Background: an optimization exercise with open tools, aiming at small area. Do not read the settings as production practice. RTL that was checked went through simulation tests only; none was proved equivalent to the original. Some runs may be left out. An edit can pass the tests and still lose a function that they never use. Only the layout flow was run in run 10; the RTL was not checked for function there. The clock port is modelled as an ideal driver; clocking choices that lean on that would not hold on a real chip.

--- config.mk ---
export PLATFORM = sky130hd
export DESIGN_NAME = top
export DESIGN_NICKNAME = top
export VERILOG_FILES = /design/flow/design.v
export SDC_FILE = /design/flow/constraint.sdc
export NUM_CORES = 4
export LEC_CHECK = 0
export CAP_MARGIN = 20
export CORE_MARGIN = 2
export CORE_UTILIZATION = 40
export CTS_CLUSTER_DIAMETER = 100
export CTS_CLUSTER_SIZE = 24
export SLEW_MARGIN = 20
--- constraint.sdc ---
create_clock -name core_clock -period 7.5 [get_ports {clk}]
set_input_delay 1.5000 -clock core_clock [delete_from_list [all_inputs] [get_ports {clk}]]
set_output_delay 1.5000 -clock core_clock [all_outputs]
set_load 0.01 [all_outputs]
--- design.v ---
module top (
    input             clk,
    input             rst,
    input             div_ready,
    input             div_datavalid_i,
    input      [31:0] div_dividend_i,
    input      [31:0] div_divisor_i,
    output reg        div_doing_o,
    output reg        div_qrvalid_o,
    output     [31:0] div_quotient_o,
    output     [31:0] div_remainder_o
);
    wire v_in = div_datavalid_i & (|div_divisor_i);
    wire [0:0] t0 = div_dividend_i[31];
    wire hi0 = |div_divisor_i[31:1];
    wire [1:0] c0;
    wire [0:0] d0;
    assign c0[0] = 1'b0;
    assign d0[0] = t0[0] ^ div_divisor_i[0] ^ c0[0];
    assign c0[1] = (~t0[0] & (div_divisor_i[0] | c0[0])) | (div_divisor_i[0] & c0[0]);
    wire qb0 = ~c0[1] & ~hi0;
    wire [0:0] r0 = qb0 ? d0 : t0;
    wire [30:0] a0 = div_dividend_i[30:0];
    wire [0:0] q0 = qb0;
    wire [1:0] t1 = {r0, a0[30]};
    wire hi1 = |div_divisor_i[31:2];
    wire [2:0] c1;
    wire [1:0] d1;
    assign c1[0] = 1'b0;
    assign d1[0] = t1[0] ^ div_divisor_i[0] ^ c1[0];
    assign c1[1] = (~t1[0] & (div_divisor_i[0] | c1[0])) | (div_divisor_i[0] & c1[0]);
    assign d1[1] = t1[1] ^ div_divisor_i[1] ^ c1[1];
    assign c1[2] = (~t1[1] & (div_divisor_i[1] | c1[1])) | (div_divisor_i[1] & c1[1]);
    wire qb1 = ~c1[2] & ~hi1;
    wire [1:0] r1 = qb1 ? d1 : t1;
    wire [29:0] a1 = a0[29:0];
    wire [1:0] q1 = {q0, qb1};
    wire [2:0] t2 = {r1, a1[29]};
    wire hi2 = |div_divisor_i[31:3];
    wire [3:0] c2;
    wire [2:0] d2;
    assign c2[0] = 1'b0;
    assign d2[0] = t2[0] ^ div_divisor_i[0] ^ c2[0];
    assign c2[1] = (~t2[0] & (div_divisor_i[0] | c2[0])) | (div_divisor_i[0] & c2[0]);
    assign d2[1] = t2[1] ^ div_divisor_i[1] ^ c2[1];
    assign c2[2] = (~t2[1] & (div_divisor_i[1] | c2[1])) | (div_divisor_i[1] & c2[1]);
    assign d2[2] = t2[2] ^ div_divisor_i[2] ^ c2[2];
    assign c2[3] = (~t2[2] & (div_divisor_i[2] | c2[2])) | (div_divisor_i[2] & c2[2]);
    wire qb2 = ~c2[3] & ~hi2;
    wire [2:0] r2 = qb2 ? d2 : t2;
    wire [28:0] a2 = a1[28:0];
    wire [2:0] q2 = {q1, qb2};
    wire [3:0] t3 = {r2, a2[28]};
    wire hi3 = |div_divisor_i[31:4];
    wire [4:0] c3;
    wire [3:0] d3;
    assign c3[0] = 1'b0;
    assign d3[0] = t3[0] ^ div_divisor_i[0] ^ c3[0];
    assign c3[1] = (~t3[0] & (div_divisor_i[0] | c3[0])) | (div_divisor_i[0] & c3[0]);
    assign d3[1] = t3[1] ^ div_divisor_i[1] ^ c3[1];
    assign c3[2] = (~t3[1] & (div_divisor_i[1] | c3[1])) | (div_divisor_i[1] & c3[1]);
    assign d3[2] = t3[2] ^ div_divisor_i[2] ^ c3[2];
    assign c3[3] = (~t3[2] & (div_divisor_i[2] | c3[2])) | (div_divisor_i[2] & c3[2]);
    assign d3[3] = t3[3] ^ div_divisor_i[3] ^ c3[3];
    assign c3[4] = (~t3[3] & (div_divisor_i[3] | c3[3])) | (div_divisor_i[3] & c3[3]);
    wire qb3 = ~c3[4] & ~hi3;
    wire [3:0] r3 = qb3 ? d3 : t3;
    wire [27:0] a3 = a2[27:0];
    wire [3:0] q3 = {q2, qb3};
    reg v_s0;
    always @(posedge clk) v_s0 <= v_in & ~rst;
    reg [3:0] r_s0, q_s0;
    always @(posedge clk) begin r_s0 <= r3; q_s0 <= q3; end
    reg [27:0] a_s0;
    reg [31:0] b_s0;
    always @(posedge clk) begin a_s0 <= a3; b_s0 <= div_divisor_i; end
    wire [4:0] t4 = {r_s0, a_s0[27]};
    wire hi4 = |b_s0[31:5];
    wire [5:0] c4;
    wire [4:0] d4;
    assign c4[0] = 1'b0;
    assign d4[0] = t4[0] ^ b_s0[0] ^ c4[0];
    assign c4[1] = (~t4[0] & (b_s0[0] | c4[0])) | (b_s0[0] & c4[0]);
    assign d4[1] = t4[1] ^ b_s0[1] ^ c4[1];
    assign c4[2] = (~t4[1] & (b_s0[1] | c4[1])) | (b_s0[1] & c4[1]);
    assign d4[2] = t4[2] ^ b_s0[2] ^ c4[2];
    assign c4[3] = (~t4[2] & (b_s0[2] | c4[2])) | (b_s0[2] & c4[2]);
    assign d4[3] = t4[3] ^ b_s0[3] ^ c4[3];
    assign c4[4] = (~t4[3] & (b_s0[3] | c4[3])) | (b_s0[3] & c4[3]);
    assign d4[4] = t4[4] ^ b_s0[4] ^ c4[4];
    assign c4[5] = (~t4[4] & (b_s0[4] | c4[4])) | (b_s0[4] & c4[4]);
    wire qb4 = ~c4[5] & ~hi4;
    wire [4:0] r4 = qb4 ? d4 : t4;
    wire [26:0] a4 = a_s0[26:0];
    wire [4:0] q4 = {q_s0, qb4};
    wire [5:0] t5 = {r4, a4[26]};
    wire hi5 = |b_s0[31:6];
    wire [6:0] c5;
    wire [5:0] d5;
    assign c5[0] = 1'b0;
    assign d5[0] = t5[0] ^ b_s0[0] ^ c5[0];
    assign c5[1] = (~t5[0] & (b_s0[0] | c5[0])) | (b_s0[0] & c5[0]);
    assign d5[1] = t5[1] ^ b_s0[1] ^ c5[1];
    assign c5[2] = (~t5[1] & (b_s0[1] | c5[1])) | (b_s0[1] & c5[1]);
    assign d5[2] = t5[2] ^ b_s0[2] ^ c5[2];
    assign c5[3] = (~t5[2] & (b_s0[2] | c5[2])) | (b_s0[2] & c5[2]);
    assign d5[3] = t5[3] ^ b_s0[3] ^ c5[3];
    assign c5[4] = (~t5[3] & (b_s0[3] | c5[3])) | (b_s0[3] & c5[3]);
    assign d5[4] = t5[4] ^ b_s0[4] ^ c5[4];
    assign c5[5] = (~t5[4] & (b_s0[4] | c5[4])) | (b_s0[4] & c5[4]);
    assign d5[5] = t5[5] ^ b_s0[5] ^ c5[5];
    assign c5[6] = (~t5[5] & (b_s0[5] | c5[5])) | (b_s0[5] & c5[5]);
    wire qb5 = ~c5[6] & ~hi5;
    wire [5:0] r5 = qb5 ? d5 : t5;
    wire [25:0] a5 = a4[25:0];
    wire [5:0] q5 = {q4, qb5};
    reg v_s1;
    always @(posedge clk) v_s1 <= v_s0 & ~rst;
    reg [5:0] r_s1, q_s1;
    always @(posedge clk) begin r_s1 <= r5; q_s1 <= q5; end
    reg [25:0] a_s1;
    reg [31:0] b_s1;
    always @(posedge clk) begin a_s1 <= a5; b_s1 <= b_s0; end
    wire [6:0] t6 = {r_s1, a_s1[25]};
    wire hi6 = |b_s1[31:7];
    wire [6:0] g6 = ~t6 & b_s1[6:0];
    wire [6:0] p6 = ~(t6 ^ b_s1[6:0]);
    wire [6:0] po6 = ~t6 | b_s1[6:0];
    wire G6_0 = g6[1] | (p6[1] & g6[0]);
    wire P6_0 = p6[1] & p6[0];
    wire G6_1 = g6[3] | (p6[3] & g6[2]);
    wire P6_1 = p6[3] & p6[2];
    wire G6_2 = g6[5] | (p6[5] & g6[4]);
    wire P6_2 = p6[5] & p6[4];
    wire G6_3 = g6[2] | (p6[2] & G6_0);
    wire P6_3 = p6[2] & P6_0;
    wire G6_4 = G6_1 | (P6_1 & G6_0);
    wire P6_4 = P6_1 & P6_0;
    wire G6_5 = g6[6] | (p6[6] & G6_2);
    wire P6_5 = p6[6] & P6_2;
    wire G6_6 = g6[4] | (p6[4] & G6_4);
    wire P6_6 = p6[4] & P6_4;
    wire G6_7 = G6_2 | (P6_2 & G6_4);
    wire P6_7 = P6_2 & P6_4;
    wire G6_8 = G6_5 | (P6_5 & G6_4);
    wire P6_8 = P6_5 & P6_4;
    wire [7:0] c6;
    assign c6[0] = 1'b0;
    assign c6[1] = g6[0];
    assign c6[2] = G6_0;
    assign c6[3] = G6_3;
    assign c6[4] = G6_4;
    assign c6[5] = G6_6;
    assign c6[6] = G6_7;
    assign c6[7] = G6_8;
    wire [6:0] d6 = ~p6 ^ c6[6:0];
    wire qb6 = ~c6[7] & ~hi6;
    wire [6:0] r6 = qb6 ? d6 : t6;
    wire [24:0] a6 = a_s1[24:0];
    wire [6:0] q6 = {q_s1, qb6};
    wire [7:0] t7 = {r6, a6[24]};
    wire hi7 = |b_s1[31:8];
    wire [7:0] g7 = ~t7 & b_s1[7:0];
    wire [7:0] p7 = ~(t7 ^ b_s1[7:0]);
    wire [7:0] po7 = ~t7 | b_s1[7:0];
    wire G7_0 = g7[1] | (p7[1] & g7[0]);
    wire P7_0 = p7[1] & p7[0];
    wire G7_1 = g7[3] | (p7[3] & g7[2]);
    wire P7_1 = p7[3] & p7[2];
    wire G7_2 = g7[5] | (p7[5] & g7[4]);
    wire P7_2 = p7[5] & p7[4];
    wire G7_3 = g7[7] | (p7[7] & g7[6]);
    wire P7_3 = p7[7] & p7[6];
    wire G7_4 = g7[2] | (p7[2] & G7_0);
    wire P7_4 = p7[2] & P7_0;
    wire G7_5 = G7_1 | (P7_1 & G7_0);
    wire P7_5 = P7_1 & P7_0;
    wire G7_6 = g7[6] | (p7[6] & G7_2);
    wire P7_6 = p7[6] & P7_2;
    wire G7_7 = G7_3 | (P7_3 & G7_2);
    wire P7_7 = P7_3 & P7_2;
    wire G7_8 = g7[4] | (p7[4] & G7_5);
    wire P7_8 = p7[4] & P7_5;
    wire G7_9 = G7_2 | (P7_2 & G7_5);
    wire P7_9 = P7_2 & P7_5;
    wire G7_10 = G7_6 | (P7_6 & G7_5);
    wire P7_10 = P7_6 & P7_5;
    wire G7_11 = G7_7 | (P7_7 & G7_5);
    wire P7_11 = P7_7 & P7_5;
    wire [8:0] c7;
    assign c7[0] = 1'b0;
    assign c7[1] = g7[0];
    assign c7[2] = G7_0;
    assign c7[3] = G7_4;
    assign c7[4] = G7_5;
    assign c7[5] = G7_8;
    assign c7[6] = G7_9;
    assign c7[7] = G7_10;
    assign c7[8] = G7_11;
    wire [7:0] d7 = ~p7 ^ c7[7:0];
    wire qb7 = ~c7[8] & ~hi7;
    wire [7:0] r7 = qb7 ? d7 : t7;
    wire [23:0] a7 = a6[23:0];
    wire [7:0] q7 = {q6, qb7};
    reg v_s2;
    always @(posedge clk) v_s2 <= v_s1 & ~rst;
    reg [7:0] r_s2, q_s2;
    always @(posedge clk) begin r_s2 <= r7; q_s2 <= q7; end
    reg [23:0] a_s2;
    reg [31:0] b_s2;
    always @(posedge clk) begin a_s2 <= a7; b_s2 <= b_s1; end
    wire [8:0] t8 = {r_s2, a_s2[23]};
    wire hi8 = |b_s2[31:9];
    wire [8:0] g8 = ~t8 & b_s2[8:0];
    wire [8:0] p8 = ~(t8 ^ b_s2[8:0]);
    wire [8:0] po8 = ~t8 | b_s2[8:0];
    wire G8_0 = g8[1] | (p8[1] & g8[0]);
    wire P8_0 = p8[1] & p8[0];
    wire G8_1 = g8[3] | (p8[3] & g8[2]);
    wire P8_1 = p8[3] & p8[2];
    wire G8_2 = g8[5] | (p8[5] & g8[4]);
    wire P8_2 = p8[5] & p8[4];
    wire G8_3 = g8[7] | (p8[7] & g8[6]);
    wire P8_3 = p8[7] & p8[6];
    wire G8_4 = g8[2] | (p8[2] & G8_0);
    wire P8_4 = p8[2] & P8_0;
    wire G8_5 = G8_1 | (P8_1 & G8_0);
    wire P8_5 = P8_1 & P8_0;
    wire G8_6 = g8[6] | (p8[6] & G8_2);
    wire P8_6 = p8[6] & P8_2;
    wire G8_7 = G8_3 | (P8_3 & G8_2);
    wire P8_7 = P8_3 & P8_2;
    wire G8_8 = g8[4] | (p8[4] & G8_5);
    wire P8_8 = p8[4] & P8_5;
    wire G8_9 = G8_2 | (P8_2 & G8_5);
    wire P8_9 = P8_2 & P8_5;
    wire G8_10 = G8_6 | (P8_6 & G8_5);
    wire P8_10 = P8_6 & P8_5;
    wire G8_11 = G8_7 | (P8_7 & G8_5);
    wire P8_11 = P8_7 & P8_5;
    wire G8_12 = g8[8] | (p8[8] & G8_11);
    wire P8_12 = p8[8] & P8_11;
    wire [9:0] c8;
    assign c8[0] = 1'b0;
    assign c8[1] = g8[0];
    assign c8[2] = G8_0;
    assign c8[3] = G8_4;
    assign c8[4] = G8_5;
    assign c8[5] = G8_8;
    assign c8[6] = G8_9;
    assign c8[7] = G8_10;
    assign c8[8] = G8_11;
    assign c8[9] = G8_12;
    wire [8:0] d8 = ~p8 ^ c8[8:0];
    wire qb8 = ~c8[9] & ~hi8;
    wire [8:0] r8 = qb8 ? d8 : t8;
    wire [22:0] a8 = a_s2[22:0];
    wire [8:0] q8 = {q_s2, qb8};
    wire [9:0] t9 = {r8, a8[22]};
    wire hi9 = |b_s2[31:10];
    wire [9:0] g9 = ~t9 & b_s2[9:0];
    wire [9:0] p9 = ~(t9 ^ b_s2[9:0]);
    wire [9:0] po9 = ~t9 | b_s2[9:0];
    wire G9_0 = g9[1] | (p9[1] & g9[0]);
    wire P9_0 = p9[1] & p9[0];
    wire G9_1 = g9[3] | (p9[3] & g9[2]);
    wire P9_1 = p9[3] & p9[2];
    wire G9_2 = g9[5] | (p9[5] & g9[4]);
    wire P9_2 = p9[5] & p9[4];
    wire G9_3 = g9[7] | (p9[7] & g9[6]);
    wire P9_3 = p9[7] & p9[6];
    wire G9_4 = g9[9] | (p9[9] & g9[8]);
    wire P9_4 = p9[9] & p9[8];
    wire G9_5 = g9[2] | (p9[2] & G9_0);
    wire P9_5 = p9[2] & P9_0;
    wire G9_6 = G9_1 | (P9_1 & G9_0);
    wire P9_6 = P9_1 & P9_0;
    wire G9_7 = g9[6] | (p9[6] & G9_2);
    wire P9_7 = p9[6] & P9_2;
    wire G9_8 = G9_3 | (P9_3 & G9_2);
    wire P9_8 = P9_3 & P9_2;
    wire G9_9 = g9[4] | (p9[4] & G9_6);
    wire P9_9 = p9[4] & P9_6;
    wire G9_10 = G9_2 | (P9_2 & G9_6);
    wire P9_10 = P9_2 & P9_6;
    wire G9_11 = G9_7 | (P9_7 & G9_6);
    wire P9_11 = P9_7 & P9_6;
    wire G9_12 = G9_8 | (P9_8 & G9_6);
    wire P9_12 = P9_8 & P9_6;
    wire G9_13 = g9[8] | (p9[8] & G9_12);
    wire P9_13 = p9[8] & P9_12;
    wire G9_14 = G9_4 | (P9_4 & G9_12);
    wire P9_14 = P9_4 & P9_12;
    wire [10:0] c9;
    assign c9[0] = 1'b0;
    assign c9[1] = g9[0];
    assign c9[2] = G9_0;
    assign c9[3] = G9_5;
    assign c9[4] = G9_6;
    assign c9[5] = G9_9;
    assign c9[6] = G9_10;
    assign c9[7] = G9_11;
    assign c9[8] = G9_12;
    assign c9[9] = G9_13;
    assign c9[10] = G9_14;
    wire [9:0] d9 = ~p9 ^ c9[9:0];
    wire qb9 = ~c9[10] & ~hi9;
    wire [9:0] r9 = qb9 ? d9 : t9;
    wire [21:0] a9 = a8[21:0];
    wire [9:0] q9 = {q8, qb9};
    reg v_s3;
    always @(posedge clk) v_s3 <= v_s2 & ~rst;
    reg [9:0] r_s3, q_s3;
    always @(posedge clk) begin r_s3 <= r9; q_s3 <= q9; end
    reg [21:0] a_s3;
    reg [31:0] b_s3;
    always @(posedge clk) begin a_s3 <= a9; b_s3 <= b_s2; end
    wire [10:0] t10 = {r_s3, a_s3[21]};
    wire hi10 = |b_s3[31:11];
    wire [10:0] g10 = ~t10 & b_s3[10:0];
    wire [10:0] p10 = ~(t10 ^ b_s3[10:0]);
    wire [10:0] po10 = ~t10 | b_s3[10:0];
    wire G10_0 = g10[1] | (p10[1] & g10[0]);
    wire P10_0 = p10[1] & p10[0];
    wire G10_1 = g10[3] | (p10[3] & g10[2]);
    wire P10_1 = p10[3] & p10[2];
    wire G10_2 = g10[5] | (p10[5] & g10[4]);
    wire P10_2 = p10[5] & p10[4];
    wire G10_3 = g10[7] | (p10[7] & g10[6]);
    wire P10_3 = p10[7] & p10[6];
    wire G10_4 = g10[9] | (p10[9] & g10[8]);
    wire P10_4 = p10[9] & p10[8];
    wire G10_5 = g10[2] | (p10[2] & G10_0);
    wire P10_5 = p10[2] & P10_0;
    wire G10_6 = G10_1 | (P10_1 & G10_0);
    wire P10_6 = P10_1 & P10_0;
    wire G10_7 = g10[6] | (p10[6] & G10_2);
    wire P10_7 = p10[6] & P10_2;
    wire G10_8 = G10_3 | (P10_3 & G10_2);
    wire P10_8 = P10_3 & P10_2;
    wire G10_9 = g10[10] | (p10[10] & G10_4);
    wire P10_9 = p10[10] & P10_4;
    wire G10_10 = g10[4] | (p10[4] & G10_6);
    wire P10_10 = p10[4] & P10_6;
    wire G10_11 = G10_2 | (P10_2 & G10_6);
    wire P10_11 = P10_2 & P10_6;
    wire G10_12 = G10_7 | (P10_7 & G10_6);
    wire P10_12 = P10_7 & P10_6;
    wire G10_13 = G10_8 | (P10_8 & G10_6);
    wire P10_13 = P10_8 & P10_6;
    wire G10_14 = g10[8] | (p10[8] & G10_13);
    wire P10_14 = p10[8] & P10_13;
    wire G10_15 = G10_4 | (P10_4 & G10_13);
    wire P10_15 = P10_4 & P10_13;
    wire G10_16 = G10_9 | (P10_9 & G10_13);
    wire P10_16 = P10_9 & P10_13;
    wire [11:0] c10;
    assign c10[0] = 1'b0;
    assign c10[1] = g10[0];
    assign c10[2] = G10_0;
    assign c10[3] = G10_5;
    assign c10[4] = G10_6;
    assign c10[5] = G10_10;
    assign c10[6] = G10_11;
    assign c10[7] = G10_12;
    assign c10[8] = G10_13;
    assign c10[9] = G10_14;
    assign c10[10] = G10_15;
    assign c10[11] = G10_16;
    wire [10:0] d10 = ~p10 ^ c10[10:0];
    wire qb10 = ~c10[11] & ~hi10;
    wire [10:0] r10 = qb10 ? d10 : t10;
    wire [20:0] a10 = a_s3[20:0];
    wire [10:0] q10 = {q_s3, qb10};
    wire [11:0] t11 = {r10, a10[20]};
    wire hi11 = |b_s3[31:12];
    wire [11:0] g11 = ~t11 & b_s3[11:0];
    wire [11:0] p11 = ~(t11 ^ b_s3[11:0]);
    wire [11:0] po11 = ~t11 | b_s3[11:0];
    wire G11_0 = g11[1] | (p11[1] & g11[0]);
    wire P11_0 = p11[1] & p11[0];
    wire G11_1 = g11[3] | (p11[3] & g11[2]);
    wire P11_1 = p11[3] & p11[2];
    wire G11_2 = g11[5] | (p11[5] & g11[4]);
    wire P11_2 = p11[5] & p11[4];
    wire G11_3 = g11[7] | (p11[7] & g11[6]);
    wire P11_3 = p11[7] & p11[6];
    wire G11_4 = g11[9] | (p11[9] & g11[8]);
    wire P11_4 = p11[9] & p11[8];
    wire G11_5 = g11[11] | (p11[11] & g11[10]);
    wire P11_5 = p11[11] & p11[10];
    wire G11_6 = g11[2] | (p11[2] & G11_0);
    wire P11_6 = p11[2] & P11_0;
    wire G11_7 = G11_1 | (P11_1 & G11_0);
    wire P11_7 = P11_1 & P11_0;
    wire G11_8 = g11[6] | (p11[6] & G11_2);
    wire P11_8 = p11[6] & P11_2;
    wire G11_9 = G11_3 | (P11_3 & G11_2);
    wire P11_9 = P11_3 & P11_2;
    wire G11_10 = g11[10] | (p11[10] & G11_4);
    wire P11_10 = p11[10] & P11_4;
    wire G11_11 = G11_5 | (P11_5 & G11_4);
    wire P11_11 = P11_5 & P11_4;
    wire G11_12 = g11[4] | (p11[4] & G11_7);
    wire P11_12 = p11[4] & P11_7;
    wire G11_13 = G11_2 | (P11_2 & G11_7);
    wire P11_13 = P11_2 & P11_7;
    wire G11_14 = G11_8 | (P11_8 & G11_7);
    wire P11_14 = P11_8 & P11_7;
    wire G11_15 = G11_9 | (P11_9 & G11_7);
    wire P11_15 = P11_9 & P11_7;
    wire G11_16 = g11[8] | (p11[8] & G11_15);
    wire P11_16 = p11[8] & P11_15;
    wire G11_17 = G11_4 | (P11_4 & G11_15);
    wire P11_17 = P11_4 & P11_15;
    wire G11_18 = G11_10 | (P11_10 & G11_15);
    wire P11_18 = P11_10 & P11_15;
    wire G11_19 = G11_11 | (P11_11 & G11_15);
    wire P11_19 = P11_11 & P11_15;
    wire [12:0] c11;
    assign c11[0] = 1'b0;
    assign c11[1] = g11[0];
    assign c11[2] = G11_0;
    assign c11[3] = G11_6;
    assign c11[4] = G11_7;
    assign c11[5] = G11_12;
    assign c11[6] = G11_13;
    assign c11[7] = G11_14;
    assign c11[8] = G11_15;
    assign c11[9] = G11_16;
    assign c11[10] = G11_17;
    assign c11[11] = G11_18;
    assign c11[12] = G11_19;
    wire [11:0] d11 = ~p11 ^ c11[11:0];
    wire qb11 = ~c11[12] & ~hi11;
    wire [11:0] r11 = qb11 ? d11 : t11;
    wire [19:0] a11 = a10[19:0];
    wire [11:0] q11 = {q10, qb11};
    reg v_s4;
    always @(posedge clk) v_s4 <= v_s3 & ~rst;
    reg [11:0] r_s4, q_s4;
    always @(posedge clk) begin r_s4 <= r11; q_s4 <= q11; end
    reg [19:0] a_s4;
    reg [31:0] b_s4;
    always @(posedge clk) begin a_s4 <= a11; b_s4 <= b_s3; end
    wire [12:0] t12 = {r_s4, a_s4[19]};
    wire hi12 = |b_s4[31:13];
    wire [12:0] g12 = ~t12 & b_s4[12:0];
    wire [12:0] p12 = ~(t12 ^ b_s4[12:0]);
    wire [12:0] po12 = ~t12 | b_s4[12:0];
    wire G12_0 = g12[1] | (p12[1] & g12[0]);
    wire P12_0 = p12[1] & p12[0];
    wire G12_1 = g12[3] | (p12[3] & g12[2]);
    wire P12_1 = p12[3] & p12[2];
    wire G12_2 = g12[5] | (p12[5] & g12[4]);
    wire P12_2 = p12[5] & p12[4];
    wire G12_3 = g12[7] | (p12[7] & g12[6]);
    wire P12_3 = p12[7] & p12[6];
    wire G12_4 = g12[9] | (p12[9] & g12[8]);
    wire P12_4 = p12[9] & p12[8];
    wire G12_5 = g12[11] | (p12[11] & g12[10]);
    wire P12_5 = p12[11] & p12[10];
    wire G12_6 = g12[2] | (p12[2] & G12_0);
    wire P12_6 = p12[2] & P12_0;
    wire G12_7 = G12_1 | (P12_1 & G12_0);
    wire P12_7 = P12_1 & P12_0;
    wire G12_8 = g12[6] | (p12[6] & G12_2);
    wire P12_8 = p12[6] & P12_2;
    wire G12_9 = G12_3 | (P12_3 & G12_2);
    wire P12_9 = P12_3 & P12_2;
    wire G12_10 = g12[10] | (p12[10] & G12_4);
    wire P12_10 = p12[10] & P12_4;
    wire G12_11 = G12_5 | (P12_5 & G12_4);
    wire P12_11 = P12_5 & P12_4;
    wire G12_12 = g12[4] | (p12[4] & G12_7);
    wire P12_12 = p12[4] & P12_7;
    wire G12_13 = G12_2 | (P12_2 & G12_7);
    wire P12_13 = P12_2 & P12_7;
    wire G12_14 = G12_8 | (P12_8 & G12_7);
    wire P12_14 = P12_8 & P12_7;
    wire G12_15 = G12_9 | (P12_9 & G12_7);
    wire P12_15 = P12_9 & P12_7;
    wire G12_16 = g12[12] | (p12[12] & G12_11);
    wire P12_16 = p12[12] & P12_11;
    wire G12_17 = g12[8] | (p12[8] & G12_15);
    wire P12_17 = p12[8] & P12_15;
    wire G12_18 = G12_4 | (P12_4 & G12_15);
    wire P12_18 = P12_4 & P12_15;
    wire G12_19 = G12_10 | (P12_10 & G12_15);
    wire P12_19 = P12_10 & P12_15;
    wire G12_20 = G12_11 | (P12_11 & G12_15);
    wire P12_20 = P12_11 & P12_15;
    wire G12_21 = G12_16 | (P12_16 & G12_15);
    wire P12_21 = P12_16 & P12_15;
    wire [13:0] c12;
    assign c12[0] = 1'b0;
    assign c12[1] = g12[0];
    assign c12[2] = G12_0;
    assign c12[3] = G12_6;
    assign c12[4] = G12_7;
    assign c12[5] = G12_12;
    assign c12[6] = G12_13;
    assign c12[7] = G12_14;
    assign c12[8] = G12_15;
    assign c12[9] = G12_17;
    assign c12[10] = G12_18;
    assign c12[11] = G12_19;
    assign c12[12] = G12_20;
    assign c12[13] = G12_21;
    wire [12:0] d12 = ~p12 ^ c12[12:0];
    wire qb12 = ~c12[13] & ~hi12;
    wire [12:0] r12 = qb12 ? d12 : t12;
    wire [18:0] a12 = a_s4[18:0];
    wire [12:0] q12 = {q_s4, qb12};
    wire [13:0] t13 = {r12, a12[18]};
    wire hi13 = |b_s4[31:14];
    wire [13:0] g13 = ~t13 & b_s4[13:0];
    wire [13:0] p13 = ~(t13 ^ b_s4[13:0]);
    wire [13:0] po13 = ~t13 | b_s4[13:0];
    wire G13_0 = g13[1] | (p13[1] & g13[0]);
    wire P13_0 = p13[1] & p13[0];
    wire G13_1 = g13[3] | (p13[3] & g13[2]);
    wire P13_1 = p13[3] & p13[2];
    wire G13_2 = g13[5] | (p13[5] & g13[4]);
    wire P13_2 = p13[5] & p13[4];
    wire G13_3 = g13[7] | (p13[7] & g13[6]);
    wire P13_3 = p13[7] & p13[6];
    wire G13_4 = g13[9] | (p13[9] & g13[8]);
    wire P13_4 = p13[9] & p13[8];
    wire G13_5 = g13[11] | (p13[11] & g13[10]);
    wire P13_5 = p13[11] & p13[10];
    wire G13_6 = g13[13] | (p13[13] & g13[12]);
    wire P13_6 = p13[13] & p13[12];
    wire G13_7 = g13[2] | (p13[2] & G13_0);
    wire P13_7 = p13[2] & P13_0;
    wire G13_8 = G13_1 | (P13_1 & G13_0);
    wire P13_8 = P13_1 & P13_0;
    wire G13_9 = g13[6] | (p13[6] & G13_2);
    wire P13_9 = p13[6] & P13_2;
    wire G13_10 = G13_3 | (P13_3 & G13_2);
    wire P13_10 = P13_3 & P13_2;
    wire G13_11 = g13[10] | (p13[10] & G13_4);
    wire P13_11 = p13[10] & P13_4;
    wire G13_12 = G13_5 | (P13_5 & G13_4);
    wire P13_12 = P13_5 & P13_4;
    wire G13_13 = g13[4] | (p13[4] & G13_8);
    wire P13_13 = p13[4] & P13_8;
    wire G13_14 = G13_2 | (P13_2 & G13_8);
    wire P13_14 = P13_2 & P13_8;
    wire G13_15 = G13_9 | (P13_9 & G13_8);
    wire P13_15 = P13_9 & P13_8;
    wire G13_16 = G13_10 | (P13_10 & G13_8);
    wire P13_16 = P13_10 & P13_8;
    wire G13_17 = g13[12] | (p13[12] & G13_12);
    wire P13_17 = p13[12] & P13_12;
    wire G13_18 = G13_6 | (P13_6 & G13_12);
    wire P13_18 = P13_6 & P13_12;
    wire G13_19 = g13[8] | (p13[8] & G13_16);
    wire P13_19 = p13[8] & P13_16;
    wire G13_20 = G13_4 | (P13_4 & G13_16);
    wire P13_20 = P13_4 & P13_16;
    wire G13_21 = G13_11 | (P13_11 & G13_16);
    wire P13_21 = P13_11 & P13_16;
    wire G13_22 = G13_12 | (P13_12 & G13_16);
    wire P13_22 = P13_12 & P13_16;
    wire G13_23 = G13_17 | (P13_17 & G13_16);
    wire P13_23 = P13_17 & P13_16;
    wire G13_24 = G13_18 | (P13_18 & G13_16);
    wire P13_24 = P13_18 & P13_16;
    wire [14:0] c13;
    assign c13[0] = 1'b0;
    assign c13[1] = g13[0];
    assign c13[2] = G13_0;
    assign c13[3] = G13_7;
    assign c13[4] = G13_8;
    assign c13[5] = G13_13;
    assign c13[6] = G13_14;
    assign c13[7] = G13_15;
    assign c13[8] = G13_16;
    assign c13[9] = G13_19;
    assign c13[10] = G13_20;
    assign c13[11] = G13_21;
    assign c13[12] = G13_22;
    assign c13[13] = G13_23;
    assign c13[14] = G13_24;
    wire [13:0] d13 = ~p13 ^ c13[13:0];
    wire qb13 = ~c13[14] & ~hi13;
    wire [13:0] r13 = qb13 ? d13 : t13;
    wire [17:0] a13 = a12[17:0];
    wire [13:0] q13 = {q12, qb13};
    reg v_s5;
    always @(posedge clk) v_s5 <= v_s4 & ~rst;
    reg [13:0] r_s5, q_s5;
    always @(posedge clk) begin r_s5 <= r13; q_s5 <= q13; end
    reg [17:0] a_s5;
    reg [31:0] b_s5;
    always @(posedge clk) begin a_s5 <= a13; b_s5 <= b_s4; end
    wire [14:0] t14 = {r_s5, a_s5[17]};
    wire hi14 = |b_s5[31:15];
    wire [14:0] g14 = ~t14 & b_s5[14:0];
    wire [14:0] p14 = ~(t14 ^ b_s5[14:0]);
    wire [14:0] po14 = ~t14 | b_s5[14:0];
    wire G14_0 = g14[1] | (p14[1] & g14[0]);
    wire P14_0 = p14[1] & p14[0];
    wire G14_1 = g14[3] | (p14[3] & g14[2]);
    wire P14_1 = p14[3] & p14[2];
    wire G14_2 = g14[5] | (p14[5] & g14[4]);
    wire P14_2 = p14[5] & p14[4];
    wire G14_3 = g14[7] | (p14[7] & g14[6]);
    wire P14_3 = p14[7] & p14[6];
    wire G14_4 = g14[9] | (p14[9] & g14[8]);
    wire P14_4 = p14[9] & p14[8];
    wire G14_5 = g14[11] | (p14[11] & g14[10]);
    wire P14_5 = p14[11] & p14[10];
    wire G14_6 = g14[13] | (p14[13] & g14[12]);
    wire P14_6 = p14[13] & p14[12];
    wire G14_7 = g14[2] | (p14[2] & G14_0);
    wire P14_7 = p14[2] & P14_0;
    wire G14_8 = G14_1 | (P14_1 & G14_0);
    wire P14_8 = P14_1 & P14_0;
    wire G14_9 = g14[6] | (p14[6] & G14_2);
    wire P14_9 = p14[6] & P14_2;
    wire G14_10 = G14_3 | (P14_3 & G14_2);
    wire P14_10 = P14_3 & P14_2;
    wire G14_11 = g14[10] | (p14[10] & G14_4);
    wire P14_11 = p14[10] & P14_4;
    wire G14_12 = G14_5 | (P14_5 & G14_4);
    wire P14_12 = P14_5 & P14_4;
    wire G14_13 = g14[14] | (p14[14] & G14_6);
    wire P14_13 = p14[14] & P14_6;
    wire G14_14 = g14[4] | (p14[4] & G14_8);
    wire P14_14 = p14[4] & P14_8;
    wire G14_15 = G14_2 | (P14_2 & G14_8);
    wire P14_15 = P14_2 & P14_8;
    wire G14_16 = G14_9 | (P14_9 & G14_8);
    wire P14_16 = P14_9 & P14_8;
    wire G14_17 = G14_10 | (P14_10 & G14_8);
    wire P14_17 = P14_10 & P14_8;
    wire G14_18 = g14[12] | (p14[12] & G14_12);
    wire P14_18 = p14[12] & P14_12;
    wire G14_19 = G14_6 | (P14_6 & G14_12);
    wire P14_19 = P14_6 & P14_12;
    wire G14_20 = G14_13 | (P14_13 & G14_12);
    wire P14_20 = P14_13 & P14_12;
    wire G14_21 = g14[8] | (p14[8] & G14_17);
    wire P14_21 = p14[8] & P14_17;
    wire G14_22 = G14_4 | (P14_4 & G14_17);
    wire P14_22 = P14_4 & P14_17;
    wire G14_23 = G14_11 | (P14_11 & G14_17);
    wire P14_23 = P14_11 & P14_17;
    wire G14_24 = G14_12 | (P14_12 & G14_17);
    wire P14_24 = P14_12 & P14_17;
    wire G14_25 = G14_18 | (P14_18 & G14_17);
    wire P14_25 = P14_18 & P14_17;
    wire G14_26 = G14_19 | (P14_19 & G14_17);
    wire P14_26 = P14_19 & P14_17;
    wire G14_27 = G14_20 | (P14_20 & G14_17);
    wire P14_27 = P14_20 & P14_17;
    wire [15:0] c14;
    assign c14[0] = 1'b0;
    assign c14[1] = g14[0];
    assign c14[2] = G14_0;
    assign c14[3] = G14_7;
    assign c14[4] = G14_8;
    assign c14[5] = G14_14;
    assign c14[6] = G14_15;
    assign c14[7] = G14_16;
    assign c14[8] = G14_17;
    assign c14[9] = G14_21;
    assign c14[10] = G14_22;
    assign c14[11] = G14_23;
    assign c14[12] = G14_24;
    assign c14[13] = G14_25;
    assign c14[14] = G14_26;
    assign c14[15] = G14_27;
    wire [14:0] d14 = ~p14 ^ c14[14:0];
    wire qb14 = ~c14[15] & ~hi14;
    wire [14:0] r14 = qb14 ? d14 : t14;
    wire [16:0] a14 = a_s5[16:0];
    wire [14:0] q14 = {q_s5, qb14};
    wire [15:0] t15 = {r14, a14[16]};
    wire hi15 = |b_s5[31:16];
    wire [15:0] g15 = ~t15 & b_s5[15:0];
    wire [15:0] p15 = ~(t15 ^ b_s5[15:0]);
    wire [15:0] po15 = ~t15 | b_s5[15:0];
    wire G15_0 = g15[1] | (p15[1] & g15[0]);
    wire P15_0 = p15[1] & p15[0];
    wire G15_1 = g15[3] | (p15[3] & g15[2]);
    wire P15_1 = p15[3] & p15[2];
    wire G15_2 = g15[5] | (p15[5] & g15[4]);
    wire P15_2 = p15[5] & p15[4];
    wire G15_3 = g15[7] | (p15[7] & g15[6]);
    wire P15_3 = p15[7] & p15[6];
    wire G15_4 = g15[9] | (p15[9] & g15[8]);
    wire P15_4 = p15[9] & p15[8];
    wire G15_5 = g15[11] | (p15[11] & g15[10]);
    wire P15_5 = p15[11] & p15[10];
    wire G15_6 = g15[13] | (p15[13] & g15[12]);
    wire P15_6 = p15[13] & p15[12];
    wire G15_7 = g15[15] | (p15[15] & g15[14]);
    wire P15_7 = p15[15] & p15[14];
    wire G15_8 = g15[2] | (p15[2] & G15_0);
    wire P15_8 = p15[2] & P15_0;
    wire G15_9 = G15_1 | (P15_1 & G15_0);
    wire P15_9 = P15_1 & P15_0;
    wire G15_10 = g15[6] | (p15[6] & G15_2);
    wire P15_10 = p15[6] & P15_2;
    wire G15_11 = G15_3 | (P15_3 & G15_2);
    wire P15_11 = P15_3 & P15_2;
    wire G15_12 = g15[10] | (p15[10] & G15_4);
    wire P15_12 = p15[10] & P15_4;
    wire G15_13 = G15_5 | (P15_5 & G15_4);
    wire P15_13 = P15_5 & P15_4;
    wire G15_14 = g15[14] | (p15[14] & G15_6);
    wire P15_14 = p15[14] & P15_6;
    wire G15_15 = G15_7 | (P15_7 & G15_6);
    wire P15_15 = P15_7 & P15_6;
    wire G15_16 = g15[4] | (p15[4] & G15_9);
    wire P15_16 = p15[4] & P15_9;
    wire G15_17 = G15_2 | (P15_2 & G15_9);
    wire P15_17 = P15_2 & P15_9;
    wire G15_18 = G15_10 | (P15_10 & G15_9);
    wire P15_18 = P15_10 & P15_9;
    wire G15_19 = G15_11 | (P15_11 & G15_9);
    wire P15_19 = P15_11 & P15_9;
    wire G15_20 = g15[12] | (p15[12] & G15_13);
    wire P15_20 = p15[12] & P15_13;
    wire G15_21 = G15_6 | (P15_6 & G15_13);
    wire P15_21 = P15_6 & P15_13;
    wire G15_22 = G15_14 | (P15_14 & G15_13);
    wire P15_22 = P15_14 & P15_13;
    wire G15_23 = G15_15 | (P15_15 & G15_13);
    wire P15_23 = P15_15 & P15_13;
    wire G15_24 = g15[8] | (p15[8] & G15_19);
    wire P15_24 = p15[8] & P15_19;
    wire G15_25 = G15_4 | (P15_4 & G15_19);
    wire P15_25 = P15_4 & P15_19;
    wire G15_26 = G15_12 | (P15_12 & G15_19);
    wire P15_26 = P15_12 & P15_19;
    wire G15_27 = G15_13 | (P15_13 & G15_19);
    wire P15_27 = P15_13 & P15_19;
    wire G15_28 = G15_20 | (P15_20 & G15_19);
    wire P15_28 = P15_20 & P15_19;
    wire G15_29 = G15_21 | (P15_21 & G15_19);
    wire P15_29 = P15_21 & P15_19;
    wire G15_30 = G15_22 | (P15_22 & G15_19);
    wire P15_30 = P15_22 & P15_19;
    wire G15_31 = G15_23 | (P15_23 & G15_19);
    wire P15_31 = P15_23 & P15_19;
    wire [16:0] c15;
    assign c15[0] = 1'b0;
    assign c15[1] = g15[0];
    assign c15[2] = G15_0;
    assign c15[3] = G15_8;
    assign c15[4] = G15_9;
    assign c15[5] = G15_16;
    assign c15[6] = G15_17;
    assign c15[7] = G15_18;
    assign c15[8] = G15_19;
    assign c15[9] = G15_24;
    assign c15[10] = G15_25;
    assign c15[11] = G15_26;
    assign c15[12] = G15_27;
    assign c15[13] = G15_28;
    assign c15[14] = G15_29;
    assign c15[15] = G15_30;
    assign c15[16] = G15_31;
    wire [15:0] d15 = ~p15 ^ c15[15:0];
    wire qb15 = ~c15[16] & ~hi15;
    wire [15:0] r15 = qb15 ? d15 : t15;
    wire [15:0] a15 = a14[15:0];
    wire [15:0] q15 = {q14, qb15};
    reg v_s6;
    always @(posedge clk) v_s6 <= v_s5 & ~rst;
    reg [15:0] r_s6, q_s6;
    always @(posedge clk) begin r_s6 <= r15; q_s6 <= q15; end
    reg [15:0] a_s6;
    reg [31:0] b_s6;
    always @(posedge clk) begin a_s6 <= a15; b_s6 <= b_s5; end
    wire [16:0] t16 = {r_s6, a_s6[15]};
    wire hi16 = |b_s6[31:17];
    wire [16:0] g16 = ~t16 & b_s6[16:0];
    wire [16:0] p16 = ~(t16 ^ b_s6[16:0]);
    wire [16:0] po16 = ~t16 | b_s6[16:0];
    wire G16_0 = g16[1] | (p16[1] & g16[0]);
    wire P16_0 = p16[1] & p16[0];
    wire G16_1 = g16[3] | (p16[3] & g16[2]);
    wire P16_1 = p16[3] & p16[2];
    wire G16_2 = g16[5] | (p16[5] & g16[4]);
    wire P16_2 = p16[5] & p16[4];
    wire G16_3 = g16[7] | (p16[7] & g16[6]);
    wire P16_3 = p16[7] & p16[6];
    wire G16_4 = g16[9] | (p16[9] & g16[8]);
    wire P16_4 = p16[9] & p16[8];
    wire G16_5 = g16[11] | (p16[11] & g16[10]);
    wire P16_5 = p16[11] & p16[10];
    wire G16_6 = g16[13] | (p16[13] & g16[12]);
    wire P16_6 = p16[13] & p16[12];
    wire G16_7 = g16[15] | (p16[15] & g16[14]);
    wire P16_7 = p16[15] & p16[14];
    wire G16_8 = g16[2] | (p16[2] & G16_0);
    wire P16_8 = p16[2] & P16_0;
    wire G16_9 = G16_1 | (P16_1 & G16_0);
    wire P16_9 = P16_1 & P16_0;
    wire G16_10 = g16[6] | (p16[6] & G16_2);
    wire P16_10 = p16[6] & P16_2;
    wire G16_11 = G16_3 | (P16_3 & G16_2);
    wire P16_11 = P16_3 & P16_2;
    wire G16_12 = g16[10] | (p16[10] & G16_4);
    wire P16_12 = p16[10] & P16_4;
    wire G16_13 = G16_5 | (P16_5 & G16_4);
    wire P16_13 = P16_5 & P16_4;
    wire G16_14 = g16[14] | (p16[14] & G16_6);
    wire P16_14 = p16[14] & P16_6;
    wire G16_15 = G16_7 | (P16_7 & G16_6);
    wire P16_15 = P16_7 & P16_6;
    wire G16_16 = g16[4] | (p16[4] & G16_9);
    wire P16_16 = p16[4] & P16_9;
    wire G16_17 = G16_2 | (P16_2 & G16_9);
    wire P16_17 = P16_2 & P16_9;
    wire G16_18 = G16_10 | (P16_10 & G16_9);
    wire P16_18 = P16_10 & P16_9;
    wire G16_19 = G16_11 | (P16_11 & G16_9);
    wire P16_19 = P16_11 & P16_9;
    wire G16_20 = g16[12] | (p16[12] & G16_13);
    wire P16_20 = p16[12] & P16_13;
    wire G16_21 = G16_6 | (P16_6 & G16_13);
    wire P16_21 = P16_6 & P16_13;
    wire G16_22 = G16_14 | (P16_14 & G16_13);
    wire P16_22 = P16_14 & P16_13;
    wire G16_23 = G16_15 | (P16_15 & G16_13);
    wire P16_23 = P16_15 & P16_13;
    wire G16_24 = g16[8] | (p16[8] & G16_19);
    wire P16_24 = p16[8] & P16_19;
    wire G16_25 = G16_4 | (P16_4 & G16_19);
    wire P16_25 = P16_4 & P16_19;
    wire G16_26 = G16_12 | (P16_12 & G16_19);
    wire P16_26 = P16_12 & P16_19;
    wire G16_27 = G16_13 | (P16_13 & G16_19);
    wire P16_27 = P16_13 & P16_19;
    wire G16_28 = G16_20 | (P16_20 & G16_19);
    wire P16_28 = P16_20 & P16_19;
    wire G16_29 = G16_21 | (P16_21 & G16_19);
    wire P16_29 = P16_21 & P16_19;
    wire G16_30 = G16_22 | (P16_22 & G16_19);
    wire P16_30 = P16_22 & P16_19;
    wire G16_31 = G16_23 | (P16_23 & G16_19);
    wire P16_31 = P16_23 & P16_19;
    wire G16_32 = g16[16] | (p16[16] & G16_31);
    wire P16_32 = p16[16] & P16_31;
    wire [17:0] c16;
    assign c16[0] = 1'b0;
    assign c16[1] = g16[0];
    assign c16[2] = G16_0;
    assign c16[3] = G16_8;
    assign c16[4] = G16_9;
    assign c16[5] = G16_16;
    assign c16[6] = G16_17;
    assign c16[7] = G16_18;
    assign c16[8] = G16_19;
    assign c16[9] = G16_24;
    assign c16[10] = G16_25;
    assign c16[11] = G16_26;
    assign c16[12] = G16_27;
    assign c16[13] = G16_28;
    assign c16[14] = G16_29;
    assign c16[15] = G16_30;
    assign c16[16] = G16_31;
    assign c16[17] = G16_32;
    wire [16:0] d16 = ~p16 ^ c16[16:0];
    wire qb16 = ~c16[17] & ~hi16;
    wire [16:0] r16 = qb16 ? d16 : t16;
    wire [14:0] a16 = a_s6[14:0];
    wire [16:0] q16 = {q_s6, qb16};
    wire [17:0] t17 = {r16, a16[14]};
    wire hi17 = |b_s6[31:18];
    wire [17:0] g17 = ~t17 & b_s6[17:0];
    wire [17:0] p17 = ~(t17 ^ b_s6[17:0]);
    wire [17:0] po17 = ~t17 | b_s6[17:0];
    wire G17_0 = g17[1] | (p17[1] & g17[0]);
    wire P17_0 = p17[1] & p17[0];
    wire G17_1 = g17[3] | (p17[3] & g17[2]);
    wire P17_1 = p17[3] & p17[2];
    wire G17_2 = g17[5] | (p17[5] & g17[4]);
    wire P17_2 = p17[5] & p17[4];
    wire G17_3 = g17[7] | (p17[7] & g17[6]);
    wire P17_3 = p17[7] & p17[6];
    wire G17_4 = g17[9] | (p17[9] & g17[8]);
    wire P17_4 = p17[9] & p17[8];
    wire G17_5 = g17[11] | (p17[11] & g17[10]);
    wire P17_5 = p17[11] & p17[10];
    wire G17_6 = g17[13] | (p17[13] & g17[12]);
    wire P17_6 = p17[13] & p17[12];
    wire G17_7 = g17[15] | (p17[15] & g17[14]);
    wire P17_7 = p17[15] & p17[14];
    wire G17_8 = g17[17] | (p17[17] & g17[16]);
    wire P17_8 = p17[17] & p17[16];
    wire G17_9 = g17[2] | (p17[2] & G17_0);
    wire P17_9 = p17[2] & P17_0;
    wire G17_10 = G17_1 | (P17_1 & G17_0);
    wire P17_10 = P17_1 & P17_0;
    wire G17_11 = g17[6] | (p17[6] & G17_2);
    wire P17_11 = p17[6] & P17_2;
    wire G17_12 = G17_3 | (P17_3 & G17_2);
    wire P17_12 = P17_3 & P17_2;
    wire G17_13 = g17[10] | (p17[10] & G17_4);
    wire P17_13 = p17[10] & P17_4;
    wire G17_14 = G17_5 | (P17_5 & G17_4);
    wire P17_14 = P17_5 & P17_4;
    wire G17_15 = g17[14] | (p17[14] & G17_6);
    wire P17_15 = p17[14] & P17_6;
    wire G17_16 = G17_7 | (P17_7 & G17_6);
    wire P17_16 = P17_7 & P17_6;
    wire G17_17 = g17[4] | (p17[4] & G17_10);
    wire P17_17 = p17[4] & P17_10;
    wire G17_18 = G17_2 | (P17_2 & G17_10);
    wire P17_18 = P17_2 & P17_10;
    wire G17_19 = G17_11 | (P17_11 & G17_10);
    wire P17_19 = P17_11 & P17_10;
    wire G17_20 = G17_12 | (P17_12 & G17_10);
    wire P17_20 = P17_12 & P17_10;
    wire G17_21 = g17[12] | (p17[12] & G17_14);
    wire P17_21 = p17[12] & P17_14;
    wire G17_22 = G17_6 | (P17_6 & G17_14);
    wire P17_22 = P17_6 & P17_14;
    wire G17_23 = G17_15 | (P17_15 & G17_14);
    wire P17_23 = P17_15 & P17_14;
    wire G17_24 = G17_16 | (P17_16 & G17_14);
    wire P17_24 = P17_16 & P17_14;
    wire G17_25 = g17[8] | (p17[8] & G17_20);
    wire P17_25 = p17[8] & P17_20;
    wire G17_26 = G17_4 | (P17_4 & G17_20);
    wire P17_26 = P17_4 & P17_20;
    wire G17_27 = G17_13 | (P17_13 & G17_20);
    wire P17_27 = P17_13 & P17_20;
    wire G17_28 = G17_14 | (P17_14 & G17_20);
    wire P17_28 = P17_14 & P17_20;
    wire G17_29 = G17_21 | (P17_21 & G17_20);
    wire P17_29 = P17_21 & P17_20;
    wire G17_30 = G17_22 | (P17_22 & G17_20);
    wire P17_30 = P17_22 & P17_20;
    wire G17_31 = G17_23 | (P17_23 & G17_20);
    wire P17_31 = P17_23 & P17_20;
    wire G17_32 = G17_24 | (P17_24 & G17_20);
    wire P17_32 = P17_24 & P17_20;
    wire G17_33 = g17[16] | (p17[16] & G17_32);
    wire P17_33 = p17[16] & P17_32;
    wire G17_34 = G17_8 | (P17_8 & G17_32);
    wire P17_34 = P17_8 & P17_32;
    wire [18:0] c17;
    assign c17[0] = 1'b0;
    assign c17[1] = g17[0];
    assign c17[2] = G17_0;
    assign c17[3] = G17_9;
    assign c17[4] = G17_10;
    assign c17[5] = G17_17;
    assign c17[6] = G17_18;
    assign c17[7] = G17_19;
    assign c17[8] = G17_20;
    assign c17[9] = G17_25;
    assign c17[10] = G17_26;
    assign c17[11] = G17_27;
    assign c17[12] = G17_28;
    assign c17[13] = G17_29;
    assign c17[14] = G17_30;
    assign c17[15] = G17_31;
    assign c17[16] = G17_32;
    assign c17[17] = G17_33;
    assign c17[18] = G17_34;
    wire [17:0] d17 = ~p17 ^ c17[17:0];
    wire qb17 = ~c17[18] & ~hi17;
    wire [17:0] r17 = qb17 ? d17 : t17;
    wire [13:0] a17 = a16[13:0];
    wire [17:0] q17 = {q16, qb17};
    reg v_s7;
    always @(posedge clk) v_s7 <= v_s6 & ~rst;
    reg [17:0] r_s7, q_s7;
    always @(posedge clk) begin r_s7 <= r17; q_s7 <= q17; end
    reg [13:0] a_s7;
    reg [31:0] b_s7;
    always @(posedge clk) begin a_s7 <= a17; b_s7 <= b_s6; end
    wire [18:0] t18 = {r_s7, a_s7[13]};
    wire hi18 = |b_s7[31:19];
    wire [18:0] g18 = ~t18 & b_s7[18:0];
    wire [18:0] p18 = ~(t18 ^ b_s7[18:0]);
    wire [18:0] po18 = ~t18 | b_s7[18:0];
    wire G18_0 = g18[1] | (p18[1] & g18[0]);
    wire P18_0 = p18[1] & p18[0];
    wire G18_1 = g18[3] | (p18[3] & g18[2]);
    wire P18_1 = p18[3] & p18[2];
    wire G18_2 = g18[5] | (p18[5] & g18[4]);
    wire P18_2 = p18[5] & p18[4];
    wire G18_3 = g18[7] | (p18[7] & g18[6]);
    wire P18_3 = p18[7] & p18[6];
    wire G18_4 = g18[9] | (p18[9] & g18[8]);
    wire P18_4 = p18[9] & p18[8];
    wire G18_5 = g18[11] | (p18[11] & g18[10]);
    wire P18_5 = p18[11] & p18[10];
    wire G18_6 = g18[13] | (p18[13] & g18[12]);
    wire P18_6 = p18[13] & p18[12];
    wire G18_7 = g18[15] | (p18[15] & g18[14]);
    wire P18_7 = p18[15] & p18[14];
    wire G18_8 = g18[17] | (p18[17] & g18[16]);
    wire P18_8 = p18[17] & p18[16];
    wire G18_9 = g18[2] | (p18[2] & G18_0);
    wire P18_9 = p18[2] & P18_0;
    wire G18_10 = G18_1 | (P18_1 & G18_0);
    wire P18_10 = P18_1 & P18_0;
    wire G18_11 = g18[6] | (p18[6] & G18_2);
    wire P18_11 = p18[6] & P18_2;
    wire G18_12 = G18_3 | (P18_3 & G18_2);
    wire P18_12 = P18_3 & P18_2;
    wire G18_13 = g18[10] | (p18[10] & G18_4);
    wire P18_13 = p18[10] & P18_4;
    wire G18_14 = G18_5 | (P18_5 & G18_4);
    wire P18_14 = P18_5 & P18_4;
    wire G18_15 = g18[14] | (p18[14] & G18_6);
    wire P18_15 = p18[14] & P18_6;
    wire G18_16 = G18_7 | (P18_7 & G18_6);
    wire P18_16 = P18_7 & P18_6;
    wire G18_17 = g18[18] | (p18[18] & G18_8);
    wire P18_17 = p18[18] & P18_8;
    wire G18_18 = g18[4] | (p18[4] & G18_10);
    wire P18_18 = p18[4] & P18_10;
    wire G18_19 = G18_2 | (P18_2 & G18_10);
    wire P18_19 = P18_2 & P18_10;
    wire G18_20 = G18_11 | (P18_11 & G18_10);
    wire P18_20 = P18_11 & P18_10;
    wire G18_21 = G18_12 | (P18_12 & G18_10);
    wire P18_21 = P18_12 & P18_10;
    wire G18_22 = g18[12] | (p18[12] & G18_14);
    wire P18_22 = p18[12] & P18_14;
    wire G18_23 = G18_6 | (P18_6 & G18_14);
    wire P18_23 = P18_6 & P18_14;
    wire G18_24 = G18_15 | (P18_15 & G18_14);
    wire P18_24 = P18_15 & P18_14;
    wire G18_25 = G18_16 | (P18_16 & G18_14);
    wire P18_25 = P18_16 & P18_14;
    wire G18_26 = g18[8] | (p18[8] & G18_21);
    wire P18_26 = p18[8] & P18_21;
    wire G18_27 = G18_4 | (P18_4 & G18_21);
    wire P18_27 = P18_4 & P18_21;
    wire G18_28 = G18_13 | (P18_13 & G18_21);
    wire P18_28 = P18_13 & P18_21;
    wire G18_29 = G18_14 | (P18_14 & G18_21);
    wire P18_29 = P18_14 & P18_21;
    wire G18_30 = G18_22 | (P18_22 & G18_21);
    wire P18_30 = P18_22 & P18_21;
    wire G18_31 = G18_23 | (P18_23 & G18_21);
    wire P18_31 = P18_23 & P18_21;
    wire G18_32 = G18_24 | (P18_24 & G18_21);
    wire P18_32 = P18_24 & P18_21;
    wire G18_33 = G18_25 | (P18_25 & G18_21);
    wire P18_33 = P18_25 & P18_21;
    wire G18_34 = g18[16] | (p18[16] & G18_33);
    wire P18_34 = p18[16] & P18_33;
    wire G18_35 = G18_8 | (P18_8 & G18_33);
    wire P18_35 = P18_8 & P18_33;
    wire G18_36 = G18_17 | (P18_17 & G18_33);
    wire P18_36 = P18_17 & P18_33;
    wire [19:0] c18;
    assign c18[0] = 1'b0;
    assign c18[1] = g18[0];
    assign c18[2] = G18_0;
    assign c18[3] = G18_9;
    assign c18[4] = G18_10;
    assign c18[5] = G18_18;
    assign c18[6] = G18_19;
    assign c18[7] = G18_20;
    assign c18[8] = G18_21;
    assign c18[9] = G18_26;
    assign c18[10] = G18_27;
    assign c18[11] = G18_28;
    assign c18[12] = G18_29;
    assign c18[13] = G18_30;
    assign c18[14] = G18_31;
    assign c18[15] = G18_32;
    assign c18[16] = G18_33;
    assign c18[17] = G18_34;
    assign c18[18] = G18_35;
    assign c18[19] = G18_36;
    wire [18:0] d18 = ~p18 ^ c18[18:0];
    wire qb18 = ~c18[19] & ~hi18;
    wire [18:0] r18 = qb18 ? d18 : t18;
    wire [12:0] a18 = a_s7[12:0];
    wire [18:0] q18 = {q_s7, qb18};
    wire [19:0] t19 = {r18, a18[12]};
    wire hi19 = |b_s7[31:20];
    wire [19:0] g19 = ~t19 & b_s7[19:0];
    wire [19:0] p19 = ~(t19 ^ b_s7[19:0]);
    wire [19:0] po19 = ~t19 | b_s7[19:0];
    wire G19_0 = g19[1] | (p19[1] & g19[0]);
    wire P19_0 = p19[1] & p19[0];
    wire G19_1 = g19[3] | (p19[3] & g19[2]);
    wire P19_1 = p19[3] & p19[2];
    wire G19_2 = g19[5] | (p19[5] & g19[4]);
    wire P19_2 = p19[5] & p19[4];
    wire G19_3 = g19[7] | (p19[7] & g19[6]);
    wire P19_3 = p19[7] & p19[6];
    wire G19_4 = g19[9] | (p19[9] & g19[8]);
    wire P19_4 = p19[9] & p19[8];
    wire G19_5 = g19[11] | (p19[11] & g19[10]);
    wire P19_5 = p19[11] & p19[10];
    wire G19_6 = g19[13] | (p19[13] & g19[12]);
    wire P19_6 = p19[13] & p19[12];
    wire G19_7 = g19[15] | (p19[15] & g19[14]);
    wire P19_7 = p19[15] & p19[14];
    wire G19_8 = g19[17] | (p19[17] & g19[16]);
    wire P19_8 = p19[17] & p19[16];
    wire G19_9 = g19[19] | (p19[19] & g19[18]);
    wire P19_9 = p19[19] & p19[18];
    wire G19_10 = g19[2] | (p19[2] & G19_0);
    wire P19_10 = p19[2] & P19_0;
    wire G19_11 = G19_1 | (P19_1 & G19_0);
    wire P19_11 = P19_1 & P19_0;
    wire G19_12 = g19[6] | (p19[6] & G19_2);
    wire P19_12 = p19[6] & P19_2;
    wire G19_13 = G19_3 | (P19_3 & G19_2);
    wire P19_13 = P19_3 & P19_2;
    wire G19_14 = g19[10] | (p19[10] & G19_4);
    wire P19_14 = p19[10] & P19_4;
    wire G19_15 = G19_5 | (P19_5 & G19_4);
    wire P19_15 = P19_5 & P19_4;
    wire G19_16 = g19[14] | (p19[14] & G19_6);
    wire P19_16 = p19[14] & P19_6;
    wire G19_17 = G19_7 | (P19_7 & G19_6);
    wire P19_17 = P19_7 & P19_6;
    wire G19_18 = g19[18] | (p19[18] & G19_8);
    wire P19_18 = p19[18] & P19_8;
    wire G19_19 = G19_9 | (P19_9 & G19_8);
    wire P19_19 = P19_9 & P19_8;
    wire G19_20 = g19[4] | (p19[4] & G19_11);
    wire P19_20 = p19[4] & P19_11;
    wire G19_21 = G19_2 | (P19_2 & G19_11);
    wire P19_21 = P19_2 & P19_11;
    wire G19_22 = G19_12 | (P19_12 & G19_11);
    wire P19_22 = P19_12 & P19_11;
    wire G19_23 = G19_13 | (P19_13 & G19_11);
    wire P19_23 = P19_13 & P19_11;
    wire G19_24 = g19[12] | (p19[12] & G19_15);
    wire P19_24 = p19[12] & P19_15;
    wire G19_25 = G19_6 | (P19_6 & G19_15);
    wire P19_25 = P19_6 & P19_15;
    wire G19_26 = G19_16 | (P19_16 & G19_15);
    wire P19_26 = P19_16 & P19_15;
    wire G19_27 = G19_17 | (P19_17 & G19_15);
    wire P19_27 = P19_17 & P19_15;
    wire G19_28 = g19[8] | (p19[8] & G19_23);
    wire P19_28 = p19[8] & P19_23;
    wire G19_29 = G19_4 | (P19_4 & G19_23);
    wire P19_29 = P19_4 & P19_23;
    wire G19_30 = G19_14 | (P19_14 & G19_23);
    wire P19_30 = P19_14 & P19_23;
    wire G19_31 = G19_15 | (P19_15 & G19_23);
    wire P19_31 = P19_15 & P19_23;
    wire G19_32 = G19_24 | (P19_24 & G19_23);
    wire P19_32 = P19_24 & P19_23;
    wire G19_33 = G19_25 | (P19_25 & G19_23);
    wire P19_33 = P19_25 & P19_23;
    wire G19_34 = G19_26 | (P19_26 & G19_23);
    wire P19_34 = P19_26 & P19_23;
    wire G19_35 = G19_27 | (P19_27 & G19_23);
    wire P19_35 = P19_27 & P19_23;
    wire G19_36 = g19[16] | (p19[16] & G19_35);
    wire P19_36 = p19[16] & P19_35;
    wire G19_37 = G19_8 | (P19_8 & G19_35);
    wire P19_37 = P19_8 & P19_35;
    wire G19_38 = G19_18 | (P19_18 & G19_35);
    wire P19_38 = P19_18 & P19_35;
    wire G19_39 = G19_19 | (P19_19 & G19_35);
    wire P19_39 = P19_19 & P19_35;
    wire [20:0] c19;
    assign c19[0] = 1'b0;
    assign c19[1] = g19[0];
    assign c19[2] = G19_0;
    assign c19[3] = G19_10;
    assign c19[4] = G19_11;
    assign c19[5] = G19_20;
    assign c19[6] = G19_21;
    assign c19[7] = G19_22;
    assign c19[8] = G19_23;
    assign c19[9] = G19_28;
    assign c19[10] = G19_29;
    assign c19[11] = G19_30;
    assign c19[12] = G19_31;
    assign c19[13] = G19_32;
    assign c19[14] = G19_33;
    assign c19[15] = G19_34;
    assign c19[16] = G19_35;
    assign c19[17] = G19_36;
    assign c19[18] = G19_37;
    assign c19[19] = G19_38;
    assign c19[20] = G19_39;
    wire [19:0] d19 = ~p19 ^ c19[19:0];
    wire qb19 = ~c19[20] & ~hi19;
    wire [19:0] r19 = qb19 ? d19 : t19;
    wire [11:0] a19 = a18[11:0];
    wire [19:0] q19 = {q18, qb19};
    reg v_s8;
    always @(posedge clk) v_s8 <= v_s7 & ~rst;
    reg [19:0] r_s8, q_s8;
    always @(posedge clk) begin r_s8 <= r19; q_s8 <= q19; end
    reg [11:0] a_s8;
    reg [31:0] b_s8;
    always @(posedge clk) begin a_s8 <= a19; b_s8 <= b_s7; end
    wire [20:0] t20 = {r_s8, a_s8[11]};
    wire hi20 = |b_s8[31:21];
    wire [20:0] g20 = ~t20 & b_s8[20:0];
    wire [20:0] p20 = ~(t20 ^ b_s8[20:0]);
    wire [20:0] po20 = ~t20 | b_s8[20:0];
    wire G20_0 = g20[1] | (p20[1] & g20[0]);
    wire P20_0 = p20[1] & p20[0];
    wire G20_1 = g20[3] | (p20[3] & g20[2]);
    wire P20_1 = p20[3] & p20[2];
    wire G20_2 = g20[5] | (p20[5] & g20[4]);
    wire P20_2 = p20[5] & p20[4];
    wire G20_3 = g20[7] | (p20[7] & g20[6]);
    wire P20_3 = p20[7] & p20[6];
    wire G20_4 = g20[9] | (p20[9] & g20[8]);
    wire P20_4 = p20[9] & p20[8];
    wire G20_5 = g20[11] | (p20[11] & g20[10]);
    wire P20_5 = p20[11] & p20[10];
    wire G20_6 = g20[13] | (p20[13] & g20[12]);
    wire P20_6 = p20[13] & p20[12];
    wire G20_7 = g20[15] | (p20[15] & g20[14]);
    wire P20_7 = p20[15] & p20[14];
    wire G20_8 = g20[17] | (p20[17] & g20[16]);
    wire P20_8 = p20[17] & p20[16];
    wire G20_9 = g20[19] | (p20[19] & g20[18]);
    wire P20_9 = p20[19] & p20[18];
    wire G20_10 = g20[2] | (p20[2] & G20_0);
    wire P20_10 = p20[2] & P20_0;
    wire G20_11 = G20_1 | (P20_1 & G20_0);
    wire P20_11 = P20_1 & P20_0;
    wire G20_12 = g20[6] | (p20[6] & G20_2);
    wire P20_12 = p20[6] & P20_2;
    wire G20_13 = G20_3 | (P20_3 & G20_2);
    wire P20_13 = P20_3 & P20_2;
    wire G20_14 = g20[10] | (p20[10] & G20_4);
    wire P20_14 = p20[10] & P20_4;
    wire G20_15 = G20_5 | (P20_5 & G20_4);
    wire P20_15 = P20_5 & P20_4;
    wire G20_16 = g20[14] | (p20[14] & G20_6);
    wire P20_16 = p20[14] & P20_6;
    wire G20_17 = G20_7 | (P20_7 & G20_6);
    wire P20_17 = P20_7 & P20_6;
    wire G20_18 = g20[18] | (p20[18] & G20_8);
    wire P20_18 = p20[18] & P20_8;
    wire G20_19 = G20_9 | (P20_9 & G20_8);
    wire P20_19 = P20_9 & P20_8;
    wire G20_20 = g20[4] | (p20[4] & G20_11);
    wire P20_20 = p20[4] & P20_11;
    wire G20_21 = G20_2 | (P20_2 & G20_11);
    wire P20_21 = P20_2 & P20_11;
    wire G20_22 = G20_12 | (P20_12 & G20_11);
    wire P20_22 = P20_12 & P20_11;
    wire G20_23 = G20_13 | (P20_13 & G20_11);
    wire P20_23 = P20_13 & P20_11;
    wire G20_24 = g20[12] | (p20[12] & G20_15);
    wire P20_24 = p20[12] & P20_15;
    wire G20_25 = G20_6 | (P20_6 & G20_15);
    wire P20_25 = P20_6 & P20_15;
    wire G20_26 = G20_16 | (P20_16 & G20_15);
    wire P20_26 = P20_16 & P20_15;
    wire G20_27 = G20_17 | (P20_17 & G20_15);
    wire P20_27 = P20_17 & P20_15;
    wire G20_28 = g20[20] | (p20[20] & G20_19);
    wire P20_28 = p20[20] & P20_19;
    wire G20_29 = g20[8] | (p20[8] & G20_23);
    wire P20_29 = p20[8] & P20_23;
    wire G20_30 = G20_4 | (P20_4 & G20_23);
    wire P20_30 = P20_4 & P20_23;
    wire G20_31 = G20_14 | (P20_14 & G20_23);
    wire P20_31 = P20_14 & P20_23;
    wire G20_32 = G20_15 | (P20_15 & G20_23);
    wire P20_32 = P20_15 & P20_23;
    wire G20_33 = G20_24 | (P20_24 & G20_23);
    wire P20_33 = P20_24 & P20_23;
    wire G20_34 = G20_25 | (P20_25 & G20_23);
    wire P20_34 = P20_25 & P20_23;
    wire G20_35 = G20_26 | (P20_26 & G20_23);
    wire P20_35 = P20_26 & P20_23;
    wire G20_36 = G20_27 | (P20_27 & G20_23);
    wire P20_36 = P20_27 & P20_23;
    wire G20_37 = g20[16] | (p20[16] & G20_36);
    wire P20_37 = p20[16] & P20_36;
    wire G20_38 = G20_8 | (P20_8 & G20_36);
    wire P20_38 = P20_8 & P20_36;
    wire G20_39 = G20_18 | (P20_18 & G20_36);
    wire P20_39 = P20_18 & P20_36;
    wire G20_40 = G20_19 | (P20_19 & G20_36);
    wire P20_40 = P20_19 & P20_36;
    wire G20_41 = G20_28 | (P20_28 & G20_36);
    wire P20_41 = P20_28 & P20_36;
    wire [21:0] c20;
    assign c20[0] = 1'b0;
    assign c20[1] = g20[0];
    assign c20[2] = G20_0;
    assign c20[3] = G20_10;
    assign c20[4] = G20_11;
    assign c20[5] = G20_20;
    assign c20[6] = G20_21;
    assign c20[7] = G20_22;
    assign c20[8] = G20_23;
    assign c20[9] = G20_29;
    assign c20[10] = G20_30;
    assign c20[11] = G20_31;
    assign c20[12] = G20_32;
    assign c20[13] = G20_33;
    assign c20[14] = G20_34;
    assign c20[15] = G20_35;
    assign c20[16] = G20_36;
    assign c20[17] = G20_37;
    assign c20[18] = G20_38;
    assign c20[19] = G20_39;
    assign c20[20] = G20_40;
    assign c20[21] = G20_41;
    wire [20:0] d20 = ~p20 ^ c20[20:0];
    wire qb20 = ~c20[21] & ~hi20;
    wire [20:0] r20 = qb20 ? d20 : t20;
    wire [10:0] a20 = a_s8[10:0];
    wire [20:0] q20 = {q_s8, qb20};
    wire [21:0] t21 = {r20, a20[10]};
    wire hi21 = |b_s8[31:22];
    wire [21:0] g21 = ~t21 & b_s8[21:0];
    wire [21:0] p21 = ~(t21 ^ b_s8[21:0]);
    wire [21:0] po21 = ~t21 | b_s8[21:0];
    wire G21_0 = g21[1] | (p21[1] & g21[0]);
    wire P21_0 = p21[1] & p21[0];
    wire G21_1 = g21[3] | (p21[3] & g21[2]);
    wire P21_1 = p21[3] & p21[2];
    wire G21_2 = g21[5] | (p21[5] & g21[4]);
    wire P21_2 = p21[5] & p21[4];
    wire G21_3 = g21[7] | (p21[7] & g21[6]);
    wire P21_3 = p21[7] & p21[6];
    wire G21_4 = g21[9] | (p21[9] & g21[8]);
    wire P21_4 = p21[9] & p21[8];
    wire G21_5 = g21[11] | (p21[11] & g21[10]);
    wire P21_5 = p21[11] & p21[10];
    wire G21_6 = g21[13] | (p21[13] & g21[12]);
    wire P21_6 = p21[13] & p21[12];
    wire G21_7 = g21[15] | (p21[15] & g21[14]);
    wire P21_7 = p21[15] & p21[14];
    wire G21_8 = g21[17] | (p21[17] & g21[16]);
    wire P21_8 = p21[17] & p21[16];
    wire G21_9 = g21[19] | (p21[19] & g21[18]);
    wire P21_9 = p21[19] & p21[18];
    wire G21_10 = g21[21] | (p21[21] & g21[20]);
    wire P21_10 = p21[21] & p21[20];
    wire G21_11 = g21[2] | (p21[2] & G21_0);
    wire P21_11 = p21[2] & P21_0;
    wire G21_12 = G21_1 | (P21_1 & G21_0);
    wire P21_12 = P21_1 & P21_0;
    wire G21_13 = g21[6] | (p21[6] & G21_2);
    wire P21_13 = p21[6] & P21_2;
    wire G21_14 = G21_3 | (P21_3 & G21_2);
    wire P21_14 = P21_3 & P21_2;
    wire G21_15 = g21[10] | (p21[10] & G21_4);
    wire P21_15 = p21[10] & P21_4;
    wire G21_16 = G21_5 | (P21_5 & G21_4);
    wire P21_16 = P21_5 & P21_4;
    wire G21_17 = g21[14] | (p21[14] & G21_6);
    wire P21_17 = p21[14] & P21_6;
    wire G21_18 = G21_7 | (P21_7 & G21_6);
    wire P21_18 = P21_7 & P21_6;
    wire G21_19 = g21[18] | (p21[18] & G21_8);
    wire P21_19 = p21[18] & P21_8;
    wire G21_20 = G21_9 | (P21_9 & G21_8);
    wire P21_20 = P21_9 & P21_8;
    wire G21_21 = g21[4] | (p21[4] & G21_12);
    wire P21_21 = p21[4] & P21_12;
    wire G21_22 = G21_2 | (P21_2 & G21_12);
    wire P21_22 = P21_2 & P21_12;
    wire G21_23 = G21_13 | (P21_13 & G21_12);
    wire P21_23 = P21_13 & P21_12;
    wire G21_24 = G21_14 | (P21_14 & G21_12);
    wire P21_24 = P21_14 & P21_12;
    wire G21_25 = g21[12] | (p21[12] & G21_16);
    wire P21_25 = p21[12] & P21_16;
    wire G21_26 = G21_6 | (P21_6 & G21_16);
    wire P21_26 = P21_6 & P21_16;
    wire G21_27 = G21_17 | (P21_17 & G21_16);
    wire P21_27 = P21_17 & P21_16;
    wire G21_28 = G21_18 | (P21_18 & G21_16);
    wire P21_28 = P21_18 & P21_16;
    wire G21_29 = g21[20] | (p21[20] & G21_20);
    wire P21_29 = p21[20] & P21_20;
    wire G21_30 = G21_10 | (P21_10 & G21_20);
    wire P21_30 = P21_10 & P21_20;
    wire G21_31 = g21[8] | (p21[8] & G21_24);
    wire P21_31 = p21[8] & P21_24;
    wire G21_32 = G21_4 | (P21_4 & G21_24);
    wire P21_32 = P21_4 & P21_24;
    wire G21_33 = G21_15 | (P21_15 & G21_24);
    wire P21_33 = P21_15 & P21_24;
    wire G21_34 = G21_16 | (P21_16 & G21_24);
    wire P21_34 = P21_16 & P21_24;
    wire G21_35 = G21_25 | (P21_25 & G21_24);
    wire P21_35 = P21_25 & P21_24;
    wire G21_36 = G21_26 | (P21_26 & G21_24);
    wire P21_36 = P21_26 & P21_24;
    wire G21_37 = G21_27 | (P21_27 & G21_24);
    wire P21_37 = P21_27 & P21_24;
    wire G21_38 = G21_28 | (P21_28 & G21_24);
    wire P21_38 = P21_28 & P21_24;
    wire G21_39 = g21[16] | (p21[16] & G21_38);
    wire P21_39 = p21[16] & P21_38;
    wire G21_40 = G21_8 | (P21_8 & G21_38);
    wire P21_40 = P21_8 & P21_38;
    wire G21_41 = G21_19 | (P21_19 & G21_38);
    wire P21_41 = P21_19 & P21_38;
    wire G21_42 = G21_20 | (P21_20 & G21_38);
    wire P21_42 = P21_20 & P21_38;
    wire G21_43 = G21_29 | (P21_29 & G21_38);
    wire P21_43 = P21_29 & P21_38;
    wire G21_44 = G21_30 | (P21_30 & G21_38);
    wire P21_44 = P21_30 & P21_38;
    wire [22:0] c21;
    assign c21[0] = 1'b0;
    assign c21[1] = g21[0];
    assign c21[2] = G21_0;
    assign c21[3] = G21_11;
    assign c21[4] = G21_12;
    assign c21[5] = G21_21;
    assign c21[6] = G21_22;
    assign c21[7] = G21_23;
    assign c21[8] = G21_24;
    assign c21[9] = G21_31;
    assign c21[10] = G21_32;
    assign c21[11] = G21_33;
    assign c21[12] = G21_34;
    assign c21[13] = G21_35;
    assign c21[14] = G21_36;
    assign c21[15] = G21_37;
    assign c21[16] = G21_38;
    assign c21[17] = G21_39;
    assign c21[18] = G21_40;
    assign c21[19] = G21_41;
    assign c21[20] = G21_42;
    assign c21[21] = G21_43;
    assign c21[22] = G21_44;
    wire [21:0] d21 = ~p21 ^ c21[21:0];
    wire qb21 = ~c21[22] & ~hi21;
    wire [21:0] r21 = qb21 ? d21 : t21;
    wire [9:0] a21 = a20[9:0];
    wire [21:0] q21 = {q20, qb21};
    reg v_s9;
    always @(posedge clk) v_s9 <= v_s8 & ~rst;
    reg [21:0] r_s9, q_s9;
    always @(posedge clk) begin r_s9 <= r21; q_s9 <= q21; end
    reg [9:0] a_s9;
    reg [31:0] b_s9;
    always @(posedge clk) begin a_s9 <= a21; b_s9 <= b_s8; end
    wire [22:0] t22 = {r_s9, a_s9[9]};
    wire hi22 = |b_s9[31:23];
    wire [22:0] g22 = ~t22 & b_s9[22:0];
    wire [22:0] p22 = ~(t22 ^ b_s9[22:0]);
    wire [22:0] po22 = ~t22 | b_s9[22:0];
    wire G22_0 = g22[1] | (p22[1] & g22[0]);
    wire P22_0 = p22[1] & p22[0];
    wire G22_1 = g22[3] | (p22[3] & g22[2]);
    wire P22_1 = p22[3] & p22[2];
    wire G22_2 = g22[5] | (p22[5] & g22[4]);
    wire P22_2 = p22[5] & p22[4];
    wire G22_3 = g22[7] | (p22[7] & g22[6]);
    wire P22_3 = p22[7] & p22[6];
    wire G22_4 = g22[9] | (p22[9] & g22[8]);
    wire P22_4 = p22[9] & p22[8];
    wire G22_5 = g22[11] | (p22[11] & g22[10]);
    wire P22_5 = p22[11] & p22[10];
    wire G22_6 = g22[13] | (p22[13] & g22[12]);
    wire P22_6 = p22[13] & p22[12];
    wire G22_7 = g22[15] | (p22[15] & g22[14]);
    wire P22_7 = p22[15] & p22[14];
    wire G22_8 = g22[17] | (p22[17] & g22[16]);
    wire P22_8 = p22[17] & p22[16];
    wire G22_9 = g22[19] | (p22[19] & g22[18]);
    wire P22_9 = p22[19] & p22[18];
    wire G22_10 = g22[21] | (p22[21] & g22[20]);
    wire P22_10 = p22[21] & p22[20];
    wire G22_11 = g22[2] | (p22[2] & G22_0);
    wire P22_11 = p22[2] & P22_0;
    wire G22_12 = G22_1 | (P22_1 & G22_0);
    wire P22_12 = P22_1 & P22_0;
    wire G22_13 = g22[6] | (p22[6] & G22_2);
    wire P22_13 = p22[6] & P22_2;
    wire G22_14 = G22_3 | (P22_3 & G22_2);
    wire P22_14 = P22_3 & P22_2;
    wire G22_15 = g22[10] | (p22[10] & G22_4);
    wire P22_15 = p22[10] & P22_4;
    wire G22_16 = G22_5 | (P22_5 & G22_4);
    wire P22_16 = P22_5 & P22_4;
    wire G22_17 = g22[14] | (p22[14] & G22_6);
    wire P22_17 = p22[14] & P22_6;
    wire G22_18 = G22_7 | (P22_7 & G22_6);
    wire P22_18 = P22_7 & P22_6;
    wire G22_19 = g22[18] | (p22[18] & G22_8);
    wire P22_19 = p22[18] & P22_8;
    wire G22_20 = G22_9 | (P22_9 & G22_8);
    wire P22_20 = P22_9 & P22_8;
    wire G22_21 = g22[22] | (p22[22] & G22_10);
    wire P22_21 = p22[22] & P22_10;
    wire G22_22 = g22[4] | (p22[4] & G22_12);
    wire P22_22 = p22[4] & P22_12;
    wire G22_23 = G22_2 | (P22_2 & G22_12);
    wire P22_23 = P22_2 & P22_12;
    wire G22_24 = G22_13 | (P22_13 & G22_12);
    wire P22_24 = P22_13 & P22_12;
    wire G22_25 = G22_14 | (P22_14 & G22_12);
    wire P22_25 = P22_14 & P22_12;
    wire G22_26 = g22[12] | (p22[12] & G22_16);
    wire P22_26 = p22[12] & P22_16;
    wire G22_27 = G22_6 | (P22_6 & G22_16);
    wire P22_27 = P22_6 & P22_16;
    wire G22_28 = G22_17 | (P22_17 & G22_16);
    wire P22_28 = P22_17 & P22_16;
    wire G22_29 = G22_18 | (P22_18 & G22_16);
    wire P22_29 = P22_18 & P22_16;
    wire G22_30 = g22[20] | (p22[20] & G22_20);
    wire P22_30 = p22[20] & P22_20;
    wire G22_31 = G22_10 | (P22_10 & G22_20);
    wire P22_31 = P22_10 & P22_20;
    wire G22_32 = G22_21 | (P22_21 & G22_20);
    wire P22_32 = P22_21 & P22_20;
    wire G22_33 = g22[8] | (p22[8] & G22_25);
    wire P22_33 = p22[8] & P22_25;
    wire G22_34 = G22_4 | (P22_4 & G22_25);
    wire P22_34 = P22_4 & P22_25;
    wire G22_35 = G22_15 | (P22_15 & G22_25);
    wire P22_35 = P22_15 & P22_25;
    wire G22_36 = G22_16 | (P22_16 & G22_25);
    wire P22_36 = P22_16 & P22_25;
    wire G22_37 = G22_26 | (P22_26 & G22_25);
    wire P22_37 = P22_26 & P22_25;
    wire G22_38 = G22_27 | (P22_27 & G22_25);
    wire P22_38 = P22_27 & P22_25;
    wire G22_39 = G22_28 | (P22_28 & G22_25);
    wire P22_39 = P22_28 & P22_25;
    wire G22_40 = G22_29 | (P22_29 & G22_25);
    wire P22_40 = P22_29 & P22_25;
    wire G22_41 = g22[16] | (p22[16] & G22_40);
    wire P22_41 = p22[16] & P22_40;
    wire G22_42 = G22_8 | (P22_8 & G22_40);
    wire P22_42 = P22_8 & P22_40;
    wire G22_43 = G22_19 | (P22_19 & G22_40);
    wire P22_43 = P22_19 & P22_40;
    wire G22_44 = G22_20 | (P22_20 & G22_40);
    wire P22_44 = P22_20 & P22_40;
    wire G22_45 = G22_30 | (P22_30 & G22_40);
    wire P22_45 = P22_30 & P22_40;
    wire G22_46 = G22_31 | (P22_31 & G22_40);
    wire P22_46 = P22_31 & P22_40;
    wire G22_47 = G22_32 | (P22_32 & G22_40);
    wire P22_47 = P22_32 & P22_40;
    wire [23:0] c22;
    assign c22[0] = 1'b0;
    assign c22[1] = g22[0];
    assign c22[2] = G22_0;
    assign c22[3] = G22_11;
    assign c22[4] = G22_12;
    assign c22[5] = G22_22;
    assign c22[6] = G22_23;
    assign c22[7] = G22_24;
    assign c22[8] = G22_25;
    assign c22[9] = G22_33;
    assign c22[10] = G22_34;
    assign c22[11] = G22_35;
    assign c22[12] = G22_36;
    assign c22[13] = G22_37;
    assign c22[14] = G22_38;
    assign c22[15] = G22_39;
    assign c22[16] = G22_40;
    assign c22[17] = G22_41;
    assign c22[18] = G22_42;
    assign c22[19] = G22_43;
    assign c22[20] = G22_44;
    assign c22[21] = G22_45;
    assign c22[22] = G22_46;
    assign c22[23] = G22_47;
    wire [22:0] d22 = ~p22 ^ c22[22:0];
    wire qb22 = ~c22[23] & ~hi22;
    wire [22:0] r22 = qb22 ? d22 : t22;
    wire [8:0] a22 = a_s9[8:0];
    wire [22:0] q22 = {q_s9, qb22};
    wire [23:0] t23 = {r22, a22[8]};
    wire hi23 = |b_s9[31:24];
    wire [23:0] g23 = ~t23 & b_s9[23:0];
    wire [23:0] p23 = ~(t23 ^ b_s9[23:0]);
    wire [23:0] po23 = ~t23 | b_s9[23:0];
    wire G23_0 = g23[1] | (p23[1] & g23[0]);
    wire P23_0 = p23[1] & p23[0];
    wire G23_1 = g23[3] | (p23[3] & g23[2]);
    wire P23_1 = p23[3] & p23[2];
    wire G23_2 = g23[5] | (p23[5] & g23[4]);
    wire P23_2 = p23[5] & p23[4];
    wire G23_3 = g23[7] | (p23[7] & g23[6]);
    wire P23_3 = p23[7] & p23[6];
    wire G23_4 = g23[9] | (p23[9] & g23[8]);
    wire P23_4 = p23[9] & p23[8];
    wire G23_5 = g23[11] | (p23[11] & g23[10]);
    wire P23_5 = p23[11] & p23[10];
    wire G23_6 = g23[13] | (p23[13] & g23[12]);
    wire P23_6 = p23[13] & p23[12];
    wire G23_7 = g23[15] | (p23[15] & g23[14]);
    wire P23_7 = p23[15] & p23[14];
    wire G23_8 = g23[17] | (p23[17] & g23[16]);
    wire P23_8 = p23[17] & p23[16];
    wire G23_9 = g23[19] | (p23[19] & g23[18]);
    wire P23_9 = p23[19] & p23[18];
    wire G23_10 = g23[21] | (p23[21] & g23[20]);
    wire P23_10 = p23[21] & p23[20];
    wire G23_11 = g23[23] | (p23[23] & g23[22]);
    wire P23_11 = p23[23] & p23[22];
    wire G23_12 = g23[2] | (p23[2] & G23_0);
    wire P23_12 = p23[2] & P23_0;
    wire G23_13 = G23_1 | (P23_1 & G23_0);
    wire P23_13 = P23_1 & P23_0;
    wire G23_14 = g23[6] | (p23[6] & G23_2);
    wire P23_14 = p23[6] & P23_2;
    wire G23_15 = G23_3 | (P23_3 & G23_2);
    wire P23_15 = P23_3 & P23_2;
    wire G23_16 = g23[10] | (p23[10] & G23_4);
    wire P23_16 = p23[10] & P23_4;
    wire G23_17 = G23_5 | (P23_5 & G23_4);
    wire P23_17 = P23_5 & P23_4;
    wire G23_18 = g23[14] | (p23[14] & G23_6);
    wire P23_18 = p23[14] & P23_6;
    wire G23_19 = G23_7 | (P23_7 & G23_6);
    wire P23_19 = P23_7 & P23_6;
    wire G23_20 = g23[18] | (p23[18] & G23_8);
    wire P23_20 = p23[18] & P23_8;
    wire G23_21 = G23_9 | (P23_9 & G23_8);
    wire P23_21 = P23_9 & P23_8;
    wire G23_22 = g23[22] | (p23[22] & G23_10);
    wire P23_22 = p23[22] & P23_10;
    wire G23_23 = G23_11 | (P23_11 & G23_10);
    wire P23_23 = P23_11 & P23_10;
    wire G23_24 = g23[4] | (p23[4] & G23_13);
    wire P23_24 = p23[4] & P23_13;
    wire G23_25 = G23_2 | (P23_2 & G23_13);
    wire P23_25 = P23_2 & P23_13;
    wire G23_26 = G23_14 | (P23_14 & G23_13);
    wire P23_26 = P23_14 & P23_13;
    wire G23_27 = G23_15 | (P23_15 & G23_13);
    wire P23_27 = P23_15 & P23_13;
    wire G23_28 = g23[12] | (p23[12] & G23_17);
    wire P23_28 = p23[12] & P23_17;
    wire G23_29 = G23_6 | (P23_6 & G23_17);
    wire P23_29 = P23_6 & P23_17;
    wire G23_30 = G23_18 | (P23_18 & G23_17);
    wire P23_30 = P23_18 & P23_17;
    wire G23_31 = G23_19 | (P23_19 & G23_17);
    wire P23_31 = P23_19 & P23_17;
    wire G23_32 = g23[20] | (p23[20] & G23_21);
    wire P23_32 = p23[20] & P23_21;
    wire G23_33 = G23_10 | (P23_10 & G23_21);
    wire P23_33 = P23_10 & P23_21;
    wire G23_34 = G23_22 | (P23_22 & G23_21);
    wire P23_34 = P23_22 & P23_21;
    wire G23_35 = G23_23 | (P23_23 & G23_21);
    wire P23_35 = P23_23 & P23_21;
    wire G23_36 = g23[8] | (p23[8] & G23_27);
    wire P23_36 = p23[8] & P23_27;
    wire G23_37 = G23_4 | (P23_4 & G23_27);
    wire P23_37 = P23_4 & P23_27;
    wire G23_38 = G23_16 | (P23_16 & G23_27);
    wire P23_38 = P23_16 & P23_27;
    wire G23_39 = G23_17 | (P23_17 & G23_27);
    wire P23_39 = P23_17 & P23_27;
    wire G23_40 = G23_28 | (P23_28 & G23_27);
    wire P23_40 = P23_28 & P23_27;
    wire G23_41 = G23_29 | (P23_29 & G23_27);
    wire P23_41 = P23_29 & P23_27;
    wire G23_42 = G23_30 | (P23_30 & G23_27);
    wire P23_42 = P23_30 & P23_27;
    wire G23_43 = G23_31 | (P23_31 & G23_27);
    wire P23_43 = P23_31 & P23_27;
    wire G23_44 = g23[16] | (p23[16] & G23_43);
    wire P23_44 = p23[16] & P23_43;
    wire G23_45 = G23_8 | (P23_8 & G23_43);
    wire P23_45 = P23_8 & P23_43;
    wire G23_46 = G23_20 | (P23_20 & G23_43);
    wire P23_46 = P23_20 & P23_43;
    wire G23_47 = G23_21 | (P23_21 & G23_43);
    wire P23_47 = P23_21 & P23_43;
    wire G23_48 = G23_32 | (P23_32 & G23_43);
    wire P23_48 = P23_32 & P23_43;
    wire G23_49 = G23_33 | (P23_33 & G23_43);
    wire P23_49 = P23_33 & P23_43;
    wire G23_50 = G23_34 | (P23_34 & G23_43);
    wire P23_50 = P23_34 & P23_43;
    wire G23_51 = G23_35 | (P23_35 & G23_43);
    wire P23_51 = P23_35 & P23_43;
    wire [24:0] c23;
    assign c23[0] = 1'b0;
    assign c23[1] = g23[0];
    assign c23[2] = G23_0;
    assign c23[3] = G23_12;
    assign c23[4] = G23_13;
    assign c23[5] = G23_24;
    assign c23[6] = G23_25;
    assign c23[7] = G23_26;
    assign c23[8] = G23_27;
    assign c23[9] = G23_36;
    assign c23[10] = G23_37;
    assign c23[11] = G23_38;
    assign c23[12] = G23_39;
    assign c23[13] = G23_40;
    assign c23[14] = G23_41;
    assign c23[15] = G23_42;
    assign c23[16] = G23_43;
    assign c23[17] = G23_44;
    assign c23[18] = G23_45;
    assign c23[19] = G23_46;
    assign c23[20] = G23_47;
    assign c23[21] = G23_48;
    assign c23[22] = G23_49;
    assign c23[23] = G23_50;
    assign c23[24] = G23_51;
    wire [23:0] d23 = ~p23 ^ c23[23:0];
    wire qb23 = ~c23[24] & ~hi23;
    wire [23:0] r23 = qb23 ? d23 : t23;
    wire [7:0] a23 = a22[7:0];
    wire [23:0] q23 = {q22, qb23};
    reg v_s10;
    always @(posedge clk) v_s10 <= v_s9 & ~rst;
    reg [23:0] r_s10, q_s10;
    always @(posedge clk) begin r_s10 <= r23; q_s10 <= q23; end
    reg [7:0] a_s10;
    reg [31:0] b_s10;
    always @(posedge clk) begin a_s10 <= a23; b_s10 <= b_s9; end
    wire [24:0] t24 = {r_s10, a_s10[7]};
    wire hi24 = |b_s10[31:25];
    wire [24:0] g24 = ~t24 & b_s10[24:0];
    wire [24:0] p24 = ~(t24 ^ b_s10[24:0]);
    wire [24:0] po24 = ~t24 | b_s10[24:0];
    wire G24_0 = g24[1] | (p24[1] & g24[0]);
    wire P24_0 = p24[1] & p24[0];
    wire G24_1 = g24[3] | (p24[3] & g24[2]);
    wire P24_1 = p24[3] & p24[2];
    wire G24_2 = g24[5] | (p24[5] & g24[4]);
    wire P24_2 = p24[5] & p24[4];
    wire G24_3 = g24[7] | (p24[7] & g24[6]);
    wire P24_3 = p24[7] & p24[6];
    wire G24_4 = g24[9] | (p24[9] & g24[8]);
    wire P24_4 = p24[9] & p24[8];
    wire G24_5 = g24[11] | (p24[11] & g24[10]);
    wire P24_5 = p24[11] & p24[10];
    wire G24_6 = g24[13] | (p24[13] & g24[12]);
    wire P24_6 = p24[13] & p24[12];
    wire G24_7 = g24[15] | (p24[15] & g24[14]);
    wire P24_7 = p24[15] & p24[14];
    wire G24_8 = g24[17] | (p24[17] & g24[16]);
    wire P24_8 = p24[17] & p24[16];
    wire G24_9 = g24[19] | (p24[19] & g24[18]);
    wire P24_9 = p24[19] & p24[18];
    wire G24_10 = g24[21] | (p24[21] & g24[20]);
    wire P24_10 = p24[21] & p24[20];
    wire G24_11 = g24[23] | (p24[23] & g24[22]);
    wire P24_11 = p24[23] & p24[22];
    wire G24_12 = g24[2] | (p24[2] & G24_0);
    wire P24_12 = p24[2] & P24_0;
    wire G24_13 = G24_1 | (P24_1 & G24_0);
    wire P24_13 = P24_1 & P24_0;
    wire G24_14 = g24[6] | (p24[6] & G24_2);
    wire P24_14 = p24[6] & P24_2;
    wire G24_15 = G24_3 | (P24_3 & G24_2);
    wire P24_15 = P24_3 & P24_2;
    wire G24_16 = g24[10] | (p24[10] & G24_4);
    wire P24_16 = p24[10] & P24_4;
    wire G24_17 = G24_5 | (P24_5 & G24_4);
    wire P24_17 = P24_5 & P24_4;
    wire G24_18 = g24[14] | (p24[14] & G24_6);
    wire P24_18 = p24[14] & P24_6;
    wire G24_19 = G24_7 | (P24_7 & G24_6);
    wire P24_19 = P24_7 & P24_6;
    wire G24_20 = g24[18] | (p24[18] & G24_8);
    wire P24_20 = p24[18] & P24_8;
    wire G24_21 = G24_9 | (P24_9 & G24_8);
    wire P24_21 = P24_9 & P24_8;
    wire G24_22 = g24[22] | (p24[22] & G24_10);
    wire P24_22 = p24[22] & P24_10;
    wire G24_23 = G24_11 | (P24_11 & G24_10);
    wire P24_23 = P24_11 & P24_10;
    wire G24_24 = g24[4] | (p24[4] & G24_13);
    wire P24_24 = p24[4] & P24_13;
    wire G24_25 = G24_2 | (P24_2 & G24_13);
    wire P24_25 = P24_2 & P24_13;
    wire G24_26 = G24_14 | (P24_14 & G24_13);
    wire P24_26 = P24_14 & P24_13;
    wire G24_27 = G24_15 | (P24_15 & G24_13);
    wire P24_27 = P24_15 & P24_13;
    wire G24_28 = g24[12] | (p24[12] & G24_17);
    wire P24_28 = p24[12] & P24_17;
    wire G24_29 = G24_6 | (P24_6 & G24_17);
    wire P24_29 = P24_6 & P24_17;
    wire G24_30 = G24_18 | (P24_18 & G24_17);
    wire P24_30 = P24_18 & P24_17;
    wire G24_31 = G24_19 | (P24_19 & G24_17);
    wire P24_31 = P24_19 & P24_17;
    wire G24_32 = g24[20] | (p24[20] & G24_21);
    wire P24_32 = p24[20] & P24_21;
    wire G24_33 = G24_10 | (P24_10 & G24_21);
    wire P24_33 = P24_10 & P24_21;
    wire G24_34 = G24_22 | (P24_22 & G24_21);
    wire P24_34 = P24_22 & P24_21;
    wire G24_35 = G24_23 | (P24_23 & G24_21);
    wire P24_35 = P24_23 & P24_21;
    wire G24_36 = g24[8] | (p24[8] & G24_27);
    wire P24_36 = p24[8] & P24_27;
    wire G24_37 = G24_4 | (P24_4 & G24_27);
    wire P24_37 = P24_4 & P24_27;
    wire G24_38 = G24_16 | (P24_16 & G24_27);
    wire P24_38 = P24_16 & P24_27;
    wire G24_39 = G24_17 | (P24_17 & G24_27);
    wire P24_39 = P24_17 & P24_27;
    wire G24_40 = G24_28 | (P24_28 & G24_27);
    wire P24_40 = P24_28 & P24_27;
    wire G24_41 = G24_29 | (P24_29 & G24_27);
    wire P24_41 = P24_29 & P24_27;
    wire G24_42 = G24_30 | (P24_30 & G24_27);
    wire P24_42 = P24_30 & P24_27;
    wire G24_43 = G24_31 | (P24_31 & G24_27);
    wire P24_43 = P24_31 & P24_27;
    wire G24_44 = g24[24] | (p24[24] & G24_35);
    wire P24_44 = p24[24] & P24_35;
    wire G24_45 = g24[16] | (p24[16] & G24_43);
    wire P24_45 = p24[16] & P24_43;
    wire G24_46 = G24_8 | (P24_8 & G24_43);
    wire P24_46 = P24_8 & P24_43;
    wire G24_47 = G24_20 | (P24_20 & G24_43);
    wire P24_47 = P24_20 & P24_43;
    wire G24_48 = G24_21 | (P24_21 & G24_43);
    wire P24_48 = P24_21 & P24_43;
    wire G24_49 = G24_32 | (P24_32 & G24_43);
    wire P24_49 = P24_32 & P24_43;
    wire G24_50 = G24_33 | (P24_33 & G24_43);
    wire P24_50 = P24_33 & P24_43;
    wire G24_51 = G24_34 | (P24_34 & G24_43);
    wire P24_51 = P24_34 & P24_43;
    wire G24_52 = G24_35 | (P24_35 & G24_43);
    wire P24_52 = P24_35 & P24_43;
    wire G24_53 = G24_44 | (P24_44 & G24_43);
    wire P24_53 = P24_44 & P24_43;
    wire [25:0] c24;
    assign c24[0] = 1'b0;
    assign c24[1] = g24[0];
    assign c24[2] = G24_0;
    assign c24[3] = G24_12;
    assign c24[4] = G24_13;
    assign c24[5] = G24_24;
    assign c24[6] = G24_25;
    assign c24[7] = G24_26;
    assign c24[8] = G24_27;
    assign c24[9] = G24_36;
    assign c24[10] = G24_37;
    assign c24[11] = G24_38;
    assign c24[12] = G24_39;
    assign c24[13] = G24_40;
    assign c24[14] = G24_41;
    assign c24[15] = G24_42;
    assign c24[16] = G24_43;
    assign c24[17] = G24_45;
    assign c24[18] = G24_46;
    assign c24[19] = G24_47;
    assign c24[20] = G24_48;
    assign c24[21] = G24_49;
    assign c24[22] = G24_50;
    assign c24[23] = G24_51;
    assign c24[24] = G24_52;
    assign c24[25] = G24_53;
    wire [24:0] d24 = ~p24 ^ c24[24:0];
    wire qb24 = ~c24[25] & ~hi24;
    wire [24:0] r24 = qb24 ? d24 : t24;
    wire [6:0] a24 = a_s10[6:0];
    wire [24:0] q24 = {q_s10, qb24};
    wire [25:0] t25 = {r24, a24[6]};
    wire hi25 = |b_s10[31:26];
    wire [25:0] g25 = ~t25 & b_s10[25:0];
    wire [25:0] p25 = ~(t25 ^ b_s10[25:0]);
    wire [25:0] po25 = ~t25 | b_s10[25:0];
    wire G25_0 = g25[1] | (p25[1] & g25[0]);
    wire P25_0 = p25[1] & p25[0];
    wire G25_1 = g25[3] | (p25[3] & g25[2]);
    wire P25_1 = p25[3] & p25[2];
    wire G25_2 = g25[5] | (p25[5] & g25[4]);
    wire P25_2 = p25[5] & p25[4];
    wire G25_3 = g25[7] | (p25[7] & g25[6]);
    wire P25_3 = p25[7] & p25[6];
    wire G25_4 = g25[9] | (p25[9] & g25[8]);
    wire P25_4 = p25[9] & p25[8];
    wire G25_5 = g25[11] | (p25[11] & g25[10]);
    wire P25_5 = p25[11] & p25[10];
    wire G25_6 = g25[13] | (p25[13] & g25[12]);
    wire P25_6 = p25[13] & p25[12];
    wire G25_7 = g25[15] | (p25[15] & g25[14]);
    wire P25_7 = p25[15] & p25[14];
    wire G25_8 = g25[17] | (p25[17] & g25[16]);
    wire P25_8 = p25[17] & p25[16];
    wire G25_9 = g25[19] | (p25[19] & g25[18]);
    wire P25_9 = p25[19] & p25[18];
    wire G25_10 = g25[21] | (p25[21] & g25[20]);
    wire P25_10 = p25[21] & p25[20];
    wire G25_11 = g25[23] | (p25[23] & g25[22]);
    wire P25_11 = p25[23] & p25[22];
    wire G25_12 = g25[25] | (p25[25] & g25[24]);
    wire P25_12 = p25[25] & p25[24];
    wire G25_13 = g25[2] | (p25[2] & G25_0);
    wire P25_13 = p25[2] & P25_0;
    wire G25_14 = G25_1 | (P25_1 & G25_0);
    wire P25_14 = P25_1 & P25_0;
    wire G25_15 = g25[6] | (p25[6] & G25_2);
    wire P25_15 = p25[6] & P25_2;
    wire G25_16 = G25_3 | (P25_3 & G25_2);
    wire P25_16 = P25_3 & P25_2;
    wire G25_17 = g25[10] | (p25[10] & G25_4);
    wire P25_17 = p25[10] & P25_4;
    wire G25_18 = G25_5 | (P25_5 & G25_4);
    wire P25_18 = P25_5 & P25_4;
    wire G25_19 = g25[14] | (p25[14] & G25_6);
    wire P25_19 = p25[14] & P25_6;
    wire G25_20 = G25_7 | (P25_7 & G25_6);
    wire P25_20 = P25_7 & P25_6;
    wire G25_21 = g25[18] | (p25[18] & G25_8);
    wire P25_21 = p25[18] & P25_8;
    wire G25_22 = G25_9 | (P25_9 & G25_8);
    wire P25_22 = P25_9 & P25_8;
    wire G25_23 = g25[22] | (p25[22] & G25_10);
    wire P25_23 = p25[22] & P25_10;
    wire G25_24 = G25_11 | (P25_11 & G25_10);
    wire P25_24 = P25_11 & P25_10;
    wire G25_25 = g25[4] | (p25[4] & G25_14);
    wire P25_25 = p25[4] & P25_14;
    wire G25_26 = G25_2 | (P25_2 & G25_14);
    wire P25_26 = P25_2 & P25_14;
    wire G25_27 = G25_15 | (P25_15 & G25_14);
    wire P25_27 = P25_15 & P25_14;
    wire G25_28 = G25_16 | (P25_16 & G25_14);
    wire P25_28 = P25_16 & P25_14;
    wire G25_29 = g25[12] | (p25[12] & G25_18);
    wire P25_29 = p25[12] & P25_18;
    wire G25_30 = G25_6 | (P25_6 & G25_18);
    wire P25_30 = P25_6 & P25_18;
    wire G25_31 = G25_19 | (P25_19 & G25_18);
    wire P25_31 = P25_19 & P25_18;
    wire G25_32 = G25_20 | (P25_20 & G25_18);
    wire P25_32 = P25_20 & P25_18;
    wire G25_33 = g25[20] | (p25[20] & G25_22);
    wire P25_33 = p25[20] & P25_22;
    wire G25_34 = G25_10 | (P25_10 & G25_22);
    wire P25_34 = P25_10 & P25_22;
    wire G25_35 = G25_23 | (P25_23 & G25_22);
    wire P25_35 = P25_23 & P25_22;
    wire G25_36 = G25_24 | (P25_24 & G25_22);
    wire P25_36 = P25_24 & P25_22;
    wire G25_37 = g25[8] | (p25[8] & G25_28);
    wire P25_37 = p25[8] & P25_28;
    wire G25_38 = G25_4 | (P25_4 & G25_28);
    wire P25_38 = P25_4 & P25_28;
    wire G25_39 = G25_17 | (P25_17 & G25_28);
    wire P25_39 = P25_17 & P25_28;
    wire G25_40 = G25_18 | (P25_18 & G25_28);
    wire P25_40 = P25_18 & P25_28;
    wire G25_41 = G25_29 | (P25_29 & G25_28);
    wire P25_41 = P25_29 & P25_28;
    wire G25_42 = G25_30 | (P25_30 & G25_28);
    wire P25_42 = P25_30 & P25_28;
    wire G25_43 = G25_31 | (P25_31 & G25_28);
    wire P25_43 = P25_31 & P25_28;
    wire G25_44 = G25_32 | (P25_32 & G25_28);
    wire P25_44 = P25_32 & P25_28;
    wire G25_45 = g25[24] | (p25[24] & G25_36);
    wire P25_45 = p25[24] & P25_36;
    wire G25_46 = G25_12 | (P25_12 & G25_36);
    wire P25_46 = P25_12 & P25_36;
    wire G25_47 = g25[16] | (p25[16] & G25_44);
    wire P25_47 = p25[16] & P25_44;
    wire G25_48 = G25_8 | (P25_8 & G25_44);
    wire P25_48 = P25_8 & P25_44;
    wire G25_49 = G25_21 | (P25_21 & G25_44);
    wire P25_49 = P25_21 & P25_44;
    wire G25_50 = G25_22 | (P25_22 & G25_44);
    wire P25_50 = P25_22 & P25_44;
    wire G25_51 = G25_33 | (P25_33 & G25_44);
    wire P25_51 = P25_33 & P25_44;
    wire G25_52 = G25_34 | (P25_34 & G25_44);
    wire P25_52 = P25_34 & P25_44;
    wire G25_53 = G25_35 | (P25_35 & G25_44);
    wire P25_53 = P25_35 & P25_44;
    wire G25_54 = G25_36 | (P25_36 & G25_44);
    wire P25_54 = P25_36 & P25_44;
    wire G25_55 = G25_45 | (P25_45 & G25_44);
    wire P25_55 = P25_45 & P25_44;
    wire G25_56 = G25_46 | (P25_46 & G25_44);
    wire P25_56 = P25_46 & P25_44;
    wire [26:0] c25;
    assign c25[0] = 1'b0;
    assign c25[1] = g25[0];
    assign c25[2] = G25_0;
    assign c25[3] = G25_13;
    assign c25[4] = G25_14;
    assign c25[5] = G25_25;
    assign c25[6] = G25_26;
    assign c25[7] = G25_27;
    assign c25[8] = G25_28;
    assign c25[9] = G25_37;
    assign c25[10] = G25_38;
    assign c25[11] = G25_39;
    assign c25[12] = G25_40;
    assign c25[13] = G25_41;
    assign c25[14] = G25_42;
    assign c25[15] = G25_43;
    assign c25[16] = G25_44;
    assign c25[17] = G25_47;
    assign c25[18] = G25_48;
    assign c25[19] = G25_49;
    assign c25[20] = G25_50;
    assign c25[21] = G25_51;
    assign c25[22] = G25_52;
    assign c25[23] = G25_53;
    assign c25[24] = G25_54;
    assign c25[25] = G25_55;
    assign c25[26] = G25_56;
    wire [25:0] d25 = ~p25 ^ c25[25:0];
    wire qb25 = ~c25[26] & ~hi25;
    wire [25:0] r25 = qb25 ? d25 : t25;
    wire [5:0] a25 = a24[5:0];
    wire [25:0] q25 = {q24, qb25};
    reg v_s11;
    always @(posedge clk) v_s11 <= v_s10 & ~rst;
    reg [25:0] r_s11, q_s11;
    always @(posedge clk) begin r_s11 <= r25; q_s11 <= q25; end
    reg [5:0] a_s11;
    reg [31:0] b_s11;
    always @(posedge clk) begin a_s11 <= a25; b_s11 <= b_s10; end
    wire [26:0] t26 = {r_s11, a_s11[5]};
    wire hi26 = |b_s11[31:27];
    wire [26:0] g26 = ~t26 & b_s11[26:0];
    wire [26:0] p26 = ~(t26 ^ b_s11[26:0]);
    wire [26:0] po26 = ~t26 | b_s11[26:0];
    wire G26_0 = g26[1] | (p26[1] & g26[0]);
    wire P26_0 = p26[1] & p26[0];
    wire G26_1 = g26[3] | (p26[3] & g26[2]);
    wire P26_1 = p26[3] & p26[2];
    wire G26_2 = g26[5] | (p26[5] & g26[4]);
    wire P26_2 = p26[5] & p26[4];
    wire G26_3 = g26[7] | (p26[7] & g26[6]);
    wire P26_3 = p26[7] & p26[6];
    wire G26_4 = g26[9] | (p26[9] & g26[8]);
    wire P26_4 = p26[9] & p26[8];
    wire G26_5 = g26[11] | (p26[11] & g26[10]);
    wire P26_5 = p26[11] & p26[10];
    wire G26_6 = g26[13] | (p26[13] & g26[12]);
    wire P26_6 = p26[13] & p26[12];
    wire G26_7 = g26[15] | (p26[15] & g26[14]);
    wire P26_7 = p26[15] & p26[14];
    wire G26_8 = g26[17] | (p26[17] & g26[16]);
    wire P26_8 = p26[17] & p26[16];
    wire G26_9 = g26[19] | (p26[19] & g26[18]);
    wire P26_9 = p26[19] & p26[18];
    wire G26_10 = g26[21] | (p26[21] & g26[20]);
    wire P26_10 = p26[21] & p26[20];
    wire G26_11 = g26[23] | (p26[23] & g26[22]);
    wire P26_11 = p26[23] & p26[22];
    wire G26_12 = g26[25] | (p26[25] & g26[24]);
    wire P26_12 = p26[25] & p26[24];
    wire G26_13 = g26[2] | (p26[2] & G26_0);
    wire P26_13 = p26[2] & P26_0;
    wire G26_14 = G26_1 | (P26_1 & G26_0);
    wire P26_14 = P26_1 & P26_0;
    wire G26_15 = g26[6] | (p26[6] & G26_2);
    wire P26_15 = p26[6] & P26_2;
    wire G26_16 = G26_3 | (P26_3 & G26_2);
    wire P26_16 = P26_3 & P26_2;
    wire G26_17 = g26[10] | (p26[10] & G26_4);
    wire P26_17 = p26[10] & P26_4;
    wire G26_18 = G26_5 | (P26_5 & G26_4);
    wire P26_18 = P26_5 & P26_4;
    wire G26_19 = g26[14] | (p26[14] & G26_6);
    wire P26_19 = p26[14] & P26_6;
    wire G26_20 = G26_7 | (P26_7 & G26_6);
    wire P26_20 = P26_7 & P26_6;
    wire G26_21 = g26[18] | (p26[18] & G26_8);
    wire P26_21 = p26[18] & P26_8;
    wire G26_22 = G26_9 | (P26_9 & G26_8);
    wire P26_22 = P26_9 & P26_8;
    wire G26_23 = g26[22] | (p26[22] & G26_10);
    wire P26_23 = p26[22] & P26_10;
    wire G26_24 = G26_11 | (P26_11 & G26_10);
    wire P26_24 = P26_11 & P26_10;
    wire G26_25 = g26[26] | (p26[26] & G26_12);
    wire P26_25 = p26[26] & P26_12;
    wire G26_26 = g26[4] | (p26[4] & G26_14);
    wire P26_26 = p26[4] & P26_14;
    wire G26_27 = G26_2 | (P26_2 & G26_14);
    wire P26_27 = P26_2 & P26_14;
    wire G26_28 = G26_15 | (P26_15 & G26_14);
    wire P26_28 = P26_15 & P26_14;
    wire G26_29 = G26_16 | (P26_16 & G26_14);
    wire P26_29 = P26_16 & P26_14;
    wire G26_30 = g26[12] | (p26[12] & G26_18);
    wire P26_30 = p26[12] & P26_18;
    wire G26_31 = G26_6 | (P26_6 & G26_18);
    wire P26_31 = P26_6 & P26_18;
    wire G26_32 = G26_19 | (P26_19 & G26_18);
    wire P26_32 = P26_19 & P26_18;
    wire G26_33 = G26_20 | (P26_20 & G26_18);
    wire P26_33 = P26_20 & P26_18;
    wire G26_34 = g26[20] | (p26[20] & G26_22);
    wire P26_34 = p26[20] & P26_22;
    wire G26_35 = G26_10 | (P26_10 & G26_22);
    wire P26_35 = P26_10 & P26_22;
    wire G26_36 = G26_23 | (P26_23 & G26_22);
    wire P26_36 = P26_23 & P26_22;
    wire G26_37 = G26_24 | (P26_24 & G26_22);
    wire P26_37 = P26_24 & P26_22;
    wire G26_38 = g26[8] | (p26[8] & G26_29);
    wire P26_38 = p26[8] & P26_29;
    wire G26_39 = G26_4 | (P26_4 & G26_29);
    wire P26_39 = P26_4 & P26_29;
    wire G26_40 = G26_17 | (P26_17 & G26_29);
    wire P26_40 = P26_17 & P26_29;
    wire G26_41 = G26_18 | (P26_18 & G26_29);
    wire P26_41 = P26_18 & P26_29;
    wire G26_42 = G26_30 | (P26_30 & G26_29);
    wire P26_42 = P26_30 & P26_29;
    wire G26_43 = G26_31 | (P26_31 & G26_29);
    wire P26_43 = P26_31 & P26_29;
    wire G26_44 = G26_32 | (P26_32 & G26_29);
    wire P26_44 = P26_32 & P26_29;
    wire G26_45 = G26_33 | (P26_33 & G26_29);
    wire P26_45 = P26_33 & P26_29;
    wire G26_46 = g26[24] | (p26[24] & G26_37);
    wire P26_46 = p26[24] & P26_37;
    wire G26_47 = G26_12 | (P26_12 & G26_37);
    wire P26_47 = P26_12 & P26_37;
    wire G26_48 = G26_25 | (P26_25 & G26_37);
    wire P26_48 = P26_25 & P26_37;
    wire G26_49 = g26[16] | (p26[16] & G26_45);
    wire P26_49 = p26[16] & P26_45;
    wire G26_50 = G26_8 | (P26_8 & G26_45);
    wire P26_50 = P26_8 & P26_45;
    wire G26_51 = G26_21 | (P26_21 & G26_45);
    wire P26_51 = P26_21 & P26_45;
    wire G26_52 = G26_22 | (P26_22 & G26_45);
    wire P26_52 = P26_22 & P26_45;
    wire G26_53 = G26_34 | (P26_34 & G26_45);
    wire P26_53 = P26_34 & P26_45;
    wire G26_54 = G26_35 | (P26_35 & G26_45);
    wire P26_54 = P26_35 & P26_45;
    wire G26_55 = G26_36 | (P26_36 & G26_45);
    wire P26_55 = P26_36 & P26_45;
    wire G26_56 = G26_37 | (P26_37 & G26_45);
    wire P26_56 = P26_37 & P26_45;
    wire G26_57 = G26_46 | (P26_46 & G26_45);
    wire P26_57 = P26_46 & P26_45;
    wire G26_58 = G26_47 | (P26_47 & G26_45);
    wire P26_58 = P26_47 & P26_45;
    wire G26_59 = G26_48 | (P26_48 & G26_45);
    wire P26_59 = P26_48 & P26_45;
    wire [27:0] c26;
    assign c26[0] = 1'b0;
    assign c26[1] = g26[0];
    assign c26[2] = G26_0;
    assign c26[3] = G26_13;
    assign c26[4] = G26_14;
    assign c26[5] = G26_26;
    assign c26[6] = G26_27;
    assign c26[7] = G26_28;
    assign c26[8] = G26_29;
    assign c26[9] = G26_38;
    assign c26[10] = G26_39;
    assign c26[11] = G26_40;
    assign c26[12] = G26_41;
    assign c26[13] = G26_42;
    assign c26[14] = G26_43;
    assign c26[15] = G26_44;
    assign c26[16] = G26_45;
    assign c26[17] = G26_49;
    assign c26[18] = G26_50;
    assign c26[19] = G26_51;
    assign c26[20] = G26_52;
    assign c26[21] = G26_53;
    assign c26[22] = G26_54;
    assign c26[23] = G26_55;
    assign c26[24] = G26_56;
    assign c26[25] = G26_57;
    assign c26[26] = G26_58;
    assign c26[27] = G26_59;
    wire [26:0] d26 = ~p26 ^ c26[26:0];
    wire qb26 = ~c26[27] & ~hi26;
    wire [26:0] r26 = qb26 ? d26 : t26;
    wire [4:0] a26 = a_s11[4:0];
    wire [26:0] q26 = {q_s11, qb26};
    wire [27:0] t27 = {r26, a26[4]};
    wire hi27 = |b_s11[31:28];
    wire [27:0] g27 = ~t27 & b_s11[27:0];
    wire [27:0] p27 = ~(t27 ^ b_s11[27:0]);
    wire [27:0] po27 = ~t27 | b_s11[27:0];
    wire G27_0 = g27[1] | (p27[1] & g27[0]);
    wire P27_0 = p27[1] & p27[0];
    wire G27_1 = g27[3] | (p27[3] & g27[2]);
    wire P27_1 = p27[3] & p27[2];
    wire G27_2 = g27[5] | (p27[5] & g27[4]);
    wire P27_2 = p27[5] & p27[4];
    wire G27_3 = g27[7] | (p27[7] & g27[6]);
    wire P27_3 = p27[7] & p27[6];
    wire G27_4 = g27[9] | (p27[9] & g27[8]);
    wire P27_4 = p27[9] & p27[8];
    wire G27_5 = g27[11] | (p27[11] & g27[10]);
    wire P27_5 = p27[11] & p27[10];
    wire G27_6 = g27[13] | (p27[13] & g27[12]);
    wire P27_6 = p27[13] & p27[12];
    wire G27_7 = g27[15] | (p27[15] & g27[14]);
    wire P27_7 = p27[15] & p27[14];
    wire G27_8 = g27[17] | (p27[17] & g27[16]);
    wire P27_8 = p27[17] & p27[16];
    wire G27_9 = g27[19] | (p27[19] & g27[18]);
    wire P27_9 = p27[19] & p27[18];
    wire G27_10 = g27[21] | (p27[21] & g27[20]);
    wire P27_10 = p27[21] & p27[20];
    wire G27_11 = g27[23] | (p27[23] & g27[22]);
    wire P27_11 = p27[23] & p27[22];
    wire G27_12 = g27[25] | (p27[25] & g27[24]);
    wire P27_12 = p27[25] & p27[24];
    wire G27_13 = g27[27] | (p27[27] & g27[26]);
    wire P27_13 = p27[27] & p27[26];
    wire G27_14 = g27[2] | (p27[2] & G27_0);
    wire P27_14 = p27[2] & P27_0;
    wire G27_15 = G27_1 | (P27_1 & G27_0);
    wire P27_15 = P27_1 & P27_0;
    wire G27_16 = g27[6] | (p27[6] & G27_2);
    wire P27_16 = p27[6] & P27_2;
    wire G27_17 = G27_3 | (P27_3 & G27_2);
    wire P27_17 = P27_3 & P27_2;
    wire G27_18 = g27[10] | (p27[10] & G27_4);
    wire P27_18 = p27[10] & P27_4;
    wire G27_19 = G27_5 | (P27_5 & G27_4);
    wire P27_19 = P27_5 & P27_4;
    wire G27_20 = g27[14] | (p27[14] & G27_6);
    wire P27_20 = p27[14] & P27_6;
    wire G27_21 = G27_7 | (P27_7 & G27_6);
    wire P27_21 = P27_7 & P27_6;
    wire G27_22 = g27[18] | (p27[18] & G27_8);
    wire P27_22 = p27[18] & P27_8;
    wire G27_23 = G27_9 | (P27_9 & G27_8);
    wire P27_23 = P27_9 & P27_8;
    wire G27_24 = g27[22] | (p27[22] & G27_10);
    wire P27_24 = p27[22] & P27_10;
    wire G27_25 = G27_11 | (P27_11 & G27_10);
    wire P27_25 = P27_11 & P27_10;
    wire G27_26 = g27[26] | (p27[26] & G27_12);
    wire P27_26 = p27[26] & P27_12;
    wire G27_27 = G27_13 | (P27_13 & G27_12);
    wire P27_27 = P27_13 & P27_12;
    wire G27_28 = g27[4] | (p27[4] & G27_15);
    wire P27_28 = p27[4] & P27_15;
    wire G27_29 = G27_2 | (P27_2 & G27_15);
    wire P27_29 = P27_2 & P27_15;
    wire G27_30 = G27_16 | (P27_16 & G27_15);
    wire P27_30 = P27_16 & P27_15;
    wire G27_31 = G27_17 | (P27_17 & G27_15);
    wire P27_31 = P27_17 & P27_15;
    wire G27_32 = g27[12] | (p27[12] & G27_19);
    wire P27_32 = p27[12] & P27_19;
    wire G27_33 = G27_6 | (P27_6 & G27_19);
    wire P27_33 = P27_6 & P27_19;
    wire G27_34 = G27_20 | (P27_20 & G27_19);
    wire P27_34 = P27_20 & P27_19;
    wire G27_35 = G27_21 | (P27_21 & G27_19);
    wire P27_35 = P27_21 & P27_19;
    wire G27_36 = g27[20] | (p27[20] & G27_23);
    wire P27_36 = p27[20] & P27_23;
    wire G27_37 = G27_10 | (P27_10 & G27_23);
    wire P27_37 = P27_10 & P27_23;
    wire G27_38 = G27_24 | (P27_24 & G27_23);
    wire P27_38 = P27_24 & P27_23;
    wire G27_39 = G27_25 | (P27_25 & G27_23);
    wire P27_39 = P27_25 & P27_23;
    wire G27_40 = g27[8] | (p27[8] & G27_31);
    wire P27_40 = p27[8] & P27_31;
    wire G27_41 = G27_4 | (P27_4 & G27_31);
    wire P27_41 = P27_4 & P27_31;
    wire G27_42 = G27_18 | (P27_18 & G27_31);
    wire P27_42 = P27_18 & P27_31;
    wire G27_43 = G27_19 | (P27_19 & G27_31);
    wire P27_43 = P27_19 & P27_31;
    wire G27_44 = G27_32 | (P27_32 & G27_31);
    wire P27_44 = P27_32 & P27_31;
    wire G27_45 = G27_33 | (P27_33 & G27_31);
    wire P27_45 = P27_33 & P27_31;
    wire G27_46 = G27_34 | (P27_34 & G27_31);
    wire P27_46 = P27_34 & P27_31;
    wire G27_47 = G27_35 | (P27_35 & G27_31);
    wire P27_47 = P27_35 & P27_31;
    wire G27_48 = g27[24] | (p27[24] & G27_39);
    wire P27_48 = p27[24] & P27_39;
    wire G27_49 = G27_12 | (P27_12 & G27_39);
    wire P27_49 = P27_12 & P27_39;
    wire G27_50 = G27_26 | (P27_26 & G27_39);
    wire P27_50 = P27_26 & P27_39;
    wire G27_51 = G27_27 | (P27_27 & G27_39);
    wire P27_51 = P27_27 & P27_39;
    wire G27_52 = g27[16] | (p27[16] & G27_47);
    wire P27_52 = p27[16] & P27_47;
    wire G27_53 = G27_8 | (P27_8 & G27_47);
    wire P27_53 = P27_8 & P27_47;
    wire G27_54 = G27_22 | (P27_22 & G27_47);
    wire P27_54 = P27_22 & P27_47;
    wire G27_55 = G27_23 | (P27_23 & G27_47);
    wire P27_55 = P27_23 & P27_47;
    wire G27_56 = G27_36 | (P27_36 & G27_47);
    wire P27_56 = P27_36 & P27_47;
    wire G27_57 = G27_37 | (P27_37 & G27_47);
    wire P27_57 = P27_37 & P27_47;
    wire G27_58 = G27_38 | (P27_38 & G27_47);
    wire P27_58 = P27_38 & P27_47;
    wire G27_59 = G27_39 | (P27_39 & G27_47);
    wire P27_59 = P27_39 & P27_47;
    wire G27_60 = G27_48 | (P27_48 & G27_47);
    wire P27_60 = P27_48 & P27_47;
    wire G27_61 = G27_49 | (P27_49 & G27_47);
    wire P27_61 = P27_49 & P27_47;
    wire G27_62 = G27_50 | (P27_50 & G27_47);
    wire P27_62 = P27_50 & P27_47;
    wire G27_63 = G27_51 | (P27_51 & G27_47);
    wire P27_63 = P27_51 & P27_47;
    wire [28:0] c27;
    assign c27[0] = 1'b0;
    assign c27[1] = g27[0];
    assign c27[2] = G27_0;
    assign c27[3] = G27_14;
    assign c27[4] = G27_15;
    assign c27[5] = G27_28;
    assign c27[6] = G27_29;
    assign c27[7] = G27_30;
    assign c27[8] = G27_31;
    assign c27[9] = G27_40;
    assign c27[10] = G27_41;
    assign c27[11] = G27_42;
    assign c27[12] = G27_43;
    assign c27[13] = G27_44;
    assign c27[14] = G27_45;
    assign c27[15] = G27_46;
    assign c27[16] = G27_47;
    assign c27[17] = G27_52;
    assign c27[18] = G27_53;
    assign c27[19] = G27_54;
    assign c27[20] = G27_55;
    assign c27[21] = G27_56;
    assign c27[22] = G27_57;
    assign c27[23] = G27_58;
    assign c27[24] = G27_59;
    assign c27[25] = G27_60;
    assign c27[26] = G27_61;
    assign c27[27] = G27_62;
    assign c27[28] = G27_63;
    wire [27:0] d27 = ~p27 ^ c27[27:0];
    wire qb27 = ~c27[28] & ~hi27;
    wire [27:0] r27 = qb27 ? d27 : t27;
    wire [3:0] a27 = a26[3:0];
    wire [27:0] q27 = {q26, qb27};
    reg v_s12;
    always @(posedge clk) v_s12 <= v_s11 & ~rst;
    reg [27:0] r_s12, q_s12;
    always @(posedge clk) begin r_s12 <= r27; q_s12 <= q27; end
    reg [3:0] a_s12;
    reg [31:0] b_s12;
    always @(posedge clk) begin a_s12 <= a27; b_s12 <= b_s11; end
    wire [28:0] t28 = {r_s12, a_s12[3]};
    wire hi28 = |b_s12[31:29];
    wire [28:0] g28 = ~t28 & b_s12[28:0];
    wire [28:0] p28 = ~(t28 ^ b_s12[28:0]);
    wire [28:0] po28 = ~t28 | b_s12[28:0];
    wire G28_0 = g28[1] | (p28[1] & g28[0]);
    wire P28_0 = p28[1] & p28[0];
    wire G28_1 = g28[3] | (p28[3] & g28[2]);
    wire P28_1 = p28[3] & p28[2];
    wire G28_2 = g28[5] | (p28[5] & g28[4]);
    wire P28_2 = p28[5] & p28[4];
    wire G28_3 = g28[7] | (p28[7] & g28[6]);
    wire P28_3 = p28[7] & p28[6];
    wire G28_4 = g28[9] | (p28[9] & g28[8]);
    wire P28_4 = p28[9] & p28[8];
    wire G28_5 = g28[11] | (p28[11] & g28[10]);
    wire P28_5 = p28[11] & p28[10];
    wire G28_6 = g28[13] | (p28[13] & g28[12]);
    wire P28_6 = p28[13] & p28[12];
    wire G28_7 = g28[15] | (p28[15] & g28[14]);
    wire P28_7 = p28[15] & p28[14];
    wire G28_8 = g28[17] | (p28[17] & g28[16]);
    wire P28_8 = p28[17] & p28[16];
    wire G28_9 = g28[19] | (p28[19] & g28[18]);
    wire P28_9 = p28[19] & p28[18];
    wire G28_10 = g28[21] | (p28[21] & g28[20]);
    wire P28_10 = p28[21] & p28[20];
    wire G28_11 = g28[23] | (p28[23] & g28[22]);
    wire P28_11 = p28[23] & p28[22];
    wire G28_12 = g28[25] | (p28[25] & g28[24]);
    wire P28_12 = p28[25] & p28[24];
    wire G28_13 = g28[27] | (p28[27] & g28[26]);
    wire P28_13 = p28[27] & p28[26];
    wire G28_14 = g28[2] | (p28[2] & G28_0);
    wire P28_14 = p28[2] & P28_0;
    wire G28_15 = G28_1 | (P28_1 & G28_0);
    wire P28_15 = P28_1 & P28_0;
    wire G28_16 = g28[6] | (p28[6] & G28_2);
    wire P28_16 = p28[6] & P28_2;
    wire G28_17 = G28_3 | (P28_3 & G28_2);
    wire P28_17 = P28_3 & P28_2;
    wire G28_18 = g28[10] | (p28[10] & G28_4);
    wire P28_18 = p28[10] & P28_4;
    wire G28_19 = G28_5 | (P28_5 & G28_4);
    wire P28_19 = P28_5 & P28_4;
    wire G28_20 = g28[14] | (p28[14] & G28_6);
    wire P28_20 = p28[14] & P28_6;
    wire G28_21 = G28_7 | (P28_7 & G28_6);
    wire P28_21 = P28_7 & P28_6;
    wire G28_22 = g28[18] | (p28[18] & G28_8);
    wire P28_22 = p28[18] & P28_8;
    wire G28_23 = G28_9 | (P28_9 & G28_8);
    wire P28_23 = P28_9 & P28_8;
    wire G28_24 = g28[22] | (p28[22] & G28_10);
    wire P28_24 = p28[22] & P28_10;
    wire G28_25 = G28_11 | (P28_11 & G28_10);
    wire P28_25 = P28_11 & P28_10;
    wire G28_26 = g28[26] | (p28[26] & G28_12);
    wire P28_26 = p28[26] & P28_12;
    wire G28_27 = G28_13 | (P28_13 & G28_12);
    wire P28_27 = P28_13 & P28_12;
    wire G28_28 = g28[4] | (p28[4] & G28_15);
    wire P28_28 = p28[4] & P28_15;
    wire G28_29 = G28_2 | (P28_2 & G28_15);
    wire P28_29 = P28_2 & P28_15;
    wire G28_30 = G28_16 | (P28_16 & G28_15);
    wire P28_30 = P28_16 & P28_15;
    wire G28_31 = G28_17 | (P28_17 & G28_15);
    wire P28_31 = P28_17 & P28_15;
    wire G28_32 = g28[12] | (p28[12] & G28_19);
    wire P28_32 = p28[12] & P28_19;
    wire G28_33 = G28_6 | (P28_6 & G28_19);
    wire P28_33 = P28_6 & P28_19;
    wire G28_34 = G28_20 | (P28_20 & G28_19);
    wire P28_34 = P28_20 & P28_19;
    wire G28_35 = G28_21 | (P28_21 & G28_19);
    wire P28_35 = P28_21 & P28_19;
    wire G28_36 = g28[20] | (p28[20] & G28_23);
    wire P28_36 = p28[20] & P28_23;
    wire G28_37 = G28_10 | (P28_10 & G28_23);
    wire P28_37 = P28_10 & P28_23;
    wire G28_38 = G28_24 | (P28_24 & G28_23);
    wire P28_38 = P28_24 & P28_23;
    wire G28_39 = G28_25 | (P28_25 & G28_23);
    wire P28_39 = P28_25 & P28_23;
    wire G28_40 = g28[28] | (p28[28] & G28_27);
    wire P28_40 = p28[28] & P28_27;
    wire G28_41 = g28[8] | (p28[8] & G28_31);
    wire P28_41 = p28[8] & P28_31;
    wire G28_42 = G28_4 | (P28_4 & G28_31);
    wire P28_42 = P28_4 & P28_31;
    wire G28_43 = G28_18 | (P28_18 & G28_31);
    wire P28_43 = P28_18 & P28_31;
    wire G28_44 = G28_19 | (P28_19 & G28_31);
    wire P28_44 = P28_19 & P28_31;
    wire G28_45 = G28_32 | (P28_32 & G28_31);
    wire P28_45 = P28_32 & P28_31;
    wire G28_46 = G28_33 | (P28_33 & G28_31);
    wire P28_46 = P28_33 & P28_31;
    wire G28_47 = G28_34 | (P28_34 & G28_31);
    wire P28_47 = P28_34 & P28_31;
    wire G28_48 = G28_35 | (P28_35 & G28_31);
    wire P28_48 = P28_35 & P28_31;
    wire G28_49 = g28[24] | (p28[24] & G28_39);
    wire P28_49 = p28[24] & P28_39;
    wire G28_50 = G28_12 | (P28_12 & G28_39);
    wire P28_50 = P28_12 & P28_39;
    wire G28_51 = G28_26 | (P28_26 & G28_39);
    wire P28_51 = P28_26 & P28_39;
    wire G28_52 = G28_27 | (P28_27 & G28_39);
    wire P28_52 = P28_27 & P28_39;
    wire G28_53 = G28_40 | (P28_40 & G28_39);
    wire P28_53 = P28_40 & P28_39;
    wire G28_54 = g28[16] | (p28[16] & G28_48);
    wire P28_54 = p28[16] & P28_48;
    wire G28_55 = G28_8 | (P28_8 & G28_48);
    wire P28_55 = P28_8 & P28_48;
    wire G28_56 = G28_22 | (P28_22 & G28_48);
    wire P28_56 = P28_22 & P28_48;
    wire G28_57 = G28_23 | (P28_23 & G28_48);
    wire P28_57 = P28_23 & P28_48;
    wire G28_58 = G28_36 | (P28_36 & G28_48);
    wire P28_58 = P28_36 & P28_48;
    wire G28_59 = G28_37 | (P28_37 & G28_48);
    wire P28_59 = P28_37 & P28_48;
    wire G28_60 = G28_38 | (P28_38 & G28_48);
    wire P28_60 = P28_38 & P28_48;
    wire G28_61 = G28_39 | (P28_39 & G28_48);
    wire P28_61 = P28_39 & P28_48;
    wire G28_62 = G28_49 | (P28_49 & G28_48);
    wire P28_62 = P28_49 & P28_48;
    wire G28_63 = G28_50 | (P28_50 & G28_48);
    wire P28_63 = P28_50 & P28_48;
    wire G28_64 = G28_51 | (P28_51 & G28_48);
    wire P28_64 = P28_51 & P28_48;
    wire G28_65 = G28_52 | (P28_52 & G28_48);
    wire P28_65 = P28_52 & P28_48;
    wire G28_66 = G28_53 | (P28_53 & G28_48);
    wire P28_66 = P28_53 & P28_48;
    wire [29:0] c28;
    assign c28[0] = 1'b0;
    assign c28[1] = g28[0];
    assign c28[2] = G28_0;
    assign c28[3] = G28_14;
    assign c28[4] = G28_15;
    assign c28[5] = G28_28;
    assign c28[6] = G28_29;
    assign c28[7] = G28_30;
    assign c28[8] = G28_31;
    assign c28[9] = G28_41;
    assign c28[10] = G28_42;
    assign c28[11] = G28_43;
    assign c28[12] = G28_44;
    assign c28[13] = G28_45;
    assign c28[14] = G28_46;
    assign c28[15] = G28_47;
    assign c28[16] = G28_48;
    assign c28[17] = G28_54;
    assign c28[18] = G28_55;
    assign c28[19] = G28_56;
    assign c28[20] = G28_57;
    assign c28[21] = G28_58;
    assign c28[22] = G28_59;
    assign c28[23] = G28_60;
    assign c28[24] = G28_61;
    assign c28[25] = G28_62;
    assign c28[26] = G28_63;
    assign c28[27] = G28_64;
    assign c28[28] = G28_65;
    assign c28[29] = G28_66;
    wire [28:0] d28 = ~p28 ^ c28[28:0];
    wire qb28 = ~c28[29] & ~hi28;
    wire [28:0] r28 = qb28 ? d28 : t28;
    wire [2:0] a28 = a_s12[2:0];
    wire [28:0] q28 = {q_s12, qb28};
    wire [29:0] t29 = {r28, a28[2]};
    wire hi29 = |b_s12[31:30];
    wire [29:0] g29 = ~t29 & b_s12[29:0];
    wire [29:0] p29 = ~(t29 ^ b_s12[29:0]);
    wire [29:0] po29 = ~t29 | b_s12[29:0];
    wire G29_0 = g29[1] | (p29[1] & g29[0]);
    wire P29_0 = p29[1] & p29[0];
    wire G29_1 = g29[3] | (p29[3] & g29[2]);
    wire P29_1 = p29[3] & p29[2];
    wire G29_2 = g29[5] | (p29[5] & g29[4]);
    wire P29_2 = p29[5] & p29[4];
    wire G29_3 = g29[7] | (p29[7] & g29[6]);
    wire P29_3 = p29[7] & p29[6];
    wire G29_4 = g29[9] | (p29[9] & g29[8]);
    wire P29_4 = p29[9] & p29[8];
    wire G29_5 = g29[11] | (p29[11] & g29[10]);
    wire P29_5 = p29[11] & p29[10];
    wire G29_6 = g29[13] | (p29[13] & g29[12]);
    wire P29_6 = p29[13] & p29[12];
    wire G29_7 = g29[15] | (p29[15] & g29[14]);
    wire P29_7 = p29[15] & p29[14];
    wire G29_8 = g29[17] | (p29[17] & g29[16]);
    wire P29_8 = p29[17] & p29[16];
    wire G29_9 = g29[19] | (p29[19] & g29[18]);
    wire P29_9 = p29[19] & p29[18];
    wire G29_10 = g29[21] | (p29[21] & g29[20]);
    wire P29_10 = p29[21] & p29[20];
    wire G29_11 = g29[23] | (p29[23] & g29[22]);
    wire P29_11 = p29[23] & p29[22];
    wire G29_12 = g29[25] | (p29[25] & g29[24]);
    wire P29_12 = p29[25] & p29[24];
    wire G29_13 = g29[27] | (p29[27] & g29[26]);
    wire P29_13 = p29[27] & p29[26];
    wire G29_14 = g29[29] | (p29[29] & g29[28]);
    wire P29_14 = p29[29] & p29[28];
    wire G29_15 = g29[2] | (p29[2] & G29_0);
    wire P29_15 = p29[2] & P29_0;
    wire G29_16 = G29_1 | (P29_1 & G29_0);
    wire P29_16 = P29_1 & P29_0;
    wire G29_17 = g29[6] | (p29[6] & G29_2);
    wire P29_17 = p29[6] & P29_2;
    wire G29_18 = G29_3 | (P29_3 & G29_2);
    wire P29_18 = P29_3 & P29_2;
    wire G29_19 = g29[10] | (p29[10] & G29_4);
    wire P29_19 = p29[10] & P29_4;
    wire G29_20 = G29_5 | (P29_5 & G29_4);
    wire P29_20 = P29_5 & P29_4;
    wire G29_21 = g29[14] | (p29[14] & G29_6);
    wire P29_21 = p29[14] & P29_6;
    wire G29_22 = G29_7 | (P29_7 & G29_6);
    wire P29_22 = P29_7 & P29_6;
    wire G29_23 = g29[18] | (p29[18] & G29_8);
    wire P29_23 = p29[18] & P29_8;
    wire G29_24 = G29_9 | (P29_9 & G29_8);
    wire P29_24 = P29_9 & P29_8;
    wire G29_25 = g29[22] | (p29[22] & G29_10);
    wire P29_25 = p29[22] & P29_10;
    wire G29_26 = G29_11 | (P29_11 & G29_10);
    wire P29_26 = P29_11 & P29_10;
    wire G29_27 = g29[26] | (p29[26] & G29_12);
    wire P29_27 = p29[26] & P29_12;
    wire G29_28 = G29_13 | (P29_13 & G29_12);
    wire P29_28 = P29_13 & P29_12;
    wire G29_29 = g29[4] | (p29[4] & G29_16);
    wire P29_29 = p29[4] & P29_16;
    wire G29_30 = G29_2 | (P29_2 & G29_16);
    wire P29_30 = P29_2 & P29_16;
    wire G29_31 = G29_17 | (P29_17 & G29_16);
    wire P29_31 = P29_17 & P29_16;
    wire G29_32 = G29_18 | (P29_18 & G29_16);
    wire P29_32 = P29_18 & P29_16;
    wire G29_33 = g29[12] | (p29[12] & G29_20);
    wire P29_33 = p29[12] & P29_20;
    wire G29_34 = G29_6 | (P29_6 & G29_20);
    wire P29_34 = P29_6 & P29_20;
    wire G29_35 = G29_21 | (P29_21 & G29_20);
    wire P29_35 = P29_21 & P29_20;
    wire G29_36 = G29_22 | (P29_22 & G29_20);
    wire P29_36 = P29_22 & P29_20;
    wire G29_37 = g29[20] | (p29[20] & G29_24);
    wire P29_37 = p29[20] & P29_24;
    wire G29_38 = G29_10 | (P29_10 & G29_24);
    wire P29_38 = P29_10 & P29_24;
    wire G29_39 = G29_25 | (P29_25 & G29_24);
    wire P29_39 = P29_25 & P29_24;
    wire G29_40 = G29_26 | (P29_26 & G29_24);
    wire P29_40 = P29_26 & P29_24;
    wire G29_41 = g29[28] | (p29[28] & G29_28);
    wire P29_41 = p29[28] & P29_28;
    wire G29_42 = G29_14 | (P29_14 & G29_28);
    wire P29_42 = P29_14 & P29_28;
    wire G29_43 = g29[8] | (p29[8] & G29_32);
    wire P29_43 = p29[8] & P29_32;
    wire G29_44 = G29_4 | (P29_4 & G29_32);
    wire P29_44 = P29_4 & P29_32;
    wire G29_45 = G29_19 | (P29_19 & G29_32);
    wire P29_45 = P29_19 & P29_32;
    wire G29_46 = G29_20 | (P29_20 & G29_32);
    wire P29_46 = P29_20 & P29_32;
    wire G29_47 = G29_33 | (P29_33 & G29_32);
    wire P29_47 = P29_33 & P29_32;
    wire G29_48 = G29_34 | (P29_34 & G29_32);
    wire P29_48 = P29_34 & P29_32;
    wire G29_49 = G29_35 | (P29_35 & G29_32);
    wire P29_49 = P29_35 & P29_32;
    wire G29_50 = G29_36 | (P29_36 & G29_32);
    wire P29_50 = P29_36 & P29_32;
    wire G29_51 = g29[24] | (p29[24] & G29_40);
    wire P29_51 = p29[24] & P29_40;
    wire G29_52 = G29_12 | (P29_12 & G29_40);
    wire P29_52 = P29_12 & P29_40;
    wire G29_53 = G29_27 | (P29_27 & G29_40);
    wire P29_53 = P29_27 & P29_40;
    wire G29_54 = G29_28 | (P29_28 & G29_40);
    wire P29_54 = P29_28 & P29_40;
    wire G29_55 = G29_41 | (P29_41 & G29_40);
    wire P29_55 = P29_41 & P29_40;
    wire G29_56 = G29_42 | (P29_42 & G29_40);
    wire P29_56 = P29_42 & P29_40;
    wire G29_57 = g29[16] | (p29[16] & G29_50);
    wire P29_57 = p29[16] & P29_50;
    wire G29_58 = G29_8 | (P29_8 & G29_50);
    wire P29_58 = P29_8 & P29_50;
    wire G29_59 = G29_23 | (P29_23 & G29_50);
    wire P29_59 = P29_23 & P29_50;
    wire G29_60 = G29_24 | (P29_24 & G29_50);
    wire P29_60 = P29_24 & P29_50;
    wire G29_61 = G29_37 | (P29_37 & G29_50);
    wire P29_61 = P29_37 & P29_50;
    wire G29_62 = G29_38 | (P29_38 & G29_50);
    wire P29_62 = P29_38 & P29_50;
    wire G29_63 = G29_39 | (P29_39 & G29_50);
    wire P29_63 = P29_39 & P29_50;
    wire G29_64 = G29_40 | (P29_40 & G29_50);
    wire P29_64 = P29_40 & P29_50;
    wire G29_65 = G29_51 | (P29_51 & G29_50);
    wire P29_65 = P29_51 & P29_50;
    wire G29_66 = G29_52 | (P29_52 & G29_50);
    wire P29_66 = P29_52 & P29_50;
    wire G29_67 = G29_53 | (P29_53 & G29_50);
    wire P29_67 = P29_53 & P29_50;
    wire G29_68 = G29_54 | (P29_54 & G29_50);
    wire P29_68 = P29_54 & P29_50;
    wire G29_69 = G29_55 | (P29_55 & G29_50);
    wire P29_69 = P29_55 & P29_50;
    wire G29_70 = G29_56 | (P29_56 & G29_50);
    wire P29_70 = P29_56 & P29_50;
    wire [30:0] c29;
    assign c29[0] = 1'b0;
    assign c29[1] = g29[0];
    assign c29[2] = G29_0;
    assign c29[3] = G29_15;
    assign c29[4] = G29_16;
    assign c29[5] = G29_29;
    assign c29[6] = G29_30;
    assign c29[7] = G29_31;
    assign c29[8] = G29_32;
    assign c29[9] = G29_43;
    assign c29[10] = G29_44;
    assign c29[11] = G29_45;
    assign c29[12] = G29_46;
    assign c29[13] = G29_47;
    assign c29[14] = G29_48;
    assign c29[15] = G29_49;
    assign c29[16] = G29_50;
    assign c29[17] = G29_57;
    assign c29[18] = G29_58;
    assign c29[19] = G29_59;
    assign c29[20] = G29_60;
    assign c29[21] = G29_61;
    assign c29[22] = G29_62;
    assign c29[23] = G29_63;
    assign c29[24] = G29_64;
    assign c29[25] = G29_65;
    assign c29[26] = G29_66;
    assign c29[27] = G29_67;
    assign c29[28] = G29_68;
    assign c29[29] = G29_69;
    assign c29[30] = G29_70;
    wire [29:0] d29 = ~p29 ^ c29[29:0];
    wire qb29 = ~c29[30] & ~hi29;
    wire [29:0] r29 = qb29 ? d29 : t29;
    wire [1:0] a29 = a28[1:0];
    wire [29:0] q29 = {q28, qb29};
    reg v_s13;
    always @(posedge clk) v_s13 <= v_s12 & ~rst;
    reg [29:0] r_s13, q_s13;
    always @(posedge clk) begin r_s13 <= r29; q_s13 <= q29; end
    reg [1:0] a_s13;
    reg [31:0] b_s13;
    always @(posedge clk) begin a_s13 <= a29; b_s13 <= b_s12; end
    wire [30:0] t30 = {r_s13, a_s13[1]};
    wire hi30 = |b_s13[31:31];
    wire [30:0] g30 = ~t30 & b_s13[30:0];
    wire [30:0] p30 = ~(t30 ^ b_s13[30:0]);
    wire [30:0] po30 = ~t30 | b_s13[30:0];
    wire G30_0 = g30[1] | (p30[1] & g30[0]);
    wire P30_0 = p30[1] & p30[0];
    wire G30_1 = g30[3] | (p30[3] & g30[2]);
    wire P30_1 = p30[3] & p30[2];
    wire G30_2 = g30[5] | (p30[5] & g30[4]);
    wire P30_2 = p30[5] & p30[4];
    wire G30_3 = g30[7] | (p30[7] & g30[6]);
    wire P30_3 = p30[7] & p30[6];
    wire G30_4 = g30[9] | (p30[9] & g30[8]);
    wire P30_4 = p30[9] & p30[8];
    wire G30_5 = g30[11] | (p30[11] & g30[10]);
    wire P30_5 = p30[11] & p30[10];
    wire G30_6 = g30[13] | (p30[13] & g30[12]);
    wire P30_6 = p30[13] & p30[12];
    wire G30_7 = g30[15] | (p30[15] & g30[14]);
    wire P30_7 = p30[15] & p30[14];
    wire G30_8 = g30[17] | (p30[17] & g30[16]);
    wire P30_8 = p30[17] & p30[16];
    wire G30_9 = g30[19] | (p30[19] & g30[18]);
    wire P30_9 = p30[19] & p30[18];
    wire G30_10 = g30[21] | (p30[21] & g30[20]);
    wire P30_10 = p30[21] & p30[20];
    wire G30_11 = g30[23] | (p30[23] & g30[22]);
    wire P30_11 = p30[23] & p30[22];
    wire G30_12 = g30[25] | (p30[25] & g30[24]);
    wire P30_12 = p30[25] & p30[24];
    wire G30_13 = g30[27] | (p30[27] & g30[26]);
    wire P30_13 = p30[27] & p30[26];
    wire G30_14 = g30[29] | (p30[29] & g30[28]);
    wire P30_14 = p30[29] & p30[28];
    wire G30_15 = g30[2] | (p30[2] & G30_0);
    wire P30_15 = p30[2] & P30_0;
    wire G30_16 = G30_1 | (P30_1 & G30_0);
    wire P30_16 = P30_1 & P30_0;
    wire G30_17 = g30[6] | (p30[6] & G30_2);
    wire P30_17 = p30[6] & P30_2;
    wire G30_18 = G30_3 | (P30_3 & G30_2);
    wire P30_18 = P30_3 & P30_2;
    wire G30_19 = g30[10] | (p30[10] & G30_4);
    wire P30_19 = p30[10] & P30_4;
    wire G30_20 = G30_5 | (P30_5 & G30_4);
    wire P30_20 = P30_5 & P30_4;
    wire G30_21 = g30[14] | (p30[14] & G30_6);
    wire P30_21 = p30[14] & P30_6;
    wire G30_22 = G30_7 | (P30_7 & G30_6);
    wire P30_22 = P30_7 & P30_6;
    wire G30_23 = g30[18] | (p30[18] & G30_8);
    wire P30_23 = p30[18] & P30_8;
    wire G30_24 = G30_9 | (P30_9 & G30_8);
    wire P30_24 = P30_9 & P30_8;
    wire G30_25 = g30[22] | (p30[22] & G30_10);
    wire P30_25 = p30[22] & P30_10;
    wire G30_26 = G30_11 | (P30_11 & G30_10);
    wire P30_26 = P30_11 & P30_10;
    wire G30_27 = g30[26] | (p30[26] & G30_12);
    wire P30_27 = p30[26] & P30_12;
    wire G30_28 = G30_13 | (P30_13 & G30_12);
    wire P30_28 = P30_13 & P30_12;
    wire G30_29 = g30[30] | (p30[30] & G30_14);
    wire P30_29 = p30[30] & P30_14;
    wire G30_30 = g30[4] | (p30[4] & G30_16);
    wire P30_30 = p30[4] & P30_16;
    wire G30_31 = G30_2 | (P30_2 & G30_16);
    wire P30_31 = P30_2 & P30_16;
    wire G30_32 = G30_17 | (P30_17 & G30_16);
    wire P30_32 = P30_17 & P30_16;
    wire G30_33 = G30_18 | (P30_18 & G30_16);
    wire P30_33 = P30_18 & P30_16;
    wire G30_34 = g30[12] | (p30[12] & G30_20);
    wire P30_34 = p30[12] & P30_20;
    wire G30_35 = G30_6 | (P30_6 & G30_20);
    wire P30_35 = P30_6 & P30_20;
    wire G30_36 = G30_21 | (P30_21 & G30_20);
    wire P30_36 = P30_21 & P30_20;
    wire G30_37 = G30_22 | (P30_22 & G30_20);
    wire P30_37 = P30_22 & P30_20;
    wire G30_38 = g30[20] | (p30[20] & G30_24);
    wire P30_38 = p30[20] & P30_24;
    wire G30_39 = G30_10 | (P30_10 & G30_24);
    wire P30_39 = P30_10 & P30_24;
    wire G30_40 = G30_25 | (P30_25 & G30_24);
    wire P30_40 = P30_25 & P30_24;
    wire G30_41 = G30_26 | (P30_26 & G30_24);
    wire P30_41 = P30_26 & P30_24;
    wire G30_42 = g30[28] | (p30[28] & G30_28);
    wire P30_42 = p30[28] & P30_28;
    wire G30_43 = G30_14 | (P30_14 & G30_28);
    wire P30_43 = P30_14 & P30_28;
    wire G30_44 = G30_29 | (P30_29 & G30_28);
    wire P30_44 = P30_29 & P30_28;
    wire G30_45 = g30[8] | (p30[8] & G30_33);
    wire P30_45 = p30[8] & P30_33;
    wire G30_46 = G30_4 | (P30_4 & G30_33);
    wire P30_46 = P30_4 & P30_33;
    wire G30_47 = G30_19 | (P30_19 & G30_33);
    wire P30_47 = P30_19 & P30_33;
    wire G30_48 = G30_20 | (P30_20 & G30_33);
    wire P30_48 = P30_20 & P30_33;
    wire G30_49 = G30_34 | (P30_34 & G30_33);
    wire P30_49 = P30_34 & P30_33;
    wire G30_50 = G30_35 | (P30_35 & G30_33);
    wire P30_50 = P30_35 & P30_33;
    wire G30_51 = G30_36 | (P30_36 & G30_33);
    wire P30_51 = P30_36 & P30_33;
    wire G30_52 = G30_37 | (P30_37 & G30_33);
    wire P30_52 = P30_37 & P30_33;
    wire G30_53 = g30[24] | (p30[24] & G30_41);
    wire P30_53 = p30[24] & P30_41;
    wire G30_54 = G30_12 | (P30_12 & G30_41);
    wire P30_54 = P30_12 & P30_41;
    wire G30_55 = G30_27 | (P30_27 & G30_41);
    wire P30_55 = P30_27 & P30_41;
    wire G30_56 = G30_28 | (P30_28 & G30_41);
    wire P30_56 = P30_28 & P30_41;
    wire G30_57 = G30_42 | (P30_42 & G30_41);
    wire P30_57 = P30_42 & P30_41;
    wire G30_58 = G30_43 | (P30_43 & G30_41);
    wire P30_58 = P30_43 & P30_41;
    wire G30_59 = G30_44 | (P30_44 & G30_41);
    wire P30_59 = P30_44 & P30_41;
    wire G30_60 = g30[16] | (p30[16] & G30_52);
    wire P30_60 = p30[16] & P30_52;
    wire G30_61 = G30_8 | (P30_8 & G30_52);
    wire P30_61 = P30_8 & P30_52;
    wire G30_62 = G30_23 | (P30_23 & G30_52);
    wire P30_62 = P30_23 & P30_52;
    wire G30_63 = G30_24 | (P30_24 & G30_52);
    wire P30_63 = P30_24 & P30_52;
    wire G30_64 = G30_38 | (P30_38 & G30_52);
    wire P30_64 = P30_38 & P30_52;
    wire G30_65 = G30_39 | (P30_39 & G30_52);
    wire P30_65 = P30_39 & P30_52;
    wire G30_66 = G30_40 | (P30_40 & G30_52);
    wire P30_66 = P30_40 & P30_52;
    wire G30_67 = G30_41 | (P30_41 & G30_52);
    wire P30_67 = P30_41 & P30_52;
    wire G30_68 = G30_53 | (P30_53 & G30_52);
    wire P30_68 = P30_53 & P30_52;
    wire G30_69 = G30_54 | (P30_54 & G30_52);
    wire P30_69 = P30_54 & P30_52;
    wire G30_70 = G30_55 | (P30_55 & G30_52);
    wire P30_70 = P30_55 & P30_52;
    wire G30_71 = G30_56 | (P30_56 & G30_52);
    wire P30_71 = P30_56 & P30_52;
    wire G30_72 = G30_57 | (P30_57 & G30_52);
    wire P30_72 = P30_57 & P30_52;
    wire G30_73 = G30_58 | (P30_58 & G30_52);
    wire P30_73 = P30_58 & P30_52;
    wire G30_74 = G30_59 | (P30_59 & G30_52);
    wire P30_74 = P30_59 & P30_52;
    wire [31:0] c30;
    assign c30[0] = 1'b0;
    assign c30[1] = g30[0];
    assign c30[2] = G30_0;
    assign c30[3] = G30_15;
    assign c30[4] = G30_16;
    assign c30[5] = G30_30;
    assign c30[6] = G30_31;
    assign c30[7] = G30_32;
    assign c30[8] = G30_33;
    assign c30[9] = G30_45;
    assign c30[10] = G30_46;
    assign c30[11] = G30_47;
    assign c30[12] = G30_48;
    assign c30[13] = G30_49;
    assign c30[14] = G30_50;
    assign c30[15] = G30_51;
    assign c30[16] = G30_52;
    assign c30[17] = G30_60;
    assign c30[18] = G30_61;
    assign c30[19] = G30_62;
    assign c30[20] = G30_63;
    assign c30[21] = G30_64;
    assign c30[22] = G30_65;
    assign c30[23] = G30_66;
    assign c30[24] = G30_67;
    assign c30[25] = G30_68;
    assign c30[26] = G30_69;
    assign c30[27] = G30_70;
    assign c30[28] = G30_71;
    assign c30[29] = G30_72;
    assign c30[30] = G30_73;
    assign c30[31] = G30_74;
    wire [30:0] d30 = ~p30 ^ c30[30:0];
    wire qb30 = ~c30[31] & ~hi30;
    wire [30:0] r30 = qb30 ? d30 : t30;
    wire [0:0] a30 = a_s13[0:0];
    wire [30:0] q30 = {q_s13, qb30};
    wire [31:0] t31 = {r30, a30[0]};
    wire hi31 = 1'b0;
    wire [31:0] g31 = ~t31 & b_s13[31:0];
    wire [31:0] p31 = ~(t31 ^ b_s13[31:0]);
    wire [31:0] po31 = ~t31 | b_s13[31:0];
    wire G31_0 = g31[1] | (p31[1] & g31[0]);
    wire P31_0 = p31[1] & p31[0];
    wire G31_1 = g31[3] | (p31[3] & g31[2]);
    wire P31_1 = p31[3] & p31[2];
    wire G31_2 = g31[5] | (p31[5] & g31[4]);
    wire P31_2 = p31[5] & p31[4];
    wire G31_3 = g31[7] | (p31[7] & g31[6]);
    wire P31_3 = p31[7] & p31[6];
    wire G31_4 = g31[9] | (p31[9] & g31[8]);
    wire P31_4 = p31[9] & p31[8];
    wire G31_5 = g31[11] | (p31[11] & g31[10]);
    wire P31_5 = p31[11] & p31[10];
    wire G31_6 = g31[13] | (p31[13] & g31[12]);
    wire P31_6 = p31[13] & p31[12];
    wire G31_7 = g31[15] | (p31[15] & g31[14]);
    wire P31_7 = p31[15] & p31[14];
    wire G31_8 = g31[17] | (p31[17] & g31[16]);
    wire P31_8 = p31[17] & p31[16];
    wire G31_9 = g31[19] | (p31[19] & g31[18]);
    wire P31_9 = p31[19] & p31[18];
    wire G31_10 = g31[21] | (p31[21] & g31[20]);
    wire P31_10 = p31[21] & p31[20];
    wire G31_11 = g31[23] | (p31[23] & g31[22]);
    wire P31_11 = p31[23] & p31[22];
    wire G31_12 = g31[25] | (p31[25] & g31[24]);
    wire P31_12 = p31[25] & p31[24];
    wire G31_13 = g31[27] | (p31[27] & g31[26]);
    wire P31_13 = p31[27] & p31[26];
    wire G31_14 = g31[29] | (p31[29] & g31[28]);
    wire P31_14 = p31[29] & p31[28];
    wire G31_15 = g31[31] | (p31[31] & g31[30]);
    wire P31_15 = p31[31] & p31[30];
    wire G31_16 = g31[2] | (p31[2] & G31_0);
    wire P31_16 = p31[2] & P31_0;
    wire G31_17 = G31_1 | (P31_1 & G31_0);
    wire P31_17 = P31_1 & P31_0;
    wire G31_18 = g31[6] | (p31[6] & G31_2);
    wire P31_18 = p31[6] & P31_2;
    wire G31_19 = G31_3 | (P31_3 & G31_2);
    wire P31_19 = P31_3 & P31_2;
    wire G31_20 = g31[10] | (p31[10] & G31_4);
    wire P31_20 = p31[10] & P31_4;
    wire G31_21 = G31_5 | (P31_5 & G31_4);
    wire P31_21 = P31_5 & P31_4;
    wire G31_22 = g31[14] | (p31[14] & G31_6);
    wire P31_22 = p31[14] & P31_6;
    wire G31_23 = G31_7 | (P31_7 & G31_6);
    wire P31_23 = P31_7 & P31_6;
    wire G31_24 = g31[18] | (p31[18] & G31_8);
    wire P31_24 = p31[18] & P31_8;
    wire G31_25 = G31_9 | (P31_9 & G31_8);
    wire P31_25 = P31_9 & P31_8;
    wire G31_26 = g31[22] | (p31[22] & G31_10);
    wire P31_26 = p31[22] & P31_10;
    wire G31_27 = G31_11 | (P31_11 & G31_10);
    wire P31_27 = P31_11 & P31_10;
    wire G31_28 = g31[26] | (p31[26] & G31_12);
    wire P31_28 = p31[26] & P31_12;
    wire G31_29 = G31_13 | (P31_13 & G31_12);
    wire P31_29 = P31_13 & P31_12;
    wire G31_30 = g31[30] | (p31[30] & G31_14);
    wire P31_30 = p31[30] & P31_14;
    wire G31_31 = G31_15 | (P31_15 & G31_14);
    wire P31_31 = P31_15 & P31_14;
    wire G31_32 = g31[4] | (p31[4] & G31_17);
    wire P31_32 = p31[4] & P31_17;
    wire G31_33 = G31_2 | (P31_2 & G31_17);
    wire P31_33 = P31_2 & P31_17;
    wire G31_34 = G31_18 | (P31_18 & G31_17);
    wire P31_34 = P31_18 & P31_17;
    wire G31_35 = G31_19 | (P31_19 & G31_17);
    wire P31_35 = P31_19 & P31_17;
    wire G31_36 = g31[12] | (p31[12] & G31_21);
    wire P31_36 = p31[12] & P31_21;
    wire G31_37 = G31_6 | (P31_6 & G31_21);
    wire P31_37 = P31_6 & P31_21;
    wire G31_38 = G31_22 | (P31_22 & G31_21);
    wire P31_38 = P31_22 & P31_21;
    wire G31_39 = G31_23 | (P31_23 & G31_21);
    wire P31_39 = P31_23 & P31_21;
    wire G31_40 = g31[20] | (p31[20] & G31_25);
    wire P31_40 = p31[20] & P31_25;
    wire G31_41 = G31_10 | (P31_10 & G31_25);
    wire P31_41 = P31_10 & P31_25;
    wire G31_42 = G31_26 | (P31_26 & G31_25);
    wire P31_42 = P31_26 & P31_25;
    wire G31_43 = G31_27 | (P31_27 & G31_25);
    wire P31_43 = P31_27 & P31_25;
    wire G31_44 = g31[28] | (p31[28] & G31_29);
    wire P31_44 = p31[28] & P31_29;
    wire G31_45 = G31_14 | (P31_14 & G31_29);
    wire P31_45 = P31_14 & P31_29;
    wire G31_46 = G31_30 | (P31_30 & G31_29);
    wire P31_46 = P31_30 & P31_29;
    wire G31_47 = G31_31 | (P31_31 & G31_29);
    wire P31_47 = P31_31 & P31_29;
    wire G31_48 = g31[8] | (p31[8] & G31_35);
    wire P31_48 = p31[8] & P31_35;
    wire G31_49 = G31_4 | (P31_4 & G31_35);
    wire P31_49 = P31_4 & P31_35;
    wire G31_50 = G31_20 | (P31_20 & G31_35);
    wire P31_50 = P31_20 & P31_35;
    wire G31_51 = G31_21 | (P31_21 & G31_35);
    wire P31_51 = P31_21 & P31_35;
    wire G31_52 = G31_36 | (P31_36 & G31_35);
    wire P31_52 = P31_36 & P31_35;
    wire G31_53 = G31_37 | (P31_37 & G31_35);
    wire P31_53 = P31_37 & P31_35;
    wire G31_54 = G31_38 | (P31_38 & G31_35);
    wire P31_54 = P31_38 & P31_35;
    wire G31_55 = G31_39 | (P31_39 & G31_35);
    wire P31_55 = P31_39 & P31_35;
    wire G31_56 = g31[24] | (p31[24] & G31_43);
    wire P31_56 = p31[24] & P31_43;
    wire G31_57 = G31_12 | (P31_12 & G31_43);
    wire P31_57 = P31_12 & P31_43;
    wire G31_58 = G31_28 | (P31_28 & G31_43);
    wire P31_58 = P31_28 & P31_43;
    wire G31_59 = G31_29 | (P31_29 & G31_43);
    wire P31_59 = P31_29 & P31_43;
    wire G31_60 = G31_44 | (P31_44 & G31_43);
    wire P31_60 = P31_44 & P31_43;
    wire G31_61 = G31_45 | (P31_45 & G31_43);
    wire P31_61 = P31_45 & P31_43;
    wire G31_62 = G31_46 | (P31_46 & G31_43);
    wire P31_62 = P31_46 & P31_43;
    wire G31_63 = G31_47 | (P31_47 & G31_43);
    wire P31_63 = P31_47 & P31_43;
    wire G31_64 = g31[16] | (p31[16] & G31_55);
    wire P31_64 = p31[16] & P31_55;
    wire G31_65 = G31_8 | (P31_8 & G31_55);
    wire P31_65 = P31_8 & P31_55;
    wire G31_66 = G31_24 | (P31_24 & G31_55);
    wire P31_66 = P31_24 & P31_55;
    wire G31_67 = G31_25 | (P31_25 & G31_55);
    wire P31_67 = P31_25 & P31_55;
    wire G31_68 = G31_40 | (P31_40 & G31_55);
    wire P31_68 = P31_40 & P31_55;
    wire G31_69 = G31_41 | (P31_41 & G31_55);
    wire P31_69 = P31_41 & P31_55;
    wire G31_70 = G31_42 | (P31_42 & G31_55);
    wire P31_70 = P31_42 & P31_55;
    wire G31_71 = G31_43 | (P31_43 & G31_55);
    wire P31_71 = P31_43 & P31_55;
    wire G31_72 = G31_56 | (P31_56 & G31_55);
    wire P31_72 = P31_56 & P31_55;
    wire G31_73 = G31_57 | (P31_57 & G31_55);
    wire P31_73 = P31_57 & P31_55;
    wire G31_74 = G31_58 | (P31_58 & G31_55);
    wire P31_74 = P31_58 & P31_55;
    wire G31_75 = G31_59 | (P31_59 & G31_55);
    wire P31_75 = P31_59 & P31_55;
    wire G31_76 = G31_60 | (P31_60 & G31_55);
    wire P31_76 = P31_60 & P31_55;
    wire G31_77 = G31_61 | (P31_61 & G31_55);
    wire P31_77 = P31_61 & P31_55;
    wire G31_78 = G31_62 | (P31_62 & G31_55);
    wire P31_78 = P31_62 & P31_55;
    wire G31_79 = G31_63 | (P31_63 & G31_55);
    wire P31_79 = P31_63 & P31_55;
    wire [32:0] c31;
    assign c31[0] = 1'b0;
    assign c31[1] = g31[0];
    assign c31[2] = G31_0;
    assign c31[3] = G31_16;
    assign c31[4] = G31_17;
    assign c31[5] = G31_32;
    assign c31[6] = G31_33;
    assign c31[7] = G31_34;
    assign c31[8] = G31_35;
    assign c31[9] = G31_48;
    assign c31[10] = G31_49;
    assign c31[11] = G31_50;
    assign c31[12] = G31_51;
    assign c31[13] = G31_52;
    assign c31[14] = G31_53;
    assign c31[15] = G31_54;
    assign c31[16] = G31_55;
    assign c31[17] = G31_64;
    assign c31[18] = G31_65;
    assign c31[19] = G31_66;
    assign c31[20] = G31_67;
    assign c31[21] = G31_68;
    assign c31[22] = G31_69;
    assign c31[23] = G31_70;
    assign c31[24] = G31_71;
    assign c31[25] = G31_72;
    assign c31[26] = G31_73;
    assign c31[27] = G31_74;
    assign c31[28] = G31_75;
    assign c31[29] = G31_76;
    assign c31[30] = G31_77;
    assign c31[31] = G31_78;
    assign c31[32] = G31_79;
    wire [31:0] d31 = ~p31 ^ c31[31:0];
    wire qb31 = ~c31[32] & ~hi31;
    wire [31:0] r31 = qb31 ? d31 : t31;
    wire [31:0] q31 = {q30, qb31};
    reg [4:0] lm_w;   
    integer li;
    always @* begin
        lm_w = 5'd0;
        for (li = 0; li < 32; li = li + 1) if (b_s13[li]) lm_w = li;
    end
    wire [32:0] x_w;
    assign x_w[0] = q31[0];
    assign x_w[32] = r31[0];
    genvar xi;
    generate for (xi = 1; xi < 32; xi = xi + 1) begin : pk
        assign x_w[xi] = q31[xi] | r31[32-xi];
    end endgenerate
    reg v_s14;
    always @(posedge clk) v_s14 <= v_s13 & ~rst;
    reg [32:0] x_s14;
    reg [4:0] lm_s14;
    always @(posedge clk) begin x_s14 <= x_w; lm_s14 <= lm_w; end
    reg v_s15;
    always @(posedge clk) v_s15 <= v_s14 & ~rst;
    reg [32:0] x_s15;
    reg [4:0] lm_s15;
    always @(posedge clk) begin x_s15 <= x_s14; lm_s15 <= lm_s14; end
    reg v_s16;
    always @(posedge clk) v_s16 <= v_s15 & ~rst;
    reg [32:0] x_s16;
    reg [4:0] lm_s16;
    always @(posedge clk) begin x_s16 <= x_s15; lm_s16 <= lm_s15; end
    reg v_s17;
    always @(posedge clk) v_s17 <= v_s16 & ~rst;
    reg [32:0] x_s17;
    reg [4:0] lm_s17;
    always @(posedge clk) begin x_s17 <= x_s16; lm_s17 <= lm_s16; end
    reg v_s18;
    always @(posedge clk) v_s18 <= v_s17 & ~rst;
    reg [32:0] x_s18;
    reg [4:0] lm_s18;
    always @(posedge clk) begin x_s18 <= x_s17; lm_s18 <= lm_s17; end
    reg v_s19;
    always @(posedge clk) v_s19 <= v_s18 & ~rst;
    reg [32:0] x_s19;
    reg [4:0] lm_s19;
    always @(posedge clk) begin x_s19 <= x_s18; lm_s19 <= lm_s18; end
    reg v_s20;
    always @(posedge clk) v_s20 <= v_s19 & ~rst;
    reg [32:0] x_s20;
    reg [4:0] lm_s20;
    always @(posedge clk) begin x_s20 <= x_s19; lm_s20 <= lm_s19; end
    reg v_s21;
    always @(posedge clk) v_s21 <= v_s20 & ~rst;
    reg [32:0] x_s21;
    reg [4:0] lm_s21;
    always @(posedge clk) begin x_s21 <= x_s20; lm_s21 <= lm_s20; end
    reg v_s22;
    always @(posedge clk) v_s22 <= v_s21 & ~rst;
    reg [32:0] x_s22;
    reg [4:0] lm_s22;
    always @(posedge clk) begin x_s22 <= x_s21; lm_s22 <= lm_s21; end
    reg v_s23;
    always @(posedge clk) v_s23 <= v_s22 & ~rst;
    reg [32:0] x_s23;
    reg [4:0] lm_s23;
    always @(posedge clk) begin x_s23 <= x_s22; lm_s23 <= lm_s22; end
    reg v_s24;
    always @(posedge clk) v_s24 <= v_s23 & ~rst;
    reg [32:0] x_s24;
    reg [4:0] lm_s24;
    always @(posedge clk) begin x_s24 <= x_s23; lm_s24 <= lm_s23; end
    reg v_s25;
    always @(posedge clk) v_s25 <= v_s24 & ~rst;
    reg [32:0] x_s25;
    reg [4:0] lm_s25;
    always @(posedge clk) begin x_s25 <= x_s24; lm_s25 <= lm_s24; end
    reg v_s26;
    always @(posedge clk) v_s26 <= v_s25 & ~rst;
    reg [32:0] x_s26;
    reg [4:0] lm_s26;
    always @(posedge clk) begin x_s26 <= x_s25; lm_s26 <= lm_s25; end
    reg v_s27;
    always @(posedge clk) v_s27 <= v_s26 & ~rst;
    reg [32:0] x_s27;
    reg [4:0] lm_s27;
    always @(posedge clk) begin x_s27 <= x_s26; lm_s27 <= lm_s26; end
    reg v_s28;
    always @(posedge clk) v_s28 <= v_s27 & ~rst;
    reg [32:0] x_s28;
    reg [4:0] lm_s28;
    always @(posedge clk) begin x_s28 <= x_s27; lm_s28 <= lm_s27; end
    reg v_s29;
    always @(posedge clk) v_s29 <= v_s28 & ~rst;
    reg [32:0] x_s29;
    reg [4:0] lm_s29;
    always @(posedge clk) begin x_s29 <= x_s28; lm_s29 <= lm_s28; end
    reg v_s30;
    always @(posedge clk) v_s30 <= v_s29 & ~rst;
    reg [32:0] x_s30;
    reg [4:0] lm_s30;
    always @(posedge clk) begin x_s30 <= x_s29; lm_s30 <= lm_s29; end
    reg v_s31;
    always @(posedge clk) v_s31 <= v_s30 & ~rst;
    reg [32:0] x_s31;
    reg [4:0] lm_s31;
    always @(posedge clk) begin x_s31 <= x_s30; lm_s31 <= lm_s30; end
    reg v_s32;
    always @(posedge clk) v_s32 <= v_s31 & ~rst;
    reg [32:0] x_s32;
    reg [4:0] lm_s32;
    always @(posedge clk) begin x_s32 <= x_s31; lm_s32 <= lm_s31; end
    reg [32:0] x_o;
    reg [4:0] lm_o;
    always @(posedge clk) begin
        if (rst | div_ready) begin
            div_qrvalid_o <= 1'b0;
            x_o           <= 33'd0;
            lm_o          <= 5'd0;
        end else if (v_s32) begin
            div_qrvalid_o <= 1'b1;
            x_o           <= x_s32;
            lm_o          <= lm_s32;
        end
    end
    wire [31:0] th;
    genvar ui;
    generate for (ui = 0; ui < 32; ui = ui + 1) begin : up
        assign th[ui] = (ui <= lm_o);
        assign div_remainder_o[ui] = x_o[32-ui] & th[ui];
        if (ui == 0) begin : u0 assign div_quotient_o[ui] = x_o[0]; end
        else begin : un assign div_quotient_o[ui] = x_o[ui] & ~th[32-ui]; end
    end endgenerate
    always @(posedge clk) begin
        if (rst)
            div_doing_o <= 1'b0;
        else if (div_qrvalid_o)
            div_doing_o <= 1'b0;
        else if (div_datavalid_i)
            div_doing_o <= 1'b1;
    end
endmodule
--- run.sh ---
#!/bin/bash
# synth_recipe.tcl (not shown) runs the flow's synth.tcl, then flattens the netlist and writes it again
# the make line also repeats each setting of config.mk as NAME=value (left out here)
make -C /OpenROAD-flow-scripts/flow DESIGN_CONFIG=/design/flow/config.mk WORK_HOME=/design/flow/orfs CLKGATE_MAP_FILE= SYNTH_SCRIPT=/design/flow/synth_recipe.tcl finish
run_1/wires.png
(1 px per µm)
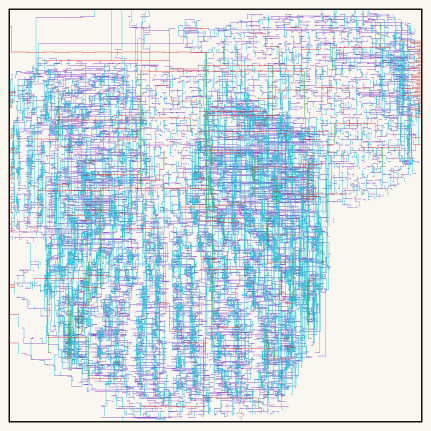
metal 4: shown in green, wire length 2940 µm. metal 3: shown in red, wire length 3940 µm. metal 2: shown in cyan, wire length 59.2 mm. metal 1: shown in purple, wire length 54.2 mm.

run_1/io_fan.png
(1 px per µm)
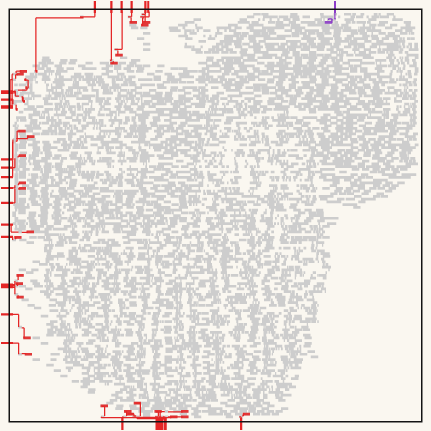
`div_qrvalid_o`: shown in purple, bits 1, direction output, edge top, end cells 1, buffers 1, wire 17.8 µm. `div_dividend_i`: shown in red, bits 32, direction input, edge 17 left, 9 bottom, 6 top, end cells 34, buffers 32, wire 943 µm.

run_1/clk_routes.png
(1.5 px per µm)
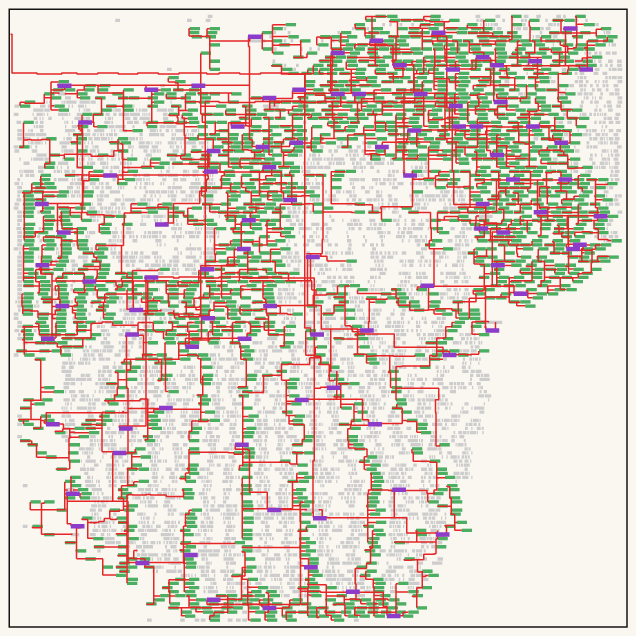
clock drivers: shown in purple, count 93. clock wires: shown in red, length 18200 µm. flip-flops: shown in green, count 1929.
Position of the flops: all over the die. There are 94 routed clock nets.

==> flow_summary.json, run 1 <==
{
  "top_usage_layer": "met2",
  "r2r_slack_ns": 0.50,
  "synth_area_um2": 66200,
  "placed_cells": 8057,
  "use_met1_pct": 17.6,
  "io_buffers": 133,
  "grt_first_pass_wirelength_um": 198000,
  "r2r_start": "a_s11[5]",
  "final_cell_mix": "dfxtp_1 (1928), ha_1 (485), inv_1 (477)",
  "worstPathArrival_ns": 7.63,
  "route.vias.total": 38300,
  "ys_types": 89,
  "hold_viol": 0,
  "wl_met3_um": 3940,
  "ctsResizeCount": 0,
  "hold_ws_ns": 0.285,
  "ctsHoldBuffers": 0,
  "synth_top_flop_cell": "dfxtp_1",
  "post-route-drc-count": 0,
  "status": "timing/DRC/antenna clean",
  "cellLeakagePower_nw": 31.9,
  "syn_area_per_cell_um2": 11.5,
  "ant_nets": 0,
  "layout_commonest_cell": "dfxtp_1",
  "vdd_drop_max_mv": 0.200,
  "max_stage_delay_ns": 0.45,
  "finalCritPeriodShare_pct": 93.4,
  "top_power_group": "registers",
  "async_flop_share_pct": 0,
  "die_x_um": 411,
  "clock.fmax_mhz": 143,
  "antenna_found_initial": 5,
  "synth_compound_area_share_pct": 10.2,
  "ys_seq_area_share_pct": 58.3,
  "start_util_pct": 40.2,
  "initialDrtViolationCount": 1531,
  "multi_input_area_share_pct": 34.7,
  "slew-limit-headroom_pct": 37.6,
  "drtPass1Iterations": 5,
  "synthMuxAreaShare_pct": 3.50,
  "p_seq_share_pct": 60.6,
  "synth_xor_area_share_pct": 3.76,
  "internal_power_mw": 16.0,
  "path_buf_inv": 7,
  "synthSimpleGateAreaFrac_pct": 7.60,
  "critPathLaunch": "a_s11[5]",
  "clock_area_share_pct": 3.67,
  "crit_cells": 27,
  "bufAreaShareNonClock_pct": 2.75,
  "powerSeq_mw": 12.9,
  "tns_ns": 0,
  "clockPowerShare_pct": 25.6,
  "layout.nets": 6649,
  "routed_wirelength_um": 120000,
  "tritoncts": "yes"
}
==> inputs of run 2 (changes only) <==
--- a/config.mk
+++ b/config.mk
@@ -9,3 +9,3 @@
 export CORE_MARGIN = 2
-export CORE_UTILIZATION = 40
+export CORE_UTILIZATION = 60
 export CTS_CLUSTER_DIAMETER = 100
run_2/sizes.png
(1.5 px per µm)
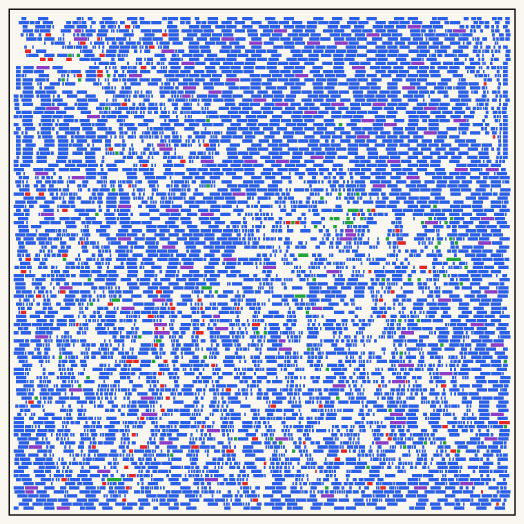
_3 and _4 cells: shown in green, cells 84, share 1.4%. _2 cells: shown in red, cells 106, share 1.8%. _6 and larger: shown in purple, cells 105, share 1.8%. _0 and _1 cells: shown in blue, cells 5671, share 95%.

run_2/clk_routes.png
(2 px per µm)
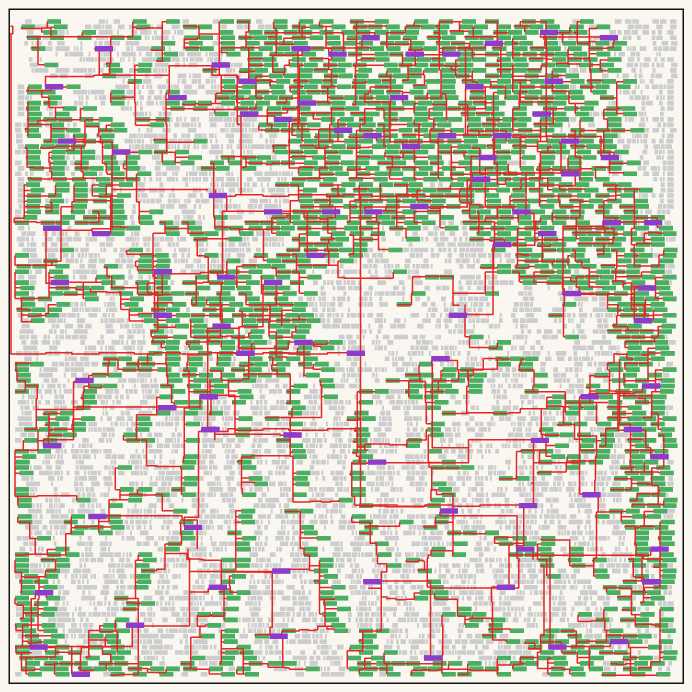
clock drivers: shown in purple, count 91. flip-flops: shown in green, count 1929. clock wires: shown in red, length 16900 µm.
There are 92 routed clock nets. Position of the flops: all over the die.

==> flow_summary.json, run 2 <==
{
  "slew-limit-headroom_pct": 33.8,
  "vdd_drop_max_mv": 0.269,
  "die_x_um": 336,
  "max_stage_delay_ns": 0.45,
  "ctsResizeCount": 0,
  "final_cell_mix": "dfxtp_1 (1928), ha_1 (485), inv_1 (477)",
  "drtPass1Iterations": 5,
  "use_met1_pct": 27.7,
  "layout.nets": 6641,
  "worstPathArrival_ns": 7.54,
  "bufAreaShareNonClock_pct": 2.65,
  "critPathLaunch": "a_s9[9]",
  "cp_slowest_cell": "o32a_1",
  "synth_xor_area_share_pct": 3.76,
  "multi_input_area_share_pct": 35.2,
  "powerSeq_mw": 13.0,
  "start_util_pct": 60.7,
  "layout_commonest_cell": "dfxtp_1",
  "syn_area_per_cell_um2": 11.5,
  "ys_seq_area_share_pct": 58.3,
  "antenna_found_initial": 2,
  "clk_pin_slew_ns": 0.09,
  "r2r_slack_ns": 0.58,
  "dpl.hpwl_um": 93500,
  "internal_power_mw": 15.9,
  "top_power_group": "registers",
  "io_buffers": 133,
  "routed_wirelength_um": 120000,
  "synthSimpleGateAreaFrac_pct": 7.60,
  "finalCritPeriodShare_pct": 92.3,
  "worst_slack_ns": 0.581,
  "wl_met3_um": 5370,
  "grt_first_pass_wirelength_um": 194000,
  "clock_buffers": 95,
  "ctsHoldBuffers": 0,
  "initialDrtViolationCount": 1845,
  "worst_r2r_endpoint": "r_s10[9]",
  "post-route-drc-count": 0,
  "async_flop_share_pct": 0,
  "synthMuxAreaShare_pct": 3.50,
  "tns_ns": 0,
  "p_seq_share_pct": 61.3,
  "route.vias.total": 38400,
  "synth-seq-cells": 1929,
  "placed_cells": 7338,
  "worstSetupStartpointType": "register",
  "clock.fmax_mhz": 145,
  "top_usage_layer": "met2",
  "min_period_ns": 6.92,
  "synth_area_um2": 66200,
  "synth_compound_area_share_pct": 10.2,
  "clockPowerShare_pct": 24.9,
  "status": "timing/DRC/antenna clean",
  "synth_top_flop_cell": "dfxtp_1",
  "crit_cells": 26,
  "clock_area_share_pct": 3.52,
  "ant_nets": 0
}
run_2/io_fan.png
(1.5 px per µm)
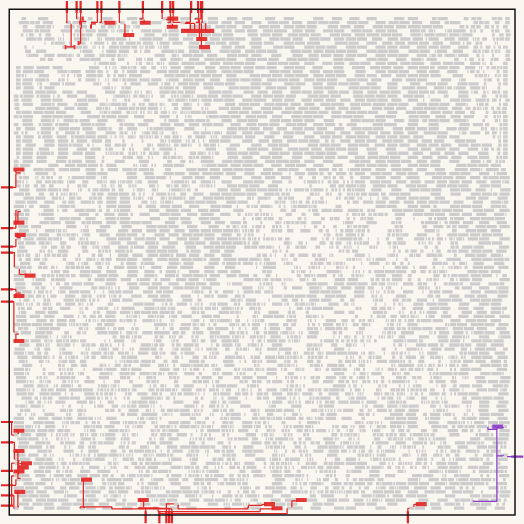

==> inputs of run 3 (changes only) <==
==> flow/run.sh (new file) <==
#!/bin/bash
# The standard layout (standard.sh, which runs the standard synthesis and ORFS
# unchanged) with two placement/CTS options set through ORFS's own variables:
#  - every input and output port still gets its own buffer, but a buf_1 rather
#    than the larger default cell (the resizer may still upsize it);
#  - clock tree synthesis adds no dummy loads.
# make's full output goes to standard_flow.log; ORFS keeps each step's log
# under orfs/logs.
set -euo pipefail
export BUFFER_PORTS_ARGS="-inputs -outputs -buffer_cell sky130_fd_sc_hd__buf_1"
export CTS_ARGS="-sink_clustering_enable -repair_clock_nets -dont_use_dummy_load -sink_clustering_size 24 -sink_clustering_max_diameter 100"
bash standard.sh > standard_flow.log 2>&1
==> standard.sh (new file) <==
#!/bin/bash
# synth_recipe.tcl (not shown) runs the flow's synth.tcl, then flattens the netlist and writes it again
# the make line also repeats each setting of config.mk as NAME=value (left out here)
make -C /OpenROAD-flow-scripts/flow DESIGN_CONFIG=/design/flow/config.mk WORK_HOME=/design/flow/orfs CLKGATE_MAP_FILE= SYNTH_SCRIPT=/design/flow/synth_recipe.tcl "${@:-finish}"
--- a/config.mk
+++ b/config.mk
@@ -9,3 +9,3 @@
 export CORE_MARGIN = 2
-export CORE_UTILIZATION = 60
+export CORE_UTILIZATION = 40
 export CTS_CLUSTER_DIAMETER = 100
removed: run.sh
run_3/io_fan.png
(1 px per µm)
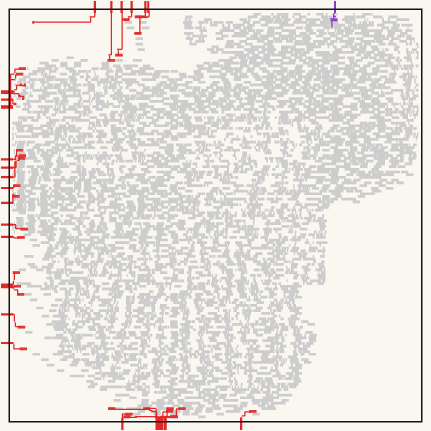
`div_qrvalid_o`: shown in purple, bits 1, direction output, edge top, end cells 1, buffers 1, wire 25.6 µm. `div_dividend_i`: shown in red, bits 32, direction input, edge 17 left, 9 bottom, 6 top, end cells 34, buffers 32, wire 779 µm.

run_3/wires.png
(1 px per µm)
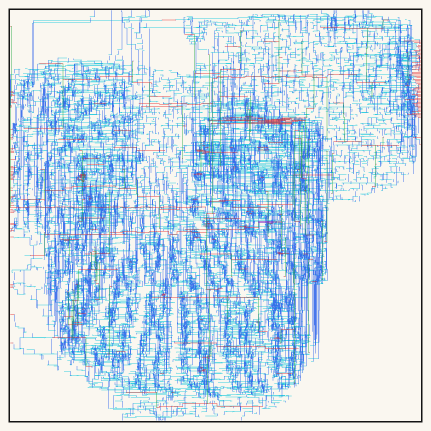
metal 1: shown in cyan, wire length 54.0 mm. metal 5: shown in purple, wire length 13.8 µm. metal 4: shown in green, wire length 3370 µm. metal 3: shown in red, wire length 3900 µm. metal 2: shown in blue, wire length 57.4 mm.

==> flow_summary.json, run 3 <==
{
  "status": "timing/DRC/antenna clean",
  "worst_slack_ns": 0.473,
  "vdd_drop_max_mv": 0.258,
  "min_period_ns": 7.03,
  "post-route-drc-count": 0,
  "placed_cells": 8030,
  "cellLeakagePower_nw": 31.2,
  "start_util_pct": 40.2,
  "slew-limit-headroom_pct": 34.5,
  "synthMuxAreaShare_pct": 3.50,
  "initialDrtViolationCount": 1637,
  "worst_r2r_endpoint": "x_s14[24]",
  "layout.nets": 6621,
  "grt_first_pass_wirelength_um": 195000,
  "synth-seq-cells": 1929,
  "p_seq_share_pct": 62.0,
  "syn_area_per_cell_um2": 11.5,
  "path_buf_inv": 1,
  "multi_input_area_share_pct": 35.4,
  "synthSimpleGateAreaFrac_pct": 7.60,
  "die_x_um": 411,
  "antenna_found_initial": 3,
  "synth_area_um2": 66200,
  "clockPowerShare_pct": 24.4,
  "final_cell_mix": "dfxtp_1 (1928), ha_1 (485), inv_1 (477)",
  "crit_cells": 21,
  "hold_viol": 0,
  "bufAreaShareNonClock_pct": 1.35,
  "tritoncts": "yes",
  "synth_top_flop_cell": "dfxtp_1",
  "worstSetupStartpointType": "register",
  "synth_xor_area_share_pct": 3.76,
  "layout_commonest_cell": "dfxtp_1",
  "internal_power_mw": 15.7,
  "ctsResizeCount": 0,
  "r2r_start": "b_s13[1]",
  "clock.fmax_mhz": 142,
  "clk_pin_slew_ns": 0.09,
  "routed_wirelength_um": 119000,
  "tns_ns": 0,
  "io_buffers": 133,
  "r2r_slack_ns": 0.47,
  "powerSeq_mw": 12.9
}
run_3/clk_routes.png
(1.5 px per µm)
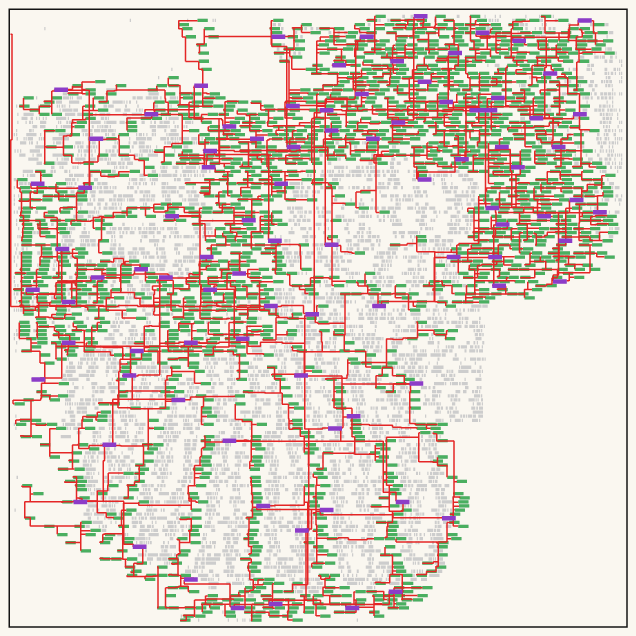

==> inputs of run 4 (changes only) <==
--- a/config.mk
+++ b/config.mk
@@ -9,3 +9,3 @@
 export CORE_MARGIN = 2
-export CORE_UTILIZATION = 40
+export CORE_UTILIZATION = 60
 export CTS_CLUSTER_DIAMETER = 100
run_4/clk_routes.png
(2 px per µm)
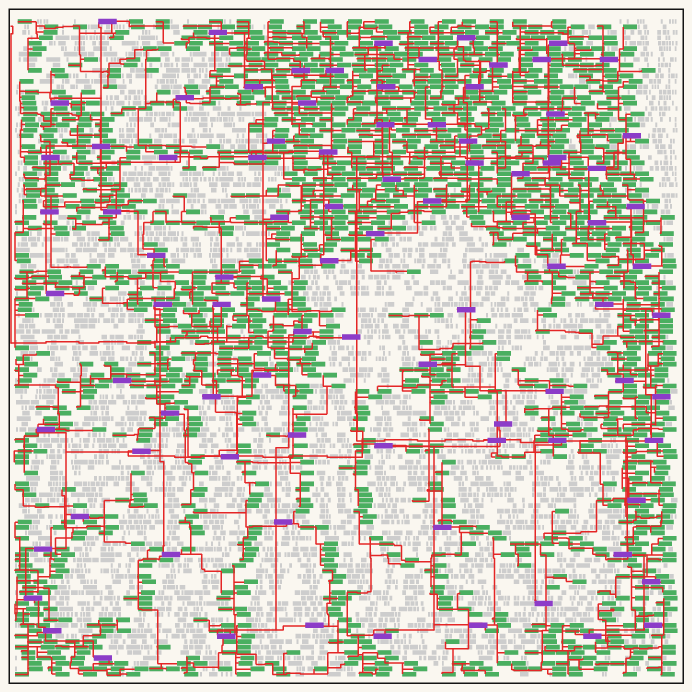
clock drivers: shown in purple, count 92. clock wires: shown in red, length 17100 µm. flip-flops: shown in green, count 1929.
There are 93 routed clock nets. Position of the flops: all over the die.

==> flow_summary.json, run 4 <==
{
  "status": "timing/DRC/antenna clean",
  "cp_slowest_cell": "o41a_2",
  "worstSetupStartpointType": "register",
  "use_met1_pct": 27.9,
  "bufAreaShareNonClock_pct": 1.54,
  "antenna_found_initial": 1,
  "grt_first_pass_wirelength_um": 193000,
  "ys_types": 89,
  "worst_r2r_endpoint": "r_s9[0]",
  "internal_power_mw": 15.8,
  "start_util_pct": 60.7,
  "critPathLaunch": "b_s8[0]",
  "clock.fmax_mhz": 141,
  "path_buf_inv": 1,
  "layout.nets": 6640,
  "hold_ws_ns": 0.284,
  "final_cell_mix": "dfxtp_1 (1928), ha_1 (485), inv_1 (477)",
  "die_x_um": 336,
  "worst_slack_ns": 0.405,
  "tns_ns": 0,
  "syn_area_per_cell_um2": 11.5,
  "r2r_slack_ns": 0.41,
  "synth_compound_area_share_pct": 10.2,
  "cellLeakagePower_nw": 31.3,
  "slew-limit-headroom_pct": 21.6,
  "drtPass1Iterations": 5,
  "tritoncts": "yes",
  "wl_met3_um": 4960,
  "route.vias.total": 38300,
  "hold_viol": 0,
  "synthSimpleGateAreaFrac_pct": 7.60,
  "powerSeq_mw": 12.9,
  "p_seq_share_pct": 61.9,
  "ctsResizeCount": 0,
  "ant_nets": 0,
  "clock_buffers": 92,
  "r2r_start": "b_s8[0]",
  "worstPathArrival_ns": 7.67,
  "top_usage_layer": "met2",
  "layout_commonest_cell": "dfxtp_1"
}
run_4/wires.png
(1.5 px per µm)
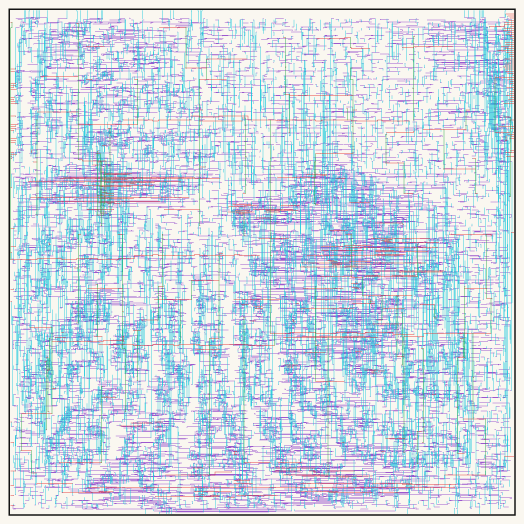
metal 4: shown in green, wire length 2970 µm. metal 1: shown in purple, wire length 54.8 mm. metal 2: shown in cyan, wire length 57.1 mm. metal 3: shown in red, wire length 4960 µm.

run_4/sizes.png
(1.5 px per µm)
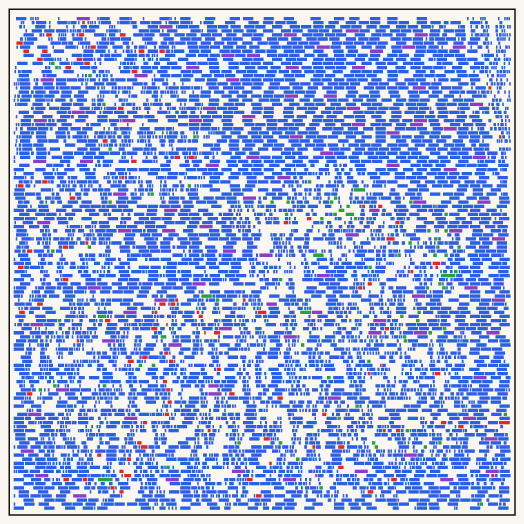

==> inputs of run 5 (changes only) <==
--- a/flow/run.sh
+++ b/flow/run.sh
@@ -5,3 +5,4 @@
 #    than the larger default cell (the resizer may still upsize it);
-#  - clock tree synthesis adds no dummy loads.
+#  - clock tree synthesis adds no dummy loads;
+#  - after global routing, gates with positive slack are downsized (RECOVER_POWER).
 # make's full output goes to standard_flow.log; ORFS keeps each step's log
@@ -10,2 +11,3 @@
 export BUFFER_PORTS_ARGS="-inputs -outputs -buffer_cell sky130_fd_sc_hd__buf_1"
+export RECOVER_POWER=100
 export CTS_ARGS="-sink_clustering_enable -repair_clock_nets -dont_use_dummy_load -sink_clustering_size 24 -sink_clustering_max_diameter 100"
run_5/sizes.png
(1.5 px per µm)
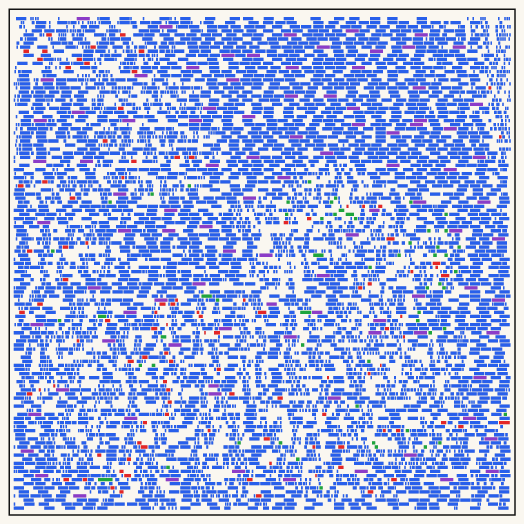
_2 cells: shown in red, cells 102, share 1.7%. _0 and _1 cells: shown in blue, cells 5697, share 96%. _3 and _4 cells: shown in green, cells 57, share 0.96%. _6 and larger: shown in purple, cells 96, share 1.6%.

run_5/io_fan.png
(1.5 px per µm)
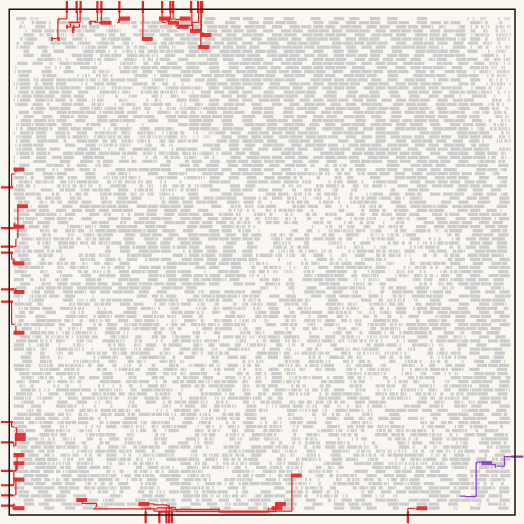
`div_dividend_i`: shown in red, bits 32, direction input, edge 14 top, 12 left, 6 bottom, end cells 34, buffers 32, wire 818 µm. `div_qrvalid_o`: shown in purple, bits 1, direction output, edge right, end cells 1, buffers 1, wire 66.5 µm.

==> flow_summary.json, run 5 <==
{
  "multi_input_area_share_pct": 35.7,
  "bufAreaShareNonClock_pct": 1.45,
  "slew_violations": 57,
  "critPathLaunch": "a_s13[1]",
  "initialDrtViolationCount": 1774,
  "use_met1_pct": 27.9,
  "max_cap_viol_count": 3,
  "routed_wirelength_um": 120000,
  "synth_top_flop_cell": "dfxtp_1",
  "synthMuxAreaShare_pct": 3.50,
  "die_x_um": 336,
  "worst_r2r_endpoint": "x_s14[19]",
  "powerSeq_mw": 12.9,
  "cp_slowest_cell": "a31o_1",
  "async_flop_share_pct": 0,
  "tns_ns": 0,
  "clock_buffers": 92,
  "cellLeakagePower_nw": 31.2,
  "synthSimpleGateAreaFrac_pct": 7.60,
  "top_power_group": "registers",
  "syn_area_per_cell_um2": 11.5,
  "post-route-drc-count": 0,
  "vdd_drop_max_mv": 0.238,
  "path_buf_inv": 4,
  "worst_slack_ns": 0.308,
  "tritoncts": "yes",
  "synth_area_um2": 66200,
  "violatedChecks": "max-capacitance violations, max-slew violations",
  "p_seq_share_pct": 61.9,
  "crit_cells": 25,
  "clockPowerShare_pct": 24.3,
  "ys_seq_area_share_pct": 58.3,
  "layout_commonest_cell": "dfxtp_1",
  "synth_compound_area_share_pct": 10.2,
  "r2r_start": "a_s13[1]",
  "hold_ws_ns": 0.282,
  "antenna_found_initial": 2,
  "r2r_slack_ns": 0.31,
  "finalCritPeriodShare_pct": 95.9,
  "grt_first_pass_wirelength_um": 193000,
  "clock.fmax_mhz": 139,
  "synth-seq-cells": 1929,
  "status": "complete, but fails checks",
  "max_stage_delay_ns": 0.75,
  "ys_types": 89
}
run_5/wires.png
(1.5 px per µm)
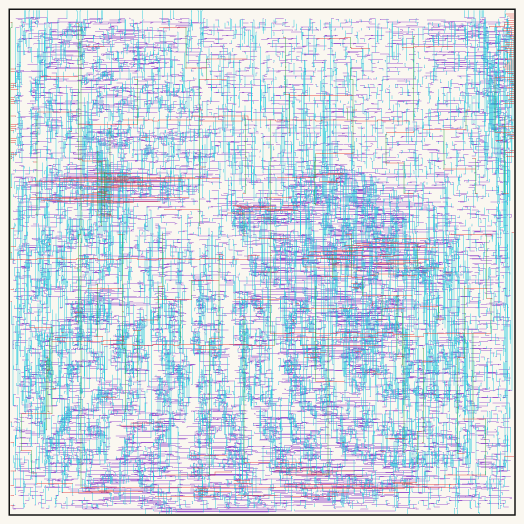

==> inputs of run 6 (changes only) <==
==> flow/run.sh (replaced) <==
#!/bin/bash
# The standard layout (standard.sh, which runs the standard synthesis and ORFS
# unchanged) with two placement/CTS options set through ORFS's own variables:
#  - every input and output port still gets its own buffer, but a buf_1 rather
#    than the larger default cell (the resizer may still upsize it);
#  - clock tree synthesis adds no dummy loads.
# make's full output goes to standard_flow.log; ORFS keeps each step's log
# under orfs/logs.
set -euo pipefail
export BUFFER_PORTS_ARGS="-inputs -outputs -buffer_cell sky130_fd_sc_hd__buf_1"
export CTS_ARGS="-sink_clustering_enable -repair_clock_nets -dont_use_dummy_load -sink_clustering_size 30 -sink_clustering_max_diameter 110"
bash standard.sh > standard_flow.log 2>&1
--- a/config.mk
+++ b/config.mk
@@ -10,4 +10,4 @@
 export CORE_UTILIZATION = 60
-export CTS_CLUSTER_DIAMETER = 100
-export CTS_CLUSTER_SIZE = 24
+export CTS_CLUSTER_DIAMETER = 110
+export CTS_CLUSTER_SIZE = 30
 export SLEW_MARGIN = 20
run_6/wires.png
(1.5 px per µm)
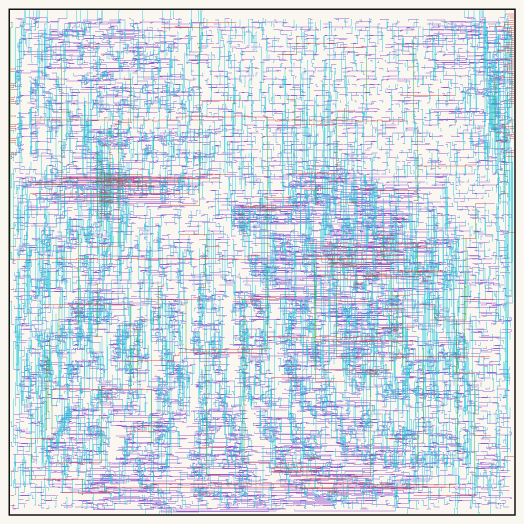
metal 4: shown in green, wire length 2700 µm. metal 2: shown in cyan, wire length 57.0 mm. metal 3: shown in red, wire length 4910 µm. metal 1: shown in purple, wire length 54.6 mm.

==> flow_summary.json, run 6 <==
{
  "ant_nets": 0,
  "synth_area_um2": 66200,
  "async_flop_share_pct": 0,
  "syn_area_per_cell_um2": 11.5,
  "io_buffers": 133,
  "cellLeakagePower_nw": 31.1,
  "clock_area_share_pct": 2.62,
  "status": "timing/DRC/antenna clean",
  "ys_types": 89,
  "layout_commonest_cell": "dfxtp_1",
  "p_seq_share_pct": 63.4,
  "top_usage_layer": "met2",
  "synth_xor_area_share_pct": 3.76,
  "synthSimpleGateAreaFrac_pct": 7.60,
  "start_util_pct": 60.7,
  "route.vias.total": 38300,
  "clk_pin_slew_ns": 0.11,
  "crit_cells": 21,
  "tritoncts": "yes",
  "post-route-drc-count": 0,
  "cp_slowest_cell": "o41a_2",
  "r2r_slack_ns": 0.46,
  "min_period_ns": 7.04,
  "bufAreaShareNonClock_pct": 1.55,
  "dpl.hpwl_um": 93500,
  "path_buf_inv": 1,
  "ys_seq_area_share_pct": 58.3,
  "internal_power_mw": 15.4,
  "synth-seq-cells": 1929,
  "initialDrtViolationCount": 1780,
  "placed_cells": 7336,
  "synth_top_flop_cell": "dfxtp_1",
  "ctsResizeCount": 0,
  "tns_ns": 0,
  "synthMuxAreaShare_pct": 3.50
}
run_6/io_fan.png
(1.5 px per µm)
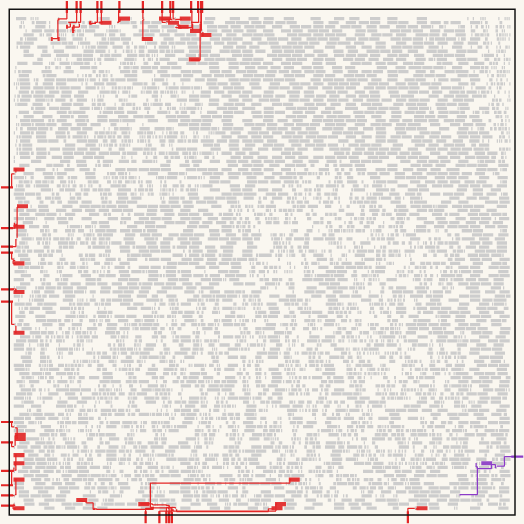
`div_qrvalid_o`: shown in purple, bits 1, direction output, edge right, end cells 1, buffers 1, wire 68.2 µm. `div_dividend_i`: shown in red, bits 32, direction input, edge 14 top, 12 left, 6 bottom, end cells 34, buffers 32, wire 830 µm.

run_6/sizes.png
(1.5 px per µm)
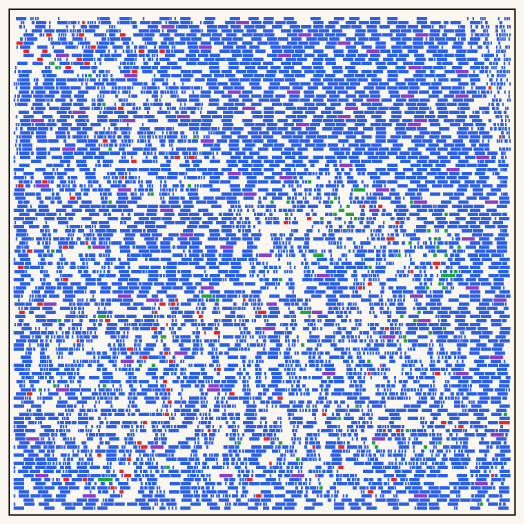

==> inputs of run 7 (changes only) <==
--- a/design.v
+++ b/design.v
@@ -117,3 +117,3 @@
     reg v_s1;
-    always @(posedge clk) v_s1 <= v_s0 & ~rst;
+    always @(posedge clk) v_s1 <= v_s0;
     reg [5:0] r_s1, q_s1;
@@ -205,3 +205,3 @@
     reg v_s2;
-    always @(posedge clk) v_s2 <= v_s1 & ~rst;
+    always @(posedge clk) v_s2 <= v_s1;
     reg [7:0] r_s2, q_s2;
@@ -311,3 +311,3 @@
     reg v_s3;
-    always @(posedge clk) v_s3 <= v_s2 & ~rst;
+    always @(posedge clk) v_s3 <= v_s2;
     reg [9:0] r_s3, q_s3;
@@ -439,3 +439,3 @@
     reg v_s4;
-    always @(posedge clk) v_s4 <= v_s3 & ~rst;
+    always @(posedge clk) v_s4 <= v_s3;
     reg [11:0] r_s4, q_s4;
@@ -591,3 +591,3 @@
     reg v_s5;
-    always @(posedge clk) v_s5 <= v_s4 & ~rst;
+    always @(posedge clk) v_s5 <= v_s4;
     reg [13:0] r_s5, q_s5;
@@ -773,3 +773,3 @@
     reg v_s6;
-    always @(posedge clk) v_s6 <= v_s5 & ~rst;
+    always @(posedge clk) v_s6 <= v_s5;
     reg [15:0] r_s6, q_s6;
@@ -975,3 +975,3 @@
     reg v_s7;
-    always @(posedge clk) v_s7 <= v_s6 & ~rst;
+    always @(posedge clk) v_s7 <= v_s6;
     reg [17:0] r_s7, q_s7;
@@ -1199,3 +1199,3 @@
     reg v_s8;
-    always @(posedge clk) v_s8 <= v_s7 & ~rst;
+    always @(posedge clk) v_s8 <= v_s7;
     reg [19:0] r_s8, q_s8;
@@ -1447,3 +1447,3 @@
     reg v_s9;
-    always @(posedge clk) v_s9 <= v_s8 & ~rst;
+    always @(posedge clk) v_s9 <= v_s8;
     reg [21:0] r_s9, q_s9;
@@ -1725,3 +1725,3 @@
     reg v_s10;
-    always @(posedge clk) v_s10 <= v_s9 & ~rst;
+    always @(posedge clk) v_s10 <= v_s9;
     reg [23:0] r_s10, q_s10;
@@ -2029,3 +2029,3 @@
     reg v_s11;
-    always @(posedge clk) v_s11 <= v_s10 & ~rst;
+    always @(posedge clk) v_s11 <= v_s10;
     reg [25:0] r_s11, q_s11;
@@ -2363,3 +2363,3 @@
     reg v_s12;
-    always @(posedge clk) v_s12 <= v_s11 & ~rst;
+    always @(posedge clk) v_s12 <= v_s11;
     reg [27:0] r_s12, q_s12;
@@ -2729,3 +2729,3 @@
     reg v_s13;
-    always @(posedge clk) v_s13 <= v_s12 & ~rst;
+    always @(posedge clk) v_s13 <= v_s12;
     reg [29:0] r_s13, q_s13;
@@ -3135,3 +3135,3 @@
         lm_w = 5'd0;
-        for (li = 0; li < 32; li = li + 1) if (b_s13[li]) lm_w = li;
+        if (v_s13) for (li = 0; li < 32; li = li + 1) if (b_s13[li]) lm_w = li;
     end
@@ -3139,3 +3139,3 @@
     assign x_w[0] = q31[0];
-    assign x_w[32] = r31[0];
+    assign x_w[32] = r31[0] | ~v_s13;
     genvar xi;
@@ -3144,4 +3144,2 @@
     end endgenerate
-    reg v_s14;
-    always @(posedge clk) v_s14 <= v_s13 & ~rst;
     reg [32:0] x_s14;
@@ -3149,4 +3147,2 @@
     always @(posedge clk) begin x_s14 <= x_w; lm_s14 <= lm_w; end
-    reg v_s15;
-    always @(posedge clk) v_s15 <= v_s14 & ~rst;
     reg [32:0] x_s15;
@@ -3154,4 +3150,2 @@
     always @(posedge clk) begin x_s15 <= x_s14; lm_s15 <= lm_s14; end
-    reg v_s16;
-    always @(posedge clk) v_s16 <= v_s15 & ~rst;
     reg [32:0] x_s16;
@@ -3159,4 +3153,2 @@
     always @(posedge clk) begin x_s16 <= x_s15; lm_s16 <= lm_s15; end
-    reg v_s17;
-    always @(posedge clk) v_s17 <= v_s16 & ~rst;
     reg [32:0] x_s17;
@@ -3164,4 +3156,2 @@
     always @(posedge clk) begin x_s17 <= x_s16; lm_s17 <= lm_s16; end
-    reg v_s18;
-    always @(posedge clk) v_s18 <= v_s17 & ~rst;
     reg [32:0] x_s18;
@@ -3169,4 +3159,2 @@
     always @(posedge clk) begin x_s18 <= x_s17; lm_s18 <= lm_s17; end
-    reg v_s19;
-    always @(posedge clk) v_s19 <= v_s18 & ~rst;
     reg [32:0] x_s19;
@@ -3174,4 +3162,2 @@
     always @(posedge clk) begin x_s19 <= x_s18; lm_s19 <= lm_s18; end
-    reg v_s20;
-    always @(posedge clk) v_s20 <= v_s19 & ~rst;
     reg [32:0] x_s20;
@@ -3179,4 +3165,2 @@
     always @(posedge clk) begin x_s20 <= x_s19; lm_s20 <= lm_s19; end
-    reg v_s21;
-    always @(posedge clk) v_s21 <= v_s20 & ~rst;
     reg [32:0] x_s21;
@@ -3184,4 +3168,2 @@
     always @(posedge clk) begin x_s21 <= x_s20; lm_s21 <= lm_s20; end
-    reg v_s22;
-    always @(posedge clk) v_s22 <= v_s21 & ~rst;
     reg [32:0] x_s22;
@@ -3189,4 +3171,2 @@
     always @(posedge clk) begin x_s22 <= x_s21; lm_s22 <= lm_s21; end
-    reg v_s23;
-    always @(posedge clk) v_s23 <= v_s22 & ~rst;
     reg [32:0] x_s23;
@@ -3194,4 +3174,2 @@
     always @(posedge clk) begin x_s23 <= x_s22; lm_s23 <= lm_s22; end
-    reg v_s24;
-    always @(posedge clk) v_s24 <= v_s23 & ~rst;
     reg [32:0] x_s24;
@@ -3199,4 +3177,2 @@
     always @(posedge clk) begin x_s24 <= x_s23; lm_s24 <= lm_s23; end
-    reg v_s25;
-    always @(posedge clk) v_s25 <= v_s24 & ~rst;
     reg [32:0] x_s25;
@@ -3204,4 +3180,2 @@
     always @(posedge clk) begin x_s25 <= x_s24; lm_s25 <= lm_s24; end
-    reg v_s26;
-    always @(posedge clk) v_s26 <= v_s25 & ~rst;
     reg [32:0] x_s26;
@@ -3209,4 +3183,2 @@
     always @(posedge clk) begin x_s26 <= x_s25; lm_s26 <= lm_s25; end
-    reg v_s27;
-    always @(posedge clk) v_s27 <= v_s26 & ~rst;
     reg [32:0] x_s27;
@@ -3214,4 +3186,2 @@
     always @(posedge clk) begin x_s27 <= x_s26; lm_s27 <= lm_s26; end
-    reg v_s28;
-    always @(posedge clk) v_s28 <= v_s27 & ~rst;
     reg [32:0] x_s28;
@@ -3219,4 +3189,2 @@
     always @(posedge clk) begin x_s28 <= x_s27; lm_s28 <= lm_s27; end
-    reg v_s29;
-    always @(posedge clk) v_s29 <= v_s28 & ~rst;
     reg [32:0] x_s29;
@@ -3224,4 +3192,2 @@
     always @(posedge clk) begin x_s29 <= x_s28; lm_s29 <= lm_s28; end
-    reg v_s30;
-    always @(posedge clk) v_s30 <= v_s29 & ~rst;
     reg [32:0] x_s30;
@@ -3229,4 +3195,2 @@
     always @(posedge clk) begin x_s30 <= x_s29; lm_s30 <= lm_s29; end
-    reg v_s31;
-    always @(posedge clk) v_s31 <= v_s30 & ~rst;
     reg [32:0] x_s31;
@@ -3234,4 +3198,2 @@
     always @(posedge clk) begin x_s31 <= x_s30; lm_s31 <= lm_s30; end
-    reg v_s32;
-    always @(posedge clk) v_s32 <= v_s31 & ~rst;
     reg [32:0] x_s32;
@@ -3239,2 +3201,7 @@
     always @(posedge clk) begin x_s32 <= x_s31; lm_s32 <= lm_s31; end
+    reg [5:0] since_rst;
+    always @(posedge clk)
+        if (rst) since_rst <= 6'd0;
+        else if (!since_rst[5]) since_rst <= since_rst + 6'd1;
+    wire arrive = since_rst[5] & ~(x_s32[32] & (lm_s32 == 5'd0));
     reg [32:0] x_o;
@@ -3246,3 +3213,3 @@
             lm_o          <= 5'd0;
-        end else if (v_s32) begin
+        end else if (arrive) begin
             div_qrvalid_o <= 1'b1;
--- a/config.mk
+++ b/config.mk
@@ -9,5 +9,3 @@
 export CORE_MARGIN = 2
-export CORE_UTILIZATION = 60
-export CTS_CLUSTER_DIAMETER = 110
-export CTS_CLUSTER_SIZE = 30
+export CORE_UTILIZATION = 70
 export SLEW_MARGIN = 20
run_7/sizes.png
(1.5 px per µm)
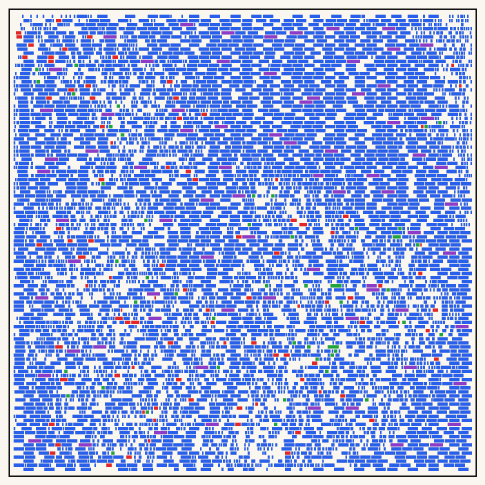
_3 and _4 cells: shown in green, cells 47, share 0.79%. _2 cells: shown in red, cells 92, share 1.6%. _0 and _1 cells: shown in blue, cells 5715, share 96%. _6 and larger: shown in purple, cells 75, share 1.3%.

==> flow_summary.json, run 7 <==
{
  "synth_top_flop_cell": "dfxtp_1",
  "layout.nets": 6618,
  "worst_slack_ns": 0.525,
  "internal_power_mw": 15.3,
  "ys_types": 83,
  "clock.fmax_mhz": 143,
  "final_cell_mix": "dfxtp_1 (1916), inv_1 (491), ha_1 (486)",
  "status": "timing/DRC/antenna clean",
  "max_stage_delay_ns": 0.50,
  "path_buf_inv": 4,
  "synth_xor_area_share_pct": 3.56,
  "synthMuxAreaShare_pct": 3.07,
  "layout_commonest_cell": "dfxtp_1",
  "grt_first_pass_wirelength_um": 194000,
  "post-route-drc-count": 0,
  "powerSeq_mw": 13.0,
  "r2r_start": "a_s10[7]",
  "die_x_um": 310,
  "multi_input_area_share_pct": 36.1,
  "synthSimpleGateAreaFrac_pct": 8.06,
  "ant_nets": 0,
  "ctsHoldBuffers": 0,
  "slew-limit-headroom_pct": 27.8,
  "hold_viol": 0,
  "clk_pin_slew_ns": 0.11,
  "clock_buffers": 73,
  "synth-seq-cells": 1916,
  "routed_wirelength_um": 121000,
  "ys_seq_area_share_pct": 58.4,
  "r2r_slack_ns": 0.52,
  "hold_ws_ns": 0.295,
  "top_power_group": "registers",
  "clock_area_share_pct": 2.62,
  "worstPathArrival_ns": 7.50,
  "tritoncts": "yes",
  "min_period_ns": 6.98,
  "synth_compound_area_share_pct": 10.1,
  "clockPowerShare_pct": 22.4,
  "crit_cells": 25,
  "drtPass1Iterations": 5,
  "max_cap_viol_count": 0,
  "worst_r2r_endpoint": "r_s11[4]",
  "bufAreaShareNonClock_pct": 1.25,
  "top_usage_layer": "met2",
  "use_met1_pct": 32.1,
  "async_flop_share_pct": 0,
  "slew_violations": 0,
  "cp_slowest_cell": "o22ai_2",
  "cellLeakagePower_nw": 30.7,
  "antenna_found_initial": 2,
  "worstSetupStartpointType": "register",
  "tns_ns": 0,
  "ctsResizeCount": 0,
  "wl_met3_um": 4840,
  "route.vias.total": 38700,
  "dpl.hpwl_um": 92000
}
run_7/clk_routes.png
(2 px per µm)
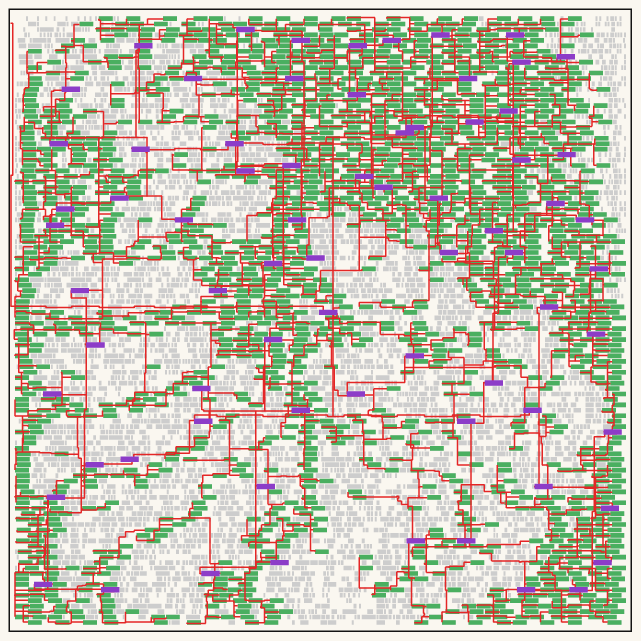
clock drivers: shown in purple, count 73. flip-flops: shown in green, count 1916. clock wires: shown in red, length 16400 µm.
There are 74 routed clock nets. Position of the flops: all over the die.

run_7/io_fan.png
(1.5 px per µm)
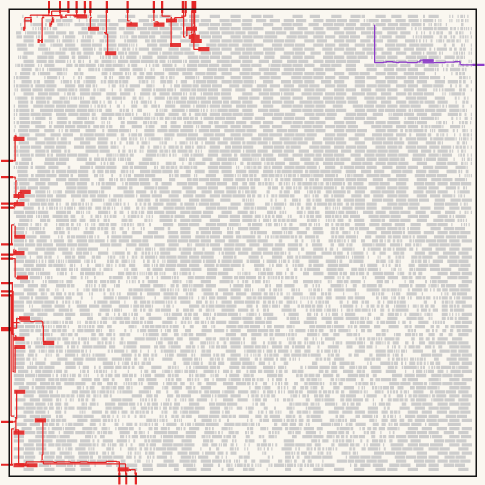

==> inputs of run 8 (changes only) <==
--- a/config.mk
+++ b/config.mk
@@ -9,3 +9,5 @@
 export CORE_MARGIN = 2
-export CORE_UTILIZATION = 70
+export CORE_UTILIZATION = 60
+export CTS_CLUSTER_DIAMETER = 110
+export CTS_CLUSTER_SIZE = 30
 export SLEW_MARGIN = 20
run_8/io_fan.png
(1.5 px per µm)
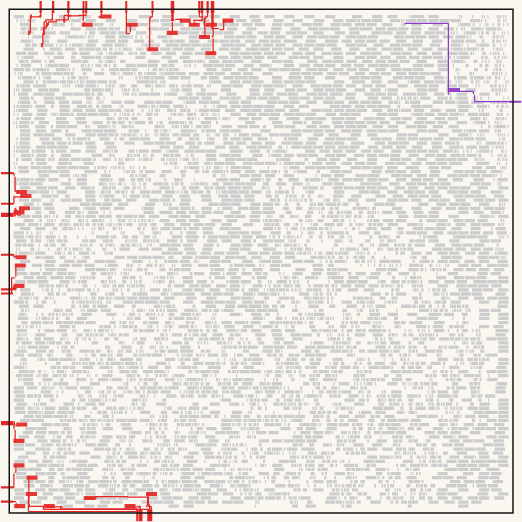
`div_qrvalid_o`: shown in purple, bits 1, direction output, edge right, end cells 1, buffers 1, wire 124 µm. `div_dividend_i`: shown in red, bits 32, direction input, edge 15 top, 11 left, 6 bottom, end cells 35, buffers 32, wire 783 µm.

run_8/sizes.png
(1.5 px per µm)
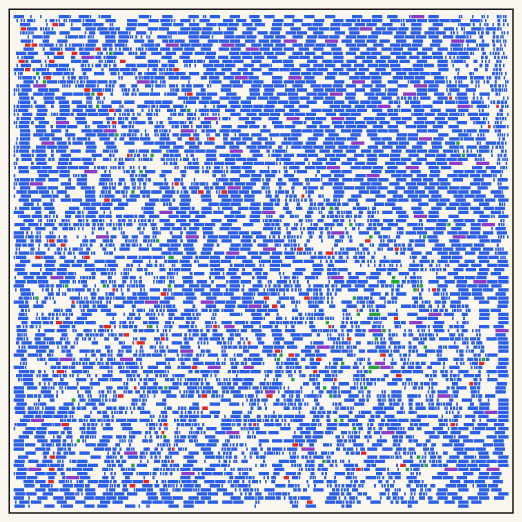
_2 cells: shown in red, cells 92, share 1.5%. _0 and _1 cells: shown in blue, cells 5714, share 96%. _6 and larger: shown in purple, cells 79, share 1.3%. _3 and _4 cells: shown in green, cells 57, share 0.96%.

==> flow_summary.json, run 8 <==
{
  "initialDrtViolationCount": 1837,
  "ctsResizeCount": 0,
  "synthSimpleGateAreaFrac_pct": 8.06,
  "synth_top_flop_cell": "dfxtp_1",
  "r2r_start": "b_s8[0]",
  "status": "timing/DRC/antenna clean",
  "tns_ns": 0,
  "routed_wirelength_um": 118000,
  "ctsHoldBuffers": 0,
  "layout_commonest_cell": "dfxtp_1",
  "r2r_slack_ns": 0.55,
  "bufAreaShareNonClock_pct": 1.43,
  "synth-seq-cells": 1916,
  "syn_area_per_cell_um2": 11.4,
  "p_seq_share_pct": 63.3,
  "clock_buffers": 74,
  "wl_met3_um": 4530,
  "hold_ws_ns": 0.274,
  "clock.fmax_mhz": 144,
  "drtPass1Iterations": 5,
  "tritoncts": "yes",
  "worst_slack_ns": 0.551,
  "worstPathArrival_ns": 7.52,
  "cellLeakagePower_nw": 30.8,
  "post-route-drc-count": 0,
  "slew-limit-headroom_pct": 38.0,
  "placed_cells": 7282,
  "start_util_pct": 60.4,
  "finalCritPeriodShare_pct": 92.6,
  "multi_input_area_share_pct": 35.9,
  "dpl.hpwl_um": 92300,
  "crit_cells": 23,
  "internal_power_mw": 15.3,
  "ys_types": 83,
  "io_buffers": 133,
  "top_usage_layer": "met2",
  "hold_viol": 0,
  "layout.nets": 6631,
  "critical_path_required_ns": 8.07,
  "synthMuxAreaShare_pct": 3.07,
  "min_period_ns": 6.95,
  "clk_pin_slew_ns": 0.10,
  "p_sw_mw": 5.00,
  "powerSeq_mw": 12.9,
  "route.vias.total": 38400,
  "die_x_um": 335,
  "drive_gt1_share_pct": 3.84,
  "use_met1_pct": 27.5,
  "grt_first_pass_wirelength_um": 190000,
  "netlist_top_cells_count": "dfxtp_1 (1916), inv_1 (491), ha_1 (486), nor2_1 (351), a21oi_1 (349)",
  "slew_violations": 0,
  "routed_via_density": 5.22,
  "antenna_found_initial": 3,
  "final_cell_mix": "dfxtp_1 (1916), inv_1 (491), ha_1 (486)",
  "worst_r2r_endpoint": "r_s9[2]",
  "clock_area_share_pct": 2.65,
  "top_power_group": "registers",
  "async_flop_share_pct": 0,
  "gp_congestion": 0.907,
  "synth_compound_area_share_pct": 10.1
}
run_8/wires.png
(1.5 px per µm)
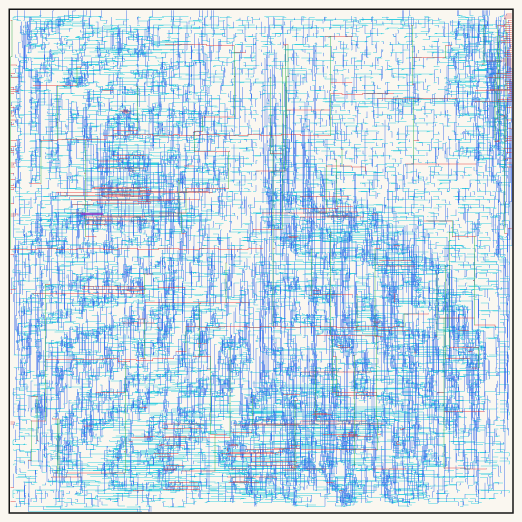

==> inputs of run 9 (changes only) <==
--- a/flow/run.sh
+++ b/flow/run.sh
@@ -10,3 +10,3 @@
 export BUFFER_PORTS_ARGS="-inputs -outputs -buffer_cell sky130_fd_sc_hd__buf_1"
-export CTS_ARGS="-sink_clustering_enable -repair_clock_nets -dont_use_dummy_load -sink_clustering_size 30 -sink_clustering_max_diameter 110"
+export CTS_ARGS="-sink_clustering_enable -repair_clock_nets -dont_use_dummy_load -sink_clustering_size 36 -sink_clustering_max_diameter 90"
 bash standard.sh > standard_flow.log 2>&1
--- a/config.mk
+++ b/config.mk
@@ -10,4 +10,2 @@
 export CORE_UTILIZATION = 60
-export CTS_CLUSTER_DIAMETER = 110
-export CTS_CLUSTER_SIZE = 30
 export SLEW_MARGIN = 20
run_9/wires.png
(1.5 px per µm)
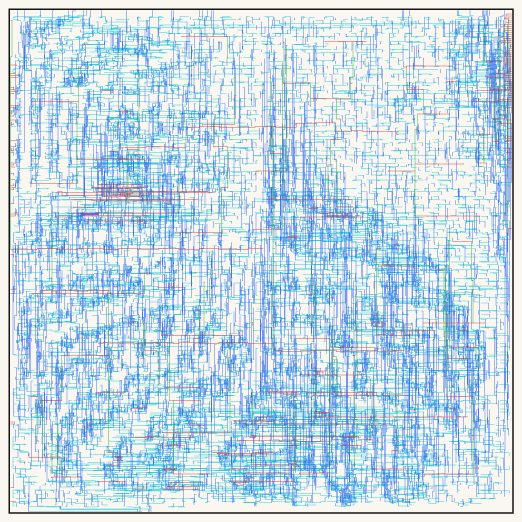
metal 1: shown in cyan, wire length 53.9 mm. metal 2: shown in blue, wire length 56.2 mm. metal 4: shown in green, wire length 3090 µm. metal 3: shown in red, wire length 4410 µm. metal 5: shown in purple, wire length 10.1 µm.

==> flow_summary.json, run 9 <==
{
  "status": "timing/DRC/antenna clean",
  "tritoncts": "yes",
  "internal_power_mw": 15.2,
  "final_cell_mix": "dfxtp_1 (1916), inv_1 (491), ha_1 (486)",
  "synthSimpleGateAreaFrac_pct": 8.06,
  "syn_area_per_cell_um2": 11.4,
  "initialDrtViolationCount": 1845,
  "worstPathArrival_ns": 7.45,
  "ant_nets": 0,
  "r2r_slack_ns": 0.60,
  "drive_gt1_share_pct": 3.79,
  "clock.fmax_mhz": 145,
  "placed_cells": 7282,
  "worst_slack_ns": 0.604,
  "drtPass1Iterations": 7,
  "clock_buffers": 70,
  "max_stage_delay_ns": 0.59,
  "grt_first_pass_wirelength_um": 189000,
  "vdd_drop_max_mv": 0.235,
  "top_usage_layer": "met2",
  "powerSeq_mw": 12.9,
  "critPathLaunch": "a_s12[3]",
  "critical_path_required_ns": 8.05,
  "layout.nets": 6627,
  "synth_top_flop_cell": "dfxtp_1",
  "synth_compound_area_share_pct": 10.1,
  "use_met1_pct": 27.3,
  "io_buffers": 133,
  "p_seq_share_pct": 63.7,
  "p_sw_mw": 4.99,
  "clock_area_share_pct": 2.51,
  "routed_wirelength_um": 118000,
  "max_cap_viol_count": 0,
  "synthMuxAreaShare_pct": 3.07,
  "bufAreaShareNonClock_pct": 1.43,
  "synth_area_um2": 65700,
  "dpl.hpwl_um": 92300,
  "top_power_group": "registers",
  "cp_slowest_cell": "a31oi_4",
  "ctsResizeCount": 0,
  "gp_congestion": 0.907,
  "ctsHoldBuffers": 0,
  "r2r_start": "a_s12[3]",
  "hold_ws_ns": 0.291,
  "ys_types": 83,
  "hold_viol": 0,
  "worst_r2r_endpoint": "r_s13[18]",
  "min_period_ns": 6.90,
  "async_flop_share_pct": 0,
  "synth-seq-cells": 1916,
  "wl_met3_um": 4410,
  "multi_input_area_share_pct": 36.0
}
run_9/clk_routes.png
(2 px per µm)
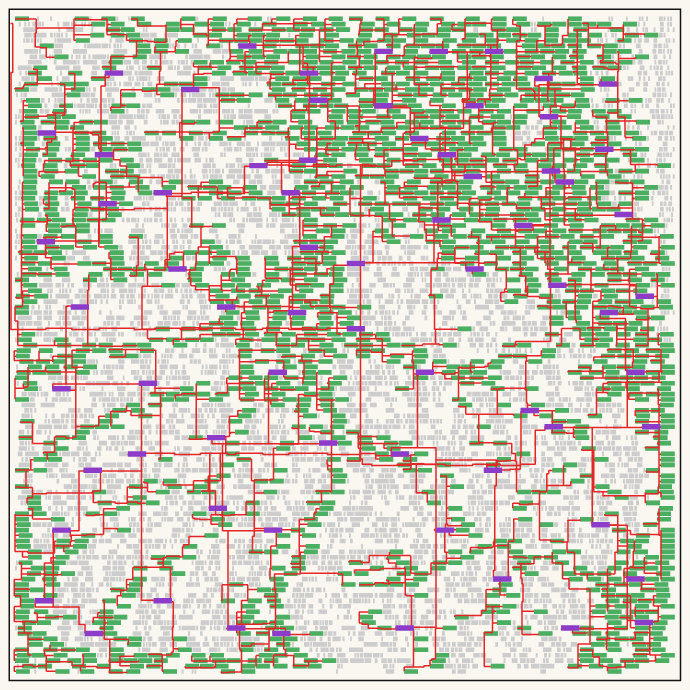
clock wires: shown in red, length 16500 µm. clock drivers: shown in purple, count 70. flip-flops: shown in green, count 1916.
Position of the flops: all over the die.

run_9/io_fan.png
(1.5 px per µm)
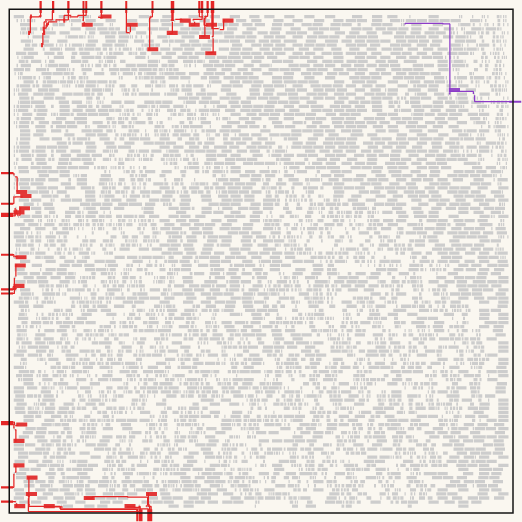

--- run 10 (changed files replaced; the others as in run 9) ---
removed: flow/run.sh
removed: standard.sh
==> design.v <==
module top #(parameter WIDTH = 32)
(
	input				   clk,
	input				   rst,
	input 				   div_ready,
	input 				   div_datavalid_i,
	input 	   [WIDTH-1:0] div_dividend_i,
	input 	   [WIDTH-1:0] div_divisor_i,
	output reg 		 	   div_doing_o,
	output reg 		 	   div_qrvalid_o,
	output reg [WIDTH-1:0] div_quotient_o,
	output reg [WIDTH-1:0] div_remainder_o
);
reg [2*WIDTH  :0] div_remainder_r 	[WIDTH-1:0];
reg [2*WIDTH-1:0] div_divisor_r   	[WIDTH-1:0];
reg [  WIDTH-1:0] div_quotient_r  	[WIDTH-1:0];
reg               div_data_valid_r 	[WIDTH-1:0];
reg 		 	  div_qrvalid_r;
reg [WIDTH-1:0]   div_quotiento_r;
reg [WIDTH-1:0]   div_remaindero_r;
always @(posedge clk) begin
    if (rst) begin
    	div_doing_o <= 1'b0;
    end
    else if (div_qrvalid_o) begin
      	div_doing_o <= 1'b0;
    end
    else if(div_datavalid_i) begin
      	div_doing_o <= 1'b1;
    end
end
always @(posedge clk ) begin
	if (rst) begin
    	div_quotient_o 	<= 1'b0;
		div_remainder_o	<= 0;
		div_qrvalid_o	<=0;
    end
	else if (div_ready)begin
		div_quotient_o 	<= 1'b0;
		div_remainder_o	<= 0;
		div_qrvalid_o	<=0;
	end
	else if(div_qrvalid_r)begin
		div_quotient_o 	<= div_quotiento_r;
		div_remainder_o	<= div_remaindero_r;
		div_qrvalid_o	<= div_qrvalid_r;
	end
end
genvar div_m_var;
always @ (posedge clk ) begin
	if (rst) begin
		div_remainder_r	[0] <= {2*WIDTH+1{1'b0}};
		div_divisor_r  	[0] <= {2*WIDTH  {1'b0}};
		div_quotient_r 	[0] <= {  WIDTH  {1'b0}};
		div_data_valid_r[0] <=            1'b0  ;
	end else if (div_datavalid_i) begin
		if (|div_divisor_i) begin 
			div_remainder_r	[0] 	<= (div_dividend_i<<1) - (div_divisor_i<<WIDTH);
			div_divisor_r  	[0] 	<= div_divisor_i<<WIDTH;
			div_quotient_r 	[0] 	<= {  WIDTH  {1'b0}};
			div_data_valid_r[0] 	<=            1'b1  ;
		end else begin
			div_remainder_r	[0] 	<= {2*WIDTH+1{1'b0}};
			div_divisor_r  	[0] 	<= {2*WIDTH  {1'b0}};
			div_quotient_r 	[0] 	<= {  WIDTH  {1'b0}};
			div_data_valid_r[0] 	<=            1'b0  ;
		end
	end else begin
		div_remainder_r	[0]		<= {2*WIDTH+1{1'b0}};
		div_divisor_r  	[0]		<= {2*WIDTH  {1'b0}};
		div_quotient_r 	[0]		<= {  WIDTH  {1'b0}};
		div_data_valid_r[0]		<=            1'b0  ;
	end
end
generate
for (div_m_var=1;div_m_var<WIDTH;div_m_var=div_m_var+1) begin: calculate_cycle
	always @ (posedge clk ) begin
		if (rst) begin
			div_remainder_r[div_m_var] 	<= {2*WIDTH+1{1'b0}};
			div_divisor_r  [div_m_var] 	<= {2*WIDTH  {1'b0}};
			div_quotient_r [div_m_var] 	<= {  WIDTH  {1'b0}};
			div_data_valid_r[div_m_var] <=            1'b0  ;
		end else if (div_data_valid_r[div_m_var-1]) begin
			if (div_remainder_r[div_m_var-1][2*WIDTH]) begin 
				div_remainder_r[div_m_var] <= ((div_remainder_r[div_m_var-1]+div_divisor_r[div_m_var-1])<<1) - div_divisor_r[div_m_var-1];
				div_divisor_r  [div_m_var] <= div_divisor_r  [div_m_var-1];
				div_quotient_r [div_m_var] <= div_quotient_r [div_m_var-1]<<1 ;
				div_data_valid_r[div_m_var] <= div_data_valid_r[div_m_var-1];
			end else begin 
				div_remainder_r[div_m_var] <= (div_remainder_r[div_m_var-1]<<1) - div_divisor_r[div_m_var-1];
				div_divisor_r  [div_m_var] <= div_divisor_r  [div_m_var-1];
				div_quotient_r [div_m_var] <= (div_quotient_r [div_m_var-1]<<1) + 1'b1;
				div_data_valid_r[div_m_var] <= div_data_valid_r[div_m_var-1];
			end
		end else begin
			div_remainder_r[div_m_var] <= div_remainder_r[div_m_var-1];
			div_divisor_r  [div_m_var] <= div_divisor_r  [div_m_var-1];
			div_quotient_r [div_m_var] <= div_quotient_r [div_m_var-1];
			div_data_valid_r[div_m_var] <= div_data_valid_r[div_m_var-1];
		end
	end
end
endgenerate
always @ (posedge clk ) begin
	if (rst) begin
		div_remaindero_r <= {WIDTH{1'b0}};
		div_remaindero_r  <= {WIDTH{1'b0}};
		div_qrvalid_r  <=        1'b0  ;
	end else if (div_data_valid_r[WIDTH-1]) begin
		if (div_remainder_r[WIDTH-1][2*WIDTH]) begin
			div_remaindero_r <= (div_remainder_r[WIDTH-1]+div_divisor_r[WIDTH-1])>>WIDTH;
			div_quotiento_r  <= div_quotient_r [WIDTH-1]<<1;
			div_qrvalid_r  <= div_data_valid_r[WIDTH-1];
		end else begin
			div_remaindero_r <= div_remainder_r[WIDTH-1]>>WIDTH;
			div_quotiento_r  <= (div_quotient_r [WIDTH-1]<<1) + 1'b1;
			div_qrvalid_r  <= div_data_valid_r[WIDTH-1];
		end
	end else begin
			div_qrvalid_r  <= div_data_valid_r[WIDTH-1];
	end
end
endmodule
==> run.sh <==
#!/bin/bash
# synth_recipe.tcl (not shown) runs the flow's synth.tcl, then flattens the netlist and writes it again
# the make line also repeats each setting of config.mk as NAME=value (left out here)
make -C /OpenROAD-flow-scripts/flow DESIGN_CONFIG=/design/flow/config.mk WORK_HOME=/design/flow/orfs CLKGATE_MAP_FILE= SYNTH_SCRIPT=/design/flow/synth_recipe.tcl finish
==> config.mk <==
export PLATFORM = sky130hd
export DESIGN_NAME = top
export DESIGN_NICKNAME = top
export VERILOG_FILES = /design/flow/design.v
export SDC_FILE = /design/flow/constraint.sdc
export NUM_CORES = 4
export LEC_CHECK = 0
export CAP_MARGIN = 20
export CORE_MARGIN = 2
export CORE_UTILIZATION = 40
export SLEW_MARGIN = 20
run_10/io_fan.png
(1 px per µm)
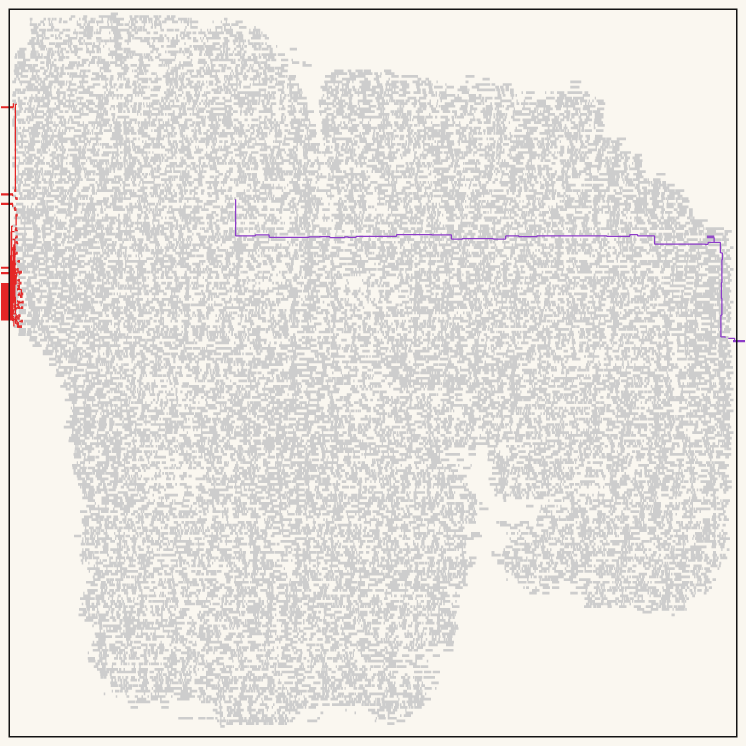
`div_qrvalid_o`: shown in purple, bits 1, direction output, edge right, end cells 1, buffers 1, wire 672 µm. `div_dividend_i`: shown in red, bits 32, direction input, edge left, end cells 32, buffers 32, wire 852 µm.

run_10/wires.png
(1 px per µm)
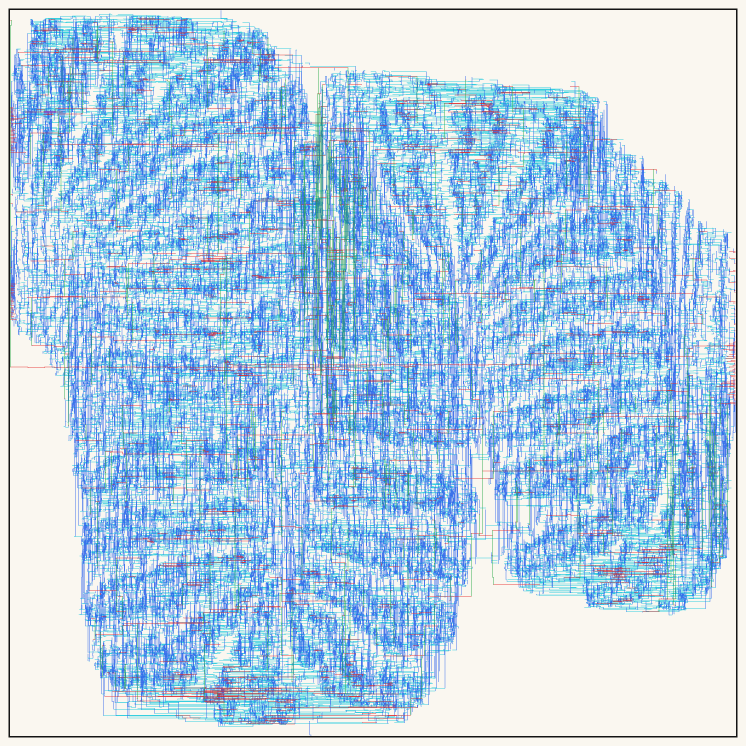
metal 2: shown in blue, wire length 262 mm. metal 1: shown in cyan, wire length 243 mm. metal 5: shown in purple, wire length 11.0 µm. metal 4: shown in green, wire length 17800 µm. metal 3: shown in red, wire length 19500 µm.

==> flow_summary.json, run 10 <==
{
  "top_power_group": "clock",
  "gp_congestion": 0.896,
  "worstSetupStartpointType": "register",
  "r2r_start": "div_divisor_r[1][32]",
  "synth_xor_area_share_pct": 6.89,
  "synth_area_um2": 208000,
  "finalCritPeriodShare_pct": 86.0,
  "crit_cells": 25,
  "die_x_um": 726,
  "hold_viol": 0,
  "critPathLaunch": "div_divisor_r[1][32]",
  "ctsHoldBuffers": 0,
  "start_util_pct": 40.1,
  "powerSeq_mw": 17.5,
  "critical_path_required_ns": 8.41,
  "initialDrtViolationCount": 9080,
  "grt_first_pass_wirelength_um": 865000,
  "post-route-drc-count": 0,
  "slew-limit-headroom_pct": 27.2,
  "io_buffers": 133,
  "multi_input_area_share_pct": 58.5,
  "worstPathArrival_ns": 7.36,
  "synth_top_flop_cell": "dfxtp_1",
  "top_usage_layer": "met2",
  "synthMuxAreaShare_pct": 12.2,
  "tritoncts": "yes",
  "routed_wirelength_um": 542000,
  "max_stage_delay_ns": 0.55,
  "dpl.hpwl_um": 430000,
  "netlist_top_cells_count": "nor2_1 (3878), dfxtp_1 (3203), ha_1 (1986), a21oi_1 (1694), mux2i_1 (1671)",
  "route.vias.total": 168000,
  "ys_types": 100,
  "bufAreaShareNonClock_pct": 1.04,
  "vdd_drop_max_mv": 0.206,
  "synthSimpleGateAreaFrac_pct": 15.4,
  "clock_area_share_pct": 5.50,
  "synth-seq-cells": 3235,
  "status": "timing/DRC/antenna clean",
  "r2r_slack_ns": 1.05,
  "hold_ws_ns": 0.399,
  "cellLeakagePower_nw": 97.8,
  "worst_slack_ns": 1.05,
  "ctsResizeCount": 0
}

## static timing again, ports no longer ideal
How much do the figures lean on ideal ports? The routed layouts below were timed once more, with nothing changed but the port constraints. Step 1, drivers: a clkbuf_16 drives clk and a buf_2 each remaining input, both assumed. Step 2 also shifts input and output timing later by t, the mid clock arrival at the registers, as if the neighbouring blocks saw the same clock. Three values: ideal ports, drivers, drivers and shift; two values: the first two.
run	t, ns	setup WS [ns]	latest minus earliest clock arrival (ns)	slew at the worst register clock pin (ns)
run 1	0.811	0.496 / 0.496 / 0.139	0.081 / 0.081	0.10 / 0.10
run 2	0.762	0.581 / 0.581 / 0.186	0.024 / 0.024	0.10 / 0.10
run 3	0.776	0.473 / 0.473 / 0.224	0.133 / 0.133	0.10 / 0.10
run 4	0.718	0.405 / 0.405 / 0.405	0.059 / 0.059	0.10 / 0.10
run 5	0.718	0.308 / 0.308 / 0.259	0.058 / 0.058	0.10 / 0.10
run 6	0.719	0.462 / 0.462 / 0.462	0.031 / 0.032	0.11 / 0.11
run 7	0.724	0.525 / 0.525 / 0.178	0.075 / 0.075	0.12 / 0.12
run 8	0.717	0.551 / 0.551 / 0.479	0.071 / 0.071	0.12 / 0.12
run 9	0.715	0.604 / 0.604 / 0.511	0.080 / 0.080	0.12 / 0.12
run 10	1.109	1.052 / 1.052 / 1.052	0.092 / 0.092	0.07 / 0.07
The setup slack of run 2, which loses most, moves by 0.000 ns with the drivers and by -0.395 ns with both steps.
